From an optimization exercise on the open Yosys and OpenROAD flow, aimed at small area; shortcuts taken in it are not production practice.
Where RTL was checked, it was by simulation tests only, not by an equivalence proof against the original.
The series may have gaps, and a smaller design here may also do less where the tests do not look.
The RTL of runs 3, 4, 10 and 11 was laid out without a check of its function.

## flow/config.mk

```make
export PLATFORM = sky130hd
export DESIGN_NAME = cordic
export DESIGN_NICKNAME = cordic
export VERILOG_FILES = /design/flow/design.v
export SDC_FILE = /design/flow/constraint.sdc
export NUM_CORES = 4
export LEC_CHECK = 0
export CAP_MARGIN = 0
export CORE_MARGIN = 2
export CORE_UTILIZATION = 60
export SLEW_MARGIN = 0
export SYNTH_HIERARCHICAL = 1
export SYNTH_MINIMUM_KEEP_SIZE = 0
```

## flow/run.sh

```bash
#!/bin/bash
# synth_recipe.tcl (not shown) runs the flow's synth.tcl, then flattens the netlist and writes it again
# the make line also repeats each setting of config.mk as NAME=value (left out here)
make -C /OpenROAD-flow-scripts/flow DESIGN_CONFIG=/design/flow/config.mk WORK_HOME=/design/flow/orfs CLKGATE_MAP_FILE= SYNTH_SCRIPT=/design/flow/synth_recipe.tcl finish
```

## flow/constraint.sdc

```tcl
create_clock -name core_clock -period 5.0 [get_ports {clk}]
set_input_delay 1.0000 -clock core_clock [delete_from_list [all_inputs] [get_ports {clk}]]
set_output_delay 1.0000 -clock core_clock [all_outputs]
set_load 0.01 [all_outputs]
```

## flow/design.v

```verilog
module cr_xor #(parameter W = 8) (
  input  [W-1:0] a,
  input  [W-1:0] b,
  output [W-1:0] y
);
  assign y = a ^ b;
endmodule
module cr_xnor #(parameter W = 8) (
  input  [W-1:0] a,
  input  [W-1:0] b,
  output [W-1:0] y
);
  assign y = ~(a ^ b);
endmodule
module cr_cmux (
  input  s,
  input  a1,
  input  a0,
  output y
);
  assign y = ~(s ? a1 : a0);
endmodule
module cr_addn #(parameter N = 16) (
  input  [N-1:0] a,
  input  [N-1:0] bn,
  input          cin,
  output [N-1:0] s,
  output         co
);
  wire [N-1:0] p;       
  wire [N:0]   c;
  assign c[0] = cin;
  genvar i;
  generate
    for (i = 0; i < N; i = i + 1) begin : g_b
      if (i % 2 == 0) begin : g_e
        cr_xor  #(.W(1)) u_p (.a(a[i]), .b(bn[i]), .y(p[i]));
        cr_xor  #(.W(1)) u_s (.a(p[i]), .b(c[i]),  .y(s[i]));
      end else begin : g_o
        cr_xnor #(.W(1)) u_p (.a(a[i]), .b(bn[i]), .y(p[i]));
        cr_xnor #(.W(1)) u_s (.a(p[i]), .b(c[i]),  .y(s[i]));
      end
      cr_cmux u_c (.s(p[i]), .a1(c[i]), .a0(bn[i]), .y(c[i+1]));
    end
  endgenerate
  assign co = c[N];
endmodule
module cr_prefix #(parameter W = 8) (
  input  [W-1:0] x,
  output [W-1:0] a1n,
  output [W-1:0] a0n
);
  assign a1n[0] = 1'b0;
  assign a0n[0] = 1'b0;
  genvar i;
  generate
    for (i = 1; i < W; i = i + 1) begin : g_b
      assign a1n[i] = a1n[i-1] | ~x[i-1];
      assign a0n[i] = a0n[i-1] | x[i-1];
    end
  endgenerate
endmodule
module cr_o22ai (
  input  a1,
  input  b1,
  input  a2,
  input  b2,
  output y
);
  assign y = ~((a1 | b1) & (a2 | b2));
endmodule
module cr_incdec #(parameter W = 8) (
  input  [W-1:0] x,
  input          incn,
  input          decn,
  output [W-1:0] y
);
  wire [W-1:0] a1n, a0n, f;
  cr_prefix #(.W(W)) u_p (.x(x), .a1n(a1n), .a0n(a0n));
  genvar i;
  generate
    for (i = 0; i < W; i = i + 1) begin : g_b
      cr_o22ai u_f (.a1(incn), .b1(a1n[i]), .a2(decn), .b2(a0n[i]), .y(f[i]));
    end
  endgenerate
  cr_xor #(.W(W)) u_y (.a(x), .b(f), .y(y));
endmodule
module cordic (
  input                clk,
  input                reset,
  input                operands_val,
  input  signed [15:0] x_start,
  input  signed [15:0] y_start,
  input  signed [15:0] angle,
  output signed [15:0] sine,
  output signed [15:0] cosine,
  output               out_valid
);
  localparam [15:0] ODD = 16'haaaa;
  reg [12:0] vld;
  always @(posedge clk) begin
    if (reset) vld <= 13'd0;
    else       vld <= {vld[11:0], operands_val};
  end
  assign out_valid = vld[12];
  wire [15:0] t0 = angle - 16'd12868;
  wire [15:0] x0_0_s;
  wire x0_0_co;
  wire [15:0] x0_0_bn = {~(y_start[15] ^ 1'b1), y_start[14] ^ 1'b1, ~(y_start[13] ^ 1'b1), y_start[12] ^ 1'b1, ~(y_start[11] ^ 1'b1), y_start[10] ^ 1'b1, ~(y_start[9] ^ 1'b1), y_start[8] ^ 1'b1, ~(y_start[7] ^ 1'b1), y_start[6] ^ 1'b1, ~(y_start[5] ^ 1'b1), y_start[4] ^ 1'b1, ~(y_start[3] ^ 1'b1), y_start[2] ^ 1'b1, ~(y_start[1] ^ 1'b1), y_start[0] ^ 1'b1};
  cr_addn #(.N(16)) u_x0_0 (.a(x_start[15:0]), .bn(x0_0_bn), .cin(1'b1), .s(x0_0_s), .co(x0_0_co));
  wire [15:0] y0_0_s;
  wire y0_0_co;
  wire [15:0] y0_0_bn = {~(x_start[15] ^ 1'b0), x_start[14] ^ 1'b0, ~(x_start[13] ^ 1'b0), x_start[12] ^ 1'b0, ~(x_start[11] ^ 1'b0), x_start[10] ^ 1'b0, ~(x_start[9] ^ 1'b0), x_start[8] ^ 1'b0, ~(x_start[7] ^ 1'b0), x_start[6] ^ 1'b0, ~(x_start[5] ^ 1'b0), x_start[4] ^ 1'b0, ~(x_start[3] ^ 1'b0), x_start[2] ^ 1'b0, ~(x_start[1] ^ 1'b0), x_start[0] ^ 1'b0};
  cr_addn #(.N(16)) u_y0_0 (.a(y_start[15:0]), .bn(y0_0_bn), .cin(1'b0), .s(y0_0_s), .co(y0_0_co));
  wire [15:0] x0 = {x0_0_s};
  wire [15:0] y0 = {y0_0_s};
  wire dir1 = ~t0[15];
  wire [5:0] x1_0_s;
  wire x1_0_co;
  wire [5:0] x1_0_bn = {~(y0[6] ^ dir1), y0[5] ^ dir1, ~(y0[4] ^ dir1), y0[3] ^ dir1, ~(y0[2] ^ dir1), y0[1] ^ dir1};
  cr_addn #(.N(6)) u_x1_0 (.a(x0[5:0]), .bn(x1_0_bn), .cin(dir1), .s(x1_0_s), .co(x1_0_co));
  wire [5:0] y1_0_s;
  wire y1_0_co;
  wire [5:0] y1_0_bn = {~(x0[6] ^ ~dir1), x0[5] ^ ~dir1, ~(x0[4] ^ ~dir1), x0[3] ^ ~dir1, ~(x0[2] ^ ~dir1), x0[1] ^ ~dir1};
  cr_addn #(.N(6)) u_y1_0 (.a(y0[5:0]), .bn(y1_0_bn), .cin(~dir1), .s(y1_0_s), .co(y1_0_co));
  wire [15:0] t1 = t0 + ({16{~t0[15]}} ^ 16'd7596) + {15'd0, ~t0[15]};
  reg [5:0] xl0, yl0;
  reg cx0, cy0;
  reg [15:6] xa0, ya0;
  reg [15:0] tr0;
  reg [1:1] dr0;
  always @(posedge clk) begin
    xl0 <= {x1_0_s};
    yl0 <= {y1_0_s};
    cx0 <= x1_0_co;
    cy0 <= y1_0_co;
    xa0 <= x0[15:6];
    ya0 <= y0[15:6];
    tr0 <= t1;
    dr0 <= {~t0[15]};
  end
  wire [15:0] xv0 = {xa0, 6'd0};
  wire [15:0] yv0 = {ya0, 6'd0};
  wire [9:0] x1_6_s;
  wire x1_6_co;
  wire [9:0] x1_6_bn = {~(yv0[15] ^ dr0[1]), yv0[15] ^ dr0[1], ~(yv0[14] ^ dr0[1]), yv0[13] ^ dr0[1], ~(yv0[12] ^ dr0[1]), yv0[11] ^ dr0[1], ~(yv0[10] ^ dr0[1]), yv0[9] ^ dr0[1], ~(yv0[8] ^ dr0[1]), yv0[7] ^ dr0[1]};
  cr_addn #(.N(10)) u_x1_6 (.a(xv0[15:6]), .bn(x1_6_bn), .cin(cx0), .s(x1_6_s), .co(x1_6_co));
  wire [9:0] y1_6_s;
  wire y1_6_co;
  wire [9:0] y1_6_bn = {~(xv0[15] ^ ~dr0[1]), xv0[15] ^ ~dr0[1], ~(xv0[14] ^ ~dr0[1]), xv0[13] ^ ~dr0[1], ~(xv0[12] ^ ~dr0[1]), xv0[11] ^ ~dr0[1], ~(xv0[10] ^ ~dr0[1]), xv0[9] ^ ~dr0[1], ~(xv0[8] ^ ~dr0[1]), xv0[7] ^ ~dr0[1]};
  cr_addn #(.N(10)) u_y1_6 (.a(yv0[15:6]), .bn(y1_6_bn), .cin(cy0), .s(y1_6_s), .co(y1_6_co));
  wire [15:0] x1 = {x1_6_s, xl0};
  wire [15:0] y1 = {y1_6_s, yl0};
  wire dir2 = ~tr0[15];
  wire [11:0] x2_0_s;
  wire x2_0_co;
  wire [11:0] x2_0_bn = {~(y1[13] ^ dir2), y1[12] ^ dir2, ~(y1[11] ^ dir2), y1[10] ^ dir2, ~(y1[9] ^ dir2), y1[8] ^ dir2, ~(y1[7] ^ dir2), y1[6] ^ dir2, ~(y1[5] ^ dir2), y1[4] ^ dir2, ~(y1[3] ^ dir2), y1[2] ^ dir2};
  cr_addn #(.N(12)) u_x2_0 (.a(x1[11:0]), .bn(x2_0_bn), .cin(dir2), .s(x2_0_s), .co(x2_0_co));
  wire [11:0] y2_0_s;
  wire y2_0_co;
  wire [11:0] y2_0_bn = {~(x1[13] ^ ~dir2), x1[12] ^ ~dir2, ~(x1[11] ^ ~dir2), x1[10] ^ ~dir2, ~(x1[9] ^ ~dir2), x1[8] ^ ~dir2, ~(x1[7] ^ ~dir2), x1[6] ^ ~dir2, ~(x1[5] ^ ~dir2), x1[4] ^ ~dir2, ~(x1[3] ^ ~dir2), x1[2] ^ ~dir2};
  cr_addn #(.N(12)) u_y2_0 (.a(y1[11:0]), .bn(y2_0_bn), .cin(~dir2), .s(y2_0_s), .co(y2_0_co));
  wire [15:0] t2 = tr0 + ({16{~tr0[15]}} ^ 16'd4013) + {15'd0, ~tr0[15]};
  reg [11:0] xl1, yl1;
  reg cx1, cy1;
  reg [15:12] xa1, ya1;
  reg [15:0] tr1;
  reg [2:2] dr1;
  always @(posedge clk) begin
    xl1 <= {x2_0_s};
    yl1 <= {y2_0_s};
    cx1 <= x2_0_co;
    cy1 <= y2_0_co;
    xa1 <= x1[15:12];
    ya1 <= y1[15:12];
    tr1 <= t2;
    dr1 <= {~tr0[15]};
  end
  wire [15:0] xv1 = {xa1, 12'd0};
  wire [15:0] yv1 = {ya1, 12'd0};
  wire [1:0] x2_12_s;
  wire x2_12_co;
  wire [1:0] x2_12_bn = {~(yv1[15] ^ dr1[2]), yv1[14] ^ dr1[2]};
  cr_addn #(.N(2)) u_x2_12 (.a(xv1[13:12]), .bn(x2_12_bn), .cin(cx1), .s(x2_12_s), .co(x2_12_co));
  wire [1:0] y2_12_s;
  wire y2_12_co;
  wire [1:0] y2_12_bn = {~(xv1[15] ^ ~dr1[2]), xv1[14] ^ ~dr1[2]};
  cr_addn #(.N(2)) u_y2_12 (.a(yv1[13:12]), .bn(y2_12_bn), .cin(cy1), .s(y2_12_s), .co(y2_12_co));
  wire x2_t_cl = x2_12_co;
  wire x2_t_sg = yv1[15] ^ dr1[2];
  wire [1:0] x2_t_s;
  cr_incdec #(.W(2)) u_x2_t (.x(xv1[15:14]), .incn(~(x2_t_cl & ~x2_t_sg)), .decn(~(~x2_t_cl & x2_t_sg)), .y(x2_t_s));
  wire y2_t_cl = y2_12_co;
  wire y2_t_sg = xv1[15] ^ ~dr1[2];
  wire [1:0] y2_t_s;
  cr_incdec #(.W(2)) u_y2_t (.x(yv1[15:14]), .incn(~(y2_t_cl & ~y2_t_sg)), .decn(~(~y2_t_cl & y2_t_sg)), .y(y2_t_s));
  wire [15:0] x2 = {x2_t_s, x2_12_s, xl1};
  wire [15:0] y2 = {y2_t_s, y2_12_s, yl1};
  wire dir3 = ~tr1[15];
  wire [11:0] x3_0_s;
  wire x3_0_co;
  wire [11:0] x3_0_bn = {~(y2[14] ^ dir3), y2[13] ^ dir3, ~(y2[12] ^ dir3), y2[11] ^ dir3, ~(y2[10] ^ dir3), y2[9] ^ dir3, ~(y2[8] ^ dir3), y2[7] ^ dir3, ~(y2[6] ^ dir3), y2[5] ^ dir3, ~(y2[4] ^ dir3), y2[3] ^ dir3};
  cr_addn #(.N(12)) u_x3_0 (.a(x2[11:0]), .bn(x3_0_bn), .cin(dir3), .s(x3_0_s), .co(x3_0_co));
  wire [11:0] y3_0_s;
  wire y3_0_co;
  wire [11:0] y3_0_bn = {~(x2[14] ^ ~dir3), x2[13] ^ ~dir3, ~(x2[12] ^ ~dir3), x2[11] ^ ~dir3, ~(x2[10] ^ ~dir3), x2[9] ^ ~dir3, ~(x2[8] ^ ~dir3), x2[7] ^ ~dir3, ~(x2[6] ^ ~dir3), x2[5] ^ ~dir3, ~(x2[4] ^ ~dir3), x2[3] ^ ~dir3};
  cr_addn #(.N(12)) u_y3_0 (.a(y2[11:0]), .bn(y3_0_bn), .cin(~dir3), .s(y3_0_s), .co(y3_0_co));
  wire [15:0] t3 = tr1 + ({16{~tr1[15]}} ^ 16'd2037) + {15'd0, ~tr1[15]};
  reg [11:0] xl2, yl2;
  reg cx2, cy2;
  reg [15:12] xa2, ya2;
  reg [15:0] tr2;
  reg [3:3] dr2;
  always @(posedge clk) begin
    xl2 <= {x3_0_s};
    yl2 <= {y3_0_s};
    cx2 <= x3_0_co;
    cy2 <= y3_0_co;
    xa2 <= x2[15:12];
    ya2 <= y2[15:12];
    tr2 <= t3;
    dr2 <= {~tr1[15]};
  end
  wire [15:0] xv2 = {xa2, 12'd0};
  wire [15:0] yv2 = {ya2, 12'd0};
  wire [0:0] x3_12_s;
  wire x3_12_co;
  wire [0:0] x3_12_bn = {yv2[15] ^ dr2[3]};
  cr_addn #(.N(1)) u_x3_12 (.a(xv2[12:12]), .bn(x3_12_bn), .cin(cx2), .s(x3_12_s), .co(x3_12_co));
  wire [0:0] y3_12_s;
  wire y3_12_co;
  wire [0:0] y3_12_bn = {xv2[15] ^ ~dr2[3]};
  cr_addn #(.N(1)) u_y3_12 (.a(yv2[12:12]), .bn(y3_12_bn), .cin(cy2), .s(y3_12_s), .co(y3_12_co));
  wire x3_t_cl = ~x3_12_co;
  wire x3_t_sg = yv2[15] ^ dr2[3];
  wire [2:0] x3_t_s;
  cr_incdec #(.W(3)) u_x3_t (.x(xv2[15:13]), .incn(~(x3_t_cl & ~x3_t_sg)), .decn(~(~x3_t_cl & x3_t_sg)), .y(x3_t_s));
  wire y3_t_cl = ~y3_12_co;
  wire y3_t_sg = xv2[15] ^ ~dr2[3];
  wire [2:0] y3_t_s;
  cr_incdec #(.W(3)) u_y3_t (.x(yv2[15:13]), .incn(~(y3_t_cl & ~y3_t_sg)), .decn(~(~y3_t_cl & y3_t_sg)), .y(y3_t_s));
  wire [15:0] x3 = {x3_t_s, x3_12_s, xl2};
  wire [15:0] y3 = {y3_t_s, y3_12_s, yl2};
  wire dir4 = ~tr2[15];
  wire [11:0] x4_0_s;
  wire x4_0_co;
  wire [11:0] x4_0_bn = {~(y3[15] ^ dir4), y3[14] ^ dir4, ~(y3[13] ^ dir4), y3[12] ^ dir4, ~(y3[11] ^ dir4), y3[10] ^ dir4, ~(y3[9] ^ dir4), y3[8] ^ dir4, ~(y3[7] ^ dir4), y3[6] ^ dir4, ~(y3[5] ^ dir4), y3[4] ^ dir4};
  cr_addn #(.N(12)) u_x4_0 (.a(x3[11:0]), .bn(x4_0_bn), .cin(dir4), .s(x4_0_s), .co(x4_0_co));
  wire [11:0] y4_0_s;
  wire y4_0_co;
  wire [11:0] y4_0_bn = {~(x3[15] ^ ~dir4), x3[14] ^ ~dir4, ~(x3[13] ^ ~dir4), x3[12] ^ ~dir4, ~(x3[11] ^ ~dir4), x3[10] ^ ~dir4, ~(x3[9] ^ ~dir4), x3[8] ^ ~dir4, ~(x3[7] ^ ~dir4), x3[6] ^ ~dir4, ~(x3[5] ^ ~dir4), x3[4] ^ ~dir4};
  cr_addn #(.N(12)) u_y4_0 (.a(y3[11:0]), .bn(y4_0_bn), .cin(~dir4), .s(y4_0_s), .co(y4_0_co));
  wire x4_t_cl = x4_0_co;
  wire x4_t_sg = y3[15] ^ dir4;
  wire [3:0] x4_t_s;
  cr_incdec #(.W(4)) u_x4_t (.x(x3[15:12]), .incn(~(x4_t_cl & ~x4_t_sg)), .decn(~(~x4_t_cl & x4_t_sg)), .y(x4_t_s));
  wire y4_t_cl = y4_0_co;
  wire y4_t_sg = x3[15] ^ ~dir4;
  wire [3:0] y4_t_s;
  cr_incdec #(.W(4)) u_y4_t (.x(y3[15:12]), .incn(~(y4_t_cl & ~y4_t_sg)), .decn(~(~y4_t_cl & y4_t_sg)), .y(y4_t_s));
  wire [15:0] x4 = {x4_t_s, x4_0_s};
  wire [15:0] y4 = {y4_t_s, y4_0_s};
  wire [15:0] t4 = tr2 + ({16{~tr2[15]}} ^ 16'd1022) + {15'd0, ~tr2[15]};
  wire        t4_hi = ~t4[15] & (|t4[14:10]);
  wire        t4_lo =  t4[15] & ~(&t4[14:10]);
  wire [10:0] u_dir = t4_hi ? 11'h7ff : t4_lo ? 11'h000 : {~t4[10], t4[9:0]};
  reg [15:0] xr3, yr3;
  reg [15:5] dr3;
  always @(posedge clk) begin
    xr3 <= x4;
    yr3 <= y4;
    dr3 <= {u_dir[0], u_dir[1], u_dir[2], u_dir[3], u_dir[4], u_dir[5], u_dir[6], u_dir[7], u_dir[8], u_dir[9], u_dir[10]};
  end
  wire dir5 = dr3[5];
  wire [10:0] x5_0_s;
  wire x5_0_co;
  wire [10:0] x5_0_bn = {yr3[15] ^ dir5, ~(yr3[14] ^ dir5), yr3[13] ^ dir5, ~(yr3[12] ^ dir5), yr3[11] ^ dir5, ~(yr3[10] ^ dir5), yr3[9] ^ dir5, ~(yr3[8] ^ dir5), yr3[7] ^ dir5, ~(yr3[6] ^ dir5), yr3[5] ^ dir5};
  cr_addn #(.N(11)) u_x5_0 (.a(xr3[10:0]), .bn(x5_0_bn), .cin(dir5), .s(x5_0_s), .co(x5_0_co));
  wire [10:0] y5_0_s;
  wire y5_0_co;
  wire [10:0] y5_0_bn = {xr3[15] ^ ~dir5, ~(xr3[14] ^ ~dir5), xr3[13] ^ ~dir5, ~(xr3[12] ^ ~dir5), xr3[11] ^ ~dir5, ~(xr3[10] ^ ~dir5), xr3[9] ^ ~dir5, ~(xr3[8] ^ ~dir5), xr3[7] ^ ~dir5, ~(xr3[6] ^ ~dir5), xr3[5] ^ ~dir5};
  cr_addn #(.N(11)) u_y5_0 (.a(yr3[10:0]), .bn(y5_0_bn), .cin(~dir5), .s(y5_0_s), .co(y5_0_co));
  wire x5_t_cl = ~x5_0_co;
  wire x5_t_sg = yr3[15] ^ dir5;
  wire [4:0] x5_t_s;
  cr_incdec #(.W(5)) u_x5_t (.x(xr3[15:11]), .incn(~(x5_t_cl & ~x5_t_sg)), .decn(~(~x5_t_cl & x5_t_sg)), .y(x5_t_s));
  wire y5_t_cl = ~y5_0_co;
  wire y5_t_sg = xr3[15] ^ ~dir5;
  wire [4:0] y5_t_s;
  cr_incdec #(.W(5)) u_y5_t (.x(yr3[15:11]), .incn(~(y5_t_cl & ~y5_t_sg)), .decn(~(~y5_t_cl & y5_t_sg)), .y(y5_t_s));
  wire [15:0] x5 = {x5_t_s, x5_0_s};
  wire [15:0] y5 = {y5_t_s, y5_0_s};
  wire dir6 = dr3[6];
  wire [3:0] x6_0_s;
  wire x6_0_co;
  wire [3:0] x6_0_bn = {~(y5[9] ^ dir6), y5[8] ^ dir6, ~(y5[7] ^ dir6), y5[6] ^ dir6};
  cr_addn #(.N(4)) u_x6_0 (.a(x5[3:0]), .bn(x6_0_bn), .cin(dir6), .s(x6_0_s), .co(x6_0_co));
  wire [3:0] y6_0_s;
  wire y6_0_co;
  wire [3:0] y6_0_bn = {~(x5[9] ^ ~dir6), x5[8] ^ ~dir6, ~(x5[7] ^ ~dir6), x5[6] ^ ~dir6};
  cr_addn #(.N(4)) u_y6_0 (.a(y5[3:0]), .bn(y6_0_bn), .cin(~dir6), .s(y6_0_s), .co(y6_0_co));
  reg [3:0] xl4, yl4;
  reg cx4, cy4;
  reg [15:4] xa4, ya4;
  reg [15:6] dr4;
  always @(posedge clk) begin
    xl4 <= {x6_0_s};
    yl4 <= {y6_0_s};
    cx4 <= x6_0_co;
    cy4 <= y6_0_co;
    xa4 <= x5[15:4];
    ya4 <= y5[15:4];
    dr4 <= {dr3[15], dr3[14], dr3[13], dr3[12], dr3[11], dr3[10], dr3[9], dr3[8], dr3[7], dr3[6]};
  end
  wire [15:0] xv4 = {xa4, 4'd0};
  wire [15:0] yv4 = {ya4, 4'd0};
  wire [5:0] x6_4_s;
  wire x6_4_co;
  wire [5:0] x6_4_bn = {~(yv4[15] ^ dr4[6]), yv4[14] ^ dr4[6], ~(yv4[13] ^ dr4[6]), yv4[12] ^ dr4[6], ~(yv4[11] ^ dr4[6]), yv4[10] ^ dr4[6]};
  cr_addn #(.N(6)) u_x6_4 (.a(xv4[9:4]), .bn(x6_4_bn), .cin(cx4), .s(x6_4_s), .co(x6_4_co));
  wire [5:0] y6_4_s;
  wire y6_4_co;
  wire [5:0] y6_4_bn = {~(xv4[15] ^ ~dr4[6]), xv4[14] ^ ~dr4[6], ~(xv4[13] ^ ~dr4[6]), xv4[12] ^ ~dr4[6], ~(xv4[11] ^ ~dr4[6]), xv4[10] ^ ~dr4[6]};
  cr_addn #(.N(6)) u_y6_4 (.a(yv4[9:4]), .bn(y6_4_bn), .cin(cy4), .s(y6_4_s), .co(y6_4_co));
  wire x6_t_cl = x6_4_co;
  wire x6_t_sg = yv4[15] ^ dr4[6];
  wire [5:0] x6_t_s;
  cr_incdec #(.W(6)) u_x6_t (.x(xv4[15:10]), .incn(~(x6_t_cl & ~x6_t_sg)), .decn(~(~x6_t_cl & x6_t_sg)), .y(x6_t_s));
  wire y6_t_cl = y6_4_co;
  wire y6_t_sg = xv4[15] ^ ~dr4[6];
  wire [5:0] y6_t_s;
  cr_incdec #(.W(6)) u_y6_t (.x(yv4[15:10]), .incn(~(y6_t_cl & ~y6_t_sg)), .decn(~(~y6_t_cl & y6_t_sg)), .y(y6_t_s));
  wire [15:0] x6 = {x6_t_s, x6_4_s, xl4};
  wire [15:0] y6 = {y6_t_s, y6_4_s, yl4};
  wire dir7 = dr4[7];
  wire [5:0] x7_0_s;
  wire x7_0_co;
  wire [5:0] x7_0_bn = {~(y6[12] ^ dir7), y6[11] ^ dir7, ~(y6[10] ^ dir7), y6[9] ^ dir7, ~(y6[8] ^ dir7), y6[7] ^ dir7};
  cr_addn #(.N(6)) u_x7_0 (.a(x6[5:0]), .bn(x7_0_bn), .cin(dir7), .s(x7_0_s), .co(x7_0_co));
  wire [5:0] y7_0_s;
  wire y7_0_co;
  wire [5:0] y7_0_bn = {~(x6[12] ^ ~dir7), x6[11] ^ ~dir7, ~(x6[10] ^ ~dir7), x6[9] ^ ~dir7, ~(x6[8] ^ ~dir7), x6[7] ^ ~dir7};
  cr_addn #(.N(6)) u_y7_0 (.a(y6[5:0]), .bn(y7_0_bn), .cin(~dir7), .s(y7_0_s), .co(y7_0_co));
  reg [5:0] xl5, yl5;
  reg cx5, cy5;
  reg [15:6] xa5, ya5;
  reg [15:7] dr5;
  always @(posedge clk) begin
    xl5 <= {x7_0_s};
    yl5 <= {y7_0_s};
    cx5 <= x7_0_co;
    cy5 <= y7_0_co;
    xa5 <= x6[15:6];
    ya5 <= y6[15:6];
    dr5 <= {dr4[15], dr4[14], dr4[13], dr4[12], dr4[11], dr4[10], dr4[9], dr4[8], dr4[7]};
  end
  wire [15:0] xv5 = {xa5, 6'd0};
  wire [15:0] yv5 = {ya5, 6'd0};
  wire [2:0] x7_6_s;
  wire x7_6_co;
  wire [2:0] x7_6_bn = {yv5[15] ^ dr5[7], ~(yv5[14] ^ dr5[7]), yv5[13] ^ dr5[7]};
  cr_addn #(.N(3)) u_x7_6 (.a(xv5[8:6]), .bn(x7_6_bn), .cin(cx5), .s(x7_6_s), .co(x7_6_co));
  wire [2:0] y7_6_s;
  wire y7_6_co;
  wire [2:0] y7_6_bn = {xv5[15] ^ ~dr5[7], ~(xv5[14] ^ ~dr5[7]), xv5[13] ^ ~dr5[7]};
  cr_addn #(.N(3)) u_y7_6 (.a(yv5[8:6]), .bn(y7_6_bn), .cin(cy5), .s(y7_6_s), .co(y7_6_co));
  wire x7_t_cl = ~x7_6_co;
  wire x7_t_sg = yv5[15] ^ dr5[7];
  wire [6:0] x7_t_s;
  cr_incdec #(.W(7)) u_x7_t (.x(xv5[15:9]), .incn(~(x7_t_cl & ~x7_t_sg)), .decn(~(~x7_t_cl & x7_t_sg)), .y(x7_t_s));
  wire y7_t_cl = ~y7_6_co;
  wire y7_t_sg = xv5[15] ^ ~dr5[7];
  wire [6:0] y7_t_s;
  cr_incdec #(.W(7)) u_y7_t (.x(yv5[15:9]), .incn(~(y7_t_cl & ~y7_t_sg)), .decn(~(~y7_t_cl & y7_t_sg)), .y(y7_t_s));
  wire [15:0] x7 = {x7_t_s, x7_6_s, xl5};
  wire [15:0] y7 = {y7_t_s, y7_6_s, yl5};
  wire dir8 = dr5[8];
  wire [5:0] x8_0_s;
  wire x8_0_co;
  wire [5:0] x8_0_bn = {~(y7[13] ^ dir8), y7[12] ^ dir8, ~(y7[11] ^ dir8), y7[10] ^ dir8, ~(y7[9] ^ dir8), y7[8] ^ dir8};
  cr_addn #(.N(6)) u_x8_0 (.a(x7[5:0]), .bn(x8_0_bn), .cin(dir8), .s(x8_0_s), .co(x8_0_co));
  wire [5:0] y8_0_s;
  wire y8_0_co;
  wire [5:0] y8_0_bn = {~(x7[13] ^ ~dir8), x7[12] ^ ~dir8, ~(x7[11] ^ ~dir8), x7[10] ^ ~dir8, ~(x7[9] ^ ~dir8), x7[8] ^ ~dir8};
  cr_addn #(.N(6)) u_y8_0 (.a(y7[5:0]), .bn(y8_0_bn), .cin(~dir8), .s(y8_0_s), .co(y8_0_co));
  reg [5:0] xl6, yl6;
  reg cx6, cy6;
  reg [15:6] xa6, ya6;
  reg [15:8] dr6;
  always @(posedge clk) begin
    xl6 <= {x8_0_s};
    yl6 <= {y8_0_s};
    cx6 <= x8_0_co;
    cy6 <= y8_0_co;
    xa6 <= x7[15:6];
    ya6 <= y7[15:6];
    dr6 <= {dr5[15], dr5[14], dr5[13], dr5[12], dr5[11], dr5[10], dr5[9], dr5[8]};
  end
  wire [15:0] xv6 = {xa6, 6'd0};
  wire [15:0] yv6 = {ya6, 6'd0};
  wire [1:0] x8_6_s;
  wire x8_6_co;
  wire [1:0] x8_6_bn = {~(yv6[15] ^ dr6[8]), yv6[14] ^ dr6[8]};
  cr_addn #(.N(2)) u_x8_6 (.a(xv6[7:6]), .bn(x8_6_bn), .cin(cx6), .s(x8_6_s), .co(x8_6_co));
  wire [1:0] y8_6_s;
  wire y8_6_co;
  wire [1:0] y8_6_bn = {~(xv6[15] ^ ~dr6[8]), xv6[14] ^ ~dr6[8]};
  cr_addn #(.N(2)) u_y8_6 (.a(yv6[7:6]), .bn(y8_6_bn), .cin(cy6), .s(y8_6_s), .co(y8_6_co));
  wire x8_t_cl = x8_6_co;
  wire x8_t_sg = yv6[15] ^ dr6[8];
  wire [7:0] x8_t_s;
  cr_incdec #(.W(8)) u_x8_t (.x(xv6[15:8]), .incn(~(x8_t_cl & ~x8_t_sg)), .decn(~(~x8_t_cl & x8_t_sg)), .y(x8_t_s));
  wire y8_t_cl = y8_6_co;
  wire y8_t_sg = xv6[15] ^ ~dr6[8];
  wire [7:0] y8_t_s;
  cr_incdec #(.W(8)) u_y8_t (.x(yv6[15:8]), .incn(~(y8_t_cl & ~y8_t_sg)), .decn(~(~y8_t_cl & y8_t_sg)), .y(y8_t_s));
  wire [15:0] x8 = {x8_t_s, x8_6_s, xl6};
  wire [15:0] y8 = {y8_t_s, y8_6_s, yl6};
  wire dir9 = dr6[9];
  wire [5:0] x9_0_s;
  wire x9_0_co;
  wire [5:0] x9_0_bn = {~(y8[14] ^ dir9), y8[13] ^ dir9, ~(y8[12] ^ dir9), y8[11] ^ dir9, ~(y8[10] ^ dir9), y8[9] ^ dir9};
  cr_addn #(.N(6)) u_x9_0 (.a(x8[5:0]), .bn(x9_0_bn), .cin(dir9), .s(x9_0_s), .co(x9_0_co));
  wire [5:0] y9_0_s;
  wire y9_0_co;
  wire [5:0] y9_0_bn = {~(x8[14] ^ ~dir9), x8[13] ^ ~dir9, ~(x8[12] ^ ~dir9), x8[11] ^ ~dir9, ~(x8[10] ^ ~dir9), x8[9] ^ ~dir9};
  cr_addn #(.N(6)) u_y9_0 (.a(y8[5:0]), .bn(y9_0_bn), .cin(~dir9), .s(y9_0_s), .co(y9_0_co));
  reg [5:0] xl7, yl7;
  reg cx7, cy7;
  reg [15:6] xa7, ya7;
  reg [15:9] dr7;
  always @(posedge clk) begin
    xl7 <= {x9_0_s};
    yl7 <= {y9_0_s};
    cx7 <= x9_0_co;
    cy7 <= y9_0_co;
    xa7 <= x8[15:6];
    ya7 <= y8[15:6];
    dr7 <= {dr6[15], dr6[14], dr6[13], dr6[12], dr6[11], dr6[10], dr6[9]};
  end
  wire [15:0] xv7 = {xa7, 6'd0};
  wire [15:0] yv7 = {ya7, 6'd0};
  wire [0:0] x9_6_s;
  wire x9_6_co;
  wire [0:0] x9_6_bn = {yv7[15] ^ dr7[9]};
  cr_addn #(.N(1)) u_x9_6 (.a(xv7[6:6]), .bn(x9_6_bn), .cin(cx7), .s(x9_6_s), .co(x9_6_co));
  wire [0:0] y9_6_s;
  wire y9_6_co;
  wire [0:0] y9_6_bn = {xv7[15] ^ ~dr7[9]};
  cr_addn #(.N(1)) u_y9_6 (.a(yv7[6:6]), .bn(y9_6_bn), .cin(cy7), .s(y9_6_s), .co(y9_6_co));
  wire x9_t_cl = ~x9_6_co;
  wire x9_t_sg = yv7[15] ^ dr7[9];
  wire [8:0] x9_t_s;
  cr_incdec #(.W(9)) u_x9_t (.x(xv7[15:7]), .incn(~(x9_t_cl & ~x9_t_sg)), .decn(~(~x9_t_cl & x9_t_sg)), .y(x9_t_s));
  wire y9_t_cl = ~y9_6_co;
  wire y9_t_sg = xv7[15] ^ ~dr7[9];
  wire [8:0] y9_t_s;
  cr_incdec #(.W(9)) u_y9_t (.x(yv7[15:7]), .incn(~(y9_t_cl & ~y9_t_sg)), .decn(~(~y9_t_cl & y9_t_sg)), .y(y9_t_s));
  wire [15:0] x9 = {x9_t_s, x9_6_s, xl7};
  wire [15:0] y9 = {y9_t_s, y9_6_s, yl7};
  wire dir10 = dr7[10];
  wire [3:0] x10_0_s;
  wire x10_0_co;
  wire [3:0] x10_0_bn = {~(y9[13] ^ dir10), y9[12] ^ dir10, ~(y9[11] ^ dir10), y9[10] ^ dir10};
  cr_addn #(.N(4)) u_x10_0 (.a(x9[3:0]), .bn(x10_0_bn), .cin(dir10), .s(x10_0_s), .co(x10_0_co));
  wire [3:0] y10_0_s;
  wire y10_0_co;
  wire [3:0] y10_0_bn = {~(x9[13] ^ ~dir10), x9[12] ^ ~dir10, ~(x9[11] ^ ~dir10), x9[10] ^ ~dir10};
  cr_addn #(.N(4)) u_y10_0 (.a(y9[3:0]), .bn(y10_0_bn), .cin(~dir10), .s(y10_0_s), .co(y10_0_co));
  reg [3:0] xl8, yl8;
  reg cx8, cy8;
  reg [15:4] xa8, ya8;
  reg [15:10] dr8;
  always @(posedge clk) begin
    xl8 <= {x10_0_s};
    yl8 <= {y10_0_s};
    cx8 <= x10_0_co;
    cy8 <= y10_0_co;
    xa8 <= x9[15:4];
    ya8 <= y9[15:4];
    dr8 <= {dr7[15], dr7[14], dr7[13], dr7[12], dr7[11], dr7[10]};
  end
  wire [15:0] xv8 = {xa8, 4'd0};
  wire [15:0] yv8 = {ya8, 4'd0};
  wire [1:0] x10_4_s;
  wire x10_4_co;
  wire [1:0] x10_4_bn = {~(yv8[15] ^ dr8[10]), yv8[14] ^ dr8[10]};
  cr_addn #(.N(2)) u_x10_4 (.a(xv8[5:4]), .bn(x10_4_bn), .cin(cx8), .s(x10_4_s), .co(x10_4_co));
  wire [1:0] y10_4_s;
  wire y10_4_co;
  wire [1:0] y10_4_bn = {~(xv8[15] ^ ~dr8[10]), xv8[14] ^ ~dr8[10]};
  cr_addn #(.N(2)) u_y10_4 (.a(yv8[5:4]), .bn(y10_4_bn), .cin(cy8), .s(y10_4_s), .co(y10_4_co));
  wire x10_t_cl = x10_4_co;
  wire x10_t_sg = yv8[15] ^ dr8[10];
  wire [9:0] x10_t_s;
  cr_incdec #(.W(10)) u_x10_t (.x(xv8[15:6]), .incn(~(x10_t_cl & ~x10_t_sg)), .decn(~(~x10_t_cl & x10_t_sg)), .y(x10_t_s));
  wire y10_t_cl = y10_4_co;
  wire y10_t_sg = xv8[15] ^ ~dr8[10];
  wire [9:0] y10_t_s;
  cr_incdec #(.W(10)) u_y10_t (.x(yv8[15:6]), .incn(~(y10_t_cl & ~y10_t_sg)), .decn(~(~y10_t_cl & y10_t_sg)), .y(y10_t_s));
  wire [15:0] x10 = {x10_t_s, x10_4_s, xl8};
  wire [15:0] y10 = {y10_t_s, y10_4_s, yl8};
  wire dir11 = dr8[11];
  wire [3:0] x11_0_s;
  wire x11_0_co;
  wire [3:0] x11_0_bn = {~(y10[14] ^ dir11), y10[13] ^ dir11, ~(y10[12] ^ dir11), y10[11] ^ dir11};
  cr_addn #(.N(4)) u_x11_0 (.a(x10[3:0]), .bn(x11_0_bn), .cin(dir11), .s(x11_0_s), .co(x11_0_co));
  wire [3:0] y11_0_s;
  wire y11_0_co;
  wire [3:0] y11_0_bn = {~(x10[14] ^ ~dir11), x10[13] ^ ~dir11, ~(x10[12] ^ ~dir11), x10[11] ^ ~dir11};
  cr_addn #(.N(4)) u_y11_0 (.a(y10[3:0]), .bn(y11_0_bn), .cin(~dir11), .s(y11_0_s), .co(y11_0_co));
  reg [3:0] xl9, yl9;
  reg cx9, cy9;
  reg [15:4] xa9, ya9;
  reg [15:11] dr9;
  always @(posedge clk) begin
    xl9 <= {x11_0_s};
    yl9 <= {y11_0_s};
    cx9 <= x11_0_co;
    cy9 <= y11_0_co;
    xa9 <= x10[15:4];
    ya9 <= y10[15:4];
    dr9 <= {dr8[15], dr8[14], dr8[13], dr8[12], dr8[11]};
  end
  wire [15:0] xv9 = {xa9, 4'd0};
  wire [15:0] yv9 = {ya9, 4'd0};
  wire [0:0] x11_4_s;
  wire x11_4_co;
  wire [0:0] x11_4_bn = {yv9[15] ^ dr9[11]};
  cr_addn #(.N(1)) u_x11_4 (.a(xv9[4:4]), .bn(x11_4_bn), .cin(cx9), .s(x11_4_s), .co(x11_4_co));
  wire [0:0] y11_4_s;
  wire y11_4_co;
  wire [0:0] y11_4_bn = {xv9[15] ^ ~dr9[11]};
  cr_addn #(.N(1)) u_y11_4 (.a(yv9[4:4]), .bn(y11_4_bn), .cin(cy9), .s(y11_4_s), .co(y11_4_co));
  wire x11_t_cl = ~x11_4_co;
  wire x11_t_sg = yv9[15] ^ dr9[11];
  wire [10:0] x11_t_s;
  cr_incdec #(.W(11)) u_x11_t (.x(xv9[15:5]), .incn(~(x11_t_cl & ~x11_t_sg)), .decn(~(~x11_t_cl & x11_t_sg)), .y(x11_t_s));
  wire y11_t_cl = ~y11_4_co;
  wire y11_t_sg = xv9[15] ^ ~dr9[11];
  wire [10:0] y11_t_s;
  cr_incdec #(.W(11)) u_y11_t (.x(yv9[15:5]), .incn(~(y11_t_cl & ~y11_t_sg)), .decn(~(~y11_t_cl & y11_t_sg)), .y(y11_t_s));
  wire [15:0] x11 = {x11_t_s, x11_4_s, xl9};
  wire [15:0] y11 = {y11_t_s, y11_4_s, yl9};
  wire dir12 = dr9[12];
  wire [1:0] x12_0_s;
  wire x12_0_co;
  wire [1:0] x12_0_bn = {~(y11[13] ^ dir12), y11[12] ^ dir12};
  cr_addn #(.N(2)) u_x12_0 (.a(x11[1:0]), .bn(x12_0_bn), .cin(dir12), .s(x12_0_s), .co(x12_0_co));
  wire [1:0] y12_0_s;
  wire y12_0_co;
  wire [1:0] y12_0_bn = {~(x11[13] ^ ~dir12), x11[12] ^ ~dir12};
  cr_addn #(.N(2)) u_y12_0 (.a(y11[1:0]), .bn(y12_0_bn), .cin(~dir12), .s(y12_0_s), .co(y12_0_co));
  reg [1:0] xl10, yl10;
  reg cx10, cy10;
  reg [15:2] xa10, ya10;
  reg [15:12] dr10;
  always @(posedge clk) begin
    xl10 <= {x12_0_s};
    yl10 <= {y12_0_s};
    cx10 <= x12_0_co;
    cy10 <= y12_0_co;
    xa10 <= x11[15:2];
    ya10 <= y11[15:2];
    dr10 <= {dr9[15], dr9[14], dr9[13], dr9[12]};
  end
  wire [15:0] xv10 = {xa10, 2'd0};
  wire [15:0] yv10 = {ya10, 2'd0};
  wire [1:0] x12_2_s;
  wire x12_2_co;
  wire [1:0] x12_2_bn = {~(yv10[15] ^ dr10[12]), yv10[14] ^ dr10[12]};
  cr_addn #(.N(2)) u_x12_2 (.a(xv10[3:2]), .bn(x12_2_bn), .cin(cx10), .s(x12_2_s), .co(x12_2_co));
  wire [1:0] y12_2_s;
  wire y12_2_co;
  wire [1:0] y12_2_bn = {~(xv10[15] ^ ~dr10[12]), xv10[14] ^ ~dr10[12]};
  cr_addn #(.N(2)) u_y12_2 (.a(yv10[3:2]), .bn(y12_2_bn), .cin(cy10), .s(y12_2_s), .co(y12_2_co));
  wire x12_t_cl = x12_2_co;
  wire x12_t_sg = yv10[15] ^ dr10[12];
  wire [11:0] x12_t_s;
  cr_incdec #(.W(12)) u_x12_t (.x(xv10[15:4]), .incn(~(x12_t_cl & ~x12_t_sg)), .decn(~(~x12_t_cl & x12_t_sg)), .y(x12_t_s));
  wire y12_t_cl = y12_2_co;
  wire y12_t_sg = xv10[15] ^ ~dr10[12];
  wire [11:0] y12_t_s;
  cr_incdec #(.W(12)) u_y12_t (.x(yv10[15:4]), .incn(~(y12_t_cl & ~y12_t_sg)), .decn(~(~y12_t_cl & y12_t_sg)), .y(y12_t_s));
  wire [15:0] x12 = {x12_t_s, x12_2_s, xl10};
  wire [15:0] y12 = {y12_t_s, y12_2_s, yl10};
  wire dir13 = dr10[13];
  wire [2:0] x13_0_s;
  wire x13_0_co;
  wire [2:0] x13_0_bn = {y12[15] ^ dir13, ~(y12[14] ^ dir13), y12[13] ^ dir13};
  cr_addn #(.N(3)) u_x13_0 (.a(x12[2:0]), .bn(x13_0_bn), .cin(dir13), .s(x13_0_s), .co(x13_0_co));
  wire [2:0] y13_0_s;
  wire y13_0_co;
  wire [2:0] y13_0_bn = {x12[15] ^ ~dir13, ~(x12[14] ^ ~dir13), x12[13] ^ ~dir13};
  cr_addn #(.N(3)) u_y13_0 (.a(y12[2:0]), .bn(y13_0_bn), .cin(~dir13), .s(y13_0_s), .co(y13_0_co));
  wire x13_t_cl = ~x13_0_co;
  wire x13_t_sg = y12[15] ^ dir13;
  wire [12:0] x13_t_s;
  cr_incdec #(.W(13)) u_x13_t (.x(x12[15:3]), .incn(~(x13_t_cl & ~x13_t_sg)), .decn(~(~x13_t_cl & x13_t_sg)), .y(x13_t_s));
  wire y13_t_cl = ~y13_0_co;
  wire y13_t_sg = x12[15] ^ ~dir13;
  wire [12:0] y13_t_s;
  cr_incdec #(.W(13)) u_y13_t (.x(y12[15:3]), .incn(~(y13_t_cl & ~y13_t_sg)), .decn(~(~y13_t_cl & y13_t_sg)), .y(y13_t_s));
  wire [15:0] x13 = {x13_t_s, x13_0_s};
  wire [15:0] y13 = {y13_t_s, y13_0_s};
  reg [15:0] xr11, yr11;
  reg [15:14] dr11;
  always @(posedge clk) begin
    xr11 <= x13;
    yr11 <= y13;
    dr11 <= {dr10[15], dr10[14]};
  end
  wire dir14 = dr11[14];
  wire [1:0] x14_0_s;
  wire x14_0_co;
  wire [1:0] x14_0_bn = {~(yr11[15] ^ dir14), yr11[14] ^ dir14};
  cr_addn #(.N(2)) u_x14_0 (.a(xr11[1:0]), .bn(x14_0_bn), .cin(dir14), .s(x14_0_s), .co(x14_0_co));
  wire [1:0] y14_0_s;
  wire y14_0_co;
  wire [1:0] y14_0_bn = {~(xr11[15] ^ ~dir14), xr11[14] ^ ~dir14};
  cr_addn #(.N(2)) u_y14_0 (.a(yr11[1:0]), .bn(y14_0_bn), .cin(~dir14), .s(y14_0_s), .co(y14_0_co));
  wire x14_t_cl = x14_0_co;
  wire x14_t_sg = yr11[15] ^ dir14;
  wire [13:0] x14_t_s;
  cr_incdec #(.W(14)) u_x14_t (.x(xr11[15:2]), .incn(~(x14_t_cl & ~x14_t_sg)), .decn(~(~x14_t_cl & x14_t_sg)), .y(x14_t_s));
  wire y14_t_cl = y14_0_co;
  wire y14_t_sg = xr11[15] ^ ~dir14;
  wire [13:0] y14_t_s;
  cr_incdec #(.W(14)) u_y14_t (.x(yr11[15:2]), .incn(~(y14_t_cl & ~y14_t_sg)), .decn(~(~y14_t_cl & y14_t_sg)), .y(y14_t_s));
  wire [15:0] x14 = {x14_t_s, x14_0_s};
  wire [15:0] y14 = {y14_t_s, y14_0_s};
  reg [15:0] xr12, yr12;
  reg [15:15] dr12;
  always @(posedge clk) begin
    xr12 <= x14;
    yr12 <= y14;
    dr12 <= {dr11[15]};
  end
  wire dir15 = dr12[15];
  wire [0:0] x15_0_s;
  wire x15_0_co;
  wire [0:0] x15_0_bn = {yr12[15] ^ dir15};
  cr_addn #(.N(1)) u_x15_0 (.a(xr12[0:0]), .bn(x15_0_bn), .cin(dir15), .s(x15_0_s), .co(x15_0_co));
  wire [0:0] y15_0_s;
  wire y15_0_co;
  wire [0:0] y15_0_bn = {xr12[15] ^ ~dir15};
  cr_addn #(.N(1)) u_y15_0 (.a(yr12[0:0]), .bn(y15_0_bn), .cin(~dir15), .s(y15_0_s), .co(y15_0_co));
  wire x15_t_cl = ~x15_0_co;
  wire x15_t_sg = yr12[15] ^ dir15;
  wire [14:0] x15_t_s;
  cr_incdec #(.W(15)) u_x15_t (.x(xr12[15:1]), .incn(~(x15_t_cl & ~x15_t_sg)), .decn(~(~x15_t_cl & x15_t_sg)), .y(x15_t_s));
  wire y15_t_cl = ~y15_0_co;
  wire y15_t_sg = xr12[15] ^ ~dir15;
  wire [14:0] y15_t_s;
  cr_incdec #(.W(15)) u_y15_t (.x(yr12[15:1]), .incn(~(y15_t_cl & ~y15_t_sg)), .decn(~(~y15_t_cl & y15_t_sg)), .y(y15_t_s));
  wire [15:0] x15 = {x15_t_s, x15_0_s};
  wire [15:0] y15 = {y15_t_s, y15_0_s};
  assign cosine = x15;
  assign sine   = y15;
endmodule
```

Run 1, M1 wires:
Scale: 2 px per um.
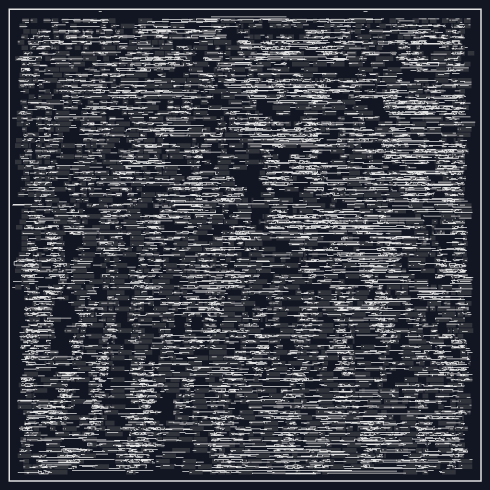
wire length on this layer	25.4 mm
share of all routed wire	42%
final WL: 61.0 mm
Vias: 22100
met1 usage: 24.2%

Run 1, signal wires on met2:
Scale: 1.5 px per um.
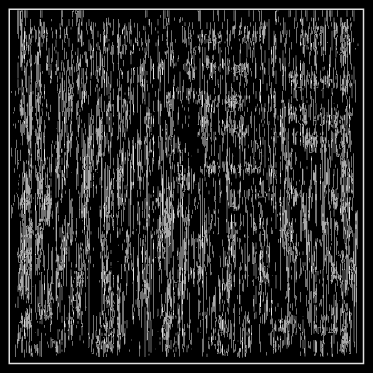
nets with wire on the layer	3035
share of all routed wire	52%
wire length on this layer	31.8 mm
longest straight run	93.8 um

Run 1, the metal 3 layer:
Scale: 2 px per um.
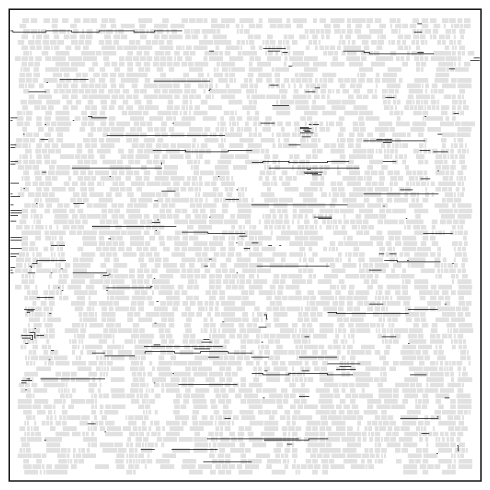
share of all routed wire	2.9%
longest straight run	58.9 um

==> results.py, run 1 <==
metrics = {
    "final_layout": {
        "area_growth_pct": 10.1,
        "seq_area_mm2": 0.0113,
        "final_cells": 4100,
        "dominant_cells": "multi-input combinational cells",
        "seq_share_pct": 31.9,
        "buffers_excl_clock": 102,
        "clockBufferCount": 92,
        "multi_input_area_share_pct": 55.7,
        "multiInputGateArea_mm2": 0.0196,
    },
    "setup_path": {
        "crit_path_end_kind": "register",
        "cpMaxStageDelayCell": "dfxtp_1",
        "crit_chain": "xor2_1 > xor2_1 > mux2i_1 > mux2i_1 > or2_2 > o22ai_1 > xor2_1 > xnor2_1 > xor2_1 > mux2i_1 > mux2i_1 > mux2i_1 > nand2_1 > o22ai_1 > xor2_1",
        "cp_num_cells": 15,
        "r2r_cells": 15,
        "r2r-end": "yr11[6]",
        "reg2reg_slack_ps": 540,
        "critPathCapture": "yr11[6]",
        "slowest_delay_ps": 430,
        "start_kind": "register",
    },
    "timing": {
        "worst_hold_slack_ps": 322,
        "clock_skew_ps": 16.4,
        "fin_crit_sh_pct": 89.2,
        "fin_setup_tns_ps": 0,
    },
    "clocking": {
        "ctsHoldBuffers": 0,
        "clockBufferDepth": 3,
    },
    "grt": {
        "antenna_found_initial": 0,
        "met3_usage_pct": 3.44,
        "grt_max_degree": 23,
        "grt_pass1_vias": 21800,
        "use_met2_pct": 41.0,
    },
    "floorplanning": {
        "fp-row-count": 84,
        "tap_cells": 688,
        "ioPinCount": 84,
    },
    "placement": {
        "hpwlAfterDp_mm": 47.2,
        "placed_area_mm2": 0.0332,
        "dp_slack_ps": -88.0,
    },
    "min_path": {
        "hold_end": "dr5[10]",
        "holdCritPathClass": "register to register",
    },
    "drt": {
        "top_layer_used": "met4",
        "dr_wl_met2_mm": 31.8,
        "antenna_left": 0,
    },
    "logic_synthesis": {
        "postSynthCellCount": 3303,
    },
    "run_status": {
        "status": "complete, no violations",
    },
}
Run 1, signal wires on met4:
Scale: 1.5 px per um.
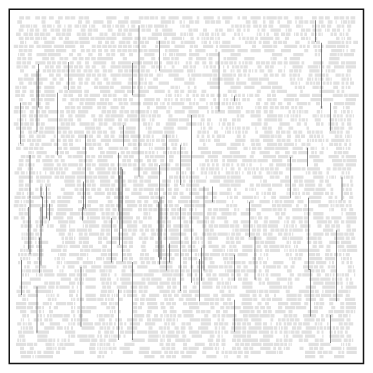

--- run 2 (diff from run 1) ---
--- a/flow/config.mk
+++ b/flow/config.mk
@@ -9,4 +9,6 @@
 export CORE_MARGIN = 2
 export CORE_UTILIZATION = 60
+export CTS_BUF_LIST = sky130_fd_sc_hd__clkbuf_4 sky130_fd_sc_hd__clkbuf_8
+export CTS_CLUSTER_SIZE = 30
 export SLEW_MARGIN = 0
 export SYNTH_HIERARCHICAL = 1
Run 2, signal wires on met4:
Scale: 1.5 px per um.
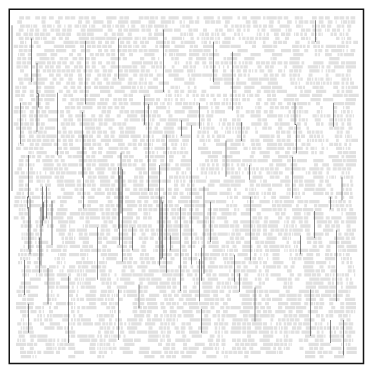
share of all routed wire	3.6%
nets with wire on the layer	48

Run 2, M1 wires:
Scale: 2 px per um.
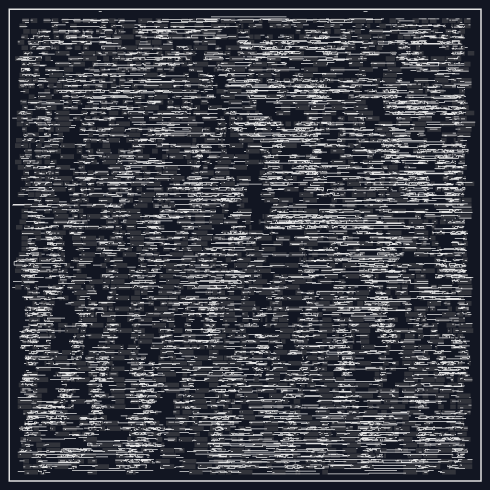
share of all routed wire	42%
nets with wire on the layer	3342

Run 2, the metal 3 layer:
Scale: 2 px per um.
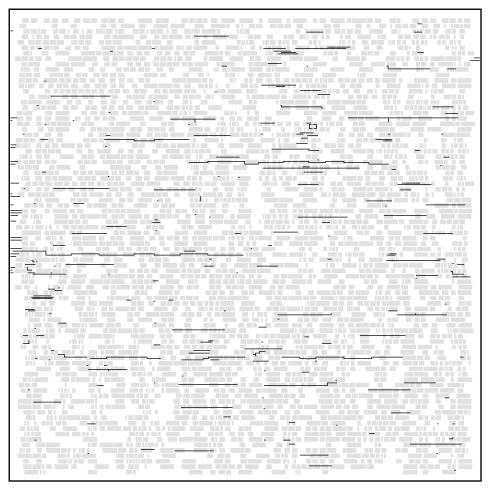
nets with wire on the layer	128
share of all routed wire	3.2%
main direction	horizontal
longest straight run	54.7 um
wire length on this layer	1950 um
Vias: 22200
final WL: 61.1 mm
met3 Usage GRT: 3.86%

==> run 2 against run 1 <==
  * Global-route usage grew 0.060 points
  * Maximum frequency decreased by 0.20%
  * Critical path depth rose by 3
  * Utilization is 0.46 points lower
  * Cell count rose by 1.1%
  * Die area unchanged
  * Synthesized area stayed put
  * Still clean on timing, DRC and antenna
==> results.py, run 2 <==
metrics = {
    "run_status": {
        "status": "complete, no violations",
    },
    "grt": {
        "grt_use_met1_pct": 23.9,
        "grt_pass1_vias": 22000,
        "grt_max_degree": 23,
        "antenna_found_initial": 2,
        "use_met2_pct": 40.5,
    },
    "setup_path": {
        "critPathLaunch": "x_start[0]",
        "cpMaxStageDelayCell": "clkdlybuf4s50_1",
        "r2r-end": "yr11[6]",
        "crit_path_end_kind": "register",
        "crit_type": "input port to register",
        "crit_chain": "clkdlybuf4s50_1 > xor2_1 > mux2i_1 > mux2i_1 > mux2i_1 > mux2i_1 > mux2i_1 > mux2i_1 > mux2i_1 > mux2i_1 > mux2i_1 > mux2i_1 > mux2i_1 > mux2i_1 > mux2i_1 > mux2i_1 > mux2i_1 > xnor2_1",
        "cp_num_cells": 18,
        "r2r_cells": 15,
        "critPathCapture": "ya0[15]",
    },
    "placement": {
        "dp_cells": 3989,
        "hpwlAfterDp_mm": 47.2,
        "placed_area_mm2": 0.0332,
        "dp_slack_ps": -88.0,
    },
    "clocking": {
        "cts_buffers": 92,
        "ctsHoldBuffers": 0,
        "cts_tree": "done",
        "clockBufferDepth": 3,
    },
    "final_layout": {
        "multi_input_area_share_pct": 56.1,
        "seq_share_pct": 32.2,
        "dominant_cells": "multi-input combinational cells",
        "final_cells": 4146,
        "seq_area_mm2": 0.0113,
        "area_growth_pct": 9.36,
        "multiInputGateArea_mm2": 0.0196,
        "buffers_excl_clock": 102,
    },
    "floorplanning": {
        "fp.coreArea_mm2": 0.0527,
        "die_area_mm2": 0.0553,
        "fp-row-count": 84,
        "ioPinCount": 84,
        "tap_cells": 688,
    },
    "logic_synthesis": {
        "postSynthCellCount": 3303,
    },
    "timing": {
        "clock_skew_ps": 29.5,
        "fin_crit_sh_pct": 89.3,
        "worst_hold_slack_ps": 314,
    },
    "min_path": {
        "holdCritPathClass": "register to register",
        "hold_end": "dr5[12]",
    },
    "drt": {
        "wl_per_cell_um": 14.7,
        "top_layer_used": "met4",
        "antenna_left": 0,
        "dr_wl_met2_mm": 31.5,
    },
}
Run 2, signal wires on met2:
Scale: 1.5 px per um.
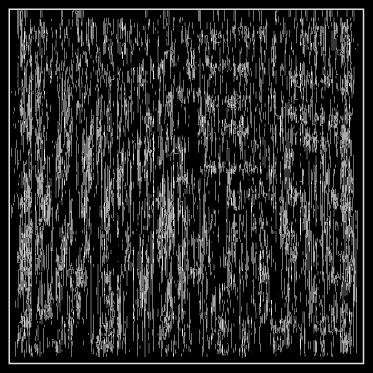

--- run 3 (diff from run 2) ---
--- a/flow/design.v
+++ b/flow/design.v
@@ -48,41 +48,41 @@
 module cr_prefix #(parameter W = 8) (
   input  [W-1:0] x,
-  output [W-1:0] a1n,
-  output [W-1:0] a0n
+  output [W-1:0] a1,
+  output [W-1:0] a0
 );
-  assign a1n[0] = 1'b0;
-  assign a0n[0] = 1'b0;
+  assign a1[0] = 1'b1;
+  assign a0[0] = 1'b1;
   genvar i;
   generate
     for (i = 1; i < W; i = i + 1) begin : g_b
-      assign a1n[i] = a1n[i-1] | ~x[i-1];
-      assign a0n[i] = a0n[i-1] | x[i-1];
+      assign a1[i] = a1[i-1] & x[i-1];
+      assign a0[i] = a0[i-1] & ~x[i-1];
     end
   endgenerate
 endmodule
-module cr_o22ai (
+module cr_idbit (
+  input  x,
   input  a1,
-  input  b1,
-  input  a2,
-  input  b2,
+  input  a0,
+  input  inc,
+  input  dec,
   output y
 );
-  assign y = ~((a1 | b1) & (a2 | b2));
+  assign y = x ^ ((inc & a1) | (dec & a0));
 endmodule
 module cr_incdec #(parameter W = 8) (
   input  [W-1:0] x,
-  input          incn,
-  input          decn,
+  input          inc,
+  input          dec,
   output [W-1:0] y
 );
-  wire [W-1:0] a1n, a0n, f;
-  cr_prefix #(.W(W)) u_p (.x(x), .a1n(a1n), .a0n(a0n));
+  wire [W-1:0] a1, a0;
+  cr_prefix #(.W(W)) u_p (.x(x), .a1(a1), .a0(a0));
   genvar i;
   generate
     for (i = 0; i < W; i = i + 1) begin : g_b
-      cr_o22ai u_f (.a1(incn), .b1(a1n[i]), .a2(decn), .b2(a0n[i]), .y(f[i]));
+      cr_idbit u_b (.x(x[i]), .a1(a1[i]), .a0(a0[i]), .inc(inc), .dec(dec), .y(y[i]));
     end
   endgenerate
-  cr_xor #(.W(W)) u_y (.a(x), .b(f), .y(y));
 endmodule
 module cordic (
@@ -190,9 +190,9 @@
   wire x2_t_sg = yv1[15] ^ dr1[2];
   wire [1:0] x2_t_s;
-  cr_incdec #(.W(2)) u_x2_t (.x(xv1[15:14]), .incn(~(x2_t_cl & ~x2_t_sg)), .decn(~(~x2_t_cl & x2_t_sg)), .y(x2_t_s));
+  cr_incdec #(.W(2)) u_x2_t (.x(xv1[15:14]), .inc(x2_t_cl & ~x2_t_sg), .dec(~x2_t_cl & x2_t_sg), .y(x2_t_s));
   wire y2_t_cl = y2_12_co;
   wire y2_t_sg = xv1[15] ^ ~dr1[2];
   wire [1:0] y2_t_s;
-  cr_incdec #(.W(2)) u_y2_t (.x(yv1[15:14]), .incn(~(y2_t_cl & ~y2_t_sg)), .decn(~(~y2_t_cl & y2_t_sg)), .y(y2_t_s));
+  cr_incdec #(.W(2)) u_y2_t (.x(yv1[15:14]), .inc(y2_t_cl & ~y2_t_sg), .dec(~y2_t_cl & y2_t_sg), .y(y2_t_s));
   wire [15:0] x2 = {x2_t_s, x2_12_s, xl1};
   wire [15:0] y2 = {y2_t_s, y2_12_s, yl1};
@@ -235,9 +235,9 @@
   wire x3_t_sg = yv2[15] ^ dr2[3];
   wire [2:0] x3_t_s;
-  cr_incdec #(.W(3)) u_x3_t (.x(xv2[15:13]), .incn(~(x3_t_cl & ~x3_t_sg)), .decn(~(~x3_t_cl & x3_t_sg)), .y(x3_t_s));
+  cr_incdec #(.W(3)) u_x3_t (.x(xv2[15:13]), .inc(x3_t_cl & ~x3_t_sg), .dec(~x3_t_cl & x3_t_sg), .y(x3_t_s));
   wire y3_t_cl = ~y3_12_co;
   wire y3_t_sg = xv2[15] ^ ~dr2[3];
   wire [2:0] y3_t_s;
-  cr_incdec #(.W(3)) u_y3_t (.x(yv2[15:13]), .incn(~(y3_t_cl & ~y3_t_sg)), .decn(~(~y3_t_cl & y3_t_sg)), .y(y3_t_s));
+  cr_incdec #(.W(3)) u_y3_t (.x(yv2[15:13]), .inc(y3_t_cl & ~y3_t_sg), .dec(~y3_t_cl & y3_t_sg), .y(y3_t_s));
   wire [15:0] x3 = {x3_t_s, x3_12_s, xl2};
   wire [15:0] y3 = {y3_t_s, y3_12_s, yl2};
@@ -254,9 +254,9 @@
   wire x4_t_sg = y3[15] ^ dir4;
   wire [3:0] x4_t_s;
-  cr_incdec #(.W(4)) u_x4_t (.x(x3[15:12]), .incn(~(x4_t_cl & ~x4_t_sg)), .decn(~(~x4_t_cl & x4_t_sg)), .y(x4_t_s));
+  cr_incdec #(.W(4)) u_x4_t (.x(x3[15:12]), .inc(x4_t_cl & ~x4_t_sg), .dec(~x4_t_cl & x4_t_sg), .y(x4_t_s));
   wire y4_t_cl = y4_0_co;
   wire y4_t_sg = x3[15] ^ ~dir4;
   wire [3:0] y4_t_s;
-  cr_incdec #(.W(4)) u_y4_t (.x(y3[15:12]), .incn(~(y4_t_cl & ~y4_t_sg)), .decn(~(~y4_t_cl & y4_t_sg)), .y(y4_t_s));
+  cr_incdec #(.W(4)) u_y4_t (.x(y3[15:12]), .inc(y4_t_cl & ~y4_t_sg), .dec(~y4_t_cl & y4_t_sg), .y(y4_t_s));
   wire [15:0] x4 = {x4_t_s, x4_0_s};
   wire [15:0] y4 = {y4_t_s, y4_0_s};
@@ -284,9 +284,9 @@
   wire x5_t_sg = yr3[15] ^ dir5;
   wire [4:0] x5_t_s;
-  cr_incdec #(.W(5)) u_x5_t (.x(xr3[15:11]), .incn(~(x5_t_cl & ~x5_t_sg)), .decn(~(~x5_t_cl & x5_t_sg)), .y(x5_t_s));
+  cr_incdec #(.W(5)) u_x5_t (.x(xr3[15:11]), .inc(x5_t_cl & ~x5_t_sg), .dec(~x5_t_cl & x5_t_sg), .y(x5_t_s));
   wire y5_t_cl = ~y5_0_co;
   wire y5_t_sg = xr3[15] ^ ~dir5;
   wire [4:0] y5_t_s;
-  cr_incdec #(.W(5)) u_y5_t (.x(yr3[15:11]), .incn(~(y5_t_cl & ~y5_t_sg)), .decn(~(~y5_t_cl & y5_t_sg)), .y(y5_t_s));
+  cr_incdec #(.W(5)) u_y5_t (.x(yr3[15:11]), .inc(y5_t_cl & ~y5_t_sg), .dec(~y5_t_cl & y5_t_sg), .y(y5_t_s));
   wire [15:0] x5 = {x5_t_s, x5_0_s};
   wire [15:0] y5 = {y5_t_s, y5_0_s};
@@ -326,9 +326,9 @@
   wire x6_t_sg = yv4[15] ^ dr4[6];
   wire [5:0] x6_t_s;
-  cr_incdec #(.W(6)) u_x6_t (.x(xv4[15:10]), .incn(~(x6_t_cl & ~x6_t_sg)), .decn(~(~x6_t_cl & x6_t_sg)), .y(x6_t_s));
+  cr_incdec #(.W(6)) u_x6_t (.x(xv4[15:10]), .inc(x6_t_cl & ~x6_t_sg), .dec(~x6_t_cl & x6_t_sg), .y(x6_t_s));
   wire y6_t_cl = y6_4_co;
   wire y6_t_sg = xv4[15] ^ ~dr4[6];
   wire [5:0] y6_t_s;
-  cr_incdec #(.W(6)) u_y6_t (.x(yv4[15:10]), .incn(~(y6_t_cl & ~y6_t_sg)), .decn(~(~y6_t_cl & y6_t_sg)), .y(y6_t_s));
+  cr_incdec #(.W(6)) u_y6_t (.x(yv4[15:10]), .inc(y6_t_cl & ~y6_t_sg), .dec(~y6_t_cl & y6_t_sg), .y(y6_t_s));
   wire [15:0] x6 = {x6_t_s, x6_4_s, xl4};
   wire [15:0] y6 = {y6_t_s, y6_4_s, yl4};
@@ -368,9 +368,9 @@
   wire x7_t_sg = yv5[15] ^ dr5[7];
   wire [6:0] x7_t_s;
-  cr_incdec #(.W(7)) u_x7_t (.x(xv5[15:9]), .incn(~(x7_t_cl & ~x7_t_sg)), .decn(~(~x7_t_cl & x7_t_sg)), .y(x7_t_s));
+  cr_incdec #(.W(7)) u_x7_t (.x(xv5[15:9]), .inc(x7_t_cl & ~x7_t_sg), .dec(~x7_t_cl & x7_t_sg), .y(x7_t_s));
   wire y7_t_cl = ~y7_6_co;
   wire y7_t_sg = xv5[15] ^ ~dr5[7];
   wire [6:0] y7_t_s;
-  cr_incdec #(.W(7)) u_y7_t (.x(yv5[15:9]), .incn(~(y7_t_cl & ~y7_t_sg)), .decn(~(~y7_t_cl & y7_t_sg)), .y(y7_t_s));
+  cr_incdec #(.W(7)) u_y7_t (.x(yv5[15:9]), .inc(y7_t_cl & ~y7_t_sg), .dec(~y7_t_cl & y7_t_sg), .y(y7_t_s));
   wire [15:0] x7 = {x7_t_s, x7_6_s, xl5};
   wire [15:0] y7 = {y7_t_s, y7_6_s, yl5};
@@ -410,9 +410,9 @@
   wire x8_t_sg = yv6[15] ^ dr6[8];
   wire [7:0] x8_t_s;
-  cr_incdec #(.W(8)) u_x8_t (.x(xv6[15:8]), .incn(~(x8_t_cl & ~x8_t_sg)), .decn(~(~x8_t_cl & x8_t_sg)), .y(x8_t_s));
+  cr_incdec #(.W(8)) u_x8_t (.x(xv6[15:8]), .inc(x8_t_cl & ~x8_t_sg), .dec(~x8_t_cl & x8_t_sg), .y(x8_t_s));
   wire y8_t_cl = y8_6_co;
   wire y8_t_sg = xv6[15] ^ ~dr6[8];
   wire [7:0] y8_t_s;
-  cr_incdec #(.W(8)) u_y8_t (.x(yv6[15:8]), .incn(~(y8_t_cl & ~y8_t_sg)), .decn(~(~y8_t_cl & y8_t_sg)), .y(y8_t_s));
+  cr_incdec #(.W(8)) u_y8_t (.x(yv6[15:8]), .inc(y8_t_cl & ~y8_t_sg), .dec(~y8_t_cl & y8_t_sg), .y(y8_t_s));
   wire [15:0] x8 = {x8_t_s, x8_6_s, xl6};
   wire [15:0] y8 = {y8_t_s, y8_6_s, yl6};
@@ -452,9 +452,9 @@
   wire x9_t_sg = yv7[15] ^ dr7[9];
   wire [8:0] x9_t_s;
-  cr_incdec #(.W(9)) u_x9_t (.x(xv7[15:7]), .incn(~(x9_t_cl & ~x9_t_sg)), .decn(~(~x9_t_cl & x9_t_sg)), .y(x9_t_s));
+  cr_incdec #(.W(9)) u_x9_t (.x(xv7[15:7]), .inc(x9_t_cl & ~x9_t_sg), .dec(~x9_t_cl & x9_t_sg), .y(x9_t_s));
   wire y9_t_cl = ~y9_6_co;
   wire y9_t_sg = xv7[15] ^ ~dr7[9];
   wire [8:0] y9_t_s;
-  cr_incdec #(.W(9)) u_y9_t (.x(yv7[15:7]), .incn(~(y9_t_cl & ~y9_t_sg)), .decn(~(~y9_t_cl & y9_t_sg)), .y(y9_t_s));
+  cr_incdec #(.W(9)) u_y9_t (.x(yv7[15:7]), .inc(y9_t_cl & ~y9_t_sg), .dec(~y9_t_cl & y9_t_sg), .y(y9_t_s));
   wire [15:0] x9 = {x9_t_s, x9_6_s, xl7};
   wire [15:0] y9 = {y9_t_s, y9_6_s, yl7};
@@ -494,9 +494,9 @@
   wire x10_t_sg = yv8[15] ^ dr8[10];
   wire [9:0] x10_t_s;
-  cr_incdec #(.W(10)) u_x10_t (.x(xv8[15:6]), .incn(~(x10_t_cl & ~x10_t_sg)), .decn(~(~x10_t_cl & x10_t_sg)), .y(x10_t_s));
+  cr_incdec #(.W(10)) u_x10_t (.x(xv8[15:6]), .inc(x10_t_cl & ~x10_t_sg), .dec(~x10_t_cl & x10_t_sg), .y(x10_t_s));
   wire y10_t_cl = y10_4_co;
   wire y10_t_sg = xv8[15] ^ ~dr8[10];
   wire [9:0] y10_t_s;
-  cr_incdec #(.W(10)) u_y10_t (.x(yv8[15:6]), .incn(~(y10_t_cl & ~y10_t_sg)), .decn(~(~y10_t_cl & y10_t_sg)), .y(y10_t_s));
+  cr_incdec #(.W(10)) u_y10_t (.x(yv8[15:6]), .inc(y10_t_cl & ~y10_t_sg), .dec(~y10_t_cl & y10_t_sg), .y(y10_t_s));
   wire [15:0] x10 = {x10_t_s, x10_4_s, xl8};
   wire [15:0] y10 = {y10_t_s, y10_4_s, yl8};
@@ -536,9 +536,9 @@
   wire x11_t_sg = yv9[15] ^ dr9[11];
   wire [10:0] x11_t_s;
-  cr_incdec #(.W(11)) u_x11_t (.x(xv9[15:5]), .incn(~(x11_t_cl & ~x11_t_sg)), .decn(~(~x11_t_cl & x11_t_sg)), .y(x11_t_s));
+  cr_incdec #(.W(11)) u_x11_t (.x(xv9[15:5]), .inc(x11_t_cl & ~x11_t_sg), .dec(~x11_t_cl & x11_t_sg), .y(x11_t_s));
   wire y11_t_cl = ~y11_4_co;
   wire y11_t_sg = xv9[15] ^ ~dr9[11];
   wire [10:0] y11_t_s;
-  cr_incdec #(.W(11)) u_y11_t (.x(yv9[15:5]), .incn(~(y11_t_cl & ~y11_t_sg)), .decn(~(~y11_t_cl & y11_t_sg)), .y(y11_t_s));
+  cr_incdec #(.W(11)) u_y11_t (.x(yv9[15:5]), .inc(y11_t_cl & ~y11_t_sg), .dec(~y11_t_cl & y11_t_sg), .y(y11_t_s));
   wire [15:0] x11 = {x11_t_s, x11_4_s, xl9};
   wire [15:0] y11 = {y11_t_s, y11_4_s, yl9};
@@ -578,9 +578,9 @@
   wire x12_t_sg = yv10[15] ^ dr10[12];
   wire [11:0] x12_t_s;
-  cr_incdec #(.W(12)) u_x12_t (.x(xv10[15:4]), .incn(~(x12_t_cl & ~x12_t_sg)), .decn(~(~x12_t_cl & x12_t_sg)), .y(x12_t_s));
+  cr_incdec #(.W(12)) u_x12_t (.x(xv10[15:4]), .inc(x12_t_cl & ~x12_t_sg), .dec(~x12_t_cl & x12_t_sg), .y(x12_t_s));
   wire y12_t_cl = y12_2_co;
   wire y12_t_sg = xv10[15] ^ ~dr10[12];
   wire [11:0] y12_t_s;
-  cr_incdec #(.W(12)) u_y12_t (.x(yv10[15:4]), .incn(~(y12_t_cl & ~y12_t_sg)), .decn(~(~y12_t_cl & y12_t_sg)), .y(y12_t_s));
+  cr_incdec #(.W(12)) u_y12_t (.x(yv10[15:4]), .inc(y12_t_cl & ~y12_t_sg), .dec(~y12_t_cl & y12_t_sg), .y(y12_t_s));
   wire [15:0] x12 = {x12_t_s, x12_2_s, xl10};
   wire [15:0] y12 = {y12_t_s, y12_2_s, yl10};
@@ -597,9 +597,9 @@
   wire x13_t_sg = y12[15] ^ dir13;
   wire [12:0] x13_t_s;
-  cr_incdec #(.W(13)) u_x13_t (.x(x12[15:3]), .incn(~(x13_t_cl & ~x13_t_sg)), .decn(~(~x13_t_cl & x13_t_sg)), .y(x13_t_s));
+  cr_incdec #(.W(13)) u_x13_t (.x(x12[15:3]), .inc(x13_t_cl & ~x13_t_sg), .dec(~x13_t_cl & x13_t_sg), .y(x13_t_s));
   wire y13_t_cl = ~y13_0_co;
   wire y13_t_sg = x12[15] ^ ~dir13;
   wire [12:0] y13_t_s;
-  cr_incdec #(.W(13)) u_y13_t (.x(y12[15:3]), .incn(~(y13_t_cl & ~y13_t_sg)), .decn(~(~y13_t_cl & y13_t_sg)), .y(y13_t_s));
+  cr_incdec #(.W(13)) u_y13_t (.x(y12[15:3]), .inc(y13_t_cl & ~y13_t_sg), .dec(~y13_t_cl & y13_t_sg), .y(y13_t_s));
   wire [15:0] x13 = {x13_t_s, x13_0_s};
   wire [15:0] y13 = {y13_t_s, y13_0_s};
@@ -623,9 +623,9 @@
   wire x14_t_sg = yr11[15] ^ dir14;
   wire [13:0] x14_t_s;
-  cr_incdec #(.W(14)) u_x14_t (.x(xr11[15:2]), .incn(~(x14_t_cl & ~x14_t_sg)), .decn(~(~x14_t_cl & x14_t_sg)), .y(x14_t_s));
+  cr_incdec #(.W(14)) u_x14_t (.x(xr11[15:2]), .inc(x14_t_cl & ~x14_t_sg), .dec(~x14_t_cl & x14_t_sg), .y(x14_t_s));
   wire y14_t_cl = y14_0_co;
   wire y14_t_sg = xr11[15] ^ ~dir14;
   wire [13:0] y14_t_s;
-  cr_incdec #(.W(14)) u_y14_t (.x(yr11[15:2]), .incn(~(y14_t_cl & ~y14_t_sg)), .decn(~(~y14_t_cl & y14_t_sg)), .y(y14_t_s));
+  cr_incdec #(.W(14)) u_y14_t (.x(yr11[15:2]), .inc(y14_t_cl & ~y14_t_sg), .dec(~y14_t_cl & y14_t_sg), .y(y14_t_s));
   wire [15:0] x14 = {x14_t_s, x14_0_s};
   wire [15:0] y14 = {y14_t_s, y14_0_s};
@@ -649,9 +649,9 @@
   wire x15_t_sg = yr12[15] ^ dir15;
   wire [14:0] x15_t_s;
-  cr_incdec #(.W(15)) u_x15_t (.x(xr12[15:1]), .incn(~(x15_t_cl & ~x15_t_sg)), .decn(~(~x15_t_cl & x15_t_sg)), .y(x15_t_s));
+  cr_incdec #(.W(15)) u_x15_t (.x(xr12[15:1]), .inc(x15_t_cl & ~x15_t_sg), .dec(~x15_t_cl & x15_t_sg), .y(x15_t_s));
   wire y15_t_cl = ~y15_0_co;
   wire y15_t_sg = xr12[15] ^ ~dir15;
   wire [14:0] y15_t_s;
-  cr_incdec #(.W(15)) u_y15_t (.x(yr12[15:1]), .incn(~(y15_t_cl & ~y15_t_sg)), .decn(~(~y15_t_cl & y15_t_sg)), .y(y15_t_s));
+  cr_incdec #(.W(15)) u_y15_t (.x(yr12[15:1]), .inc(y15_t_cl & ~y15_t_sg), .dec(~y15_t_cl & y15_t_sg), .y(y15_t_s));
   wire [15:0] x15 = {x15_t_s, x15_0_s};
   wire [15:0] y15 = {y15_t_s, y15_0_s};
--- a/flow/config.mk
+++ b/flow/config.mk
@@ -9,6 +9,4 @@
 export CORE_MARGIN = 2
 export CORE_UTILIZATION = 60
-export CTS_BUF_LIST = sky130_fd_sc_hd__clkbuf_4 sky130_fd_sc_hd__clkbuf_8
-export CTS_CLUSTER_SIZE = 30
 export SLEW_MARGIN = 0
 export SYNTH_HIERARCHICAL = 1
Run 3, signal wires on met2:
Scale: 1.5 px per um.
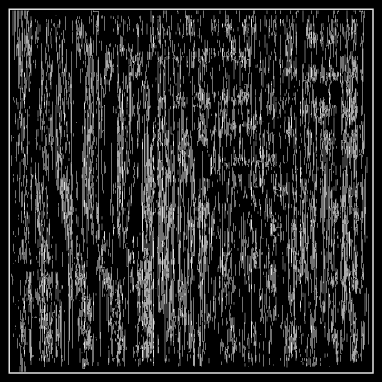
share of all routed wire	55%
main direction	vertical
wire length on this layer	33.6 mm
Vias: 22000
M2 GR Usage: 41.7%
final WL: 60.9 mm

Run 3, the metal 3 layer:
Scale: 2 px per um.
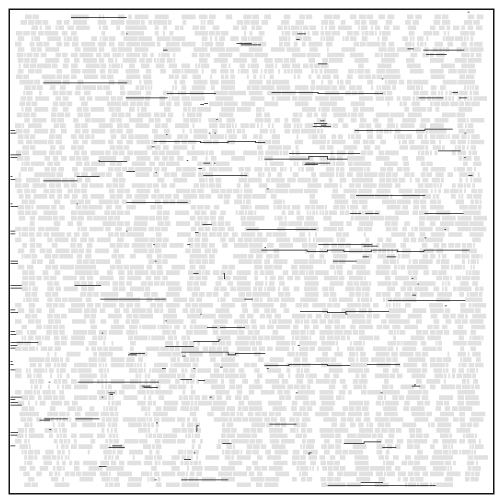
wire length on this layer	1530 um
nets with wire on the layer	96
longest straight run	53.8 um
main direction	horizontal
share of all routed wire	2.5%
met3 Usage GRT: 3.02%

Run 3, M1 wires:
Scale: 2 px per um.
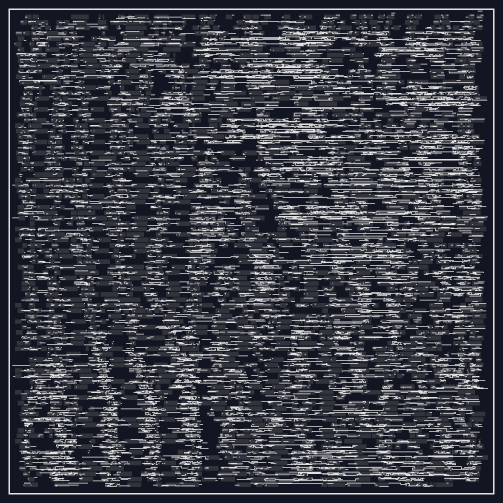
nets with wire on the layer	3320
share of all routed wire	40%

==> run 3 against run 2 <==
  * Cell count up 1.5%
  * First-iteration DRC count down 17%
  * Maximum frequency down 1.7%
  * Via count down 1.0%
  * Cell area grew 6.3%
  * Critical endpoint is now ya4[11]
==> results.py, run 3 <==
metrics = {
    "run_status": {
        "status": "complete, no violations",
    },
    "logic_synthesis": {
        "postSynthCellCount": 3319,
    },
    "floorplanning": {
        "fp-row-count": 87,
        "fp.coreArea_mm2": 0.0561,
        "ioPinCount": 84,
        "die_area_mm2": 0.0583,
    },
    "grt": {
        "grt_max_degree": 25,
        "grt_use_met1_pct": 21.8,
        "antenna_found_initial": 0,
        "grt_pass1_vias": 21900,
    },
    "timing": {
        "fin_crit_sh_pct": 90.9,
        "clock_skew_ps": 7.74,
    },
    "setup_path": {
        "crit_type": "register to register",
        "critPathLaunch": "dr3[5]",
        "critPathCapture": "ya4[11]",
        "cpMaxStageDelayCell": "dfxtp_1",
        "r2r_cells": 16,
        "crit_path_end_kind": "register",
        "cp_num_cells": 16,
        "r2r-end": "ya4[11]",
    },
    "final_layout": {
        "dominant_cells": "multi-input combinational cells",
        "area_growth_pct": 10.2,
        "multiInputGateArea_mm2": 0.0212,
        "buffers_excl_clock": 129,
        "multi_input_area_share_pct": 56.9,
        "seq_share_pct": 30.3,
        "final_cells": 4207,
    },
    "drt": {
        "antenna_left": 0,
        "wl_per_cell_um": 14.5,
        "dr_wl_met2_mm": 33.6,
    },
    "clocking": {
        "cts_tree": "done",
        "clockBufferDepth": 3,
        "ctsHoldBuffers": 0,
    },
    "min_path": {
        "holdCritPathClass": "register to register",
        "hold_end": "dr5[14]",
    },
}
Run 3, signal wires on met4:
Scale: 1.5 px per um.
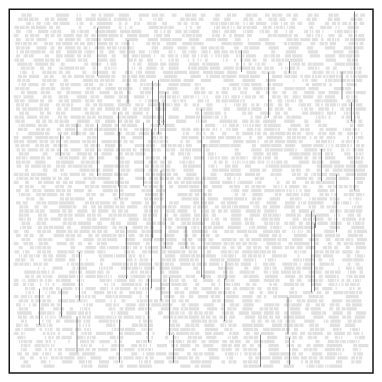

--- run 4 (diff from run 3) ---
--- a/flow/config.mk
+++ b/flow/config.mk
@@ -6,8 +6,8 @@
 export NUM_CORES = 4
 export LEC_CHECK = 0
-export CAP_MARGIN = 0
+export CAP_MARGIN = 20
 export CORE_MARGIN = 2
-export CORE_UTILIZATION = 60
-export SLEW_MARGIN = 0
+export CORE_UTILIZATION = 45
+export SLEW_MARGIN = 20
 export SYNTH_HIERARCHICAL = 1
 export SYNTH_MINIMUM_KEEP_SIZE = 0
Run 4, signal wires on met4:
Scale: 1.5 px per um.
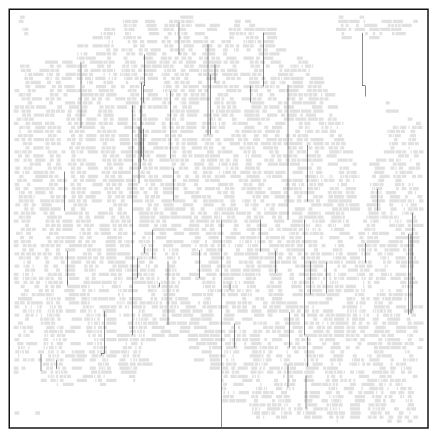
share of all routed wire	2.6%
nets with wire on the layer	31
main direction	vertical
wire length on this layer	1580 um
longest straight run	153 um

Run 4, the metal 3 layer:
Scale: 2 px per um.
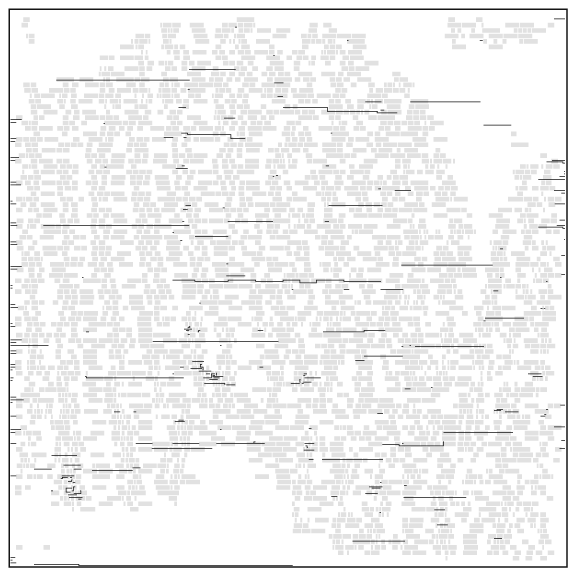
wire length on this layer	1700 um
longest straight run	107 um
final WL: 61.6 mm
Vias: 22100

==> run 4 against run 3 <==
  * First-iteration DRC count grew 18%
  * Cell area grew 0.94%
  * Register-to-register slack gained 140 ps
==> results.py, run 4 <==
metrics = {
    "run_status": {
        "status": "complete, no violations",
    },
    "final_layout": {
        "final_cells": 4423,
        "clockBufferCount": 98,
        "final_common_cell": "xnor2_1",
        "buffers_excl_clock": 125,
        "dominant_cells": "multi-input combinational cells",
        "area_growth_pct": 11.2,
        "multi_input_area_share_pct": 56.4,
        "seq_share_pct": 30.0,
        "multiInputGateArea_mm2": 0.0212,
    },
    "drt": {
        "antenna_left": 0,
        "wl_per_cell_um": 13.9,
        "wl_met1_mm": 24.7,
        "drt_iter0_drc": 775,
        "dr_wl_met2_mm": 33.6,
    },
    "timing": {
        "fin_crit_sh_pct": 89.1,
        "clock_skew_ps": 24.9,
        "hold_viol_final": 0,
        "finalSetupViolCount": 0,
    },
    "floorplanning": {
        "fp-row-count": 100,
        "fp.coreArea_mm2": 0.0744,
        "ioPinCount": 84,
    },
    "setup_path": {
        "crit_arrival_ps": 4920,
        "r2r_cells": 17,
        "r2r-end": "yr3[13]",
        "cpMaxStageDelayCell": "clkdlybuf4s50_1",
        "critPathCapture": "ya0[15]",
        "crit_path_end_kind": "register",
        "crit_type": "input port to register",
        "cp_num_cells": 18,
        "critPathLaunch": "x_start[0]",
    },
    "min_path": {
        "hold_end": "xa10[2]",
        "holdCritPathClass": "register to register",
    },
    "grt": {
        "antenna_found_initial": 0,
        "grt_max_degree": 26,
        "met3_usage_pct": 2.35,
        "grt_use_met1_pct": 16.7,
        "grt_pass1_vias": 22500,
    },
    "clocking": {
        "ctsHoldBuffers": 0,
        "clockBufferDepth": 3,
        "htreeDepth": 3,
        "cts_tree": "done",
    },
    "logic_synthesis": {
        "postSynthCellCount": 3319,
    },
    "placement": {
        "placed_area_mm2": 0.0354,
    },
    "job": {
        "maxCapViolations": 0,
    },
}
Run 4, signal wires on met2:
Scale: 1.5 px per um.
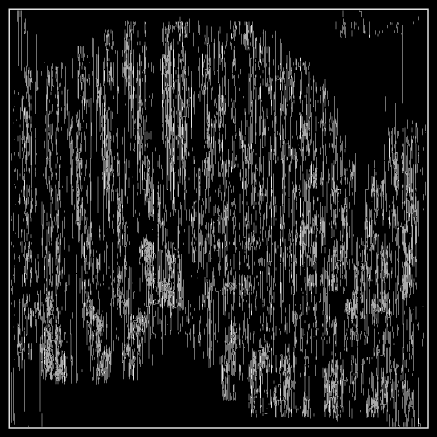
nets with wire on the layer	3067
wire length on this layer	33.6 mm
M2 GR Usage: 31.5%

Run 4, clock routing:
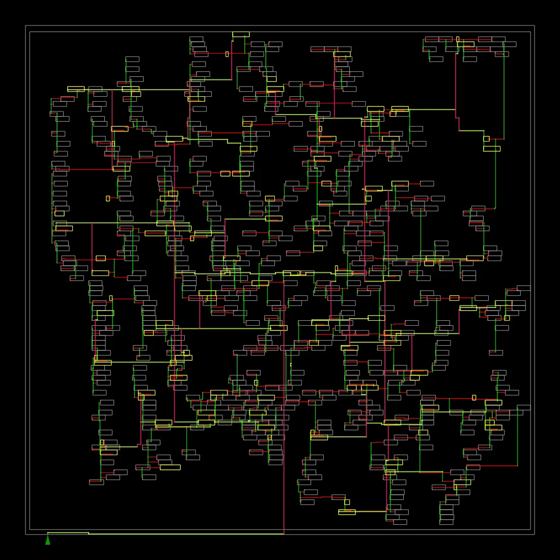

--- run 5 (changed files replaced; the others as in run 4) ---
removed: flow/run.sh
==> flow/design.v <==
module cr_xor #(parameter W = 8) (
  input  [W-1:0] a,
  input  [W-1:0] b,
  output [W-1:0] y
);
  assign y = a ^ b;
endmodule
module cr_xnor #(parameter W = 8) (
  input  [W-1:0] a,
  input  [W-1:0] b,
  output [W-1:0] y
);
  assign y = ~(a ^ b);
endmodule
module cr_cmux (
  input  s,
  input  a1,
  input  a0,
  output y
);
  assign y = ~(s ? a1 : a0);
endmodule
module cr_addn #(parameter N = 16) (
  input  [N-1:0] a,
  input  [N-1:0] bn,
  input          cin,
  output [N-1:0] s,
  output         co
);
  wire [N-1:0] p;       
  wire [N:0]   c;
  assign c[0] = cin;
  genvar i;
  generate
    for (i = 0; i < N; i = i + 1) begin : g_b
      if (i % 2 == 0) begin : g_e
        cr_xor  #(.W(1)) u_p (.a(a[i]), .b(bn[i]), .y(p[i]));
        cr_xor  #(.W(1)) u_s (.a(p[i]), .b(c[i]),  .y(s[i]));
      end else begin : g_o
        cr_xnor #(.W(1)) u_p (.a(a[i]), .b(bn[i]), .y(p[i]));
        cr_xnor #(.W(1)) u_s (.a(p[i]), .b(c[i]),  .y(s[i]));
      end
      cr_cmux u_c (.s(p[i]), .a1(c[i]), .a0(bn[i]), .y(c[i+1]));
    end
  endgenerate
  assign co = c[N];
endmodule
module cr_prefix #(parameter W = 8) (
  input  [W-1:0] x,
  output [W-1:0] a1n,
  output [W-1:0] a0n
);
  assign a1n[0] = ~x[0];
  assign a0n[0] = x[0];
  genvar i;
  generate
    for (i = 1; i < W; i = i + 1) begin : g_b
      assign a1n[i] = a1n[i-1] | ~x[i];
      assign a0n[i] = a0n[i-1] | x[i];
    end
  endgenerate
endmodule
module cr_nand2 (
  input  a,
  input  b,
  output y
);
  assign y = ~(a & b);
endmodule
module cr_o22ai (
  input  a1,
  input  b1,
  input  a2,
  input  b2,
  output y
);
  assign y = ~((a1 | b1) & (a2 | b2));
endmodule
module cr_incdec #(parameter W = 8) (
  input  [W-1:0] x,
  input          incn,
  input          decn,
  output [W-1:0] y
);
  wire [W-1:0] f;
  cr_nand2 u_f0 (.a(incn), .b(decn), .y(f[0]));
  generate
    if (W > 1) begin : g_p
      wire [W-2:0] a1n, a0n;
      cr_prefix #(.W(W-1)) u_p (.x(x[W-2:0]), .a1n(a1n), .a0n(a0n));
      genvar i;
      for (i = 1; i < W; i = i + 1) begin : g_b
        cr_o22ai u_f (.a1(incn), .b1(a1n[i-1]), .a2(decn), .b2(a0n[i-1]), .y(f[i]));
      end
    end
  endgenerate
  cr_xor #(.W(W)) u_y (.a(x), .b(f), .y(y));
endmodule
module cordic (
  input                clk,
  input                reset,
  input                operands_val,
  input  signed [15:0] x_start,
  input  signed [15:0] y_start,
  input  signed [15:0] angle,
  output signed [15:0] sine,
  output signed [15:0] cosine,
  output               out_valid
);
  localparam [15:0] ODD = 16'haaaa;
  reg [11:0] vld;
  always @(posedge clk) begin
    if (reset) vld <= 12'd0;
    else       vld <= {vld[10:0], operands_val};
  end
  assign out_valid = vld[11];
  wire [15:0] t0 = angle - 16'd12868;
  wire [15:0] x0_0_s;
  wire x0_0_co;
  wire [15:0] x0_0_bn = {~(y_start[15] ^ 1'b1), y_start[14] ^ 1'b1, ~(y_start[13] ^ 1'b1), y_start[12] ^ 1'b1, ~(y_start[11] ^ 1'b1), y_start[10] ^ 1'b1, ~(y_start[9] ^ 1'b1), y_start[8] ^ 1'b1, ~(y_start[7] ^ 1'b1), y_start[6] ^ 1'b1, ~(y_start[5] ^ 1'b1), y_start[4] ^ 1'b1, ~(y_start[3] ^ 1'b1), y_start[2] ^ 1'b1, ~(y_start[1] ^ 1'b1), y_start[0] ^ 1'b1};
  cr_addn #(.N(16)) u_x0_0 (.a(x_start[15:0]), .bn(x0_0_bn), .cin(1'b1), .s(x0_0_s), .co(x0_0_co));
  wire [15:0] y0_0_s;
  wire y0_0_co;
  wire [15:0] y0_0_bn = {~(x_start[15] ^ 1'b0), x_start[14] ^ 1'b0, ~(x_start[13] ^ 1'b0), x_start[12] ^ 1'b0, ~(x_start[11] ^ 1'b0), x_start[10] ^ 1'b0, ~(x_start[9] ^ 1'b0), x_start[8] ^ 1'b0, ~(x_start[7] ^ 1'b0), x_start[6] ^ 1'b0, ~(x_start[5] ^ 1'b0), x_start[4] ^ 1'b0, ~(x_start[3] ^ 1'b0), x_start[2] ^ 1'b0, ~(x_start[1] ^ 1'b0), x_start[0] ^ 1'b0};
  cr_addn #(.N(16)) u_y0_0 (.a(y_start[15:0]), .bn(y0_0_bn), .cin(1'b0), .s(y0_0_s), .co(y0_0_co));
  wire [15:0] x0 = {x0_0_s};
  wire [15:0] y0 = {y0_0_s};
  wire dir1 = ~t0[15];
  wire [5:0] x1_0_s;
  wire x1_0_co;
  wire [5:0] x1_0_bn = {~(y0[6] ^ dir1), y0[5] ^ dir1, ~(y0[4] ^ dir1), y0[3] ^ dir1, ~(y0[2] ^ dir1), y0[1] ^ dir1};
  cr_addn #(.N(6)) u_x1_0 (.a(x0[5:0]), .bn(x1_0_bn), .cin(dir1), .s(x1_0_s), .co(x1_0_co));
  wire [5:0] y1_0_s;
  wire y1_0_co;
  wire [5:0] y1_0_bn = {~(x0[6] ^ ~dir1), x0[5] ^ ~dir1, ~(x0[4] ^ ~dir1), x0[3] ^ ~dir1, ~(x0[2] ^ ~dir1), x0[1] ^ ~dir1};
  cr_addn #(.N(6)) u_y1_0 (.a(y0[5:0]), .bn(y1_0_bn), .cin(~dir1), .s(y1_0_s), .co(y1_0_co));
  reg [5:0] xl0, yl0;
  reg cx0, cy0;
  reg [15:6] xa0, ya0;
  reg [15:0] tr0;
  always @(posedge clk) begin
    xl0 <= {x1_0_s};
    yl0 <= {y1_0_s};
    cx0 <= x1_0_co;
    cy0 <= y1_0_co;
    xa0 <= x0[15:6];
    ya0 <= y0[15:6];
    tr0 <= t0;
  end
  wire [15:0] xv0 = {xa0, 6'd0};
  wire [15:0] yv0 = {ya0, 6'd0};
  wire [9:0] x1_6_s;
  wire x1_6_co;
  wire [9:0] x1_6_bn = {~(yv0[15] ^ (~tr0[15])), yv0[15] ^ (~tr0[15]), ~(yv0[14] ^ (~tr0[15])), yv0[13] ^ (~tr0[15]), ~(yv0[12] ^ (~tr0[15])), yv0[11] ^ (~tr0[15]), ~(yv0[10] ^ (~tr0[15])), yv0[9] ^ (~tr0[15]), ~(yv0[8] ^ (~tr0[15])), yv0[7] ^ (~tr0[15])};
  cr_addn #(.N(10)) u_x1_6 (.a(xv0[15:6]), .bn(x1_6_bn), .cin(cx0), .s(x1_6_s), .co(x1_6_co));
  wire [9:0] y1_6_s;
  wire y1_6_co;
  wire [9:0] y1_6_bn = {~(xv0[15] ^ ~(~tr0[15])), xv0[15] ^ ~(~tr0[15]), ~(xv0[14] ^ ~(~tr0[15])), xv0[13] ^ ~(~tr0[15]), ~(xv0[12] ^ ~(~tr0[15])), xv0[11] ^ ~(~tr0[15]), ~(xv0[10] ^ ~(~tr0[15])), xv0[9] ^ ~(~tr0[15]), ~(xv0[8] ^ ~(~tr0[15])), xv0[7] ^ ~(~tr0[15])};
  cr_addn #(.N(10)) u_y1_6 (.a(yv0[15:6]), .bn(y1_6_bn), .cin(cy0), .s(y1_6_s), .co(y1_6_co));
  wire [15:0] x1 = {x1_6_s, xl0};
  wire [15:0] y1 = {y1_6_s, yl0};
  wire        a_sat = tr0[15] ^ tr0[14];
  wire [14:0] a_tu = {~tr0[14], tr0[13:0]};    
  wire a_s1 = ~tr0[15];
  wire a_ge_7596 = (a_tu[14] & (a_tu[13] | (a_tu[12] & (a_tu[11] & (a_tu[10] & (a_tu[9] | (a_tu[8] & (a_tu[7] & (a_tu[6] | (a_tu[5] & (a_tu[4] | (a_tu[3] & (a_tu[2] & (a_tu[1] | (a_tu[0] | 1'b1)))))))))))))));    
  wire a_ge_m7596 = (a_tu[14] | (a_tu[13] & (a_tu[12] | (a_tu[11] | (a_tu[10] | (a_tu[9] & (a_tu[8] | (a_tu[7] | (a_tu[6] & (a_tu[5] | (a_tu[4] & (a_tu[3] | (a_tu[2] & (a_tu[1] | (a_tu[0] | 1'b1)))))))))))))));    
  wire a_s2 = a_sat ? a_s1 : a_s1 ? a_ge_7596 : a_ge_m7596;
  wire a_ge_11609 = (a_tu[14] & (a_tu[13] & (a_tu[12] | (a_tu[11] & (a_tu[10] & (a_tu[9] | (a_tu[8] & (a_tu[7] | (a_tu[6] & (a_tu[5] | (a_tu[4] & (a_tu[3] & (a_tu[2] | (a_tu[1] | (a_tu[0] & 1'b1)))))))))))))));    
  wire a_ge_3583 = (a_tu[14] & (a_tu[13] | (a_tu[12] | (a_tu[11] & (a_tu[10] & (a_tu[9] | (a_tu[8] & (a_tu[7] & (a_tu[6] & (a_tu[5] & (a_tu[4] & (a_tu[3] & (a_tu[2] & (a_tu[1] & (a_tu[0] & 1'b1)))))))))))))));    
  wire a_ge_m3583 = (a_tu[14] | (a_tu[13] & (a_tu[12] & (a_tu[11] | (a_tu[10] | (a_tu[9] & (a_tu[8] | (a_tu[7] | (a_tu[6] | (a_tu[5] | (a_tu[4] | (a_tu[3] | (a_tu[2] | (a_tu[1] | (a_tu[0] & 1'b1)))))))))))))));    
  wire a_ge_m11609 = (a_tu[14] | (a_tu[13] | (a_tu[12] & (a_tu[11] | (a_tu[10] | (a_tu[9] & (a_tu[8] | (a_tu[7] & (a_tu[6] | (a_tu[5] & (a_tu[4] | (a_tu[3] | (a_tu[2] & (a_tu[1] & (a_tu[0] & 1'b1)))))))))))))));    
  wire a_s3 = a_sat ? a_s1 : a_s1 ? (a_s2 ? a_ge_11609 : a_ge_3583) : (a_s2 ? a_ge_m3583 : a_ge_m11609);
  wire a_ge_13646 = (a_tu[14] & (a_tu[13] & (a_tu[12] & (a_tu[11] | (a_tu[10] & (a_tu[9] | (a_tu[8] & (a_tu[7] | (a_tu[6] & (a_tu[5] | (a_tu[4] | (a_tu[3] & (a_tu[2] & (a_tu[1] & (a_tu[0] | 1'b1)))))))))))))));    
  wire a_ge_9572 = (a_tu[14] & (a_tu[13] & (a_tu[12] | (a_tu[11] | (a_tu[10] & (a_tu[9] | (a_tu[8] & (a_tu[7] | (a_tu[6] & (a_tu[5] & (a_tu[4] | (a_tu[3] | (a_tu[2] & (a_tu[1] | (a_tu[0] | 1'b1)))))))))))))));    
  wire a_ge_5620 = (a_tu[14] & (a_tu[13] | (a_tu[12] & (a_tu[11] | (a_tu[10] & (a_tu[9] | (a_tu[8] & (a_tu[7] & (a_tu[6] & (a_tu[5] & (a_tu[4] & (a_tu[3] | (a_tu[2] & (a_tu[1] | (a_tu[0] | 1'b1)))))))))))))));    
  wire a_ge_1546 = (a_tu[14] & (a_tu[13] | (a_tu[12] | (a_tu[11] | (a_tu[10] & (a_tu[9] & (a_tu[8] | (a_tu[7] | (a_tu[6] | (a_tu[5] | (a_tu[4] | (a_tu[3] & (a_tu[2] | (a_tu[1] & (a_tu[0] | 1'b1)))))))))))))));    
  wire a_ge_m1546 = (a_tu[14] | (a_tu[13] & (a_tu[12] & (a_tu[11] & (a_tu[10] | (a_tu[9] | (a_tu[8] & (a_tu[7] & (a_tu[6] & (a_tu[5] & (a_tu[4] & (a_tu[3] | (a_tu[2] & (a_tu[1] & (a_tu[0] | 1'b1)))))))))))))));    
  wire a_ge_m5620 = (a_tu[14] | (a_tu[13] & (a_tu[12] | (a_tu[11] & (a_tu[10] | (a_tu[9] & (a_tu[8] | (a_tu[7] | (a_tu[6] | (a_tu[5] | (a_tu[4] | (a_tu[3] & (a_tu[2] & (a_tu[1] | (a_tu[0] | 1'b1)))))))))))))));    
  wire a_ge_m9572 = (a_tu[14] | (a_tu[13] | (a_tu[12] & (a_tu[11] & (a_tu[10] | (a_tu[9] & (a_tu[8] | (a_tu[7] & (a_tu[6] | (a_tu[5] | (a_tu[4] & (a_tu[3] & (a_tu[2] & (a_tu[1] | (a_tu[0] | 1'b1)))))))))))))));    
  wire a_ge_m13646 = (a_tu[14] | (a_tu[13] | (a_tu[12] | (a_tu[11] & (a_tu[10] | (a_tu[9] & (a_tu[8] | (a_tu[7] & (a_tu[6] | (a_tu[5] & (a_tu[4] & (a_tu[3] | (a_tu[2] | (a_tu[1] & (a_tu[0] | 1'b1)))))))))))))));    
  wire [7:0] a_g4 = {a_ge_m13646, a_ge_m9572, a_ge_m5620, a_ge_m1546, a_ge_1546, a_ge_5620, a_ge_9572, a_ge_13646};
  wire a_s4 = a_sat ? a_s1 : a_g4[~{a_s1, a_s2, a_s3}];
  wire [11:0] a_t = tr0[11:0];
  wire dir2 = a_s2;
  wire [11:0] x2_0_s;
  wire x2_0_co;
  wire [11:0] x2_0_bn = {~(y1[13] ^ dir2), y1[12] ^ dir2, ~(y1[11] ^ dir2), y1[10] ^ dir2, ~(y1[9] ^ dir2), y1[8] ^ dir2, ~(y1[7] ^ dir2), y1[6] ^ dir2, ~(y1[5] ^ dir2), y1[4] ^ dir2, ~(y1[3] ^ dir2), y1[2] ^ dir2};
  cr_addn #(.N(12)) u_x2_0 (.a(x1[11:0]), .bn(x2_0_bn), .cin(dir2), .s(x2_0_s), .co(x2_0_co));
  wire [11:0] y2_0_s;
  wire y2_0_co;
  wire [11:0] y2_0_bn = {~(x1[13] ^ ~dir2), x1[12] ^ ~dir2, ~(x1[11] ^ ~dir2), x1[10] ^ ~dir2, ~(x1[9] ^ ~dir2), x1[8] ^ ~dir2, ~(x1[7] ^ ~dir2), x1[6] ^ ~dir2, ~(x1[5] ^ ~dir2), x1[4] ^ ~dir2, ~(x1[3] ^ ~dir2), x1[2] ^ ~dir2};
  cr_addn #(.N(12)) u_y2_0 (.a(y1[11:0]), .bn(y2_0_bn), .cin(~dir2), .s(y2_0_s), .co(y2_0_co));
  reg [11:0] xl1, yl1;
  reg cx1, cy1;
  reg [15:12] xa1, ya1;
  reg [11:0] tr1;
  reg sr1;
  reg [4:1] dr1;
  always @(posedge clk) begin
    xl1 <= {x2_0_s};
    yl1 <= {y2_0_s};
    cx1 <= x2_0_co;
    cy1 <= y2_0_co;
    xa1 <= x1[15:12];
    ya1 <= y1[15:12];
    tr1 <= a_t;
    sr1 <= a_sat;
    dr1 <= {a_s4, a_s3, a_s2, a_s1};
  end
  wire [15:0] xv1 = {xa1, 12'd0};
  wire [15:0] yv1 = {ya1, 12'd0};
  wire [1:0] x2_12_s;
  wire x2_12_co;
  wire [1:0] x2_12_bn = {~(yv1[15] ^ (dr1[2])), yv1[14] ^ (dr1[2])};
  cr_addn #(.N(2)) u_x2_12 (.a(xv1[13:12]), .bn(x2_12_bn), .cin(cx1), .s(x2_12_s), .co(x2_12_co));
  wire [1:0] y2_12_s;
  wire y2_12_co;
  wire [1:0] y2_12_bn = {~(xv1[15] ^ ~(dr1[2])), xv1[14] ^ ~(dr1[2])};
  cr_addn #(.N(2)) u_y2_12 (.a(yv1[13:12]), .bn(y2_12_bn), .cin(cy1), .s(y2_12_s), .co(y2_12_co));
  wire x2_t_cl = x2_12_co;
  wire x2_t_sg = yv1[15] ^ (dr1[2]);
  wire [1:0] x2_t_s;
  cr_incdec #(.W(2)) u_x2_t (.x(xv1[15:14]), .incn(~(x2_t_cl & ~x2_t_sg)), .decn(~(~x2_t_cl & x2_t_sg)), .y(x2_t_s));
  wire y2_t_cl = y2_12_co;
  wire y2_t_sg = xv1[15] ^ ~(dr1[2]);
  wire [1:0] y2_t_s;
  cr_incdec #(.W(2)) u_y2_t (.x(yv1[15:14]), .incn(~(y2_t_cl & ~y2_t_sg)), .decn(~(~y2_t_cl & y2_t_sg)), .y(y2_t_s));
  wire [15:0] x2 = {x2_t_s, x2_12_s, xl1};
  wire [15:0] y2 = {y2_t_s, y2_12_s, yl1};
  reg [11:0] b_c;    
  always @(*) begin
    case ({dr1[1], dr1[2], dr1[3], dr1[4]})
      4'b1111: b_c = 12'h94c;
      4'b1110: b_c = 12'h150;
      4'b1101: b_c = 12'h962;
      4'b1100: b_c = 12'h166;
      4'b1011: b_c = 12'h9f2;
      4'b1010: b_c = 12'h1f6;
      4'b1001: b_c = 12'ha08;
      4'b1000: b_c = 12'h20c;
      4'b0111: b_c = 12'hdf4;
      4'b0110: b_c = 12'h5f8;
      4'b0101: b_c = 12'he0a;
      4'b0100: b_c = 12'h60e;
      4'b0011: b_c = 12'he9a;
      4'b0010: b_c = 12'h69e;
      4'b0001: b_c = 12'heb0;
      4'b0000: b_c = 12'h6b4;
    endcase
  end
  wire [11:0] b_u = tr1 - b_c;    
  wire b_hi = ~b_u[11] & b_u[10];
  wire b_lo = b_u[11] & ~b_u[10];
  wire [10:0] u_dir = sr1 ? {11{dr1[1]}} : b_hi ? 11'h7ff : b_lo ? 11'h000 : {~b_u[10], b_u[9:0]};
  wire dir3 = dr1[3];
  wire [11:0] x3_0_s;
  wire x3_0_co;
  wire [11:0] x3_0_bn = {~(y2[14] ^ dir3), y2[13] ^ dir3, ~(y2[12] ^ dir3), y2[11] ^ dir3, ~(y2[10] ^ dir3), y2[9] ^ dir3, ~(y2[8] ^ dir3), y2[7] ^ dir3, ~(y2[6] ^ dir3), y2[5] ^ dir3, ~(y2[4] ^ dir3), y2[3] ^ dir3};
  cr_addn #(.N(12)) u_x3_0 (.a(x2[11:0]), .bn(x3_0_bn), .cin(dir3), .s(x3_0_s), .co(x3_0_co));
  wire [11:0] y3_0_s;
  wire y3_0_co;
  wire [11:0] y3_0_bn = {~(x2[14] ^ ~dir3), x2[13] ^ ~dir3, ~(x2[12] ^ ~dir3), x2[11] ^ ~dir3, ~(x2[10] ^ ~dir3), x2[9] ^ ~dir3, ~(x2[8] ^ ~dir3), x2[7] ^ ~dir3, ~(x2[6] ^ ~dir3), x2[5] ^ ~dir3, ~(x2[4] ^ ~dir3), x2[3] ^ ~dir3};
  cr_addn #(.N(12)) u_y3_0 (.a(y2[11:0]), .bn(y3_0_bn), .cin(~dir3), .s(y3_0_s), .co(y3_0_co));
  reg [11:0] xl2, yl2;
  reg cx2, cy2;
  reg [15:12] xa2, ya2;
  reg [15:3] dr2;
  always @(posedge clk) begin
    xl2 <= {x3_0_s};
    yl2 <= {y3_0_s};
    cx2 <= x3_0_co;
    cy2 <= y3_0_co;
    xa2 <= x2[15:12];
    ya2 <= y2[15:12];
    dr2 <= {u_dir[0], u_dir[1], u_dir[2], u_dir[3], u_dir[4], u_dir[5], u_dir[6], u_dir[7], u_dir[8], u_dir[9], u_dir[10], dr1[4], dr1[3]};
  end
  wire [15:0] xv2 = {xa2, 12'd0};
  wire [15:0] yv2 = {ya2, 12'd0};
  wire [0:0] x3_12_s;
  wire x3_12_co;
  wire [0:0] x3_12_bn = {yv2[15] ^ (dr2[3])};
  cr_addn #(.N(1)) u_x3_12 (.a(xv2[12:12]), .bn(x3_12_bn), .cin(cx2), .s(x3_12_s), .co(x3_12_co));
  wire [0:0] y3_12_s;
  wire y3_12_co;
  wire [0:0] y3_12_bn = {xv2[15] ^ ~(dr2[3])};
  cr_addn #(.N(1)) u_y3_12 (.a(yv2[12:12]), .bn(y3_12_bn), .cin(cy2), .s(y3_12_s), .co(y3_12_co));
  wire x3_t_cl = ~x3_12_co;
  wire x3_t_sg = yv2[15] ^ (dr2[3]);
  wire [2:0] x3_t_s;
  cr_incdec #(.W(3)) u_x3_t (.x(xv2[15:13]), .incn(~(x3_t_cl & ~x3_t_sg)), .decn(~(~x3_t_cl & x3_t_sg)), .y(x3_t_s));
  wire y3_t_cl = ~y3_12_co;
  wire y3_t_sg = xv2[15] ^ ~(dr2[3]);
  wire [2:0] y3_t_s;
  cr_incdec #(.W(3)) u_y3_t (.x(yv2[15:13]), .incn(~(y3_t_cl & ~y3_t_sg)), .decn(~(~y3_t_cl & y3_t_sg)), .y(y3_t_s));
  wire [15:0] x3 = {x3_t_s, x3_12_s, xl2};
  wire [15:0] y3 = {y3_t_s, y3_12_s, yl2};
  wire dir4 = dr2[4];
  wire [11:0] x4_0_s;
  wire x4_0_co;
  wire [11:0] x4_0_bn = {~(y3[15] ^ dir4), y3[14] ^ dir4, ~(y3[13] ^ dir4), y3[12] ^ dir4, ~(y3[11] ^ dir4), y3[10] ^ dir4, ~(y3[9] ^ dir4), y3[8] ^ dir4, ~(y3[7] ^ dir4), y3[6] ^ dir4, ~(y3[5] ^ dir4), y3[4] ^ dir4};
  cr_addn #(.N(12)) u_x4_0 (.a(x3[11:0]), .bn(x4_0_bn), .cin(dir4), .s(x4_0_s), .co(x4_0_co));
  wire [11:0] y4_0_s;
  wire y4_0_co;
  wire [11:0] y4_0_bn = {~(x3[15] ^ ~dir4), x3[14] ^ ~dir4, ~(x3[13] ^ ~dir4), x3[12] ^ ~dir4, ~(x3[11] ^ ~dir4), x3[10] ^ ~dir4, ~(x3[9] ^ ~dir4), x3[8] ^ ~dir4, ~(x3[7] ^ ~dir4), x3[6] ^ ~dir4, ~(x3[5] ^ ~dir4), x3[4] ^ ~dir4};
  cr_addn #(.N(12)) u_y4_0 (.a(y3[11:0]), .bn(y4_0_bn), .cin(~dir4), .s(y4_0_s), .co(y4_0_co));
  wire x4_t_cl = x4_0_co;
  wire x4_t_sg = y3[15] ^ dir4;
  wire [3:0] x4_t_s;
  cr_incdec #(.W(4)) u_x4_t (.x(x3[15:12]), .incn(~(x4_t_cl & ~x4_t_sg)), .decn(~(~x4_t_cl & x4_t_sg)), .y(x4_t_s));
  wire y4_t_cl = y4_0_co;
  wire y4_t_sg = x3[15] ^ ~dir4;
  wire [3:0] y4_t_s;
  cr_incdec #(.W(4)) u_y4_t (.x(y3[15:12]), .incn(~(y4_t_cl & ~y4_t_sg)), .decn(~(~y4_t_cl & y4_t_sg)), .y(y4_t_s));
  wire [15:0] x4 = {x4_t_s, x4_0_s};
  wire [15:0] y4 = {y4_t_s, y4_0_s};
  reg [15:0] xr3, yr3;
  reg [15:5] dr3;
  always @(posedge clk) begin
    xr3 <= x4;
    yr3 <= y4;
    dr3 <= {dr2[15], dr2[14], dr2[13], dr2[12], dr2[11], dr2[10], dr2[9], dr2[8], dr2[7], dr2[6], dr2[5]};
  end
  wire dir5 = dr3[5];
  wire [10:0] x5_0_s;
  wire x5_0_co;
  wire [10:0] x5_0_bn = {yr3[15] ^ dir5, ~(yr3[14] ^ dir5), yr3[13] ^ dir5, ~(yr3[12] ^ dir5), yr3[11] ^ dir5, ~(yr3[10] ^ dir5), yr3[9] ^ dir5, ~(yr3[8] ^ dir5), yr3[7] ^ dir5, ~(yr3[6] ^ dir5), yr3[5] ^ dir5};
  cr_addn #(.N(11)) u_x5_0 (.a(xr3[10:0]), .bn(x5_0_bn), .cin(dir5), .s(x5_0_s), .co(x5_0_co));
  wire [10:0] y5_0_s;
  wire y5_0_co;
  wire [10:0] y5_0_bn = {xr3[15] ^ ~dir5, ~(xr3[14] ^ ~dir5), xr3[13] ^ ~dir5, ~(xr3[12] ^ ~dir5), xr3[11] ^ ~dir5, ~(xr3[10] ^ ~dir5), xr3[9] ^ ~dir5, ~(xr3[8] ^ ~dir5), xr3[7] ^ ~dir5, ~(xr3[6] ^ ~dir5), xr3[5] ^ ~dir5};
  cr_addn #(.N(11)) u_y5_0 (.a(yr3[10:0]), .bn(y5_0_bn), .cin(~dir5), .s(y5_0_s), .co(y5_0_co));
  wire x5_t_cl = ~x5_0_co;
  wire x5_t_sg = yr3[15] ^ dir5;
  wire [4:0] x5_t_s;
  cr_incdec #(.W(5)) u_x5_t (.x(xr3[15:11]), .incn(~(x5_t_cl & ~x5_t_sg)), .decn(~(~x5_t_cl & x5_t_sg)), .y(x5_t_s));
  wire y5_t_cl = ~y5_0_co;
  wire y5_t_sg = xr3[15] ^ ~dir5;
  wire [4:0] y5_t_s;
  cr_incdec #(.W(5)) u_y5_t (.x(yr3[15:11]), .incn(~(y5_t_cl & ~y5_t_sg)), .decn(~(~y5_t_cl & y5_t_sg)), .y(y5_t_s));
  wire [15:0] x5 = {x5_t_s, x5_0_s};
  wire [15:0] y5 = {y5_t_s, y5_0_s};
  wire dir6 = dr3[6];
  wire [3:0] x6_0_s;
  wire x6_0_co;
  wire [3:0] x6_0_bn = {~(y5[9] ^ dir6), y5[8] ^ dir6, ~(y5[7] ^ dir6), y5[6] ^ dir6};
  cr_addn #(.N(4)) u_x6_0 (.a(x5[3:0]), .bn(x6_0_bn), .cin(dir6), .s(x6_0_s), .co(x6_0_co));
  wire [3:0] y6_0_s;
  wire y6_0_co;
  wire [3:0] y6_0_bn = {~(x5[9] ^ ~dir6), x5[8] ^ ~dir6, ~(x5[7] ^ ~dir6), x5[6] ^ ~dir6};
  cr_addn #(.N(4)) u_y6_0 (.a(y5[3:0]), .bn(y6_0_bn), .cin(~dir6), .s(y6_0_s), .co(y6_0_co));
  reg [3:0] xl4, yl4;
  reg cx4, cy4;
  reg [15:4] xa4, ya4;
  reg [15:6] dr4;
  always @(posedge clk) begin
    xl4 <= {x6_0_s};
    yl4 <= {y6_0_s};
    cx4 <= x6_0_co;
    cy4 <= y6_0_co;
    xa4 <= x5[15:4];
    ya4 <= y5[15:4];
    dr4 <= {dr3[15], dr3[14], dr3[13], dr3[12], dr3[11], dr3[10], dr3[9], dr3[8], dr3[7], dr3[6]};
  end
  wire [15:0] xv4 = {xa4, 4'd0};
  wire [15:0] yv4 = {ya4, 4'd0};
  wire [5:0] x6_4_s;
  wire x6_4_co;
  wire [5:0] x6_4_bn = {~(yv4[15] ^ (dr4[6])), yv4[14] ^ (dr4[6]), ~(yv4[13] ^ (dr4[6])), yv4[12] ^ (dr4[6]), ~(yv4[11] ^ (dr4[6])), yv4[10] ^ (dr4[6])};
  cr_addn #(.N(6)) u_x6_4 (.a(xv4[9:4]), .bn(x6_4_bn), .cin(cx4), .s(x6_4_s), .co(x6_4_co));
  wire [5:0] y6_4_s;
  wire y6_4_co;
  wire [5:0] y6_4_bn = {~(xv4[15] ^ ~(dr4[6])), xv4[14] ^ ~(dr4[6]), ~(xv4[13] ^ ~(dr4[6])), xv4[12] ^ ~(dr4[6]), ~(xv4[11] ^ ~(dr4[6])), xv4[10] ^ ~(dr4[6])};
  cr_addn #(.N(6)) u_y6_4 (.a(yv4[9:4]), .bn(y6_4_bn), .cin(cy4), .s(y6_4_s), .co(y6_4_co));
  wire x6_t_cl = x6_4_co;
  wire x6_t_sg = yv4[15] ^ (dr4[6]);
  wire [5:0] x6_t_s;
  cr_incdec #(.W(6)) u_x6_t (.x(xv4[15:10]), .incn(~(x6_t_cl & ~x6_t_sg)), .decn(~(~x6_t_cl & x6_t_sg)), .y(x6_t_s));
  wire y6_t_cl = y6_4_co;
  wire y6_t_sg = xv4[15] ^ ~(dr4[6]);
  wire [5:0] y6_t_s;
  cr_incdec #(.W(6)) u_y6_t (.x(yv4[15:10]), .incn(~(y6_t_cl & ~y6_t_sg)), .decn(~(~y6_t_cl & y6_t_sg)), .y(y6_t_s));
  wire [15:0] x6 = {x6_t_s, x6_4_s, xl4};
  wire [15:0] y6 = {y6_t_s, y6_4_s, yl4};
  wire dir7 = dr4[7];
  wire [5:0] x7_0_s;
  wire x7_0_co;
  wire [5:0] x7_0_bn = {~(y6[12] ^ dir7), y6[11] ^ dir7, ~(y6[10] ^ dir7), y6[9] ^ dir7, ~(y6[8] ^ dir7), y6[7] ^ dir7};
  cr_addn #(.N(6)) u_x7_0 (.a(x6[5:0]), .bn(x7_0_bn), .cin(dir7), .s(x7_0_s), .co(x7_0_co));
  wire [5:0] y7_0_s;
  wire y7_0_co;
  wire [5:0] y7_0_bn = {~(x6[12] ^ ~dir7), x6[11] ^ ~dir7, ~(x6[10] ^ ~dir7), x6[9] ^ ~dir7, ~(x6[8] ^ ~dir7), x6[7] ^ ~dir7};
  cr_addn #(.N(6)) u_y7_0 (.a(y6[5:0]), .bn(y7_0_bn), .cin(~dir7), .s(y7_0_s), .co(y7_0_co));
  reg [5:0] xl5, yl5;
  reg cx5, cy5;
  reg [15:6] xa5, ya5;
  reg [15:7] dr5;
  always @(posedge clk) begin
    xl5 <= {x7_0_s};
    yl5 <= {y7_0_s};
    cx5 <= x7_0_co;
    cy5 <= y7_0_co;
    xa5 <= x6[15:6];
    ya5 <= y6[15:6];
    dr5 <= {dr4[15], dr4[14], dr4[13], dr4[12], dr4[11], dr4[10], dr4[9], dr4[8], dr4[7]};
  end
  wire [15:0] xv5 = {xa5, 6'd0};
  wire [15:0] yv5 = {ya5, 6'd0};
  wire [2:0] x7_6_s;
  wire x7_6_co;
  wire [2:0] x7_6_bn = {yv5[15] ^ (dr5[7]), ~(yv5[14] ^ (dr5[7])), yv5[13] ^ (dr5[7])};
  cr_addn #(.N(3)) u_x7_6 (.a(xv5[8:6]), .bn(x7_6_bn), .cin(cx5), .s(x7_6_s), .co(x7_6_co));
  wire [2:0] y7_6_s;
  wire y7_6_co;
  wire [2:0] y7_6_bn = {xv5[15] ^ ~(dr5[7]), ~(xv5[14] ^ ~(dr5[7])), xv5[13] ^ ~(dr5[7])};
  cr_addn #(.N(3)) u_y7_6 (.a(yv5[8:6]), .bn(y7_6_bn), .cin(cy5), .s(y7_6_s), .co(y7_6_co));
  wire x7_t_cl = ~x7_6_co;
  wire x7_t_sg = yv5[15] ^ (dr5[7]);
  wire [6:0] x7_t_s;
  cr_incdec #(.W(7)) u_x7_t (.x(xv5[15:9]), .incn(~(x7_t_cl & ~x7_t_sg)), .decn(~(~x7_t_cl & x7_t_sg)), .y(x7_t_s));
  wire y7_t_cl = ~y7_6_co;
  wire y7_t_sg = xv5[15] ^ ~(dr5[7]);
  wire [6:0] y7_t_s;
  cr_incdec #(.W(7)) u_y7_t (.x(yv5[15:9]), .incn(~(y7_t_cl & ~y7_t_sg)), .decn(~(~y7_t_cl & y7_t_sg)), .y(y7_t_s));
  wire [15:0] x7 = {x7_t_s, x7_6_s, xl5};
  wire [15:0] y7 = {y7_t_s, y7_6_s, yl5};
  wire dir8 = dr5[8];
  wire [5:0] x8_0_s;
  wire x8_0_co;
  wire [5:0] x8_0_bn = {~(y7[13] ^ dir8), y7[12] ^ dir8, ~(y7[11] ^ dir8), y7[10] ^ dir8, ~(y7[9] ^ dir8), y7[8] ^ dir8};
  cr_addn #(.N(6)) u_x8_0 (.a(x7[5:0]), .bn(x8_0_bn), .cin(dir8), .s(x8_0_s), .co(x8_0_co));
  wire [5:0] y8_0_s;
  wire y8_0_co;
  wire [5:0] y8_0_bn = {~(x7[13] ^ ~dir8), x7[12] ^ ~dir8, ~(x7[11] ^ ~dir8), x7[10] ^ ~dir8, ~(x7[9] ^ ~dir8), x7[8] ^ ~dir8};
  cr_addn #(.N(6)) u_y8_0 (.a(y7[5:0]), .bn(y8_0_bn), .cin(~dir8), .s(y8_0_s), .co(y8_0_co));
  reg [5:0] xl6, yl6;
  reg cx6, cy6;
  reg [15:6] xa6, ya6;
  reg [15:8] dr6;
  always @(posedge clk) begin
    xl6 <= {x8_0_s};
    yl6 <= {y8_0_s};
    cx6 <= x8_0_co;
    cy6 <= y8_0_co;
    xa6 <= x7[15:6];
    ya6 <= y7[15:6];
    dr6 <= {dr5[15], dr5[14], dr5[13], dr5[12], dr5[11], dr5[10], dr5[9], dr5[8]};
  end
  wire [15:0] xv6 = {xa6, 6'd0};
  wire [15:0] yv6 = {ya6, 6'd0};
  wire [1:0] x8_6_s;
  wire x8_6_co;
  wire [1:0] x8_6_bn = {~(yv6[15] ^ (dr6[8])), yv6[14] ^ (dr6[8])};
  cr_addn #(.N(2)) u_x8_6 (.a(xv6[7:6]), .bn(x8_6_bn), .cin(cx6), .s(x8_6_s), .co(x8_6_co));
  wire [1:0] y8_6_s;
  wire y8_6_co;
  wire [1:0] y8_6_bn = {~(xv6[15] ^ ~(dr6[8])), xv6[14] ^ ~(dr6[8])};
  cr_addn #(.N(2)) u_y8_6 (.a(yv6[7:6]), .bn(y8_6_bn), .cin(cy6), .s(y8_6_s), .co(y8_6_co));
  wire x8_t_cl = x8_6_co;
  wire x8_t_sg = yv6[15] ^ (dr6[8]);
  wire [7:0] x8_t_s;
  cr_incdec #(.W(8)) u_x8_t (.x(xv6[15:8]), .incn(~(x8_t_cl & ~x8_t_sg)), .decn(~(~x8_t_cl & x8_t_sg)), .y(x8_t_s));
  wire y8_t_cl = y8_6_co;
  wire y8_t_sg = xv6[15] ^ ~(dr6[8]);
  wire [7:0] y8_t_s;
  cr_incdec #(.W(8)) u_y8_t (.x(yv6[15:8]), .incn(~(y8_t_cl & ~y8_t_sg)), .decn(~(~y8_t_cl & y8_t_sg)), .y(y8_t_s));
  wire [15:0] x8 = {x8_t_s, x8_6_s, xl6};
  wire [15:0] y8 = {y8_t_s, y8_6_s, yl6};
  wire dir9 = dr6[9];
  wire [5:0] x9_0_s;
  wire x9_0_co;
  wire [5:0] x9_0_bn = {~(y8[14] ^ dir9), y8[13] ^ dir9, ~(y8[12] ^ dir9), y8[11] ^ dir9, ~(y8[10] ^ dir9), y8[9] ^ dir9};
  cr_addn #(.N(6)) u_x9_0 (.a(x8[5:0]), .bn(x9_0_bn), .cin(dir9), .s(x9_0_s), .co(x9_0_co));
  wire [5:0] y9_0_s;
  wire y9_0_co;
  wire [5:0] y9_0_bn = {~(x8[14] ^ ~dir9), x8[13] ^ ~dir9, ~(x8[12] ^ ~dir9), x8[11] ^ ~dir9, ~(x8[10] ^ ~dir9), x8[9] ^ ~dir9};
  cr_addn #(.N(6)) u_y9_0 (.a(y8[5:0]), .bn(y9_0_bn), .cin(~dir9), .s(y9_0_s), .co(y9_0_co));
  reg [5:0] xl7, yl7;
  reg cx7, cy7;
  reg [15:6] xa7, ya7;
  reg [15:9] dr7;
  always @(posedge clk) begin
    xl7 <= {x9_0_s};
    yl7 <= {y9_0_s};
    cx7 <= x9_0_co;
    cy7 <= y9_0_co;
    xa7 <= x8[15:6];
    ya7 <= y8[15:6];
    dr7 <= {dr6[15], dr6[14], dr6[13], dr6[12], dr6[11], dr6[10], dr6[9]};
  end
  wire [15:0] xv7 = {xa7, 6'd0};
  wire [15:0] yv7 = {ya7, 6'd0};
  wire [0:0] x9_6_s;
  wire x9_6_co;
  wire [0:0] x9_6_bn = {yv7[15] ^ (dr7[9])};
  cr_addn #(.N(1)) u_x9_6 (.a(xv7[6:6]), .bn(x9_6_bn), .cin(cx7), .s(x9_6_s), .co(x9_6_co));
  wire [0:0] y9_6_s;
  wire y9_6_co;
  wire [0:0] y9_6_bn = {xv7[15] ^ ~(dr7[9])};
  cr_addn #(.N(1)) u_y9_6 (.a(yv7[6:6]), .bn(y9_6_bn), .cin(cy7), .s(y9_6_s), .co(y9_6_co));
  wire x9_t_cl = ~x9_6_co;
  wire x9_t_sg = yv7[15] ^ (dr7[9]);
  wire [8:0] x9_t_s;
  cr_incdec #(.W(9)) u_x9_t (.x(xv7[15:7]), .incn(~(x9_t_cl & ~x9_t_sg)), .decn(~(~x9_t_cl & x9_t_sg)), .y(x9_t_s));
  wire y9_t_cl = ~y9_6_co;
  wire y9_t_sg = xv7[15] ^ ~(dr7[9]);
  wire [8:0] y9_t_s;
  cr_incdec #(.W(9)) u_y9_t (.x(yv7[15:7]), .incn(~(y9_t_cl & ~y9_t_sg)), .decn(~(~y9_t_cl & y9_t_sg)), .y(y9_t_s));
  wire [15:0] x9 = {x9_t_s, x9_6_s, xl7};
  wire [15:0] y9 = {y9_t_s, y9_6_s, yl7};
  wire dir10 = dr7[10];
  wire [3:0] x10_0_s;
  wire x10_0_co;
  wire [3:0] x10_0_bn = {~(y9[13] ^ dir10), y9[12] ^ dir10, ~(y9[11] ^ dir10), y9[10] ^ dir10};
  cr_addn #(.N(4)) u_x10_0 (.a(x9[3:0]), .bn(x10_0_bn), .cin(dir10), .s(x10_0_s), .co(x10_0_co));
  wire [3:0] y10_0_s;
  wire y10_0_co;
  wire [3:0] y10_0_bn = {~(x9[13] ^ ~dir10), x9[12] ^ ~dir10, ~(x9[11] ^ ~dir10), x9[10] ^ ~dir10};
  cr_addn #(.N(4)) u_y10_0 (.a(y9[3:0]), .bn(y10_0_bn), .cin(~dir10), .s(y10_0_s), .co(y10_0_co));
  reg [3:0] xl8, yl8;
  reg cx8, cy8;
  reg [15:4] xa8, ya8;
  reg [15:10] dr8;
  always @(posedge clk) begin
    xl8 <= {x10_0_s};
    yl8 <= {y10_0_s};
    cx8 <= x10_0_co;
    cy8 <= y10_0_co;
    xa8 <= x9[15:4];
    ya8 <= y9[15:4];
    dr8 <= {dr7[15], dr7[14], dr7[13], dr7[12], dr7[11], dr7[10]};
  end
  wire [15:0] xv8 = {xa8, 4'd0};
  wire [15:0] yv8 = {ya8, 4'd0};
  wire [1:0] x10_4_s;
  wire x10_4_co;
  wire [1:0] x10_4_bn = {~(yv8[15] ^ (dr8[10])), yv8[14] ^ (dr8[10])};
  cr_addn #(.N(2)) u_x10_4 (.a(xv8[5:4]), .bn(x10_4_bn), .cin(cx8), .s(x10_4_s), .co(x10_4_co));
  wire [1:0] y10_4_s;
  wire y10_4_co;
  wire [1:0] y10_4_bn = {~(xv8[15] ^ ~(dr8[10])), xv8[14] ^ ~(dr8[10])};
  cr_addn #(.N(2)) u_y10_4 (.a(yv8[5:4]), .bn(y10_4_bn), .cin(cy8), .s(y10_4_s), .co(y10_4_co));
  wire x10_t_cl = x10_4_co;
  wire x10_t_sg = yv8[15] ^ (dr8[10]);
  wire [9:0] x10_t_s;
  cr_incdec #(.W(10)) u_x10_t (.x(xv8[15:6]), .incn(~(x10_t_cl & ~x10_t_sg)), .decn(~(~x10_t_cl & x10_t_sg)), .y(x10_t_s));
  wire y10_t_cl = y10_4_co;
  wire y10_t_sg = xv8[15] ^ ~(dr8[10]);
  wire [9:0] y10_t_s;
  cr_incdec #(.W(10)) u_y10_t (.x(yv8[15:6]), .incn(~(y10_t_cl & ~y10_t_sg)), .decn(~(~y10_t_cl & y10_t_sg)), .y(y10_t_s));
  wire [15:0] x10 = {x10_t_s, x10_4_s, xl8};
  wire [15:0] y10 = {y10_t_s, y10_4_s, yl8};
  wire dir11 = dr8[11];
  wire [3:0] x11_0_s;
  wire x11_0_co;
  wire [3:0] x11_0_bn = {~(y10[14] ^ dir11), y10[13] ^ dir11, ~(y10[12] ^ dir11), y10[11] ^ dir11};
  cr_addn #(.N(4)) u_x11_0 (.a(x10[3:0]), .bn(x11_0_bn), .cin(dir11), .s(x11_0_s), .co(x11_0_co));
  wire [3:0] y11_0_s;
  wire y11_0_co;
  wire [3:0] y11_0_bn = {~(x10[14] ^ ~dir11), x10[13] ^ ~dir11, ~(x10[12] ^ ~dir11), x10[11] ^ ~dir11};
  cr_addn #(.N(4)) u_y11_0 (.a(y10[3:0]), .bn(y11_0_bn), .cin(~dir11), .s(y11_0_s), .co(y11_0_co));
  reg [3:0] xl9, yl9;
  reg cx9, cy9;
  reg [15:4] xa9, ya9;
  reg [15:11] dr9;
  always @(posedge clk) begin
    xl9 <= {x11_0_s};
    yl9 <= {y11_0_s};
    cx9 <= x11_0_co;
    cy9 <= y11_0_co;
    xa9 <= x10[15:4];
    ya9 <= y10[15:4];
    dr9 <= {dr8[15], dr8[14], dr8[13], dr8[12], dr8[11]};
  end
  wire [15:0] xv9 = {xa9, 4'd0};
  wire [15:0] yv9 = {ya9, 4'd0};
  wire [0:0] x11_4_s;
  wire x11_4_co;
  wire [0:0] x11_4_bn = {yv9[15] ^ (dr9[11])};
  cr_addn #(.N(1)) u_x11_4 (.a(xv9[4:4]), .bn(x11_4_bn), .cin(cx9), .s(x11_4_s), .co(x11_4_co));
  wire [0:0] y11_4_s;
  wire y11_4_co;
  wire [0:0] y11_4_bn = {xv9[15] ^ ~(dr9[11])};
  cr_addn #(.N(1)) u_y11_4 (.a(yv9[4:4]), .bn(y11_4_bn), .cin(cy9), .s(y11_4_s), .co(y11_4_co));
  wire x11_t_cl = ~x11_4_co;
  wire x11_t_sg = yv9[15] ^ (dr9[11]);
  wire [10:0] x11_t_s;
  cr_incdec #(.W(11)) u_x11_t (.x(xv9[15:5]), .incn(~(x11_t_cl & ~x11_t_sg)), .decn(~(~x11_t_cl & x11_t_sg)), .y(x11_t_s));
  wire y11_t_cl = ~y11_4_co;
  wire y11_t_sg = xv9[15] ^ ~(dr9[11]);
  wire [10:0] y11_t_s;
  cr_incdec #(.W(11)) u_y11_t (.x(yv9[15:5]), .incn(~(y11_t_cl & ~y11_t_sg)), .decn(~(~y11_t_cl & y11_t_sg)), .y(y11_t_s));
  wire [15:0] x11 = {x11_t_s, x11_4_s, xl9};
  wire [15:0] y11 = {y11_t_s, y11_4_s, yl9};
  wire dir12 = dr9[12];
  wire [3:0] x12_0_s;
  wire x12_0_co;
  wire [3:0] x12_0_bn = {~(y11[15] ^ dir12), y11[14] ^ dir12, ~(y11[13] ^ dir12), y11[12] ^ dir12};
  cr_addn #(.N(4)) u_x12_0 (.a(x11[3:0]), .bn(x12_0_bn), .cin(dir12), .s(x12_0_s), .co(x12_0_co));
  wire [3:0] y12_0_s;
  wire y12_0_co;
  wire [3:0] y12_0_bn = {~(x11[15] ^ ~dir12), x11[14] ^ ~dir12, ~(x11[13] ^ ~dir12), x11[12] ^ ~dir12};
  cr_addn #(.N(4)) u_y12_0 (.a(y11[3:0]), .bn(y12_0_bn), .cin(~dir12), .s(y12_0_s), .co(y12_0_co));
  wire x12_t_cl = x12_0_co;
  wire x12_t_sg = y11[15] ^ dir12;
  wire [11:0] x12_t_s;
  cr_incdec #(.W(12)) u_x12_t (.x(x11[15:4]), .incn(~(x12_t_cl & ~x12_t_sg)), .decn(~(~x12_t_cl & x12_t_sg)), .y(x12_t_s));
  wire y12_t_cl = y12_0_co;
  wire y12_t_sg = x11[15] ^ ~dir12;
  wire [11:0] y12_t_s;
  cr_incdec #(.W(12)) u_y12_t (.x(y11[15:4]), .incn(~(y12_t_cl & ~y12_t_sg)), .decn(~(~y12_t_cl & y12_t_sg)), .y(y12_t_s));
  wire [15:0] x12 = {x12_t_s, x12_0_s};
  wire [15:0] y12 = {y12_t_s, y12_0_s};
  reg [15:0] xr10, yr10;
  reg [15:13] dr10;
  always @(posedge clk) begin
    xr10 <= x12;
    yr10 <= y12;
    dr10 <= {dr9[15], dr9[14], dr9[13]};
  end
  wire dir13 = dr10[13];
  wire [2:0] x13_0_s;
  wire x13_0_co;
  wire [2:0] x13_0_bn = {yr10[15] ^ dir13, ~(yr10[14] ^ dir13), yr10[13] ^ dir13};
  cr_addn #(.N(3)) u_x13_0 (.a(xr10[2:0]), .bn(x13_0_bn), .cin(dir13), .s(x13_0_s), .co(x13_0_co));
  wire [2:0] y13_0_s;
  wire y13_0_co;
  wire [2:0] y13_0_bn = {xr10[15] ^ ~dir13, ~(xr10[14] ^ ~dir13), xr10[13] ^ ~dir13};
  cr_addn #(.N(3)) u_y13_0 (.a(yr10[2:0]), .bn(y13_0_bn), .cin(~dir13), .s(y13_0_s), .co(y13_0_co));
  wire x13_t_cl = ~x13_0_co;
  wire x13_t_sg = yr10[15] ^ dir13;
  wire [12:0] x13_t_s;
  cr_incdec #(.W(13)) u_x13_t (.x(xr10[15:3]), .incn(~(x13_t_cl & ~x13_t_sg)), .decn(~(~x13_t_cl & x13_t_sg)), .y(x13_t_s));
  wire y13_t_cl = ~y13_0_co;
  wire y13_t_sg = xr10[15] ^ ~dir13;
  wire [12:0] y13_t_s;
  cr_incdec #(.W(13)) u_y13_t (.x(yr10[15:3]), .incn(~(y13_t_cl & ~y13_t_sg)), .decn(~(~y13_t_cl & y13_t_sg)), .y(y13_t_s));
  wire [15:0] x13 = {x13_t_s, x13_0_s};
  wire [15:0] y13 = {y13_t_s, y13_0_s};
  reg [15:0] xr11, yr11;
  reg [15:14] dr11;
  always @(posedge clk) begin
    xr11 <= x13;
    yr11 <= y13;
    dr11 <= {dr10[15], dr10[14]};
  end
  wire dir14 = dr11[14];
  wire [1:0] x14_0_s;
  wire x14_0_co;
  wire [1:0] x14_0_bn = {~(yr11[15] ^ dir14), yr11[14] ^ dir14};
  cr_addn #(.N(2)) u_x14_0 (.a(xr11[1:0]), .bn(x14_0_bn), .cin(dir14), .s(x14_0_s), .co(x14_0_co));
  wire [1:0] y14_0_s;
  wire y14_0_co;
  wire [1:0] y14_0_bn = {~(xr11[15] ^ ~dir14), xr11[14] ^ ~dir14};
  cr_addn #(.N(2)) u_y14_0 (.a(yr11[1:0]), .bn(y14_0_bn), .cin(~dir14), .s(y14_0_s), .co(y14_0_co));
  wire x14_t_cl = x14_0_co;
  wire x14_t_sg = yr11[15] ^ dir14;
  wire [13:0] x14_t_s;
  cr_incdec #(.W(14)) u_x14_t (.x(xr11[15:2]), .incn(~(x14_t_cl & ~x14_t_sg)), .decn(~(~x14_t_cl & x14_t_sg)), .y(x14_t_s));
  wire y14_t_cl = y14_0_co;
  wire y14_t_sg = xr11[15] ^ ~dir14;
  wire [13:0] y14_t_s;
  cr_incdec #(.W(14)) u_y14_t (.x(yr11[15:2]), .incn(~(y14_t_cl & ~y14_t_sg)), .decn(~(~y14_t_cl & y14_t_sg)), .y(y14_t_s));
  wire [15:0] x14 = {x14_t_s, x14_0_s};
  wire [15:0] y14 = {y14_t_s, y14_0_s};
  wire dir15 = dr11[15];
  wire [0:0] x15_0_s;
  wire x15_0_co;
  wire [0:0] x15_0_bn = {y14[15] ^ dir15};
  cr_addn #(.N(1)) u_x15_0 (.a(x14[0:0]), .bn(x15_0_bn), .cin(dir15), .s(x15_0_s), .co(x15_0_co));
  wire [0:0] y15_0_s;
  wire y15_0_co;
  wire [0:0] y15_0_bn = {x14[15] ^ ~dir15};
  cr_addn #(.N(1)) u_y15_0 (.a(y14[0:0]), .bn(y15_0_bn), .cin(~dir15), .s(y15_0_s), .co(y15_0_co));
  wire x15_t_cl = ~x15_0_co;
  wire x15_t_sg = y14[15] ^ dir15;
  wire [14:0] x15_t_s;
  cr_incdec #(.W(15)) u_x15_t (.x(x14[15:1]), .incn(~(x15_t_cl & ~x15_t_sg)), .decn(~(~x15_t_cl & x15_t_sg)), .y(x15_t_s));
  wire y15_t_cl = ~y15_0_co;
  wire y15_t_sg = x14[15] ^ ~dir15;
  wire [14:0] y15_t_s;
  cr_incdec #(.W(15)) u_y15_t (.x(y14[15:1]), .incn(~(y15_t_cl & ~y15_t_sg)), .decn(~(~y15_t_cl & y15_t_sg)), .y(y15_t_s));
  wire [15:0] x15 = {x15_t_s, x15_0_s};
  wire [15:0] y15 = {y15_t_s, y15_0_s};
  assign cosine = x15;
  assign sine   = y15;
endmodule
==> flow/flow/run.sh <==
#!/bin/bash
# Own layout flow: the standard ORFS flow (standard.sh, including its
# standard synthesis), with two changes to how the layout is built:
#  - the input/output port buffers are sky130_fd_sc_hd__buf_1 cells;
#  - clock tree synthesis uses clkbuf_4/clkbuf_8 and inserts no dummy loads.
# ORFS writes each step's full log under orfs/logs/; make's own output goes
# to make.log in this folder.
set -euo pipefail
export BUFFER_PORTS_ARGS="-buffer_cell sky130_fd_sc_hd__buf_1"
export CTS_ARGS="-sink_clustering_enable -repair_clock_nets -dont_use_dummy_load -sink_clustering_size 30 -buf_list {sky130_fd_sc_hd__clkbuf_4 sky130_fd_sc_hd__clkbuf_8}"
bash standard.sh finish > make.log 2>&1
==> flow/standard.sh <==
#!/bin/bash
# synth_recipe.tcl (not shown) runs the flow's synth.tcl, then flattens the netlist and writes it again
# the make line also repeats each setting of config.mk as NAME=value (left out here)
make -C /OpenROAD-flow-scripts/flow DESIGN_CONFIG=/design/flow/config.mk WORK_HOME=/design/flow/orfs CLKGATE_MAP_FILE= SYNTH_SCRIPT=/design/flow/synth_recipe.tcl "${@:-finish}"
==> flow/config.mk <==
export PLATFORM = sky130hd
export DESIGN_NAME = cordic
export DESIGN_NICKNAME = cordic
export VERILOG_FILES = /design/flow/design.v
export SDC_FILE = /design/flow/constraint.sdc
export NUM_CORES = 4
export LEC_CHECK = 0
export CAP_MARGIN = 0
export CORE_MARGIN = 2
export CORE_UTILIZATION = 60
export SLEW_MARGIN = 0
export SYNTH_HIERARCHICAL = 1
export SYNTH_MINIMUM_KEEP_SIZE = 0
Run 5, clock routing:
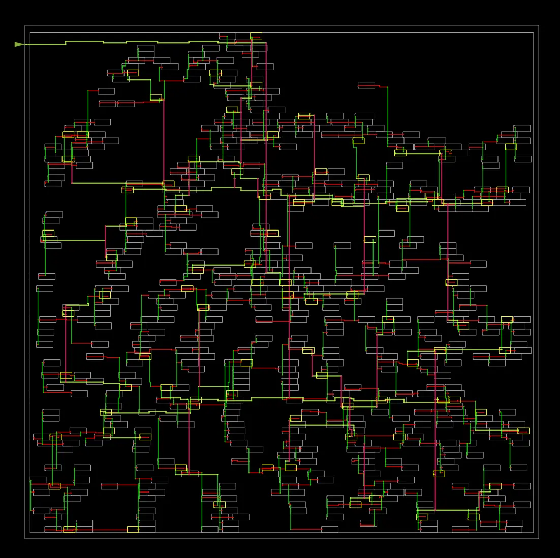
Fin Clk Skew: 43.1 ps
CTS Buf Count: 89
CTS sink count: 530
clkbuf count: 89

Run 5, M1 wires:
Scale: 2 px per um.
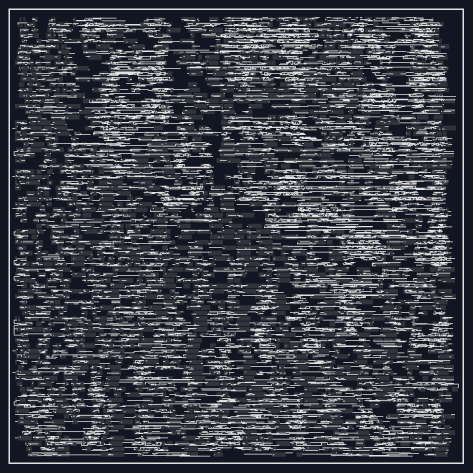
longest straight run	42.2 um
main direction	horizontal
share of all routed wire	42%
wire length on this layer	23.5 mm

==> run 5 against run 4 <==
  * The layout now fails its checks (setup timing)
  * Clock-buffer cell count fell by 9
  * Hold slack about the same
  * Critical endpoint is now cosine[2]
  * Non-clock buffer count rose by 40
  * Highest routed layer unchanged
==> results.py, run 5 <==
metrics = {
    "setup_path": {
        "crit_path_end_kind": "output port",
        "r2r-end": "yr10[15]",
        "r2r_cells": 15,
        "cp_num_cells": 14,
        "crit_type": "register to output port",
        "crit_arrival_ps": 4070,
        "critPathCapture": "cosine[2]",
        "critPathLaunch": "xr11[14]",
    },
    "run_status": {
        "status": "failed layout checks",
        "so_faults": "setup timing",
    },
    "final_layout": {
        "area_growth_pct": 10.9,
        "dominant_cells": "multi-input combinational cells",
        "final_cells": 3860,
        "final_common_cell": "xor2_1",
        "buffers_excl_clock": 165,
    },
    "timing": {
        "finalWorstSetupSlack_ps": -68.4,
        "hold_viol_final": 0,
        "finalSetupViolCount": 6,
    },
    "grt": {
        "use_met2_pct": 41.9,
        "met3_usage_pct": 3.84,
        "grt_use_met1_pct": 24.9,
        "grt_pass1_vias": 20400,
        "antenna_found_initial": 0,
        "grt_max_degree": 32,
    },
    "drt": {
        "wl_met1_mm": 23.5,
    },
    "placement": {
        "placed_area_mm2": 0.0305,
    },
    "floorplanning": {
        "fp-row-count": 81,
        "ioPinCount": 84,
        "fp.coreArea_mm2": 0.0488,
    },
    "logic_synthesis": {
        "postSynthCellCount": 3023,
    },
    "job": {
        "maxCapViolations": 0,
    },
    "min_path": {
        "hold_end": "dr10[14]",
        "holdCritPathClass": "register to register",
    },
    "clocking": {
        "clockBufferDepth": 3,
        "cts_tree": "done",
        "htreeDepth": 3,
    },
}
Run 5, signal wires on met2:
Scale: 1.5 px per um.
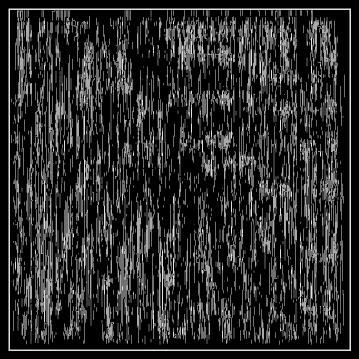
wire length on this layer	30.1 mm
share of all routed wire	53%
nets with wire on the layer	2875
main direction	vertical
longest straight run	102 um
Vias: 20800
final WL: 56.4 mm

Run 5, the metal 3 layer:
Scale: 2 px per um.
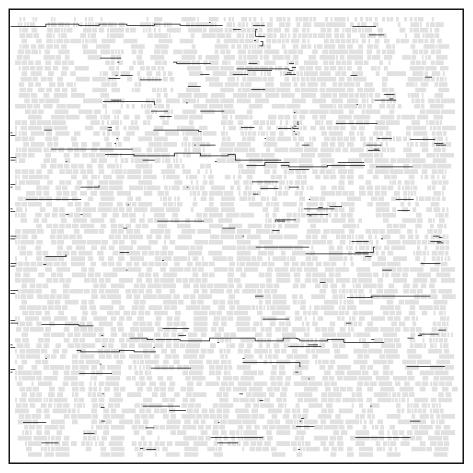

--- run 6 (diff from run 5) ---
==> flow/run.sh (new file) <==
#!/bin/bash
# synth_recipe.tcl (not shown) runs the flow's synth.tcl, then flattens the netlist and writes it again
# the make line also repeats each setting of config.mk as NAME=value (left out here)
make -C /OpenROAD-flow-scripts/flow DESIGN_CONFIG=/design/flow/config.mk WORK_HOME=/design/flow/orfs CLKGATE_MAP_FILE= SYNTH_SCRIPT=/design/flow/synth_recipe.tcl finish
--- a/flow/config.mk
+++ b/flow/config.mk
@@ -9,4 +9,6 @@
 export CORE_MARGIN = 2
 export CORE_UTILIZATION = 60
+export CTS_BUF_LIST = sky130_fd_sc_hd__clkbuf_4 sky130_fd_sc_hd__clkbuf_8
+export CTS_CLUSTER_SIZE = 30
 export SLEW_MARGIN = 0
 export SYNTH_HIERARCHICAL = 1
removed: flow/flow/run.sh
removed: flow/standard.sh
Run 6, the metal 3 layer:
Scale: 2 px per um.
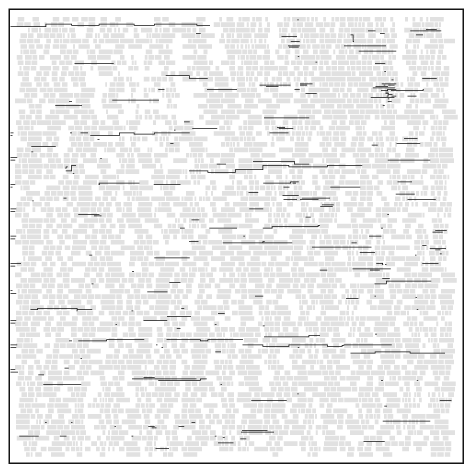
main direction	horizontal
longest straight run	34.5 um
share of all routed wire	3.0%

Run 6, clock routing:
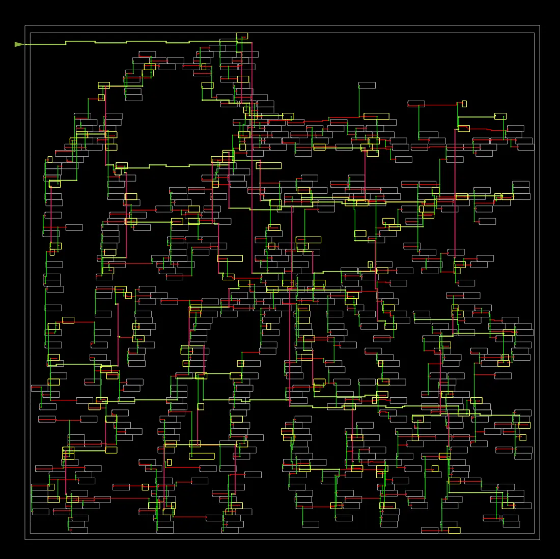
CTS Buf Count: 87
Seq Cell Count: 530
clock latency on the worst-skew pair: 650 ps
clkbuf count: 133

==> run 6 against run 5 <==
  * The layout still fails its checks (setup timing)
  * Die area is the same
  * Clock skew shrank 17 ps
  * Synthesized area is the same
  * Utilization grew 2.9 points
  * Sequential cell count unchanged
  * Critical path depth rose by 2
  * Global-route usage increased by 0.35 points
  * Cell area grew 4.3%
  * First-iteration DRC count fell by 10%
  * Synthesized cell count unchanged
  * Critical endpoint is now cosine[5]
==> results.py, run 6 <==
metrics = {
    "run_status": {
        "status": "failed layout checks",
        "so_faults": "setup timing",
    },
    "drt": {
        "wl_met1_mm": 23.8,
    },
    "final_layout": {
        "final_common_cell": "xor2_1",
        "final_cells": 3974,
    },
    "setup_path": {
        "crit_path_end_kind": "output port",
        "r2r_cells": 19,
        "crit_arrival_ps": 4290,
        "critPathLaunch": "dr11[14]",
    },
    "timing": {
        "hold_viol_final": 0,
        "finalSetupViolCount": 29,
        "clock_skew_ps": 26.4,
        "finalWorstSetupSlack_ps": -288,
    },
    "grt": {
        "antenna_found_initial": 0,
        "grt_pass1_vias": 21100,
        "grt_max_degree": 25,
        "use_met2_pct": 42.2,
    },
    "job": {
        "maxCapViolations": 0,
    },
    "clocking": {
        "clockBufferDepth": 3,
        "cts_tree": "done",
        "cts_sinks": 530,
    },
    "logic_synthesis": {
        "postSynthCellCount": 3023,
    },
    "min_path": {
        "hold_end": "dr5[10]",
    },
    "floorplanning": {
        "fp-row-count": 81,
        "fp.coreArea_mm2": 0.0488,
    },
}
Run 6, signal wires on met4:
Scale: 1.5 px per um.
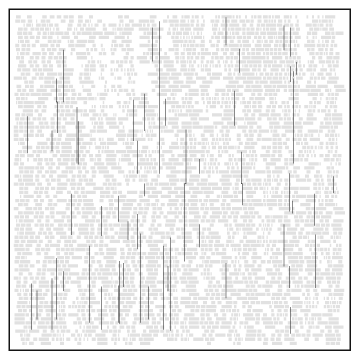
main direction	vertical
share of all routed wire	2.6%
nets with wire on the layer	37
longest straight run	101 um
wire length on this layer	1520 um
final WL: 57.8 mm
Vias: 21200

Run 6, signal wires on met2:
Scale: 1.5 px per um.
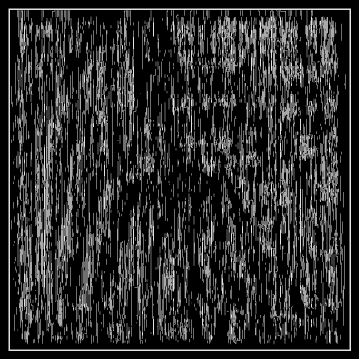

--- run 7 (diff from run 6) ---
--- a/flow/design.v
+++ b/flow/design.v
@@ -637,47 +637,47 @@
   wire [15:0] x13 = {x13_t_s, x13_0_s};
   wire [15:0] y13 = {y13_t_s, y13_0_s};
-  reg [15:0] xr11, yr11;
-  reg [15:14] dr11;
-  always @(posedge clk) begin
-    xr11 <= x13;
-    yr11 <= y13;
-    dr11 <= {dr10[15], dr10[14]};
-  end
-  wire dir14 = dr11[14];
+  wire dir14 = dr10[14];
   wire [1:0] x14_0_s;
   wire x14_0_co;
-  wire [1:0] x14_0_bn = {~(yr11[15] ^ dir14), yr11[14] ^ dir14};
-  cr_addn #(.N(2)) u_x14_0 (.a(xr11[1:0]), .bn(x14_0_bn), .cin(dir14), .s(x14_0_s), .co(x14_0_co));
+  wire [1:0] x14_0_bn = {~(y13[15] ^ dir14), y13[14] ^ dir14};
+  cr_addn #(.N(2)) u_x14_0 (.a(x13[1:0]), .bn(x14_0_bn), .cin(dir14), .s(x14_0_s), .co(x14_0_co));
   wire [1:0] y14_0_s;
   wire y14_0_co;
-  wire [1:0] y14_0_bn = {~(xr11[15] ^ ~dir14), xr11[14] ^ ~dir14};
-  cr_addn #(.N(2)) u_y14_0 (.a(yr11[1:0]), .bn(y14_0_bn), .cin(~dir14), .s(y14_0_s), .co(y14_0_co));
+  wire [1:0] y14_0_bn = {~(x13[15] ^ ~dir14), x13[14] ^ ~dir14};
+  cr_addn #(.N(2)) u_y14_0 (.a(y13[1:0]), .bn(y14_0_bn), .cin(~dir14), .s(y14_0_s), .co(y14_0_co));
   wire x14_t_cl = x14_0_co;
-  wire x14_t_sg = yr11[15] ^ dir14;
+  wire x14_t_sg = y13[15] ^ dir14;
   wire [13:0] x14_t_s;
-  cr_incdec #(.W(14)) u_x14_t (.x(xr11[15:2]), .incn(~(x14_t_cl & ~x14_t_sg)), .decn(~(~x14_t_cl & x14_t_sg)), .y(x14_t_s));
+  cr_incdec #(.W(14)) u_x14_t (.x(x13[15:2]), .incn(~(x14_t_cl & ~x14_t_sg)), .decn(~(~x14_t_cl & x14_t_sg)), .y(x14_t_s));
   wire y14_t_cl = y14_0_co;
-  wire y14_t_sg = xr11[15] ^ ~dir14;
+  wire y14_t_sg = x13[15] ^ ~dir14;
   wire [13:0] y14_t_s;
-  cr_incdec #(.W(14)) u_y14_t (.x(yr11[15:2]), .incn(~(y14_t_cl & ~y14_t_sg)), .decn(~(~y14_t_cl & y14_t_sg)), .y(y14_t_s));
+  cr_incdec #(.W(14)) u_y14_t (.x(y13[15:2]), .incn(~(y14_t_cl & ~y14_t_sg)), .decn(~(~y14_t_cl & y14_t_sg)), .y(y14_t_s));
   wire [15:0] x14 = {x14_t_s, x14_0_s};
   wire [15:0] y14 = {y14_t_s, y14_0_s};
+  reg [15:0] xr11, yr11;
+  reg [15:15] dr11;
+  always @(posedge clk) begin
+    xr11 <= x14;
+    yr11 <= y14;
+    dr11 <= {dr10[15]};
+  end
   wire dir15 = dr11[15];
   wire [0:0] x15_0_s;
   wire x15_0_co;
-  wire [0:0] x15_0_bn = {y14[15] ^ dir15};
-  cr_addn #(.N(1)) u_x15_0 (.a(x14[0:0]), .bn(x15_0_bn), .cin(dir15), .s(x15_0_s), .co(x15_0_co));
+  wire [0:0] x15_0_bn = {yr11[15] ^ dir15};
+  cr_addn #(.N(1)) u_x15_0 (.a(xr11[0:0]), .bn(x15_0_bn), .cin(dir15), .s(x15_0_s), .co(x15_0_co));
   wire [0:0] y15_0_s;
   wire y15_0_co;
-  wire [0:0] y15_0_bn = {x14[15] ^ ~dir15};
-  cr_addn #(.N(1)) u_y15_0 (.a(y14[0:0]), .bn(y15_0_bn), .cin(~dir15), .s(y15_0_s), .co(y15_0_co));
+  wire [0:0] y15_0_bn = {xr11[15] ^ ~dir15};
+  cr_addn #(.N(1)) u_y15_0 (.a(yr11[0:0]), .bn(y15_0_bn), .cin(~dir15), .s(y15_0_s), .co(y15_0_co));
   wire x15_t_cl = ~x15_0_co;
-  wire x15_t_sg = y14[15] ^ dir15;
+  wire x15_t_sg = yr11[15] ^ dir15;
   wire [14:0] x15_t_s;
-  cr_incdec #(.W(15)) u_x15_t (.x(x14[15:1]), .incn(~(x15_t_cl & ~x15_t_sg)), .decn(~(~x15_t_cl & x15_t_sg)), .y(x15_t_s));
+  cr_incdec #(.W(15)) u_x15_t (.x(xr11[15:1]), .incn(~(x15_t_cl & ~x15_t_sg)), .decn(~(~x15_t_cl & x15_t_sg)), .y(x15_t_s));
   wire y15_t_cl = ~y15_0_co;
-  wire y15_t_sg = x14[15] ^ ~dir15;
+  wire y15_t_sg = xr11[15] ^ ~dir15;
   wire [14:0] y15_t_s;
-  cr_incdec #(.W(15)) u_y15_t (.x(y14[15:1]), .incn(~(y15_t_cl & ~y15_t_sg)), .decn(~(~y15_t_cl & y15_t_sg)), .y(y15_t_s));
+  cr_incdec #(.W(15)) u_y15_t (.x(yr11[15:1]), .incn(~(y15_t_cl & ~y15_t_sg)), .decn(~(~y15_t_cl & y15_t_sg)), .y(y15_t_s));
   wire [15:0] x15 = {x15_t_s, x15_0_s};
   wire [15:0] y15 = {y15_t_s, y15_0_s};
--- a/flow/config.mk
+++ b/flow/config.mk
@@ -9,6 +9,4 @@
 export CORE_MARGIN = 2
 export CORE_UTILIZATION = 60
-export CTS_BUF_LIST = sky130_fd_sc_hd__clkbuf_4 sky130_fd_sc_hd__clkbuf_8
-export CTS_CLUSTER_SIZE = 30
 export SLEW_MARGIN = 0
 export SYNTH_HIERARCHICAL = 1
Run 7, signal wires on met2:
Scale: 1.5 px per um.
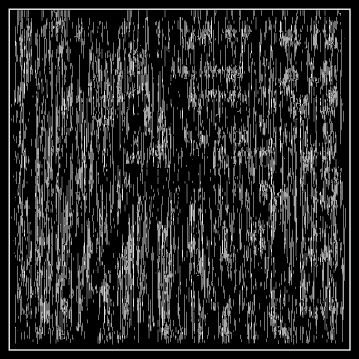
wire length on this layer	29.3 mm
nets with wire on the layer	2791
Vias: 20400
M2 GR Usage: 41.7%
final WL: 54.6 mm

Run 7, M1 wires:
Scale: 2 px per um.
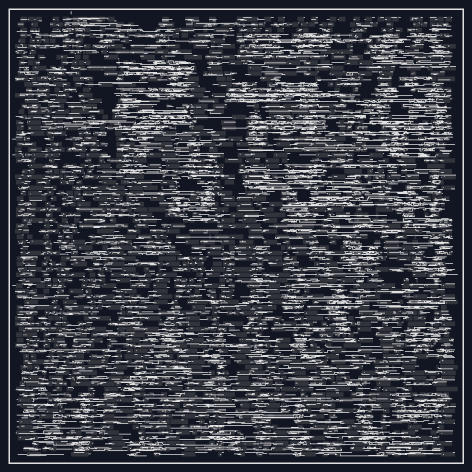
nets with wire on the layer	3040
longest straight run	36.8 um
share of all routed wire	41%

==> run 7 against run 6 <==
  * The run now finishes clean
  * Synthesized cell count barely moved
  * Routed wire length fell by 5.6%
  * Critical endpoint is now yr11[15]
  * Critical path type is now register to register
  * Setup slack improved by 750 ps
  * Clock-buffer cell count fell by 54
  * Largest cell class unchanged
  * Sequential cell count fell by 1
  * Die area barely moved
  * Cell count fell by 4.0%
==> results.py, run 7 <==
metrics = {
    "timing": {
        "hold_viol_final": 0,
        "finalWorstSetupSlack_ps": 457,
        "clock_skew_ps": 17.6,
    },
    "floorplanning": {
        "die_area_mm2": 0.0512,
        "fp-row-count": 81,
        "fp.coreArea_mm2": 0.0488,
    },
    "clocking": {
        "cts_tree": "done",
        "clockBufferDepth": 3,
        "cts_buffers": 58,
        "insertion_delay_ps": 600,
        "ctsResizeCount": 0,
    },
    "setup_path": {
        "crit_path_end_kind": "register",
        "r2r_cells": 15,
        "critPathLaunch": "dr10[13]",
        "crit_arrival_ps": 5060,
    },
    "drt": {
        "wl_met1_mm": 22.6,
    },
    "grt": {
        "grt_max_degree": 32,
        "antenna_found_initial": 0,
    },
    "final_layout": {
        "final_common_cell": "xor2_1",
        "fillers": 3981,
        "final_cells": 3815,
    },
    "logic_synthesis": {
        "synth_area_per_cell_um2": 9.81,
        "postSynthCellCount": 3022,
    },
    "run_status": {
        "status": "complete, no violations",
    },
    "min_path": {
        "hold_end": "dr4[9]",
    },
}
Run 7, clock routing:
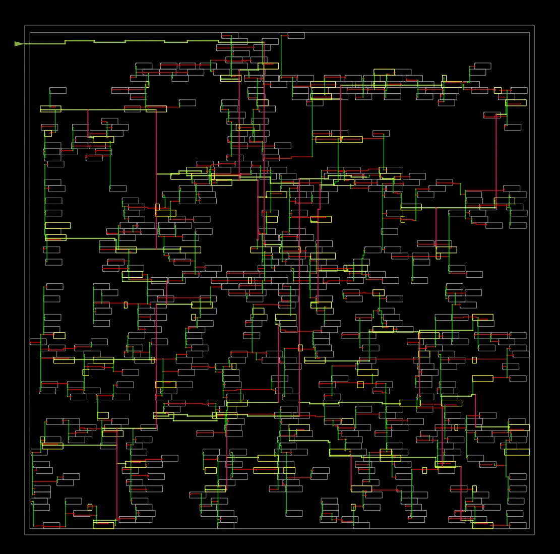
CTS sink count: 529
Seq Cell Count: 529
clkbuf count: 79

Run 7, the metal 3 layer:
Scale: 2 px per um.
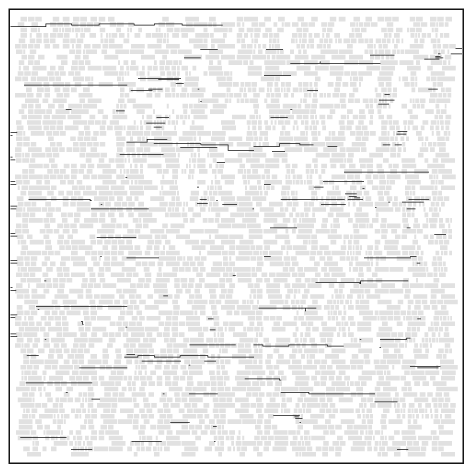

--- run 8 (diff from run 7) ---
==> flow/flow/run.sh (new file) <==
#!/bin/bash
# Own layout flow: the standard ORFS flow (standard.sh, including its
# standard synthesis), with two changes to how the layout is built:
#  - the input/output port buffers are sky130_fd_sc_hd__buf_1 cells;
#  - clock tree synthesis inserts no dummy loads.
# ORFS writes each step's full log under orfs/logs/; make's own output goes
# to make.log in this folder.
set -euo pipefail
export BUFFER_PORTS_ARGS="-buffer_cell sky130_fd_sc_hd__buf_1"
export CTS_ARGS="-sink_clustering_enable -repair_clock_nets -dont_use_dummy_load -sink_clustering_size 30 -sink_clustering_max_diameter 100"
bash standard.sh finish > make.log 2>&1
==> flow/standard.sh (new file) <==
#!/bin/bash
# synth_recipe.tcl (not shown) runs the flow's synth.tcl, then flattens the netlist and writes it again
# the make line also repeats each setting of config.mk as NAME=value (left out here)
make -C /OpenROAD-flow-scripts/flow DESIGN_CONFIG=/design/flow/config.mk WORK_HOME=/design/flow/orfs CLKGATE_MAP_FILE= SYNTH_SCRIPT=/design/flow/synth_recipe.tcl "${@:-finish}"
removed: flow/run.sh
Run 8, the metal 3 layer:
Scale: 2 px per um.
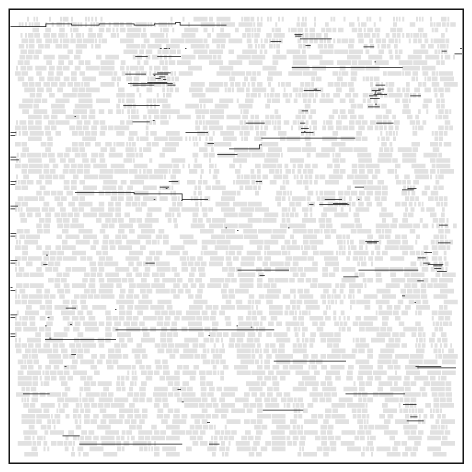
wire length on this layer	1150 um
nets with wire on the layer	101

Run 8, M1 wires:
Scale: 2 px per um.
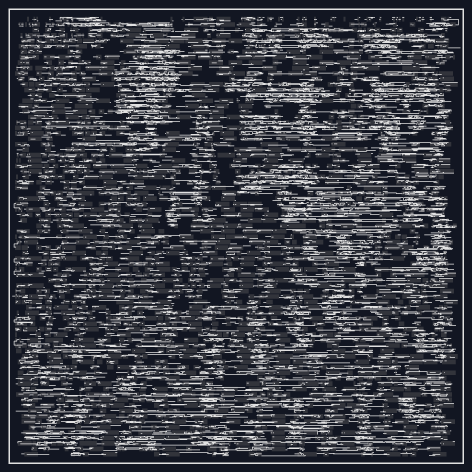
wire length on this layer	22.3 mm
longest straight run	59.3 um
share of all routed wire	42%
nets with wire on the layer	2992

Run 8, signal wires on met4:
Scale: 1.5 px per um.
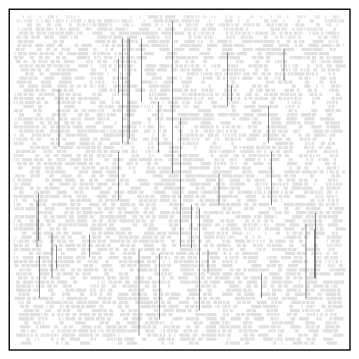
nets with wire on the layer	22
longest straight run	101 um
wire length on this layer	1210 um
share of all routed wire	2.3%
main direction	vertical
final WL: 53.2 mm
Vias: 20100

==> run 8 against run 7 <==
  * Die area unchanged
  * Non-clock buffer count is 10 lower
  * Sequential cell count is the same
  * First-iteration DRC count increased by 8.5%
  * Critical endpoint is now yl1[11]
==> results.py, run 8 <==
metrics = {
    "run_status": {
        "status": "complete, no violations",
    },
    "grt": {
        "grt_max_degree": 32,
        "use_met2_pct": 40.8,
    },
    "final_layout": {
        "final_common_cell": "xor2_1",
        "final_cells": 3723,
        "fillers": 4198,
        "seq_cells": 529,
        "clockBufferCount": 22,
    },
    "setup_path": {
        "critPathLaunch": "tr0[3]",
        "r2r_cells": 18,
        "crit_arrival_ps": 5010,
        "start_kind": "register",
    },
    "clocking": {
        "htreeDepth": 1,
        "cts_sinks": 529,
        "cts_buffers": 22,
        "ctsResizeCount": 0,
        "clockBufferDepth": 3,
    },
    "timing": {
        "finalWorstSetupSlack_ps": 458,
        "hold_viol_final": 0,
        "clock_skew_ps": 33.5,
        "worst_hold_slack_ps": 318,
    },
    "logic_synthesis": {
        "postSynthCellCount": 3022,
        "synth_area_per_cell_um2": 9.81,
    },
    "floorplanning": {
        "die_area_mm2": 0.0512,
        "fp.coreArea_mm2": 0.0488,
        "fp-row-count": 81,
    },
    "placement": {
        "io_buffers": 83,
    },
    "drt": {
        "wl_met1_mm": 22.3,
    },
    "min_path": {
        "hold_end": "dr7[11]",
        "hp-start": "dr6[11]",
    },
}
Run 8, signal wires on met2:
Scale: 1.5 px per um.
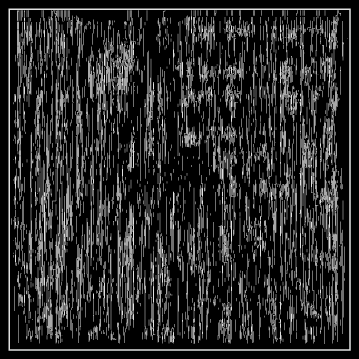

--- run 9 (diff from run 8) ---
--- a/flow/flow/run.sh
+++ b/flow/flow/run.sh
@@ -8,4 +8,4 @@
 set -euo pipefail
 export BUFFER_PORTS_ARGS="-buffer_cell sky130_fd_sc_hd__buf_1"
-export CTS_ARGS="-sink_clustering_enable -repair_clock_nets -dont_use_dummy_load -sink_clustering_size 30 -sink_clustering_max_diameter 100"
+export CTS_ARGS="-sink_clustering_enable -repair_clock_nets -dont_use_dummy_load"
 bash standard.sh finish > make.log 2>&1
Run 9, signal wires on met2:
Scale: 1.5 px per um.
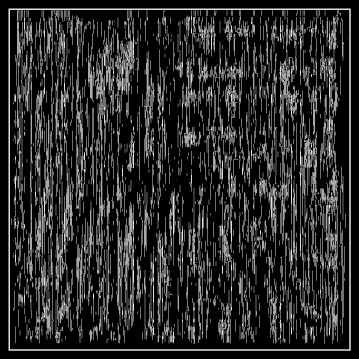
main direction	vertical
longest straight run	90.7 um
wire length on this layer	28.9 mm

Run 9, clock routing:
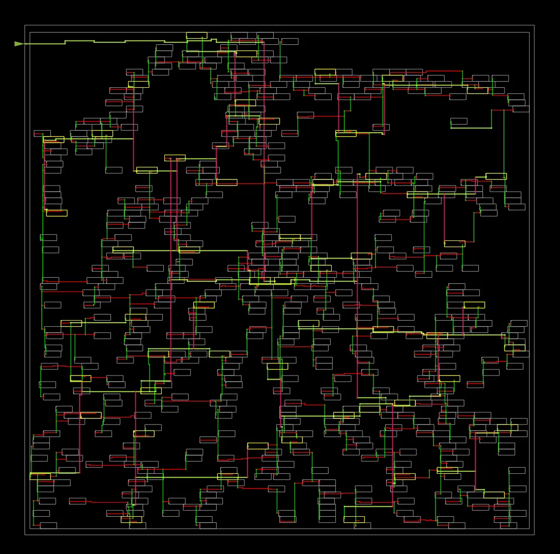
Fin Clk Skew: 53.5 ps
clkbuf count: 56

Run 9, signal wires on met4:
Scale: 1.5 px per um.
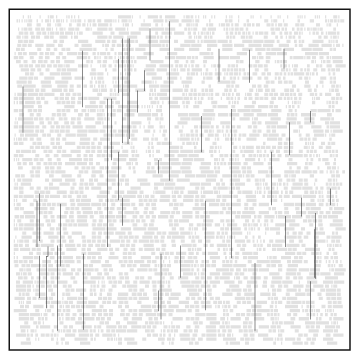
share of all routed wire	2.8%
longest straight run	106 um
main direction	vertical
wire length on this layer	1510 um

==> run 9 against run 8 <==
  * Sequential cell count unchanged
  * Global-route usage up 0.66 points
  * Via count up 1.3%
  * Cell area up 2.8%
  * Highest routed layer unchanged
  * Setup slack better by 12 ps
==> results.py, run 9 <==
metrics = {
    "final_layout": {
        "seq_cells": 529,
        "seq_share_pct": 33.3,
        "final_cell_mix": "xor2_1 (660), dfxtp_1 (529), xnor2_1 (380)",
        "buffers_excl_clock": 100,
        "fillers": 4105,
        "final_cells": 3757,
        "n_antenna_cell": 0,
        "final_common_cell": "xor2_1",
        "drive_gt1_share_pct": 7.63,
    },
    "job": {
        "maxCapViolations": 0,
    },
    "setup_path": {
        "critPathLaunch": "dr10[13]",
        "r2r_cells": 15,
        "start_kind": "register",
        "crit_arrival_ps": 5020,
    },
    "placement": {
        "dp_slack_ps": 23.0,
        "io_buffers": 83,
        "dp_cells": 3701,
        "gp_congestion": 0.879,
    },
    "drt": {
        "wl_met1_mm": 22.4,
        "wl_per_cell_um": 14.5,
        "wl_mm": 54.5,
        "drtPass1Iterations": 5,
        "vias": 20300,
    },
    "clocking": {
        "cts_sinks": 529,
        "clockBufferDepth": 3,
        "htreeDepth": 2,
        "ctsHoldBuffers": 0,
        "ctsResizeCount": 0,
        "cts_buffers": 56,
    },
    "grt": {
        "grt_max_degree": 32,
        "use_met2_pct": 41.0,
        "grt_use_met1_pct": 23.7,
        "met3_usage_pct": 2.99,
    },
    "timing": {
        "finalWorstSetupSlack_ps": 470,
        "worst_hold_slack_ps": 292,
        "hold_viol_final": 0,
    },
    "floorplanning": {
        "die_area_mm2": 0.0512,
        "start_util_pct": 60.7,
        "fp.coreArea_mm2": 0.0488,
        "fp-row-count": 81,
    },
    "run_status": {
        "status": "complete, no violations",
    },
    "min_path": {
        "hold_end": "dr5[9]",
        "hp-start": "dr4[9]",
    },
    "logic_synthesis": {
        "synth_area_per_cell_um2": 9.81,
        "postSynthCellCount": 3022,
    },
}
Run 9, the metal 3 layer:
Scale: 2 px per um.
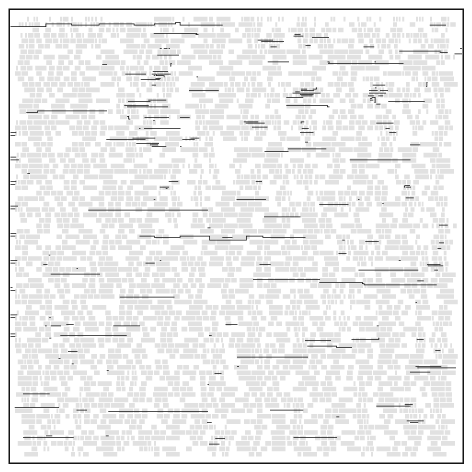

## Run 10: files that changed since run 9, shown whole
removed: flow/flow/run.sh
removed: flow/standard.sh
==> flow/design.v <==
module cr_xor #(parameter W = 8) (
  input  [W-1:0] a,
  input  [W-1:0] b,
  output [W-1:0] y
);
  assign y = a ^ b;
endmodule
module cr_xnor #(parameter W = 8) (
  input  [W-1:0] a,
  input  [W-1:0] b,
  output [W-1:0] y
);
  assign y = ~(a ^ b);
endmodule
module cr_cmux (
  input  s,
  input  a1,
  input  a0,
  output y
);
  assign y = ~(s ? a1 : a0);
endmodule
module cr_addn #(parameter N = 16) (
  input  [N-1:0] a,
  input  [N-1:0] bn,
  input          cin,
  output [N-1:0] s,
  output         co
);
  wire [N-1:0] p;       
  wire [N:0]   c;
  assign c[0] = cin;
  genvar i;
  generate
    for (i = 0; i < N; i = i + 1) begin : g_b
      if (i % 2 == 0) begin : g_e
        cr_xor  #(.W(1)) u_p (.a(a[i]), .b(bn[i]), .y(p[i]));
        cr_xor  #(.W(1)) u_s (.a(p[i]), .b(c[i]),  .y(s[i]));
      end else begin : g_o
        cr_xnor #(.W(1)) u_p (.a(a[i]), .b(bn[i]), .y(p[i]));
        cr_xnor #(.W(1)) u_s (.a(p[i]), .b(c[i]),  .y(s[i]));
      end
      cr_cmux u_c (.s(p[i]), .a1(c[i]), .a0(bn[i]), .y(c[i+1]));
    end
  endgenerate
  assign co = c[N];
endmodule
module cr_prefix #(parameter W = 8) (
  input  [W-1:0] x,
  output [W-1:0] a1,
  output [W-1:0] a0
);
  assign a1[0] = 1'b1;
  assign a0[0] = 1'b1;
  genvar i;
  generate
    for (i = 1; i < W; i = i + 1) begin : g_b
      assign a1[i] = a1[i-1] & x[i-1];
      assign a0[i] = a0[i-1] & ~x[i-1];
    end
  endgenerate
endmodule
module cr_idbit (
  input  x,
  input  a1,
  input  a0,
  input  inc,
  input  dec,
  output y
);
  assign y = x ^ ((inc & a1) | (dec & a0));
endmodule
module cr_incdec #(parameter W = 8) (
  input  [W-1:0] x,
  input          inc,
  input          dec,
  output [W-1:0] y
);
  wire [W-1:0] a1, a0;
  cr_prefix #(.W(W)) u_p (.x(x), .a1(a1), .a0(a0));
  genvar i;
  generate
    for (i = 0; i < W; i = i + 1) begin : g_b
      cr_idbit u_b (.x(x[i]), .a1(a1[i]), .a0(a0[i]), .inc(inc), .dec(dec), .y(y[i]));
    end
  endgenerate
endmodule
module cr_addsh #(parameter K = 1, parameter FAST = 0) (
  input  [15:0] a,
  input  [15:0] b,       
  input         inv,     
  output [15:0] s
);
  localparam [15:0] ODD = 16'haaaa;
  wire [15:0] bs = $signed(b) >>> K;
  generate
    if (FAST) begin : g_f
      localparam N = 16 - K;
      wire co;
      cr_addn #(.N(N)) u_lo (.a(a[N-1:0]), .bn(bs[N-1:0] ^ {N{inv}} ^ ODD[N-1:0]),
                             .cin(inv), .s(s[N-1:0]), .co(co));
      wire cl = (N % 2) ? ~co : co;    
      wire sg = b[15] ^ inv;           
      cr_incdec #(.W(K)) u_hi (.x(a[15:N]), .inc(cl & ~sg), .dec(~cl & sg), .y(s[15:N]));
    end else begin : g_r
      wire co;
      cr_addn #(.N(16)) u_a (.a(a), .bn(bs ^ {16{inv}} ^ ODD), .cin(inv), .s(s), .co(co));
    end
  endgenerate
endmodule
module cr_step #(parameter K = 1, parameter FAST = 0) (
  input  [15:0] x,
  input  [15:0] y,
  input         dir,
  output [15:0] xo,
  output [15:0] yo
);
  cr_addsh #(.K(K), .FAST(FAST)) u_x (.a(x), .b(y), .inv(dir),  .s(xo));
  cr_addsh #(.K(K), .FAST(FAST)) u_y (.a(y), .b(x), .inv(~dir), .s(yo));
endmodule
module cordic (
  input                clk,
  input                reset,
  input                operands_val,
  input  signed [15:0] x_start,
  input  signed [15:0] y_start,
  input  signed [15:0] angle,
  output signed [15:0] sine,
  output signed [15:0] cosine,
  output               out_valid
);
  reg [7:0] vld;
  always @(posedge clk) begin
    if (reset) vld <= 8'd0;
    else       vld <= {vld[6:0], operands_val};
  end
  assign out_valid = vld[7];
  wire [15:0] t0 = angle - 16'd12868;
  wire [15:0] x0, y0;
  cr_addsh #(.K(0)) u_x0 (.a(x_start), .b(y_start), .inv(1'b1), .s(x0));
  cr_addsh #(.K(0)) u_y0 (.a(x_start), .b(y_start), .inv(1'b0), .s(y0));
  wire [15:0] t1 = t0 + ({16{~t0[15]}} ^ 16'd7596) + {15'd0, ~t0[15]};
  reg [15:0] xr0, yr0;
  reg [15:0] tr0;
  reg [1:1] dr0;
  always @(posedge clk) begin
    xr0 <= x0;
    yr0 <= y0;
    tr0 <= t1;
    dr0 <= {~t0[15]};
  end
  wire [15:0] x1, y1;
  cr_step #(.K(1), .FAST(0)) u_s1 (.x(xr0), .y(yr0), .dir(dr0[1]), .xo(x1), .yo(y1));
  wire [15:0] x2, y2;
  cr_step #(.K(2), .FAST(1)) u_s2 (.x(x1), .y(y1), .dir(~tr0[15]), .xo(x2), .yo(y2));
  wire [15:0] t2 = tr0 + ({16{~tr0[15]}} ^ 16'd4013) + {15'd0, ~tr0[15]};
  wire [15:0] t3 = t2 + ({16{~t2[15]}} ^ 16'd2037) + {15'd0, ~t2[15]};
  reg [15:0] xr1, yr1;
  reg [15:0] tr1;
  reg [3:3] dr1;
  always @(posedge clk) begin
    xr1 <= x2;
    yr1 <= y2;
    tr1 <= t3;
    dr1 <= {~t2[15]};
  end
  wire [15:0] x3, y3;
  cr_step #(.K(3), .FAST(1)) u_s3 (.x(xr1), .y(yr1), .dir(dr1[3]), .xo(x3), .yo(y3));
  wire [15:0] x4, y4;
  cr_step #(.K(4), .FAST(1)) u_s4 (.x(x3), .y(y3), .dir(~tr1[15]), .xo(x4), .yo(y4));
  wire [15:0] t4 = tr1 + ({16{~tr1[15]}} ^ 16'd1022) + {15'd0, ~tr1[15]};
  wire        t4_hi = ~t4[15] & (|t4[14:10]);
  wire        t4_lo =  t4[15] & ~(&t4[14:10]);
  wire [10:0] u_dir = t4_hi ? 11'h7ff : t4_lo ? 11'h000 : {~t4[10], t4[9:0]};
  reg [15:0] xr2, yr2;
  reg [15:5] dr2;
  always @(posedge clk) begin
    xr2 <= x4;
    yr2 <= y4;
    dr2 <= {u_dir[0], u_dir[1], u_dir[2], u_dir[3], u_dir[4], u_dir[5], u_dir[6], u_dir[7], u_dir[8], u_dir[9], u_dir[10]};
  end
  wire [15:0] x5, y5;
  cr_step #(.K(5), .FAST(1)) u_s5 (.x(xr2), .y(yr2), .dir(dr2[5]), .xo(x5), .yo(y5));
  wire [15:0] x6, y6;
  cr_step #(.K(6), .FAST(1)) u_s6 (.x(x5), .y(y5), .dir(dr2[6]), .xo(x6), .yo(y6));
  reg [15:0] xr3, yr3;
  reg [15:7] dr3;
  always @(posedge clk) begin
    xr3 <= x6;
    yr3 <= y6;
    dr3 <= {dr2[15], dr2[14], dr2[13], dr2[12], dr2[11], dr2[10], dr2[9], dr2[8], dr2[7]};
  end
  wire [15:0] x7, y7;
  cr_step #(.K(7), .FAST(1)) u_s7 (.x(xr3), .y(yr3), .dir(dr3[7]), .xo(x7), .yo(y7));
  wire [15:0] x8, y8;
  cr_step #(.K(8), .FAST(1)) u_s8 (.x(x7), .y(y7), .dir(dr3[8]), .xo(x8), .yo(y8));
  reg [15:0] xr4, yr4;
  reg [15:9] dr4;
  always @(posedge clk) begin
    xr4 <= x8;
    yr4 <= y8;
    dr4 <= {dr3[15], dr3[14], dr3[13], dr3[12], dr3[11], dr3[10], dr3[9]};
  end
  wire [15:0] x9, y9;
  cr_step #(.K(9), .FAST(1)) u_s9 (.x(xr4), .y(yr4), .dir(dr4[9]), .xo(x9), .yo(y9));
  wire [15:0] x10, y10;
  cr_step #(.K(10), .FAST(1)) u_s10 (.x(x9), .y(y9), .dir(dr4[10]), .xo(x10), .yo(y10));
  reg [15:0] xr5, yr5;
  reg [15:11] dr5;
  always @(posedge clk) begin
    xr5 <= x10;
    yr5 <= y10;
    dr5 <= {dr4[15], dr4[14], dr4[13], dr4[12], dr4[11]};
  end
  wire [15:0] x11, y11;
  cr_step #(.K(11), .FAST(1)) u_s11 (.x(xr5), .y(yr5), .dir(dr5[11]), .xo(x11), .yo(y11));
  wire [15:0] x12, y12;
  cr_step #(.K(12), .FAST(1)) u_s12 (.x(x11), .y(y11), .dir(dr5[12]), .xo(x12), .yo(y12));
  reg [15:0] xr6, yr6;
  reg [15:13] dr6;
  always @(posedge clk) begin
    xr6 <= x12;
    yr6 <= y12;
    dr6 <= {dr5[15], dr5[14], dr5[13]};
  end
  wire [15:0] x13, y13;
  cr_step #(.K(13), .FAST(1)) u_s13 (.x(xr6), .y(yr6), .dir(dr6[13]), .xo(x13), .yo(y13));
  wire [15:0] x14, y14;
  cr_step #(.K(14), .FAST(1)) u_s14 (.x(x13), .y(y13), .dir(dr6[14]), .xo(x14), .yo(y14));
  reg [15:0] xr7, yr7;
  reg [15:15] dr7;
  always @(posedge clk) begin
    xr7 <= x14;
    yr7 <= y14;
    dr7 <= {dr6[15]};
  end
  wire [15:0] x15, y15;
  cr_step #(.K(15), .FAST(1)) u_s15 (.x(xr7), .y(yr7), .dir(dr7[15]), .xo(x15), .yo(y15));
  assign cosine = x15;
  assign sine   = y15;
endmodule
==> flow/run.sh <==
#!/bin/bash
# synth_recipe.tcl (not shown) runs the flow's synth.tcl, then flattens the netlist and writes it again
# the make line also repeats each setting of config.mk as NAME=value (left out here)
make -C /OpenROAD-flow-scripts/flow DESIGN_CONFIG=/design/flow/config.mk WORK_HOME=/design/flow/orfs CLKGATE_MAP_FILE= SYNTH_SCRIPT=/design/flow/synth_recipe.tcl finish
==> flow/config.mk <==
export PLATFORM = sky130hd
export DESIGN_NAME = cordic
export DESIGN_NICKNAME = cordic
export VERILOG_FILES = /design/flow/design.v
export SDC_FILE = /design/flow/constraint.sdc
export NUM_CORES = 4
export LEC_CHECK = 0
export CAP_MARGIN = 20
export CORE_MARGIN = 2
export CORE_UTILIZATION = 50
export SLEW_MARGIN = 20
export SYNTH_HIERARCHICAL = 1
export SYNTH_MINIMUM_KEEP_SIZE = 0
Run 10, the metal 3 layer:
Scale: 2 px per um.
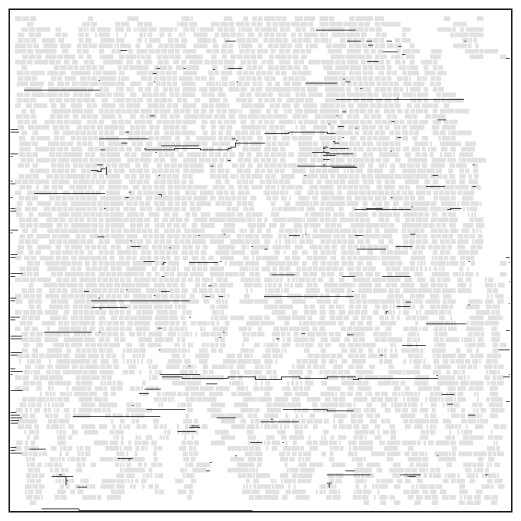
longest straight run	86.5 um
nets with wire on the layer	145
main direction	horizontal

Run 10, M1 wires:
Scale: 2 px per um.
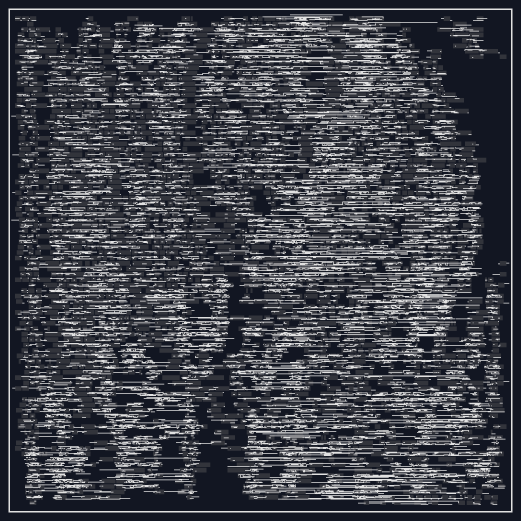
longest straight run	56.1 um
share of all routed wire	41%
nets with wire on the layer	3890
main direction	horizontal

==> run 10 against run 9 <==
  * The layout now fails its checks (setup timing)
  * Synthesized cell count up 4.0%
  * Sequential share of layout area down 17 points
  * Non-clock buffer count increased by 895
  * Synthesized area up 2.5%
  * Maximum frequency down 21%
  * Critical endpoint is now xr4[14]
  * Utilization up 3.6 points
  * Highest routed layer is now met5
  * Clock skew shrank 34 ps
==> results.py, run 10 <==
metrics = {
    "final_layout": {
        "n_antenna_cell": 0,
        "final_cells": 4884,
        "final_common_cell": "buf_4",
        "seq_share_pct": 16.2,
        "seq_cells": 334,
        "final_cell_mix": "buf_4 (893), xnor2_1 (566), xor2_1 (364)",
        "clockBufferCount": 52,
        "buffers_excl_clock": 995,
        "fillers": 4475,
    },
    "clocking": {
        "ctsHoldBuffers": 0,
        "clockBufferDepth": 3,
        "htreeDepth": 2,
        "cts_buffers": 40,
        "root_buffer": "clkbuf_16",
        "ctsResizeCount": 97,
    },
    "floorplanning": {
        "die_area_mm2": 0.0627,
        "fp-row-count": 90,
        "start_util_pct": 50.4,
    },
    "logic_synthesis": {
        "synth_area_per_cell_um2": 9.66,
        "postSynthCellCount": 3143,
    },
    "timing": {
        "finalSetupViolCount": 73,
        "hold_viol_final": 0,
        "period_needed_ps": 5730,
        "finalWorstSetupSlack_ps": -730,
        "worst_hold_slack_ps": 325,
        "clock_skew_ps": 19.2,
        "slew-limit-headroom_pct": 39.2,
    },
    "setup_path": {
        "crit_fanout": 7,
        "r2r_cells": 28,
        "critPathLaunch": "dr3[7]",
        "start_kind": "register",
        "crit_arrival_ps": 6180,
        "crit_type": "register to register",
    },
    "drt": {
        "wl_met3_mm": 1.52,
        "drtPass1Iterations": 5,
        "wl_per_cell_um": 14.9,
        "wl_met1_mm": 30.0,
    },
    "grt": {
        "grt_use_met1_pct": 24.8,
        "grt_max_degree": 20,
        "use_met2_pct": 42.3,
        "grt.busiest_layer": "met2",
        "antenna_found_initial": 1,
    },
    "min_path": {
        "hold_end": "dr5[11]",
        "holdCritPathClass": "register to register",
    },
    "run_status": {
        "so_faults": "setup timing",
        "status": "failed layout checks",
    },
    "job": {
        "maxCapViolations": 0,
    },
    "placement": {
        "gp_congestion": 0.838,
        "dp_slack_ps": -558,
    },
}
Run 10, signal wires on met4:
Scale: 1.5 px per um.
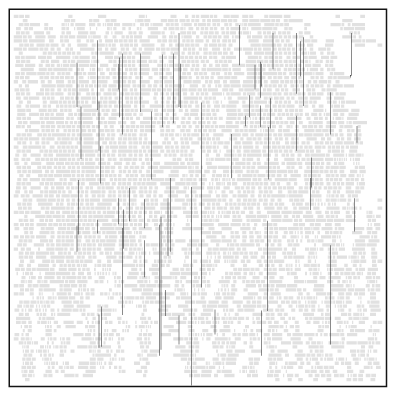
nets with wire on the layer	44
share of all routed wire	2.8%
longest straight run	132 um
final WL: 72.8 mm
Vias: 24700

Run 10, signal wires on met2:
Scale: 1.5 px per um.
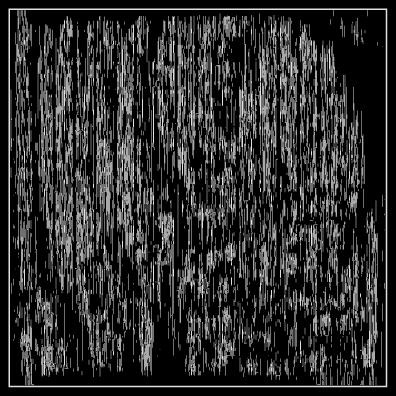

## Run 11: files that changed since run 10, shown whole
==> flow/design.v <==
module cordic(
			clk,
            reset,
           operands_val,
            x_start,
            y_start,
            angle,
            sine,
            cosine,
            out_valid
);
  parameter width =16;
  input clk,reset,operands_val;
  input signed [width-1:0] x_start,y_start;
  input signed [width-1:0]angle;
  output signed [width-1:0] sine,cosine;
  output out_valid;
  reg [15:0] vld;
  reg signed [width-1:0] x0;
  reg signed [width-1:0] y0;
  reg signed [width-1:0] theta0;
  reg signed [width-1:0] x1;
  reg signed [width-1:0] y1;
  reg signed [width-1:0] theta1;
  reg signed [width-1:0] x2;
  reg signed [width-1:0] y2;
  reg signed [width-1:0] theta2;
  reg signed [width-1:0] x3;
  reg signed [width-1:0] y3;
  reg signed [width-1:0] theta3;
  reg signed [width-1:0] x4;
  reg signed [width-1:0] y4;
  reg signed [width-1:0] theta4;
  reg signed [width-1:0] x5;
  reg signed [width-1:0] y5;
  reg signed [width-1:0] theta5;
  reg signed [width-1:0] x6;
  reg signed [width-1:0] y6;
  reg signed [width-1:0] theta6;
  reg signed [width-1:0] x7;
  reg signed [width-1:0] y7;
  reg signed [width-1:0] theta7;
  reg signed [width-1:0] x8;
  reg signed [width-1:0] y8;
  reg signed [width-1:0] theta8;
  reg signed [width-1:0] x9;
  reg signed [width-1:0] y9;
  reg signed [width-1:0] theta9;
  reg signed [width-1:0] x10;
  reg signed [width-1:0] y10;
  reg signed [width-1:0] theta10;
  reg signed [width-1:0] x11;
  reg signed [width-1:0] y11;
  reg signed [width-1:0] theta11;
  reg signed [width-1:0] x12;
  reg signed [width-1:0] y12;
  reg signed [width-1:0] theta12;
  reg signed [width-1:0] x13;
  reg signed [width-1:0] y13;
  reg signed [width-1:0] theta13;
  reg signed [width-1:0] x14;
  reg signed [width-1:0] y14;
  reg signed [width-1:0] theta14;
  reg signed [width-1:0] x15;
  reg signed [width-1:0] y15;
  reg signed [width-1:0] theta15;
  wire signed [width-1:0] x_add_out0,y_add_out0,theta_add_out0;
  reg signed[width-1:0] x_add_out1,y_add_out1,theta_add_out1,
                        x_add_out2,y_add_out2,theta_add_out2,
                          x_add_out3,y_add_out3,theta_add_out3,
                        x_add_out4,y_add_out4,theta_add_out4,
                          x_add_out5,y_add_out5,theta_add_out5,
                        x_add_out6,y_add_out6,theta_add_out6,
                          x_add_out7,y_add_out7,theta_add_out7,
                        x_add_out8,y_add_out8,theta_add_out8,
                          x_add_out9,y_add_out9,theta_add_out9,
                        x_add_out10,y_add_out10,theta_add_out10,
                          x_add_out11,y_add_out11,theta_add_out11,
                        x_add_out12,y_add_out12,theta_add_out12, 
                          x_add_out13,y_add_out13,theta_add_out13,
                        x_add_out14,y_add_out14,theta_add_out14,
                          x_add_out15,y_add_out15,theta_add_out15;
	parameter [15:0] del0 = 16'b0011001001000100;
    parameter [15:0] del1 = 16'b0001110110101100;
    parameter [15:0] del2 = 16'b0000111110101101;
    parameter [15:0] del3 = 16'b0000011111110101;
    parameter [15:0] del4 = 16'b0000001111111110;
    parameter [15:0] del5 = 16'b0000001000000000;
    parameter [15:0] del6 = 16'b0000000100000000;
    parameter [15:0] del7 = 16'b0000000010000000;
    parameter [15:0] del8 = 16'b0000000001000000;
    parameter [15:0] del9 = 16'b0000000000100000;
    parameter [15:0] del10 =16'b0000000000010000;
    parameter [15:0] del11 =16'b0000000000001000;
    parameter [15:0] del12 =16'b0000000000000100;
    parameter [15:0] del13= 16'b0000000000000010;
    parameter [15:0] del14= 16'b0000000000000001;
    parameter [15:0] del15= 16'b0000000000000000;
assign x_add_out0=x0-y0;
assign y_add_out0=x0+y0;
assign theta_add_out0=theta0-del0;
  assign cosine=x_add_out15;
  assign sine=y_add_out15;
  assign out_valid=vld[15];
  always@(posedge clk)
    begin 
      if(reset)
        begin
          vld<=0;
          x0<=0;
          y0<=0;
          theta0<=0;
          x1<=0;
          y1<=0;
          theta1<=0;
          x2<=0;
          y2<=0;
          theta2<=0;
          x3<=0;
          y3<=0;
          theta3<=0;
          x4<=0;
          y4<=0;
          theta4<=0;
          x5<=0;
          y5<=0;
          theta5<=0;
          x6<=0;
          y6<=0;
          theta6<=0;
          x7<=0;
          y7<=0;
          theta7<=0;
          x8<=0;
          y8<=0;
          theta8<=0;
          x9<=0;
          y9<=0;
          theta9<=0;
          x10<=0;
          y10<=0;
          theta10<=0;
          x11<=0;
          y11<=0;
          theta11<=0;
          x12<=0;
          y12<=0;
          theta12<=0;
          x13<=0;
          y13<=0;
          theta13<=0;
           x14<=0;
          y14<=0;
          theta14<=0;
            x15<=0;
          y15<=0;
          theta15<=0;
        end
      else
        begin
      vld<={vld[14:0],operands_val};
      x0<=x_start;
      y0<=y_start;
      theta0<=angle;
       x1<=x_add_out0;
      y1<=y_add_out0;
      theta1<=theta_add_out0;
         x2<=x_add_out1;
      y2<=y_add_out1;
      theta2<=theta_add_out1;
       x3<=x_add_out2;
      y3<=y_add_out2;
      theta3<=theta_add_out2;
       x4<=x_add_out3;
      y4<=y_add_out3;
      theta4<=theta_add_out3;
        x5<=x_add_out4;
      y5<=y_add_out4;
      theta5<=theta_add_out4;
        x6<=x_add_out5;
      y6<=y_add_out5;
      theta6<=theta_add_out5;
         x7<=x_add_out6;
      y7<=y_add_out6;
      theta7<=theta_add_out6;
         x8<=x_add_out7;
      y8<=y_add_out7;
      theta8<=theta_add_out7;
         x9<=x_add_out8;
      y9<=y_add_out8;
      theta9<=theta_add_out8;
      x10<=x_add_out9;
      y10<=y_add_out9;
      theta10<=theta_add_out9;
       x11<=x_add_out10;
      y11<=y_add_out10;
      theta11<=theta_add_out10;
      x12<=x_add_out11;
      y12<=y_add_out11;
      theta12<=theta_add_out11;
       x13<=x_add_out12;
      y13<=y_add_out12;
      theta13<=theta_add_out12;
          x14<=x_add_out13;
      y14<=y_add_out13;
      theta14<=theta_add_out13;
          x15<=x_add_out14;
      y15<=y_add_out14;
      theta15<=theta_add_out14;
        end
    end
  always@(*)
  	begin
  case(theta1[15])
    1'b1:
    begin
      x_add_out1=x1+(y1>>>1);
      y_add_out1=y1-(x1>>>1);
 	  theta_add_out1=theta1+del1; 
    end
    1'b0:
      begin
        x_add_out1=x1-(y1>>>1);
        y_add_out1=y1+(x1>>>1);
 		 theta_add_out1=theta1-del1;
      end
  endcase
      case(theta2[15])
    1'b1:
    begin
      x_add_out2=x2+(y2>>>2);
      y_add_out2=y2-(x2>>>2);
 		theta_add_out2=theta2+del2; 
    end
    1'b0:
      begin
        x_add_out2=x2-(y2>>>2);
        y_add_out2=y2+(x2>>>2);
 		 theta_add_out2=theta2-del2;
      end
  endcase
      case(theta3[15])
    1'b1:
    begin
      x_add_out3=x3+(y3>>>3);
      y_add_out3=y3-(x3>>>3);
 		theta_add_out3=theta3+del3; 
    end
    1'b0:
      begin
        x_add_out3=x3-(y3>>>3);
        y_add_out3=y3+(x3>>>3);
 		 theta_add_out3=theta3-del3;
      end
  endcase
      case(theta4[15])
    1'b1:
    begin
      x_add_out4=x4+(y4>>>4);
      y_add_out4=y4-(x4>>>4);
 		theta_add_out4=theta4+del4; 
    end
    1'b0:
      begin
        x_add_out4=x4-(y4>>>4);
        y_add_out4=y4+(x4>>>4);
 		 theta_add_out4=theta4-del4;
      end
  endcase
      case(theta5[15])
    1'b1:
    begin
      x_add_out5=x5+(y5>>>5);
      y_add_out5=y5-(x5>>>5);
 		theta_add_out5=theta5+del5; 
    end
    1'b0:
      begin
        x_add_out5=x5-(y5>>>5);
        y_add_out5=y5+(x5>>>5);
 		 theta_add_out5=theta5-del5;
      end
  endcase
      case(theta6[15])
    1'b1:
    begin
      x_add_out6=x6+(y6>>>6);
      y_add_out6=y6-(x6>>>6);
 		theta_add_out6=theta6+del6; 
    end
    1'b0:
      begin
        x_add_out6=x6-(y6>>>6);
        y_add_out6=y6+(x6>>>6);
 		 theta_add_out6=theta6-del6;
      end
  endcase
      case(theta7[15])
    1'b1:
    begin
      x_add_out7=x7+(y7>>>7);
      y_add_out7=y7-(x7>>>7);
 		theta_add_out7=theta7+del7; 
    end
    1'b0:
      begin
        x_add_out7=x7-(y7>>>7);
        y_add_out7=y7+(x7>>>7);
 		 theta_add_out7=theta7-del7;
      end
  endcase
      case(theta8[15])
    1'b1:
    begin
      x_add_out8=x8+(y8>>>8);
      y_add_out8=y8-(x8>>>8);
 		theta_add_out8=theta8+del8; 
    end
    1'b0:
      begin
        x_add_out8=x8-(y8>>>8);
        y_add_out8=y8+(x8>>>8);
 		 theta_add_out8=theta8-del8;
      end
  endcase
      case(theta9[15])
    1'b1:
    begin
      x_add_out9=x9+(y9>>>9);
      y_add_out9=y9-(x9>>>9);
 		theta_add_out9=theta9+del9; 
    end
    1'b0:
      begin
        x_add_out9=x9-(y9>>>9);
        y_add_out9=y9+(x9>>>9);
 		 theta_add_out9=theta9-del9;
      end
  endcase
      case(theta10[15])
    1'b1:
    begin
      x_add_out10=x10+(y10>>>10);
      y_add_out10=y10-(x10>>>10);
 		theta_add_out10=theta10+del10; 
    end
    1'b0:
      begin
        x_add_out10=x10-(y10>>>10);
        y_add_out10=y10+(x10>>>10);
 		 theta_add_out10=theta10-del10;
      end
  endcase  
      case(theta11[15])
    1'b1:
    begin
      x_add_out11=x11+(y11>>>11);
      y_add_out11=y11-(x11>>>11);
 		theta_add_out11=theta11+del11; 
    end
    1'b0:
      begin
        x_add_out11=x11-(y11>>>11);
        y_add_out11=y11+(x11>>>11);
 		 theta_add_out11=theta11-del11;
      end
  endcase 
      case(theta12[15])
    1'b1:
    begin
      x_add_out12=x12+(y12>>>12);
      y_add_out12=y12-(x12>>>12);
 		theta_add_out12=theta12+del12; 
    end
    1'b0:
      begin
        x_add_out12=x12-(y12>>>12);
        y_add_out12=y12+(x12>>>12);
 		 theta_add_out12=theta12-del12;
      end
  endcase 
      case(theta13[15])
    1'b1:
    begin
      x_add_out13=x13+(y13>>>13);
      y_add_out13=y13-(x13>>>13);
 		theta_add_out13=theta13+del13; 
    end
    1'b0:
      begin
        x_add_out13=x13-(y13>>>13);
        y_add_out13=y13+(x13>>>13);
 		 theta_add_out13=theta13-del13;
      end
  endcase 
      case(theta14[15])
    1'b1:
    begin
      x_add_out14=x14+(y14>>>14);
      y_add_out14=y14-(x14>>>14);
 		theta_add_out14=theta14+del14; 
    end
    1'b0:
      begin
        x_add_out14=x14-(y14>>>14);
        y_add_out14=y14+(x14>>>14);
 		 theta_add_out14=theta14-del14;
      end
  endcase 
      case(theta15[15])
    1'b1:
    begin
      x_add_out15=x15+(y15>>>15);
      y_add_out15=y15-(x15>>>15);
 		theta_add_out15=theta15+del15; 
    end
    1'b0:
      begin
        x_add_out15=x15-(y15>>>15);
        y_add_out15=y15+(x15>>>15);
 		 theta_add_out15=theta15-del15;
      end
  endcase 
  end
endmodule
==> flow/config.mk <==
export PLATFORM = sky130hd
export DESIGN_NAME = cordic
export DESIGN_NICKNAME = cordic
export VERILOG_FILES = /design/flow/design.v
export SDC_FILE = /design/flow/constraint.sdc
export NUM_CORES = 4
export LEC_CHECK = 0
export CAP_MARGIN = 20
export CORE_MARGIN = 2
export CORE_UTILIZATION = 40
export SLEW_MARGIN = 20
Run 11, signal wires on met2:
Scale: 1 px per um.
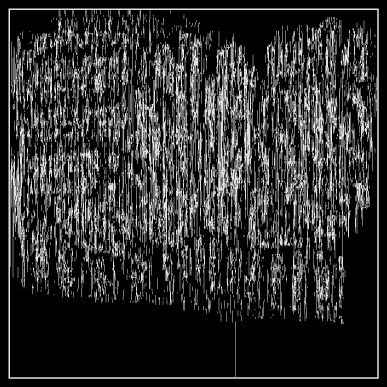
main direction	vertical
share of all routed wire	48%
nets with wire on the layer	5791
wire length on this layer	59.6 mm

Run 11, clock routing:
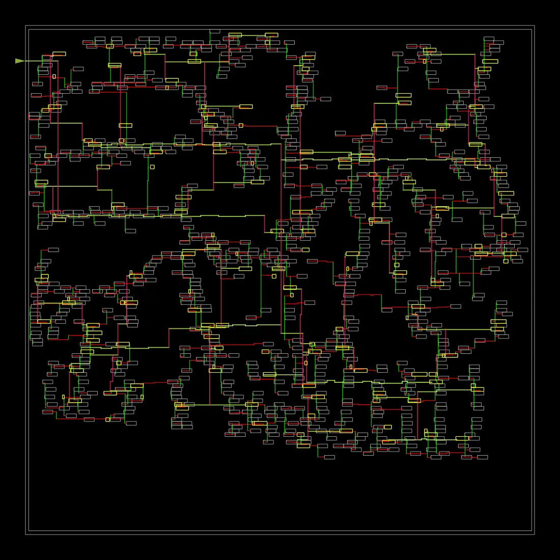
CTS sink count: 768
Fin Clk Skew: 31.0 ps
CTS Buf Count: 90

Run 11, M1 wires:
Scale: 1 px per um.
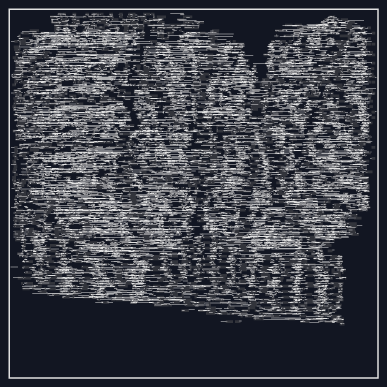
wire length on this layer	55.5 mm
share of all routed wire	45%
nets with wire on the layer	6783

==> run 11 against run 10 <==
  * The run now finishes clean
  * Via count increased by 73%
  * Global-route usage decreased by 4.0 points
  * Clock skew increased by 12 ps
  * Clock-buffer cell count increased by 71
  * Maximum frequency increased by 23%
  * Highest routed layer is now met4
  * Cell area increased by 42%
  * Die area increased by 120%
  * Routed wire length increased by 69%
  * Sequential cell count increased by 434
  * Register-to-register slack improved by 2000 ps
  * Critical path depth decreased by 16
==> results.py, run 11 <==
metrics = {
    "run_status": {
        "status": "complete, no violations",
    },
    "floorplanning": {
        "die_area_mm2": 0.135,
        "fp-row-count": 133,
    },
    "clocking": {
        "htreeDepth": 3,
        "root_buffer": "clkbuf_16",
        "clockBufferDepth": 3,
        "ctsHoldBuffers": 0,
        "ctsResizeCount": 0,
    },
    "placement": {
        "gp_congestion": 0.907,
        "hpwlAfterDp_mm": 95.8,
    },
    "job": {
        "maxCapViolations": 0,
    },
    "final_layout": {
        "seq_cells": 768,
        "final_common_cell": "nor2_1",
        "n_antenna_cell": 0,
        "seq_share_pct": 26.2,
        "multi_input_gates": 4991,
        "final_cells": 8117,
        "fillers": 12900,
    },
    "timing": {
        "finalWorstSetupSlack_ps": 323,
        "period_needed_ps": 4680,
        "worst_hold_slack_ps": 419,
        "finalSetupViolCount": 0,
        "hold_viol_final": 0,
        "slew-limit-headroom_pct": 18.2,
    },
    "setup_path": {
        "r2r_cells": 14,
        "start_kind": "register",
        "critPathLaunch": "y15[15]",
        "crit_arrival_ps": 3680,
        "crit_type": "register to output port",
        "crit_fanout": 8,
    },
    "min_path": {
        "hold_end": "vld[14]",
    },
    "logic_synthesis": {
        "postSynthCellCount": 6234,
        "synthTopCellsByCount": "nor2_1 (823), dfxtp_1 (768), ha_1 (714)",
        "synth_area_per_cell_um2": 8.47,
        "ys.flop_type": "dfxtp_1",
    },
    "drt": {
        "wl_met1_mm": 55.5,
        "vias": 42600,
        "wl_met3_mm": 3.72,
        "wl_per_cell_um": 15.1,
        "drtPass1Iterations": 5,
    },
    "grt": {
        "grt_max_degree": 141,
        "use_met2_pct": 32.0,
        "grt_use_met1_pct": 21.7,
        "grt.busiest_layer": "met2",
    },
}
Run 11, signal wires on met4:
Scale: 1 px per um.
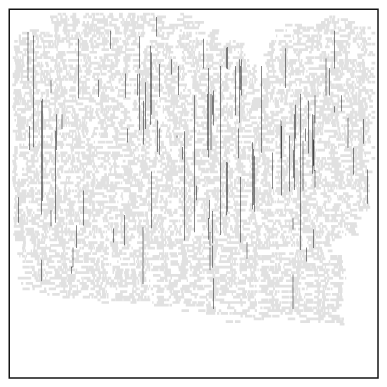

==> run 12: too many edits to list; what changed since run 11 <==
flow/design.v: 425 -> 617 lines; modules unchanged: 0
  cr_xor: new, 7 lines
  cr_xnor: new, 7 lines
  cr_cmux: new, 8 lines
  cr_addn: new, 25 lines
  cr_prefix: new, 15 lines
  cr_nand2: new, 7 lines
  cr_o22ai: new, 9 lines
  cr_incdec: new, 20 lines
  cordic: edited, 425 -> 519 lines
==> module cr_prefix as of run 12 <==
module cr_prefix #(parameter W = 8) (
  input  [W-1:0] x,
  output [W-1:0] a1n,
  output [W-1:0] a0n
);
  assign a1n[0] = ~x[0];
  assign a0n[0] = x[0];
  genvar i;
  generate
    for (i = 1; i < W; i = i + 1) begin : g_b
      assign a1n[i] = a1n[i-1] | ~x[i];
      assign a0n[i] = a0n[i-1] | x[i];
    end
  endgenerate
endmodule
==> module cr_incdec as of run 12 <==
module cr_incdec #(parameter W = 8) (
  input  [W-1:0] x,
  input          incn,
  input          decn,
  output [W-1:0] y
);
  wire [W-1:0] f;
  cr_nand2 u_f0 (.a(incn), .b(decn), .y(f[0]));
  generate
    if (W > 1) begin : g_p
      wire [W-2:0] a1n, a0n;
      cr_prefix #(.W(W-1)) u_p (.x(x[W-2:0]), .a1n(a1n), .a0n(a0n));
      genvar i;
      for (i = 1; i < W; i = i + 1) begin : g_b
        cr_o22ai u_f (.a1(incn), .b1(a1n[i-1]), .a2(decn), .b2(a0n[i-1]), .y(f[i]));
      end
    end
  endgenerate
  cr_xor #(.W(W)) u_y (.a(x), .b(f), .y(y));
endmodule
==> module cr_addn as of run 12 <==
module cr_addn #(parameter N = 16) (
  input  [N-1:0] a,
  input  [N-1:0] bn,
  input          cin,
  output [N-1:0] s,
  output         co
);
  wire [N-1:0] p;       
  wire [N:0]   c;
  assign c[0] = cin;
  genvar i;
  generate
    for (i = 0; i < N; i = i + 1) begin : g_b
      if (i % 2 == 0) begin : g_e
        cr_xor  #(.W(1)) u_p (.a(a[i]), .b(bn[i]), .y(p[i]));
        cr_xor  #(.W(1)) u_s (.a(p[i]), .b(c[i]),  .y(s[i]));
      end else begin : g_o
        cr_xnor #(.W(1)) u_p (.a(a[i]), .b(bn[i]), .y(p[i]));
        cr_xnor #(.W(1)) u_s (.a(p[i]), .b(c[i]),  .y(s[i]));
      end
      cr_cmux u_c (.s(p[i]), .a1(c[i]), .a0(bn[i]), .y(c[i+1]));
    end
  endgenerate
  assign co = c[N];
endmodule
==> module cr_xor as of run 12 <==
module cr_xor #(parameter W = 8) (
  input  [W-1:0] a,
  input  [W-1:0] b,
  output [W-1:0] y
);
  assign y = a ^ b;
endmodule
==> module cr_xnor as of run 12 <==
module cr_xnor #(parameter W = 8) (
  input  [W-1:0] a,
  input  [W-1:0] b,
  output [W-1:0] y
);
  assign y = ~(a ^ b);
endmodule
==> module cr_cmux as of run 12 <==
module cr_cmux (
  input  s,
  input  a1,
  input  a0,
  output y
);
  assign y = ~(s ? a1 : a0);
endmodule
==> module cr_nand2 as of run 12 <==
module cr_nand2 (
  input  a,
  input  b,
  output y
);
  assign y = ~(a & b);
endmodule
==> module cr_o22ai as of run 12 <==
module cr_o22ai (
  input  a1,
  input  b1,
  input  a2,
  input  b2,
  output y
);
  assign y = ~((a1 | b1) & (a2 | b2));
endmodule
==> flow/flow/run.sh (new file) <==
#!/bin/bash
# Own layout flow: the standard ORFS flow (standard.sh, including its
# standard synthesis), with two changes to how the layout is built:
#  - the input/output port buffers are sky130_fd_sc_hd__buf_1 cells;
#  - clock tree synthesis inserts no dummy loads.
# ORFS writes each step's full log under orfs/logs/; make's own output goes
# to make.log in this folder.
set -euo pipefail
export BUFFER_PORTS_ARGS="-buffer_cell sky130_fd_sc_hd__buf_1"
export CTS_ARGS="-sink_clustering_enable -repair_clock_nets -dont_use_dummy_load"
bash standard.sh finish > make.log 2>&1
==> flow/standard.sh (new file) <==
#!/bin/bash
# synth_recipe.tcl (not shown) runs the flow's synth.tcl, then flattens the netlist and writes it again
# the make line also repeats each setting of config.mk as NAME=value (left out here)
make -C /OpenROAD-flow-scripts/flow DESIGN_CONFIG=/design/flow/config.mk WORK_HOME=/design/flow/orfs CLKGATE_MAP_FILE= SYNTH_SCRIPT=/design/flow/synth_recipe.tcl "${@:-finish}"
--- a/flow/config.mk
+++ b/flow/config.mk
@@ -6,6 +6,8 @@
 export NUM_CORES = 4
 export LEC_CHECK = 0
-export CAP_MARGIN = 20
+export CAP_MARGIN = 0
 export CORE_MARGIN = 2
-export CORE_UTILIZATION = 40
-export SLEW_MARGIN = 20
+export CORE_UTILIZATION = 60
+export SLEW_MARGIN = 0
+export SYNTH_HIERARCHICAL = 1
+export SYNTH_MINIMUM_KEEP_SIZE = 0
removed: flow/run.sh
Run 12, signal wires on met4:
Scale: 1.5 px per um.
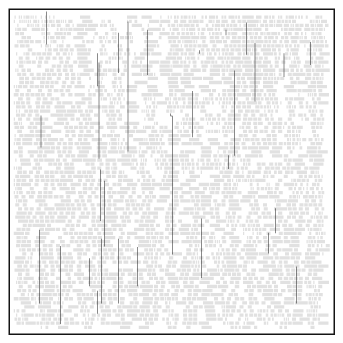
wire length on this layer	975 um
share of all routed wire	1.7%
main direction	vertical
longest straight run	92.2 um
nets with wire on the layer	21

Run 12, the metal 3 layer:
Scale: 3 px per um.
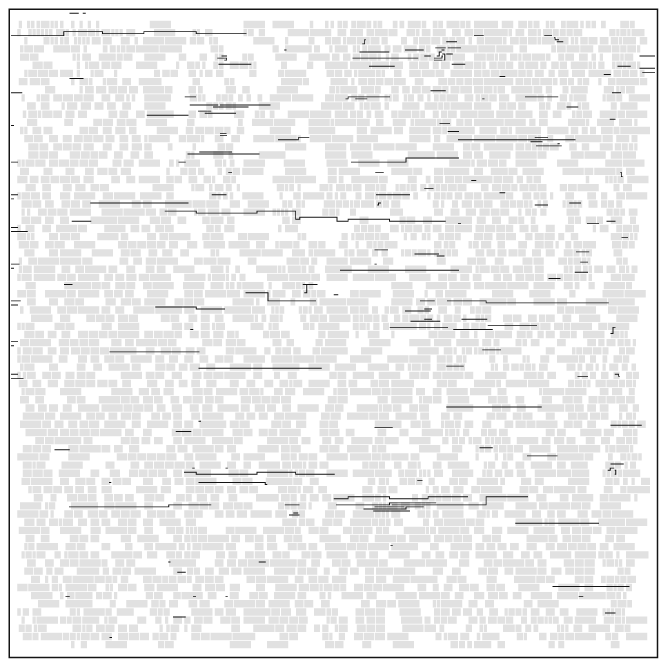
longest straight run	40.7 um
main direction	horizontal
wire length on this layer	1510 um
nets with wire on the layer	117
share of all routed wire	2.7%

Run 12, signal wires on met2:
Scale: 1.5 px per um.
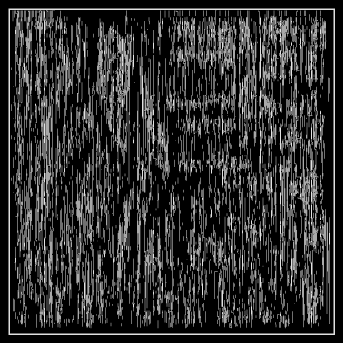
share of all routed wire	54%
longest straight run	71.1 um
main direction	vertical
wire length on this layer	30.0 mm
nets with wire on the layer	2769

==> run 12 against run 11 <==
  * The layout now fails its checks (setup timing)
  * Setup slack got worse by 350 ps
  * Synthesized cell count down 54%
  * Cell count decreased by 55%
  * Global-route usage increased by 5.3 points
  * Clock skew rose by 9.1 ps
  * Via count is 53% lower
  * Routed wire length shrank 55%
  * Maximum frequency decreased by 6.9%
  * Critical path type unchanged
  * Highest routed layer is now met5
==> results.py, run 12 <==
metrics = {
    "run_status": {
        "status": "failed layout checks",
        "so_faults": "setup timing",
    },
    "final_layout": {
        "seq_share_pct": 26.5,
        "n_antenna_cell": 0,
        "final_cells": 3654,
        "seq_cells": 401,
        "multi_input_gates": 2303,
    },
    "job": {
        "maxCapViolations": 0,
    },
    "grt": {
        "grt_max_degree": 23,
        "use_met2_pct": 45.0,
        "grt.busiest_layer": "met2",
    },
    "floorplanning": {
        "fp-row-count": 77,
        "die_area_mm2": 0.0465,
    },
    "setup_path": {
        "crit_fanout": 8,
        "start_kind": "register",
        "r2r_cells": 17,
        "crit_arrival_ps": 4020,
    },
    "logic_synthesis": {
        "synth_area_per_cell_um2": 9.30,
        "postSynthCellCount": 2890,
    },
    "drt": {
        "drtPass1Iterations": 5,
        "wl_per_cell_um": 15.3,
        "vias": 20200,
        "wl_met1_mm": 23.4,
    },
    "clocking": {
        "cts_sinks": 401,
        "htreeDepth": 2,
        "cts_buffers": 43,
        "root_buffer": "clkbuf_16",
    },
    "timing": {
        "hold_viol_final": 0,
        "finalSetupViolCount": 2,
        "clock_skew_ps": 40.1,
        "finalWorstSetupSlack_ps": -22.1,
    },
    "min_path": {
        "hold_end": "dr6[13]",
    },
    "placement": {
        "gp_congestion": 0.870,
    },
}
Run 12, clock routing:
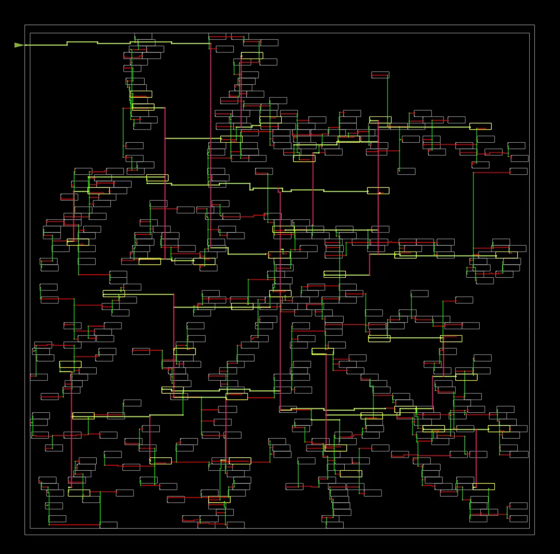

--- run 13 (diff from run 12) ---
==> flow/flow/run.sh (replaced) <==
#!/bin/bash
# Own layout flow: the standard ORFS flow (standard.sh, including its
# standard synthesis), with two changes to how the layout is built:
#  - the input/output port buffers are sky130_fd_sc_hd__buf_1 cells;
#  - clock tree synthesis inserts no dummy loads and clusters up to 24 sinks.
# ORFS writes each step's full log under orfs/logs/; make's own output goes
# to make.log in this folder.
set -euo pipefail
export BUFFER_PORTS_ARGS="-buffer_cell sky130_fd_sc_hd__buf_1"
export CTS_ARGS="-sink_clustering_enable -repair_clock_nets -dont_use_dummy_load -sink_clustering_size 24 -sink_clustering_max_diameter 100"
bash standard.sh finish > make.log 2>&1
--- a/flow/config.mk
+++ b/flow/config.mk
@@ -9,4 +9,5 @@
 export CORE_MARGIN = 2
 export CORE_UTILIZATION = 60
+export SETUP_SLACK_MARGIN = 0.2
 export SLEW_MARGIN = 0
 export SYNTH_HIERARCHICAL = 1
Run 13, clock routing:
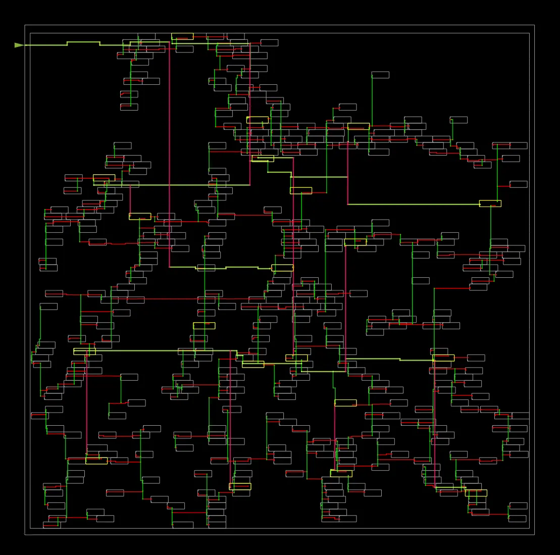
CTS Buf Count: 20
clock latency on the worst-skew pair: 560 ps

Run 13, the metal 3 layer:
Scale: 3 px per um.
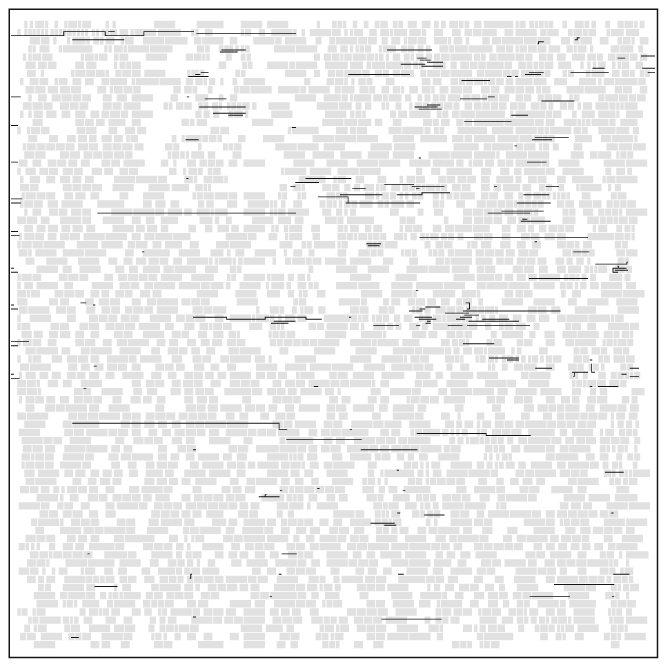
main direction	horizontal
longest straight run	68.8 um
wire length on this layer	1300 um
share of all routed wire	2.3%
nets with wire on the layer	123
final WL: 56.2 mm
met3 Usage GRT: 1.65%

Run 13, signal wires on met4:
Scale: 1.5 px per um.
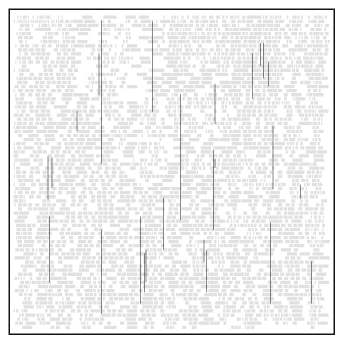
wire length on this layer	909 um
longest straight run	95.2 um
Vias: 20300

==> run 13 against run 12 <==
  * Still fails the layout checks on setup timing
  * Clock skew is 18 ps higher
  * Synthesized area did not move
  * Non-clock buffer count up 43
  * Critical path depth rose by 2
  * Clock-buffer cell count fell by 23
  * Routed wire length rose by 0.68%
  * Cell area is 0.15% higher
  * Cell count is 0.66% higher
  * Sequential cell count stayed put
  * Die area did not move
==> results.py, run 13 <==
metrics = {
    "run_status": {
        "status": "failed layout checks",
        "so_faults": "setup timing",
    },
    "floorplanning": {
        "fp-row-count": 77,
        "die_area_mm2": 0.0465,
    },
    "grt": {
        "grt.busiest_layer": "met2",
        "use_met2_pct": 45.0,
        "grt_pass1_vias": 19300,
        "grt_max_degree": 25,
    },
    "logic_synthesis": {
        "postSynthCellCount": 2890,
        "synth_area_per_cell_um2": 9.30,
    },
    "clocking": {
        "cts_sinks": 401,
        "path_clk_slew_ps": 90,
        "htreeDepth": 1,
        "cts_tree": "done",
        "root_buffer": "clkbuf_16",
    },
    "min_path": {
        "hold_end": "dr3[10]",
    },
    "placement": {
        "dp_slack_ps": -56.9,
        "gp_congestion": 0.848,
    },
    "timing": {
        "hold_viol_final": 0,
        "clock_skew_ps": 58.2,
        "worstMarginPinSlew_ps": 1170,
        "finalSetupViolCount": 10,
        "finalWorstSetupSlack_ps": -58.2,
    },
    "final_layout": {
        "clock_area_share_pct": 1.64,
        "n_antenna_cell": 0,
        "multi_input_gates": 2307,
        "seq_cells": 401,
        "postLayoutCoreUtil_pct": 68.8,
        "seq_share_pct": 26.5,
        "final_cells": 3678,
    },
    "setup_path": {
        "start_kind": "register",
        "r2r_cells": 17,
        "critPathCapture": "cosine[15]",
        "crit_arrival_ps": 4060,
    },
    "drt": {
        "wl_per_cell_um": 15.3,
        "drt_iter0_drc": 1062,
        "drtPass1Iterations": 5,
        "via_per_inst": 5.51,
        "wl_met1_mm": 23.6,
    },
    "job": {
        "maxCapViolations": 0,
    },
}
Run 13, signal wires on met2:
Scale: 1.5 px per um.
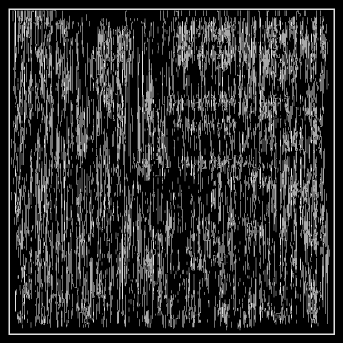

--- run 14 (diff from run 13) ---
--- a/flow/design.v
+++ b/flow/design.v
@@ -109,10 +109,10 @@
 );
   localparam [15:0] ODD = 16'haaaa;
-  reg [8:0] vld;
+  reg [9:0] vld;
   always @(posedge clk) begin
-    if (reset) vld <= 9'd0;
-    else       vld <= {vld[7:0], operands_val};
+    if (reset) vld <= 10'd0;
+    else       vld <= {vld[8:0], operands_val};
   end
-  assign out_valid = vld[8];
+  assign out_valid = vld[9];
   wire [15:0] t0 = angle - 16'd12868;
   wire [15:0] x0_0_s;
@@ -505,110 +505,133 @@
   wire [15:0] y10 = {y10_t_s, y10_4_s, yl6};
   wire dir11 = dr6[11];
-  wire [4:0] x11_0_s;
+  wire [3:0] x11_0_s;
   wire x11_0_co;
-  wire [4:0] x11_0_bn = {y10[15] ^ dir11, ~(y10[14] ^ dir11), y10[13] ^ dir11, ~(y10[12] ^ dir11), y10[11] ^ dir11};
-  cr_addn #(.N(5)) u_x11_0 (.a(x10[4:0]), .bn(x11_0_bn), .cin(dir11), .s(x11_0_s), .co(x11_0_co));
-  wire [4:0] y11_0_s;
+  wire [3:0] x11_0_bn = {~(y10[14] ^ dir11), y10[13] ^ dir11, ~(y10[12] ^ dir11), y10[11] ^ dir11};
+  cr_addn #(.N(4)) u_x11_0 (.a(x10[3:0]), .bn(x11_0_bn), .cin(dir11), .s(x11_0_s), .co(x11_0_co));
+  wire [3:0] y11_0_s;
   wire y11_0_co;
-  wire [4:0] y11_0_bn = {x10[15] ^ ~dir11, ~(x10[14] ^ ~dir11), x10[13] ^ ~dir11, ~(x10[12] ^ ~dir11), x10[11] ^ ~dir11};
-  cr_addn #(.N(5)) u_y11_0 (.a(y10[4:0]), .bn(y11_0_bn), .cin(~dir11), .s(y11_0_s), .co(y11_0_co));
-  wire x11_t_cl = ~x11_0_co;
-  wire x11_t_sg = y10[15] ^ dir11;
+  wire [3:0] y11_0_bn = {~(x10[14] ^ ~dir11), x10[13] ^ ~dir11, ~(x10[12] ^ ~dir11), x10[11] ^ ~dir11};
+  cr_addn #(.N(4)) u_y11_0 (.a(y10[3:0]), .bn(y11_0_bn), .cin(~dir11), .s(y11_0_s), .co(y11_0_co));
+  reg [3:0] xl7, yl7;
+  reg cx7, cy7;
+  reg [15:4] xa7, ya7;
+  reg [15:11] dr7;
+  always @(posedge clk) begin
+    xl7 <= {x11_0_s};
+    yl7 <= {y11_0_s};
+    cx7 <= x11_0_co;
+    cy7 <= y11_0_co;
+    xa7 <= x10[15:4];
+    ya7 <= y10[15:4];
+    dr7 <= {dr6[15], dr6[14], dr6[13], dr6[12], dr6[11]};
+  end
+  wire [15:0] xv7 = {xa7, 4'd0};
+  wire [15:0] yv7 = {ya7, 4'd0};
+  wire [0:0] x11_4_s;
+  wire x11_4_co;
+  wire [0:0] x11_4_bn = {yv7[15] ^ (dr7[11])};
+  cr_addn #(.N(1)) u_x11_4 (.a(xv7[4:4]), .bn(x11_4_bn), .cin(cx7), .s(x11_4_s), .co(x11_4_co));
+  wire [0:0] y11_4_s;
+  wire y11_4_co;
+  wire [0:0] y11_4_bn = {xv7[15] ^ ~(dr7[11])};
+  cr_addn #(.N(1)) u_y11_4 (.a(yv7[4:4]), .bn(y11_4_bn), .cin(cy7), .s(y11_4_s), .co(y11_4_co));
+  wire x11_t_cl = ~x11_4_co;
+  wire x11_t_sg = yv7[15] ^ (dr7[11]);
   wire [10:0] x11_t_s;
-  cr_incdec #(.W(11)) u_x11_t (.x(x10[15:5]), .incn(~(x11_t_cl & ~x11_t_sg)), .decn(~(~x11_t_cl & x11_t_sg)), .y(x11_t_s));
-  wire y11_t_cl = ~y11_0_co;
-  wire y11_t_sg = x10[15] ^ ~dir11;
+  cr_incdec #(.W(11)) u_x11_t (.x(xv7[15:5]), .incn(~(x11_t_cl & ~x11_t_sg)), .decn(~(~x11_t_cl & x11_t_sg)), .y(x11_t_s));
+  wire y11_t_cl = ~y11_4_co;
+  wire y11_t_sg = xv7[15] ^ ~(dr7[11]);
   wire [10:0] y11_t_s;
-  cr_incdec #(.W(11)) u_y11_t (.x(y10[15:5]), .incn(~(y11_t_cl & ~y11_t_sg)), .decn(~(~y11_t_cl & y11_t_sg)), .y(y11_t_s));
-  wire [15:0] x11 = {x11_t_s, x11_0_s};
-  wire [15:0] y11 = {y11_t_s, y11_0_s};
-  reg [15:0] xr7, yr7;
-  reg [15:12] dr7;
-  always @(posedge clk) begin
-    xr7 <= x11;
-    yr7 <= y11;
-    dr7 <= {dr6[15], dr6[14], dr6[13], dr6[12]};
-  end
+  cr_incdec #(.W(11)) u_y11_t (.x(yv7[15:5]), .incn(~(y11_t_cl & ~y11_t_sg)), .decn(~(~y11_t_cl & y11_t_sg)), .y(y11_t_s));
+  wire [15:0] x11 = {x11_t_s, x11_4_s, xl7};
+  wire [15:0] y11 = {y11_t_s, y11_4_s, yl7};
   wire dir12 = dr7[12];
   wire [3:0] x12_0_s;
   wire x12_0_co;
-  wire [3:0] x12_0_bn = {~(yr7[15] ^ dir12), yr7[14] ^ dir12, ~(yr7[13] ^ dir12), yr7[12] ^ dir12};
-  cr_addn #(.N(4)) u_x12_0 (.a(xr7[3:0]), .bn(x12_0_bn), .cin(dir12), .s(x12_0_s), .co(x12_0_co));
+  wire [3:0] x12_0_bn = {~(y11[15] ^ dir12), y11[14] ^ dir12, ~(y11[13] ^ dir12), y11[12] ^ dir12};
+  cr_addn #(.N(4)) u_x12_0 (.a(x11[3:0]), .bn(x12_0_bn), .cin(dir12), .s(x12_0_s), .co(x12_0_co));
   wire [3:0] y12_0_s;
   wire y12_0_co;
-  wire [3:0] y12_0_bn = {~(xr7[15] ^ ~dir12), xr7[14] ^ ~dir12, ~(xr7[13] ^ ~dir12), xr7[12] ^ ~dir12};
-  cr_addn #(.N(4)) u_y12_0 (.a(yr7[3:0]), .bn(y12_0_bn), .cin(~dir12), .s(y12_0_s), .co(y12_0_co));
+  wire [3:0] y12_0_bn = {~(x11[15] ^ ~dir12), x11[14] ^ ~dir12, ~(x11[13] ^ ~dir12), x11[12] ^ ~dir12};
+  cr_addn #(.N(4)) u_y12_0 (.a(y11[3:0]), .bn(y12_0_bn), .cin(~dir12), .s(y12_0_s), .co(y12_0_co));
   wire x12_t_cl = x12_0_co;
-  wire x12_t_sg = yr7[15] ^ dir12;
+  wire x12_t_sg = y11[15] ^ dir12;
   wire [11:0] x12_t_s;
-  cr_incdec #(.W(12)) u_x12_t (.x(xr7[15:4]), .incn(~(x12_t_cl & ~x12_t_sg)), .decn(~(~x12_t_cl & x12_t_sg)), .y(x12_t_s));
+  cr_incdec #(.W(12)) u_x12_t (.x(x11[15:4]), .incn(~(x12_t_cl & ~x12_t_sg)), .decn(~(~x12_t_cl & x12_t_sg)), .y(x12_t_s));
   wire y12_t_cl = y12_0_co;
-  wire y12_t_sg = xr7[15] ^ ~dir12;
+  wire y12_t_sg = x11[15] ^ ~dir12;
   wire [11:0] y12_t_s;
-  cr_incdec #(.W(12)) u_y12_t (.x(yr7[15:4]), .incn(~(y12_t_cl & ~y12_t_sg)), .decn(~(~y12_t_cl & y12_t_sg)), .y(y12_t_s));
+  cr_incdec #(.W(12)) u_y12_t (.x(y11[15:4]), .incn(~(y12_t_cl & ~y12_t_sg)), .decn(~(~y12_t_cl & y12_t_sg)), .y(y12_t_s));
   wire [15:0] x12 = {x12_t_s, x12_0_s};
   wire [15:0] y12 = {y12_t_s, y12_0_s};
-  wire dir13 = dr7[13];
+  reg [15:0] xr8, yr8;
+  reg [15:13] dr8;
+  always @(posedge clk) begin
+    xr8 <= x12;
+    yr8 <= y12;
+    dr8 <= {dr7[15], dr7[14], dr7[13]};
+  end
+  wire dir13 = dr8[13];
   wire [2:0] x13_0_s;
   wire x13_0_co;
-  wire [2:0] x13_0_bn = {y12[15] ^ dir13, ~(y12[14] ^ dir13), y12[13] ^ dir13};
-  cr_addn #(.N(3)) u_x13_0 (.a(x12[2:0]), .bn(x13_0_bn), .cin(dir13), .s(x13_0_s), .co(x13_0_co));
+  wire [2:0] x13_0_bn = {yr8[15] ^ dir13, ~(yr8[14] ^ dir13), yr8[13] ^ dir13};
+  cr_addn #(.N(3)) u_x13_0 (.a(xr8[2:0]), .bn(x13_0_bn), .cin(dir13), .s(x13_0_s), .co(x13_0_co));
   wire [2:0] y13_0_s;
   wire y13_0_co;
-  wire [2:0] y13_0_bn = {x12[15] ^ ~dir13, ~(x12[14] ^ ~dir13), x12[13] ^ ~dir13};
-  cr_addn #(.N(3)) u_y13_0 (.a(y12[2:0]), .bn(y13_0_bn), .cin(~dir13), .s(y13_0_s), .co(y13_0_co));
+  wire [2:0] y13_0_bn = {xr8[15] ^ ~dir13, ~(xr8[14] ^ ~dir13), xr8[13] ^ ~dir13};
+  cr_addn #(.N(3)) u_y13_0 (.a(yr8[2:0]), .bn(y13_0_bn), .cin(~dir13), .s(y13_0_s), .co(y13_0_co));
   wire x13_t_cl = ~x13_0_co;
-  wire x13_t_sg = y12[15] ^ dir13;
+  wire x13_t_sg = yr8[15] ^ dir13;
   wire [12:0] x13_t_s;
-  cr_incdec #(.W(13)) u_x13_t (.x(x12[15:3]), .incn(~(x13_t_cl & ~x13_t_sg)), .decn(~(~x13_t_cl & x13_t_sg)), .y(x13_t_s));
+  cr_incdec #(.W(13)) u_x13_t (.x(xr8[15:3]), .incn(~(x13_t_cl & ~x13_t_sg)), .decn(~(~x13_t_cl & x13_t_sg)), .y(x13_t_s));
   wire y13_t_cl = ~y13_0_co;
-  wire y13_t_sg = x12[15] ^ ~dir13;
+  wire y13_t_sg = xr8[15] ^ ~dir13;
   wire [12:0] y13_t_s;
-  cr_incdec #(.W(13)) u_y13_t (.x(y12[15:3]), .incn(~(y13_t_cl & ~y13_t_sg)), .decn(~(~y13_t_cl & y13_t_sg)), .y(y13_t_s));
+  cr_incdec #(.W(13)) u_y13_t (.x(yr8[15:3]), .incn(~(y13_t_cl & ~y13_t_sg)), .decn(~(~y13_t_cl & y13_t_sg)), .y(y13_t_s));
   wire [15:0] x13 = {x13_t_s, x13_0_s};
   wire [15:0] y13 = {y13_t_s, y13_0_s};
-  reg [15:0] xr8, yr8;
-  reg [15:14] dr8;
-  always @(posedge clk) begin
-    xr8 <= x13;
-    yr8 <= y13;
-    dr8 <= {dr7[15], dr7[14]};
-  end
   wire dir14 = dr8[14];
   wire [1:0] x14_0_s;
   wire x14_0_co;
-  wire [1:0] x14_0_bn = {~(yr8[15] ^ dir14), yr8[14] ^ dir14};
-  cr_addn #(.N(2)) u_x14_0 (.a(xr8[1:0]), .bn(x14_0_bn), .cin(dir14), .s(x14_0_s), .co(x14_0_co));
+  wire [1:0] x14_0_bn = {~(y13[15] ^ dir14), y13[14] ^ dir14};
+  cr_addn #(.N(2)) u_x14_0 (.a(x13[1:0]), .bn(x14_0_bn), .cin(dir14), .s(x14_0_s), .co(x14_0_co));
   wire [1:0] y14_0_s;
   wire y14_0_co;
-  wire [1:0] y14_0_bn = {~(xr8[15] ^ ~dir14), xr8[14] ^ ~dir14};
-  cr_addn #(.N(2)) u_y14_0 (.a(yr8[1:0]), .bn(y14_0_bn), .cin(~dir14), .s(y14_0_s), .co(y14_0_co));
+  wire [1:0] y14_0_bn = {~(x13[15] ^ ~dir14), x13[14] ^ ~dir14};
+  cr_addn #(.N(2)) u_y14_0 (.a(y13[1:0]), .bn(y14_0_bn), .cin(~dir14), .s(y14_0_s), .co(y14_0_co));
   wire x14_t_cl = x14_0_co;
-  wire x14_t_sg = yr8[15] ^ dir14;
+  wire x14_t_sg = y13[15] ^ dir14;
   wire [13:0] x14_t_s;
-  cr_incdec #(.W(14)) u_x14_t (.x(xr8[15:2]), .incn(~(x14_t_cl & ~x14_t_sg)), .decn(~(~x14_t_cl & x14_t_sg)), .y(x14_t_s));
+  cr_incdec #(.W(14)) u_x14_t (.x(x13[15:2]), .incn(~(x14_t_cl & ~x14_t_sg)), .decn(~(~x14_t_cl & x14_t_sg)), .y(x14_t_s));
   wire y14_t_cl = y14_0_co;
-  wire y14_t_sg = xr8[15] ^ ~dir14;
+  wire y14_t_sg = x13[15] ^ ~dir14;
   wire [13:0] y14_t_s;
-  cr_incdec #(.W(14)) u_y14_t (.x(yr8[15:2]), .incn(~(y14_t_cl & ~y14_t_sg)), .decn(~(~y14_t_cl & y14_t_sg)), .y(y14_t_s));
+  cr_incdec #(.W(14)) u_y14_t (.x(y13[15:2]), .incn(~(y14_t_cl & ~y14_t_sg)), .decn(~(~y14_t_cl & y14_t_sg)), .y(y14_t_s));
   wire [15:0] x14 = {x14_t_s, x14_0_s};
   wire [15:0] y14 = {y14_t_s, y14_0_s};
-  wire dir15 = dr8[15];
+  reg [15:0] xr9, yr9;
+  reg [15:15] dr9;
+  always @(posedge clk) begin
+    xr9 <= x14;
+    yr9 <= y14;
+    dr9 <= {dr8[15]};
+  end
+  wire dir15 = dr9[15];
   wire [0:0] x15_0_s;
   wire x15_0_co;
-  wire [0:0] x15_0_bn = {y14[15] ^ dir15};
-  cr_addn #(.N(1)) u_x15_0 (.a(x14[0:0]), .bn(x15_0_bn), .cin(dir15), .s(x15_0_s), .co(x15_0_co));
+  wire [0:0] x15_0_bn = {yr9[15] ^ dir15};
+  cr_addn #(.N(1)) u_x15_0 (.a(xr9[0:0]), .bn(x15_0_bn), .cin(dir15), .s(x15_0_s), .co(x15_0_co));
   wire [0:0] y15_0_s;
   wire y15_0_co;
-  wire [0:0] y15_0_bn = {x14[15] ^ ~dir15};
-  cr_addn #(.N(1)) u_y15_0 (.a(y14[0:0]), .bn(y15_0_bn), .cin(~dir15), .s(y15_0_s), .co(y15_0_co));
+  wire [0:0] y15_0_bn = {xr9[15] ^ ~dir15};
+  cr_addn #(.N(1)) u_y15_0 (.a(yr9[0:0]), .bn(y15_0_bn), .cin(~dir15), .s(y15_0_s), .co(y15_0_co));
   wire x15_t_cl = ~x15_0_co;
-  wire x15_t_sg = y14[15] ^ dir15;
+  wire x15_t_sg = yr9[15] ^ dir15;
   wire [14:0] x15_t_s;
-  cr_incdec #(.W(15)) u_x15_t (.x(x14[15:1]), .incn(~(x15_t_cl & ~x15_t_sg)), .decn(~(~x15_t_cl & x15_t_sg)), .y(x15_t_s));
+  cr_incdec #(.W(15)) u_x15_t (.x(xr9[15:1]), .incn(~(x15_t_cl & ~x15_t_sg)), .decn(~(~x15_t_cl & x15_t_sg)), .y(x15_t_s));
   wire y15_t_cl = ~y15_0_co;
-  wire y15_t_sg = x14[15] ^ ~dir15;
+  wire y15_t_sg = xr9[15] ^ ~dir15;
   wire [14:0] y15_t_s;
-  cr_incdec #(.W(15)) u_y15_t (.x(y14[15:1]), .incn(~(y15_t_cl & ~y15_t_sg)), .decn(~(~y15_t_cl & y15_t_sg)), .y(y15_t_s));
+  cr_incdec #(.W(15)) u_y15_t (.x(yr9[15:1]), .incn(~(y15_t_cl & ~y15_t_sg)), .decn(~(~y15_t_cl & y15_t_sg)), .y(y15_t_s));
   wire [15:0] x15 = {x15_t_s, x15_0_s};
   wire [15:0] y15 = {y15_t_s, y15_0_s};
--- a/flow/config.mk
+++ b/flow/config.mk
@@ -9,5 +9,5 @@
 export CORE_MARGIN = 2
 export CORE_UTILIZATION = 60
-export SETUP_SLACK_MARGIN = 0.2
+export SETUP_SLACK_MARGIN = 0.1
 export SLEW_MARGIN = 0
 export SYNTH_HIERARCHICAL = 1
Run 14, signal wires on met2:
Scale: 1.5 px per um.
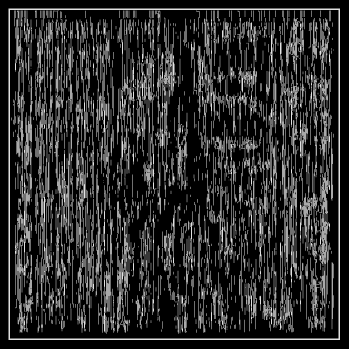
wire length on this layer	29.0 mm
main direction	vertical
nets with wire on the layer	2708
share of all routed wire	54%
longest straight run	68.7 um
M2 GR Usage: 43.5%
final WL: 53.8 mm
Vias: 19900

Run 14, the metal 3 layer:
Scale: 2 px per um.
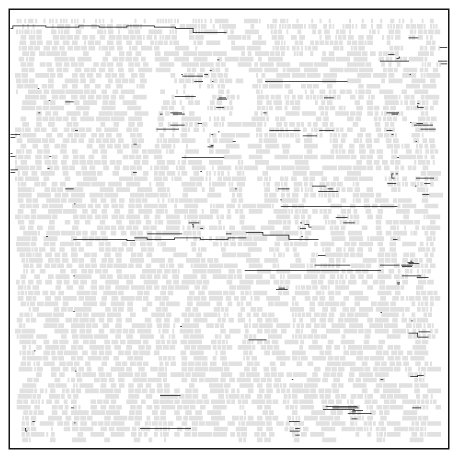
share of all routed wire	1.8%
wire length on this layer	978 um
nets with wire on the layer	101
longest straight run	67.9 um
main direction	horizontal
met3 Usage GRT: 1.75%

Run 14, clock routing:
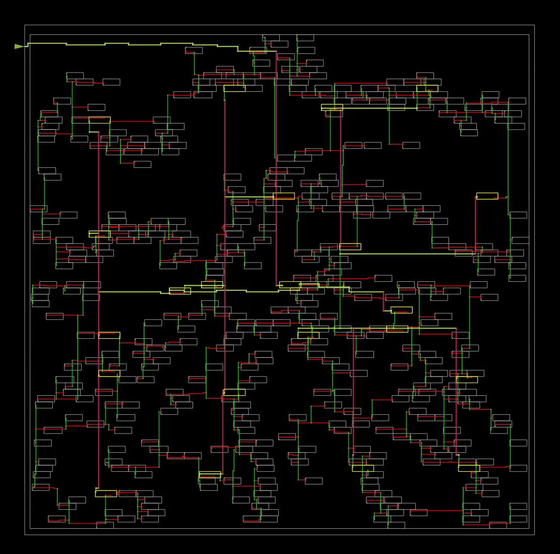
CTS Buf Count: 22
Seq Cell Count: 439

==> run 14 against run 13 <==
  * Now clean on timing, DRC and antenna
  * Clock skew down 13 ps
  * Largest cell class unchanged
  * Clock-buffer cell count up 2
  * Global-route usage down 0.83 points
  * Critical path type is now register to register
==> results.py, run 14 <==
metrics = {
    "clocking": {
        "cts_sinks": 439,
        "htreeDepth": 1,
        "cts_tree": "done",
        "root_buffer": "clkbuf_16",
    },
    "placement": {
        "dp_slack_ps": -58.4,
        "gp_congestion": 0.840,
    },
    "floorplanning": {
        "die_area_mm2": 0.0480,
        "fp-row-count": 78,
    },
    "setup_path": {
        "critPathCapture": "xa3[14]",
        "r2r_cells": 18,
        "start_kind": "register",
        "crit_arrival_ps": 5040,
    },
    "grt": {
        "grt_max_degree": 25,
        "grt_pass1_vias": 19100,
        "grt.busiest_layer": "met2",
    },
    "logic_synthesis": {
        "synth_area_per_cell_um2": 9.44,
        "postSynthCellCount": 2937,
    },
    "min_path": {
        "hold_end": "dr8[13]",
    },
    "job": {
        "maxCapViolations": 0,
    },
    "final_layout": {
        "n_antenna_cell": 0,
        "multi_input_gates": 2304,
        "postLayoutCoreUtil_pct": 64.7,
        "clock_area_share_pct": 1.87,
        "final_cells": 3600,
        "seq_share_pct": 29.9,
    },
    "run_status": {
        "status": "complete, no violations",
    },
    "timing": {
        "worstMarginPinSlew_ps": 917,
        "hold_viol_final": 0,
    },
    "drt": {
        "wl_per_cell_um": 15.0,
        "via_per_inst": 5.52,
        "drtPass1Iterations": 5,
        "drt_iter0_drc": 995,
    },
}
Run 14, M1 wires:
Scale: 2 px per um.
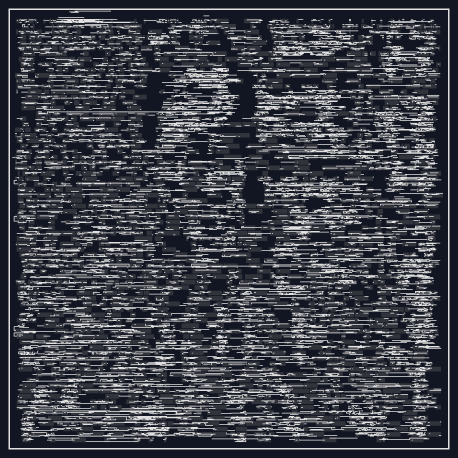

==> run 15: too many edits to list; what changed since run 14 <==
flow/design.v: 640 -> 991 lines; modules unchanged: 8
  cr_tmsbx: new, 46 lines
  cr_toutx: new, 146 lines
  cr_tmsby: new, 46 lines
  cr_touty: new, 146 lines
  cordic: edited, 542 -> 509 lines
==> module cr_toutx as of run 15 <==
module cr_toutx (
  input      p1,
  input      p0,
  input      d14,
  input      q15,
  input      q14,
  input      d15,
  input      s14,
  output reg s1,
  output reg s0,
  output reg inc,
  output reg dec
);
  always @(*) begin
    case ({p1, p0, d14, q15, q14, d15, s14})
      7'd0: {s1, s0, inc, dec} = 4'b0000;
      7'd1: {s1, s0, inc, dec} = 4'b1101;
      7'd2: {s1, s0, inc, dec} = 4'b0000;
      7'd3: {s1, s0, inc, dec} = 4'b0100;
      7'd4: {s1, s0, inc, dec} = 4'b0100;
      7'd5: {s1, s0, inc, dec} = 4'b0000;
      7'd6: {s1, s0, inc, dec} = 4'b0100;
      7'd7: {s1, s0, inc, dec} = 4'b1000;
      7'd8: {s1, s0, inc, dec} = 4'b1001;
      7'd9: {s1, s0, inc, dec} = 4'b0101;
      7'd10: {s1, s0, inc, dec} = 4'b1001;
      7'd11: {s1, s0, inc, dec} = 4'b1101;
      7'd12: {s1, s0, inc, dec} = 4'b1101;
      7'd13: {s1, s0, inc, dec} = 4'b1001;
      7'd14: {s1, s0, inc, dec} = 4'b1101;
      7'd15: {s1, s0, inc, dec} = 4'b0000;
      7'd16: {s1, s0, inc, dec} = 4'b0000;
      7'd17: {s1, s0, inc, dec} = 4'b1101;
      7'd18: {s1, s0, inc, dec} = 4'b0000;
      7'd19: {s1, s0, inc, dec} = 4'b0100;
      7'd20: {s1, s0, inc, dec} = 4'b1101;
      7'd21: {s1, s0, inc, dec} = 4'b1001;
      7'd22: {s1, s0, inc, dec} = 4'b1101;
      7'd23: {s1, s0, inc, dec} = 4'b0000;
      7'd24: {s1, s0, inc, dec} = 4'b1000;
      7'd25: {s1, s0, inc, dec} = 4'b0100;
      7'd26: {s1, s0, inc, dec} = 4'b1000;
      7'd27: {s1, s0, inc, dec} = 4'b1100;
      7'd28: {s1, s0, inc, dec} = 4'b0100;
      7'd29: {s1, s0, inc, dec} = 4'b0000;
      7'd30: {s1, s0, inc, dec} = 4'b0100;
      7'd31: {s1, s0, inc, dec} = 4'b1000;
      7'd32: {s1, s0, inc, dec} = 4'b0100;
      7'd33: {s1, s0, inc, dec} = 4'b0000;
      7'd34: {s1, s0, inc, dec} = 4'b0100;
      7'd35: {s1, s0, inc, dec} = 4'b1000;
      7'd36: {s1, s0, inc, dec} = 4'b1000;
      7'd37: {s1, s0, inc, dec} = 4'b0100;
      7'd38: {s1, s0, inc, dec} = 4'b1000;
      7'd39: {s1, s0, inc, dec} = 4'b1100;
      7'd40: {s1, s0, inc, dec} = 4'b1101;
      7'd41: {s1, s0, inc, dec} = 4'b1001;
      7'd42: {s1, s0, inc, dec} = 4'b1101;
      7'd43: {s1, s0, inc, dec} = 4'b0000;
      7'd44: {s1, s0, inc, dec} = 4'b0000;
      7'd45: {s1, s0, inc, dec} = 4'b1101;
      7'd46: {s1, s0, inc, dec} = 4'b0000;
      7'd47: {s1, s0, inc, dec} = 4'b0100;
      7'd48: {s1, s0, inc, dec} = 4'b0100;
      7'd49: {s1, s0, inc, dec} = 4'b0000;
      7'd50: {s1, s0, inc, dec} = 4'b0100;
      7'd51: {s1, s0, inc, dec} = 4'b1000;
      7'd52: {s1, s0, inc, dec} = 4'b0000;
      7'd53: {s1, s0, inc, dec} = 4'b1101;
      7'd54: {s1, s0, inc, dec} = 4'b0000;
      7'd55: {s1, s0, inc, dec} = 4'b0100;
      7'd56: {s1, s0, inc, dec} = 4'b1100;
      7'd57: {s1, s0, inc, dec} = 4'b1000;
      7'd58: {s1, s0, inc, dec} = 4'b1100;
      7'd59: {s1, s0, inc, dec} = 4'b0010;
      7'd60: {s1, s0, inc, dec} = 4'b1000;
      7'd61: {s1, s0, inc, dec} = 4'b0100;
      7'd62: {s1, s0, inc, dec} = 4'b1000;
      7'd63: {s1, s0, inc, dec} = 4'b1100;
      7'd64: {s1, s0, inc, dec} = 4'b1000;
      7'd65: {s1, s0, inc, dec} = 4'b0100;
      7'd66: {s1, s0, inc, dec} = 4'b1000;
      7'd67: {s1, s0, inc, dec} = 4'b1100;
      7'd68: {s1, s0, inc, dec} = 4'b1100;
      7'd69: {s1, s0, inc, dec} = 4'b1000;
      7'd70: {s1, s0, inc, dec} = 4'b1100;
      7'd71: {s1, s0, inc, dec} = 4'b0010;
      7'd72: {s1, s0, inc, dec} = 4'b0000;
      7'd73: {s1, s0, inc, dec} = 4'b1101;
      7'd74: {s1, s0, inc, dec} = 4'b0000;
      7'd75: {s1, s0, inc, dec} = 4'b0100;
      7'd76: {s1, s0, inc, dec} = 4'b0100;
      7'd77: {s1, s0, inc, dec} = 4'b0000;
      7'd78: {s1, s0, inc, dec} = 4'b0100;
      7'd79: {s1, s0, inc, dec} = 4'b1000;
      7'd80: {s1, s0, inc, dec} = 4'b1000;
      7'd81: {s1, s0, inc, dec} = 4'b0100;
      7'd82: {s1, s0, inc, dec} = 4'b1000;
      7'd83: {s1, s0, inc, dec} = 4'b1100;
      7'd84: {s1, s0, inc, dec} = 4'b0100;
      7'd85: {s1, s0, inc, dec} = 4'b0000;
      7'd86: {s1, s0, inc, dec} = 4'b0100;
      7'd87: {s1, s0, inc, dec} = 4'b1000;
      7'd88: {s1, s0, inc, dec} = 4'b0010;
      7'd89: {s1, s0, inc, dec} = 4'b1100;
      7'd90: {s1, s0, inc, dec} = 4'b0010;
      7'd91: {s1, s0, inc, dec} = 4'b0110;
      7'd92: {s1, s0, inc, dec} = 4'b1100;
      7'd93: {s1, s0, inc, dec} = 4'b1000;
      7'd94: {s1, s0, inc, dec} = 4'b1100;
      7'd95: {s1, s0, inc, dec} = 4'b0010;
      7'd96: {s1, s0, inc, dec} = 4'b1100;
      7'd97: {s1, s0, inc, dec} = 4'b1000;
      7'd98: {s1, s0, inc, dec} = 4'b1100;
      7'd99: {s1, s0, inc, dec} = 4'b0010;
      7'd100: {s1, s0, inc, dec} = 4'b0010;
      7'd101: {s1, s0, inc, dec} = 4'b1100;
      7'd102: {s1, s0, inc, dec} = 4'b0010;
      7'd103: {s1, s0, inc, dec} = 4'b0110;
      7'd104: {s1, s0, inc, dec} = 4'b0100;
      7'd105: {s1, s0, inc, dec} = 4'b0000;
      7'd106: {s1, s0, inc, dec} = 4'b0100;
      7'd107: {s1, s0, inc, dec} = 4'b1000;
      7'd108: {s1, s0, inc, dec} = 4'b1000;
      7'd109: {s1, s0, inc, dec} = 4'b0100;
      7'd110: {s1, s0, inc, dec} = 4'b1000;
      7'd111: {s1, s0, inc, dec} = 4'b1100;
      7'd112: {s1, s0, inc, dec} = 4'b1100;
      7'd113: {s1, s0, inc, dec} = 4'b1000;
      7'd114: {s1, s0, inc, dec} = 4'b1100;
      7'd115: {s1, s0, inc, dec} = 4'b0010;
      7'd116: {s1, s0, inc, dec} = 4'b1000;
      7'd117: {s1, s0, inc, dec} = 4'b0100;
      7'd118: {s1, s0, inc, dec} = 4'b1000;
      7'd119: {s1, s0, inc, dec} = 4'b1100;
      7'd120: {s1, s0, inc, dec} = 4'b0110;
      7'd121: {s1, s0, inc, dec} = 4'b0010;
      7'd122: {s1, s0, inc, dec} = 4'b0110;
      7'd123: {s1, s0, inc, dec} = 4'b1010;
      7'd124: {s1, s0, inc, dec} = 4'b0010;
      7'd125: {s1, s0, inc, dec} = 4'b1100;
      7'd126: {s1, s0, inc, dec} = 4'b0010;
      7'd127: {s1, s0, inc, dec} = 4'b0110;
    endcase
  end
endmodule
--- a/flow/config.mk
+++ b/flow/config.mk
@@ -9,5 +9,4 @@
 export CORE_MARGIN = 2
 export CORE_UTILIZATION = 60
-export SETUP_SLACK_MARGIN = 0.1
 export SLEW_MARGIN = 0
 export SYNTH_HIERARCHICAL = 1
Run 15, M1 wires:
Scale: 2 px per um.
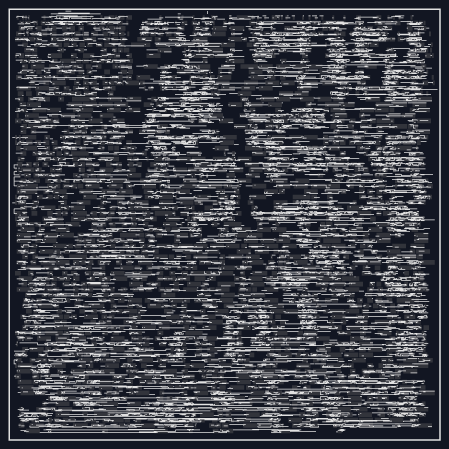
share of all routed wire	43%
nets with wire on the layer	2891

Run 15, the metal 3 layer:
Scale: 3 px per um.
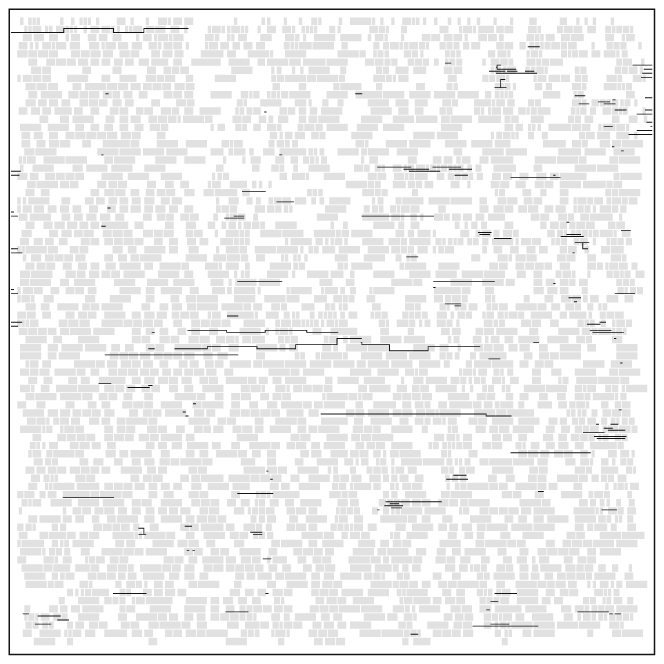
nets with wire on the layer	100
share of all routed wire	1.9%
main direction	horizontal
met3 Usage GRT: 1.90%
final WL: 52.1 mm
Vias: 19400

Run 15, clock routing:
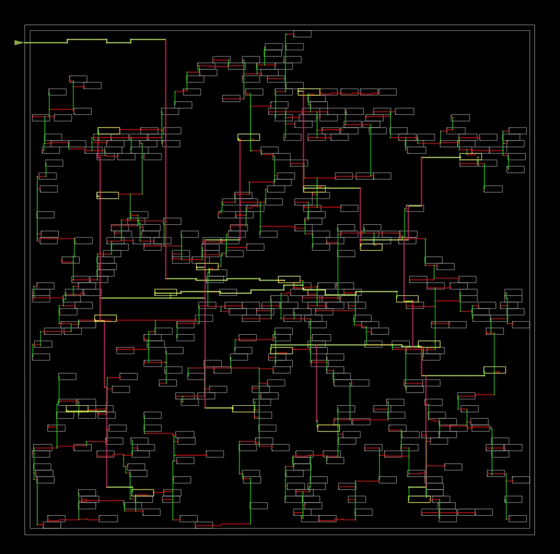
clock latency on the worst-skew pair: 550 ps
Fin Clk Skew: 24.4 ps
CTS Buf Count: 20
CTS sink count: 401
clkbuf count: 20

==> run 15 against run 14 <==
  * Still clean on timing, DRC and antenna
  * Register-to-register slack worse by 120 ps
  * Clock-buffer cell count down 2
  * Cell count down 2.0%
  * Critical path depth down 2
  * Routed wire length down 3.2%
  * First-iteration DRC count down 17%
  * Largest cell class unchanged
==> results.py, run 15 <==
metrics = {
    "run_status": {
        "status": "complete, no violations",
    },
    "clocking": {
        "htreeDepth": 1,
        "cts_tree": "done",
    },
    "job": {
        "maxCapViolations": 0,
    },
    "timing": {
        "hold_viol_final": 0,
        "worstMarginPinSlew_ps": 977,
    },
    "placement": {
        "dp_slack_ps": -48.9,
    },
    "drt": {
        "drt_iter0_drc": 830,
        "drtPass1Iterations": 5,
        "via_per_inst": 5.49,
        "wl_per_cell_um": 14.8,
    },
    "final_layout": {
        "seq_share_pct": 28.3,
        "seq_cells": 401,
        "final_cells": 3527,
        "postLayoutCoreUtil_pct": 64.5,
        "multi_input_gates": 2248,
        "n_antenna_cell": 0,
    },
    "grt": {
        "grt.busiest_layer": "met2",
        "grt_pass1_vias": 18600,
        "grt_max_degree": 25,
    },
    "setup_path": {
        "crit_arrival_ps": 3730,
        "start_kind": "register",
        "r2r_cells": 16,
        "critPathCapture": "sine[9]",
    },
    "logic_synthesis": {
        "synth_area_per_cell_um2": 9.35,
        "postSynthCellCount": 2845,
    },
    "floorplanning": {
        "die_area_mm2": 0.0460,
    },
}
Run 15, signal wires on met4:
Scale: 1.5 px per um.
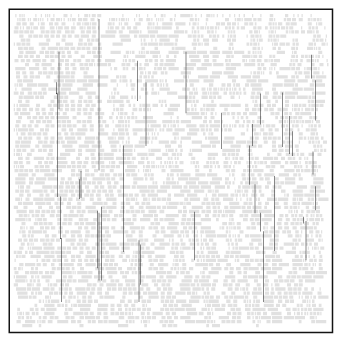

--- run 16 (diff from run 15) ---
--- a/flow/config.mk
+++ b/flow/config.mk
@@ -9,4 +9,5 @@
 export CORE_MARGIN = 2
 export CORE_UTILIZATION = 60
+export SETUP_SLACK_MARGIN = 0.1
 export SLEW_MARGIN = 0
 export SYNTH_HIERARCHICAL = 1
Run 16, signal wires on met4:
Scale: 1.5 px per um.
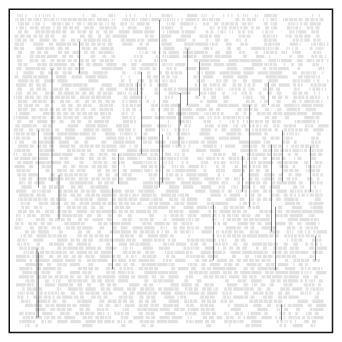
longest straight run	112 um
main direction	vertical
nets with wire on the layer	19
final WL: 52.4 mm
Vias: 19400

Run 16, M1 wires:
Scale: 2 px per um.
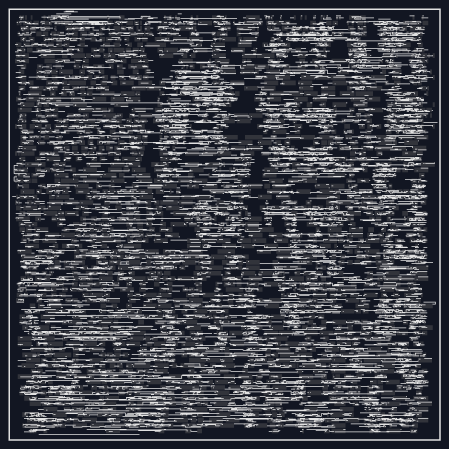
nets with wire on the layer	2873
main direction	horizontal
wire length on this layer	22.0 mm
longest straight run	62.1 um
share of all routed wire	42%
met1 usage: 25.3%

==> run 16 against run 15 <==
  * Still clean on timing, DRC and antenna
  * Die area did not move
  * Cell count stayed put
  * Via count about the same
  * Critical path type is now register to register
  * First-iteration DRC count is 15% higher
  * Utilization up 0.14 points
  * Setup slack gained 100 ps
  * Clock-buffer cell count stayed put
==> results.py, run 16 <==
metrics = {
    "run_status": {
        "status": "complete, no violations",
    },
    "placement": {
        "dp_slack_ps": -120,
        "dp_cells": 3485,
    },
    "final_layout": {
        "final_cells": 3527,
        "final_cell_mix": "xor2_1 (596), xnor2_1 (392), dfxtp_1 (383)",
        "n_antenna_cell": 0,
        "postLayoutCoreUtil_pct": 64.7,
        "seq_cells": 401,
        "drive_gt1_share_pct": 9.88,
        "multi_input_gates": 2248,
        "design_area_mm2": 0.0285,
        "multi_input_area_share_pct": 62.8,
        "seq_share_pct": 28.3,
        "clockBufferCount": 20,
    },
    "timing": {
        "hold_viol_final": 0,
        "clock_skew_ps": 33.3,
        "worstMarginPinSlew_ps": 1020,
        "fin_setup_tns_ps": 0,
        "fmax_ghz": 0.216,
        "rsz0062_at_grt": "false",
    },
    "job": {
        "maxCapViolations": 0,
    },
    "drt": {
        "wl_per_cell_um": 14.8,
        "via_per_inst": 5.50,
        "drt_iter0_drc": 955,
    },
    "grt": {
        "grt_pass1_wl_mm": 87.4,
        "grt.busiest_layer": "met2",
        "grt_max_degree": 25,
        "grt_pass1_vias": 18800,
        "met3_usage_pct": 1.96,
    },
    "setup_path": {
        "start_kind": "register",
        "r2r_cells": 17,
        "critPathCapture": "xr7[6]",
        "r2r_start": "xa6[14]",
        "crit_chain": "xnor2_1 > xor2_1 > mux2i_1 > mux2i_1 > or2_2 > o22ai_1 > xor2_1 > xor2_1 > xor2_2 > mux2i_1 > mux2i_1 > mux2i_1 > mux2i_1 > mux2i_2 > or2_4 > o22ai_1 > xor2_1",
        "crit_type": "register to register",
        "crit_arrival_ps": 5010,
        "required_ps": 5390,
    },
    "clocking": {
        "htreeDepth": 1,
        "insertion_delay_ps": 560,
        "cts_tree": "done",
        "ctsResizeCount": 3,
        "cts_buffers": 20,
        "cts_sinks": 401,
    },
    "floorplanning": {
        "die_area_mm2": 0.0460,
    },
    "min_path": {
        "hold_end": "dr3[10]",
        "holdCritPathClass": "register to register",
    },
    "logic_synthesis": {
        "postSynthCellCount": 2845,
        "synth_area_per_cell_um2": 9.35,
    },
}
Run 16, signal wires on met2:
Scale: 1.5 px per um.
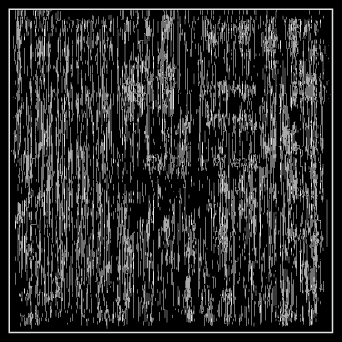
main direction	vertical
longest straight run	59.2 um
nets with wire on the layer	2662

Run 16, clock routing:
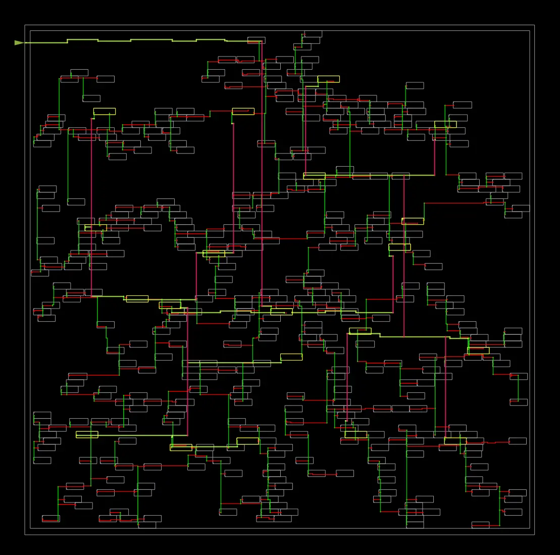

--- run 17 (diff from run 16) ---
==> flow/flow/run.sh (replaced) <==
#!/bin/bash
# Own layout flow: the standard ORFS flow (standard.sh, including its
# standard synthesis), with two changes to how the layout is built:
#  - the input/output port buffers are sky130_fd_sc_hd__buf_1 cells;
#  - clock tree synthesis inserts no dummy loads and clusters up to 30 sinks.
# ORFS writes each step's full log under orfs/logs/; make's own output goes
# to make.log in this folder.
set -euo pipefail
export BUFFER_PORTS_ARGS="-buffer_cell sky130_fd_sc_hd__buf_1"
export CTS_ARGS="-sink_clustering_enable -repair_clock_nets -dont_use_dummy_load -sink_clustering_size 30 -sink_clustering_max_diameter 100"
bash standard.sh finish > make.log 2>&1
--- a/flow/config.mk
+++ b/flow/config.mk
@@ -8,6 +8,5 @@
 export CAP_MARGIN = 0
 export CORE_MARGIN = 2
-export CORE_UTILIZATION = 60
-export SETUP_SLACK_MARGIN = 0.1
+export CORE_UTILIZATION = 70
 export SLEW_MARGIN = 0
 export SYNTH_HIERARCHICAL = 1
Run 17, clock routing:
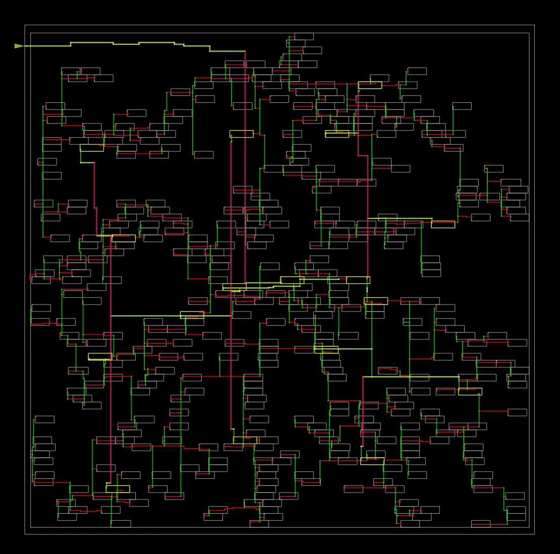
Fin Clk Skew: 32.9 ps
clkbuf count: 17
CTS Buf Count: 17
Seq Cell Count: 401

Run 17, signal wires on met4:
Scale: 2 px per um.
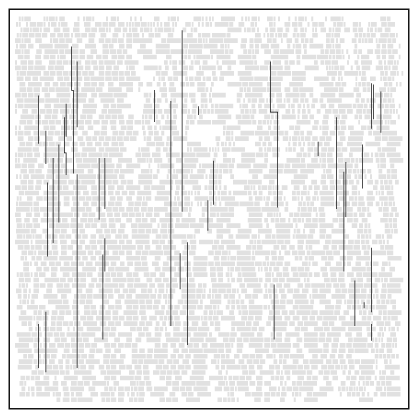
nets with wire on the layer	35
main direction	vertical
share of all routed wire	2.4%
longest straight run	112 um
wire length on this layer	1270 um
final WL: 52.4 mm
Vias: 19500

==> run 17 against run 16 <==
  * Sequential cell count unchanged
  * First-iteration DRC count is 4.3% lower
  * Critical path depth stayed put
  * Maximum frequency down 3.0%
  * Register-to-register slack got worse by 140 ps
  * Synthesized area did not move
  * Clock-buffer cell count is 3 lower
  * Hold slack gained 2.7 ps
  * Die area decreased by 14%
==> results.py, run 17 <==
metrics = {
    "run_status": {
        "status": "complete, no violations",
    },
    "timing": {
        "worstMarginPinSlew_ps": 970,
        "hold_viol_final": 0,
        "fmax_ghz": 0.210,
        "fin_setup_tns_ps": 0,
    },
    "placement": {
        "dp_cells": 3396,
        "dp_slack_ps": -262,
    },
    "clocking": {
        "insertion_delay_ps": 520,
        "htreeDepth": 1,
    },
    "setup_path": {
        "r2r_cells": 17,
        "start_kind": "register",
        "required_ps": 5370,
        "crit_type": "register to register",
        "crit_arrival_ps": 5140,
        "r2r_start": "dr6[10]",
        "crit_chain": "xnor2_2 > xor2_2 > mux2i_2 > mux2i_1 > or2_2 > o22ai_1 > xor2_2 > xor2_1 > xor2_1 > mux2i_1 > mux2i_1 > mux2i_1 > mux2i_1 > mux2i_1 > or2_2 > o22ai_1 > xor2_1",
        "slowest_delay_ps": 480,
    },
    "final_layout": {
        "seq_share_pct": 28.5,
        "multi_input_gates": 2248,
        "drive_gt1_share_pct": 9.33,
        "final_cells": 3436,
        "design_area_mm2": 0.0282,
        "n_antenna_cell": 0,
        "multi_input_area_share_pct": 63.3,
        "postLayoutCoreUtil_pct": 75.1,
        "buffers_excl_clock": 152,
    },
    "min_path": {
        "hold_end": "dr4[9]",
        "holdCritPathClass": "register to register",
    },
    "grt": {
        "grt.busiest_layer": "met2",
        "grt_use_met1_pct": 29.1,
        "grt_pass1_vias": 18900,
        "overflow": 0,
        "grt_pass1_wl_mm": 86.4,
    },
    "logic_synthesis": {
        "synth_area_per_cell_um2": 9.35,
        "postSynthCellCount": 2845,
    },
    "floorplanning": {
        "ioPinCount": 84,
    },
    "drt": {
        "antenna_left": 0,
        "wl_per_cell_um": 15.2,
        "via_per_inst": 5.69,
    },
    "job": {
        "maxCapViolations": 0,
    },
}
Run 17, the metal 3 layer:
Scale: 3 px per um.
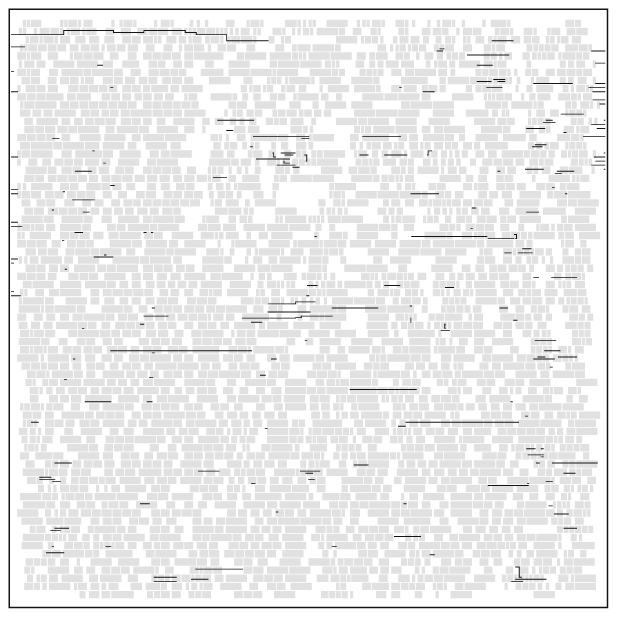
nets with wire on the layer	131
main direction	horizontal
met3 Usage GRT: 1.80%

Run 17, M1 wires:
Scale: 2 px per um.
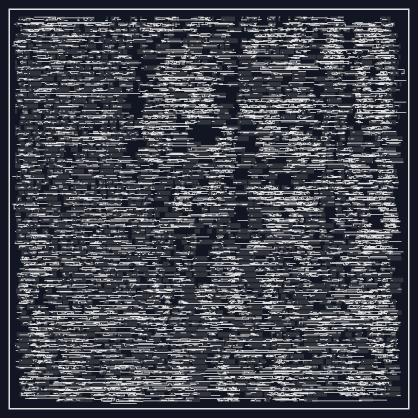

--- run 18 (diff from run 17) ---
==> flow/flow/run.sh (replaced) <==
#!/bin/bash
# Own layout flow: the standard ORFS flow (standard.sh, including its
# standard synthesis), with two changes to how the layout is built:
#  - the input/output port buffers are sky130_fd_sc_hd__buf_1 cells;
#  - clock tree synthesis inserts no dummy loads and clusters up to 27 sinks.
# ORFS writes each step's full log under orfs/logs/; make's own output goes
# to make.log in this folder.
set -euo pipefail
export BUFFER_PORTS_ARGS="-buffer_cell sky130_fd_sc_hd__buf_1"
export CTS_ARGS="-sink_clustering_enable -repair_clock_nets -dont_use_dummy_load -sink_clustering_size 27 -sink_clustering_max_diameter 100"
bash standard.sh finish > make.log 2>&1
Run 18, M1 wires:
Scale: 2 px per um.
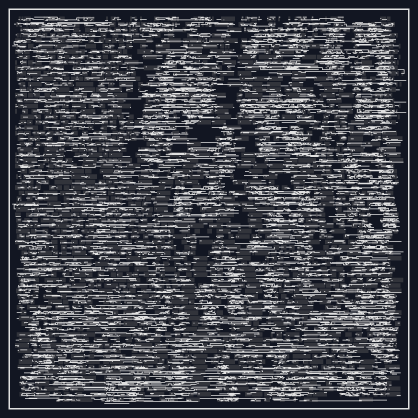
nets with wire on the layer	2877
share of all routed wire	41%

Run 18, signal wires on met2:
Scale: 2 px per um.
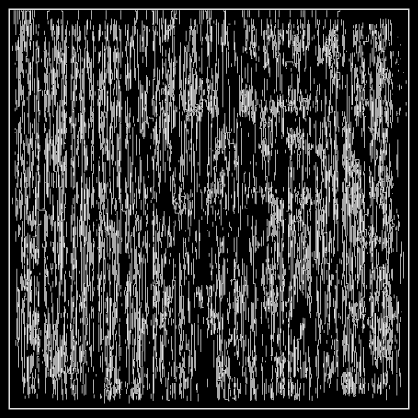
nets with wire on the layer	2665
wire length on this layer	28.9 mm
main direction	vertical
share of all routed wire	55%
M2 GR Usage: 52.0%
Vias: 19600
final WL: 52.7 mm

==> run 18 against run 17 <==
  * Cell area grew 0.55%
  * Sequential cell count unchanged
  * Critical path depth is 2 higher
  * Via count is 0.33% higher
  * Largest cell class unchanged
  * Synthesized area unchanged
  * Setup slack better by 34 ps
  * Global-route usage is 0.073 points higher
  * Still clean on timing, DRC and antenna
  * Cell count increased by 0.29%
  * Clock skew shrank 2.8 ps
  * Maximum frequency increased by 0.72%
==> results.py, run 18 <==
metrics = {
    "grt": {
        "grt_pass1_vias": 19000,
        "grt.busiest_layer": "met2",
        "grt_use_met1_pct": 29.1,
        "grt_pass1_wl_mm": 86.7,
        "overflow": 0,
        "met3_usage_pct": 2.15,
    },
    "final_layout": {
        "multi_input_area_share_pct": 63.2,
        "seq_cells": 401,
        "clockBufferCount": 19,
        "multi_input_gates": 2248,
        "n_antenna_cell": 0,
        "postLayoutCoreUtil_pct": 75.5,
        "seq_share_pct": 28.3,
        "design_area_mm2": 0.0284,
        "drive_gt1_share_pct": 9.78,
        "final_cells": 3446,
    },
    "setup_path": {
        "path_common_cell": "mux2i_1",
        "r2r_start": "dr6[10]",
        "slowest_delay_ps": 460,
        "crit_type": "input port to register",
        "start_kind": "input port",
        "crit_chain": "buf_1 > o41a_1 > or3_4 > a21oi_2 > nand2b_2 > a31oi_4 > xnor2_4 > buf_4 > xor2_1 > xnor2_1 > mux2i_1 > mux2i_1 > mux2i_1 > mux2i_1 > mux2i_1 > mux2i_1 > mux2i_1 > mux2i_2 > xnor2_1",
        "r2r_cells": 17,
        "cp_num_cells": 19,
        "required_ps": 5420,
    },
    "run_status": {
        "status": "complete, no violations",
    },
    "clocking": {
        "path_clk_slew_ps": 100,
        "cts_buffers": 19,
        "insertion_delay_ps": 520,
        "cts_tree": "done",
        "htreeDepth": 1,
        "clockBufferDepth": 3,
    },
    "logic_synthesis": {
        "synth_area_per_cell_um2": 9.35,
        "postSynthCellCount": 2845,
    },
    "placement": {
        "dp_slack_ps": -262,
        "placed_area_mm2": 0.0274,
        "dp_cells": 3396,
    },
    "timing": {
        "clock_skew_ps": 30.1,
        "fmax_ghz": 0.211,
        "hold_viol_final": 0,
        "fin_setup_tns_ps": 0,
        "fin_crit_sh_pct": 94.7,
        "worstMarginPinSlew_ps": 946,
        "period_needed_ps": 4730,
    },
    "min_path": {
        "holdCritPathClass": "register to register",
        "hold_end": "dr5[11]",
    },
    "floorplanning": {
        "die_x_um": 199,
        "start_util_pct": 70.8,
    },
    "drt": {
        "via_per_inst": 5.69,
        "antenna_left": 0,
        "wl_per_cell_um": 15.3,
    },
    "job": {
        "maxCapViolations": 0,
    },
}
Run 18, the metal 3 layer:
Scale: 3 px per um.
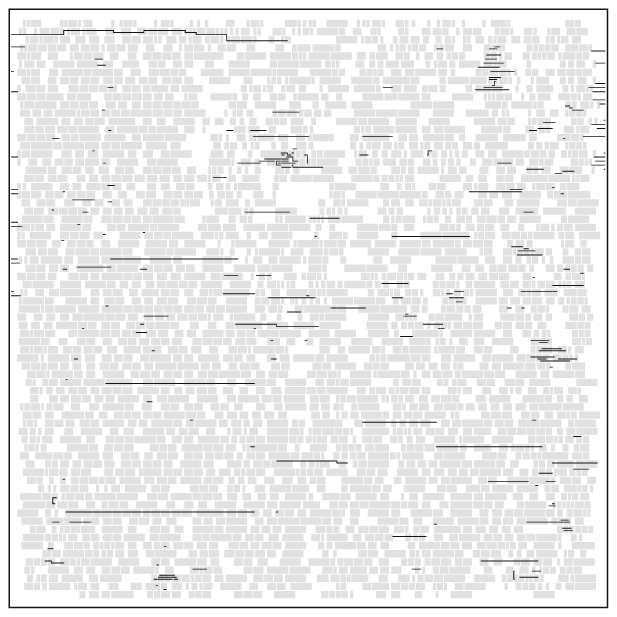
share of all routed wire	2.2%
longest straight run	62.8 um
nets with wire on the layer	141
wire length on this layer	1140 um

==> separate check: timing with driven ports <==
In the flow no input, the clock included, has a driving cell. The finished layouts below were timed again as built, in two steps.
Step 1, drivers: a clkbuf_16 drives clk and a buf_2 each remaining input, both assumed.
Step 2 adds t to the input delays and takes it off the output delays; t is the mean of the earliest and latest rising clock arrival at the registers after step 1. Input paths then give back, and output paths get back, about the clock's delay inside the block.
Slacks: no drivers / after step 1 / after step 2; pairs: no drivers / after step 1.
run | t, ns | slack for setup (ns) | hold WS [ns] | worst setup path after step 2 | worst register clock-pin slew, ns
run 1 | 0.675 | 0.541 / 0.541 / -0.096 | 0.322 / 0.322 / 0.322 | input to register | 0.06 / 0.06
run 2 | 0.703 | 0.533 / 0.555 / -0.141 | 0.314 / 0.314 / 0.314 | input to register | 0.06 / 0.06
run 3 | 0.665 | 0.455 / 0.455 / 0.028 | 0.324 / 0.324 / 0.324 | input to register | 0.06 / 0.06
run 4 | 0.641 | 0.546 / 0.502 / -0.057 | 0.314 / 0.314 / 0.314 | input to register | 0.06 / 0.06
run 5 | 0.679 | -0.068 / -0.124 / 0.211 | 0.315 / 0.315 / 0.315 | input to register | 0.06 / 0.06
run 6 | 0.695 | -0.288 / -0.343 / -0.219 | 0.312 / 0.312 / 0.312 | input to register | 0.06 / 0.06
run 7 | 0.649 | 0.457 / 0.457 / -0.093 | 0.313 / 0.313 / 0.313 | input to register | 0.06 / 0.06
run 8 | 0.605 | 0.458 / 0.458 / 0.120 | 0.318 / 0.318 / 0.318 | input to register | 0.11 / 0.11
run 9 | 0.644 | 0.470 / 0.470 / 0.078 | 0.292 / 0.292 / 0.292 | input to register | 0.06 / 0.06
run 10 | 0.619 | -0.730 / -0.730 / -0.730 | 0.325 / 0.325 / 0.325 | register to register | 0.07 / 0.07
run 11 | 0.756 | 0.323 / 0.250 / 1.006 | 0.419 / 0.419 / 0.419 | register to output | 0.07 / 0.07
run 12 | 0.597 | -0.022 / -0.080 / -0.083 | 0.300 / 0.300 / 0.300 | input to register | 0.06 / 0.06
run 13 | 0.593 | -0.058 / -0.120 / -0.002 | 0.299 / 0.299 / 0.299 | input to register | 0.10 / 0.10
run 14 | 0.601 | 0.448 / 0.448 / -0.015 | 0.330 / 0.330 / 0.330 | input to register | 0.10 / 0.10
run 15 | 0.594 | 0.273 / 0.213 / -0.050 | 0.324 / 0.324 / 0.324 | input to register | 0.10 / 0.10
run 16 | 0.600 | 0.376 / 0.343 / -0.060 | 0.327 / 0.327 / 0.327 | input to register | 0.10 / 0.10
run 17 | 0.568 | 0.232 / 0.229 / -0.210 | 0.330 / 0.330 / 0.330 | input to register | 0.11 / 0.11
run 18 | 0.568 | 0.266 / 0.256 / -0.265 | 0.327 / 0.327 / 0.327 | input to register | 0.11 / 0.11
With both steps, setup timing fails in 9 of these runs, where it was met with ideal ports. The setup slack of run 2, which loses most, moves by +0.022 ns with the drivers and by -0.674 ns with both steps.
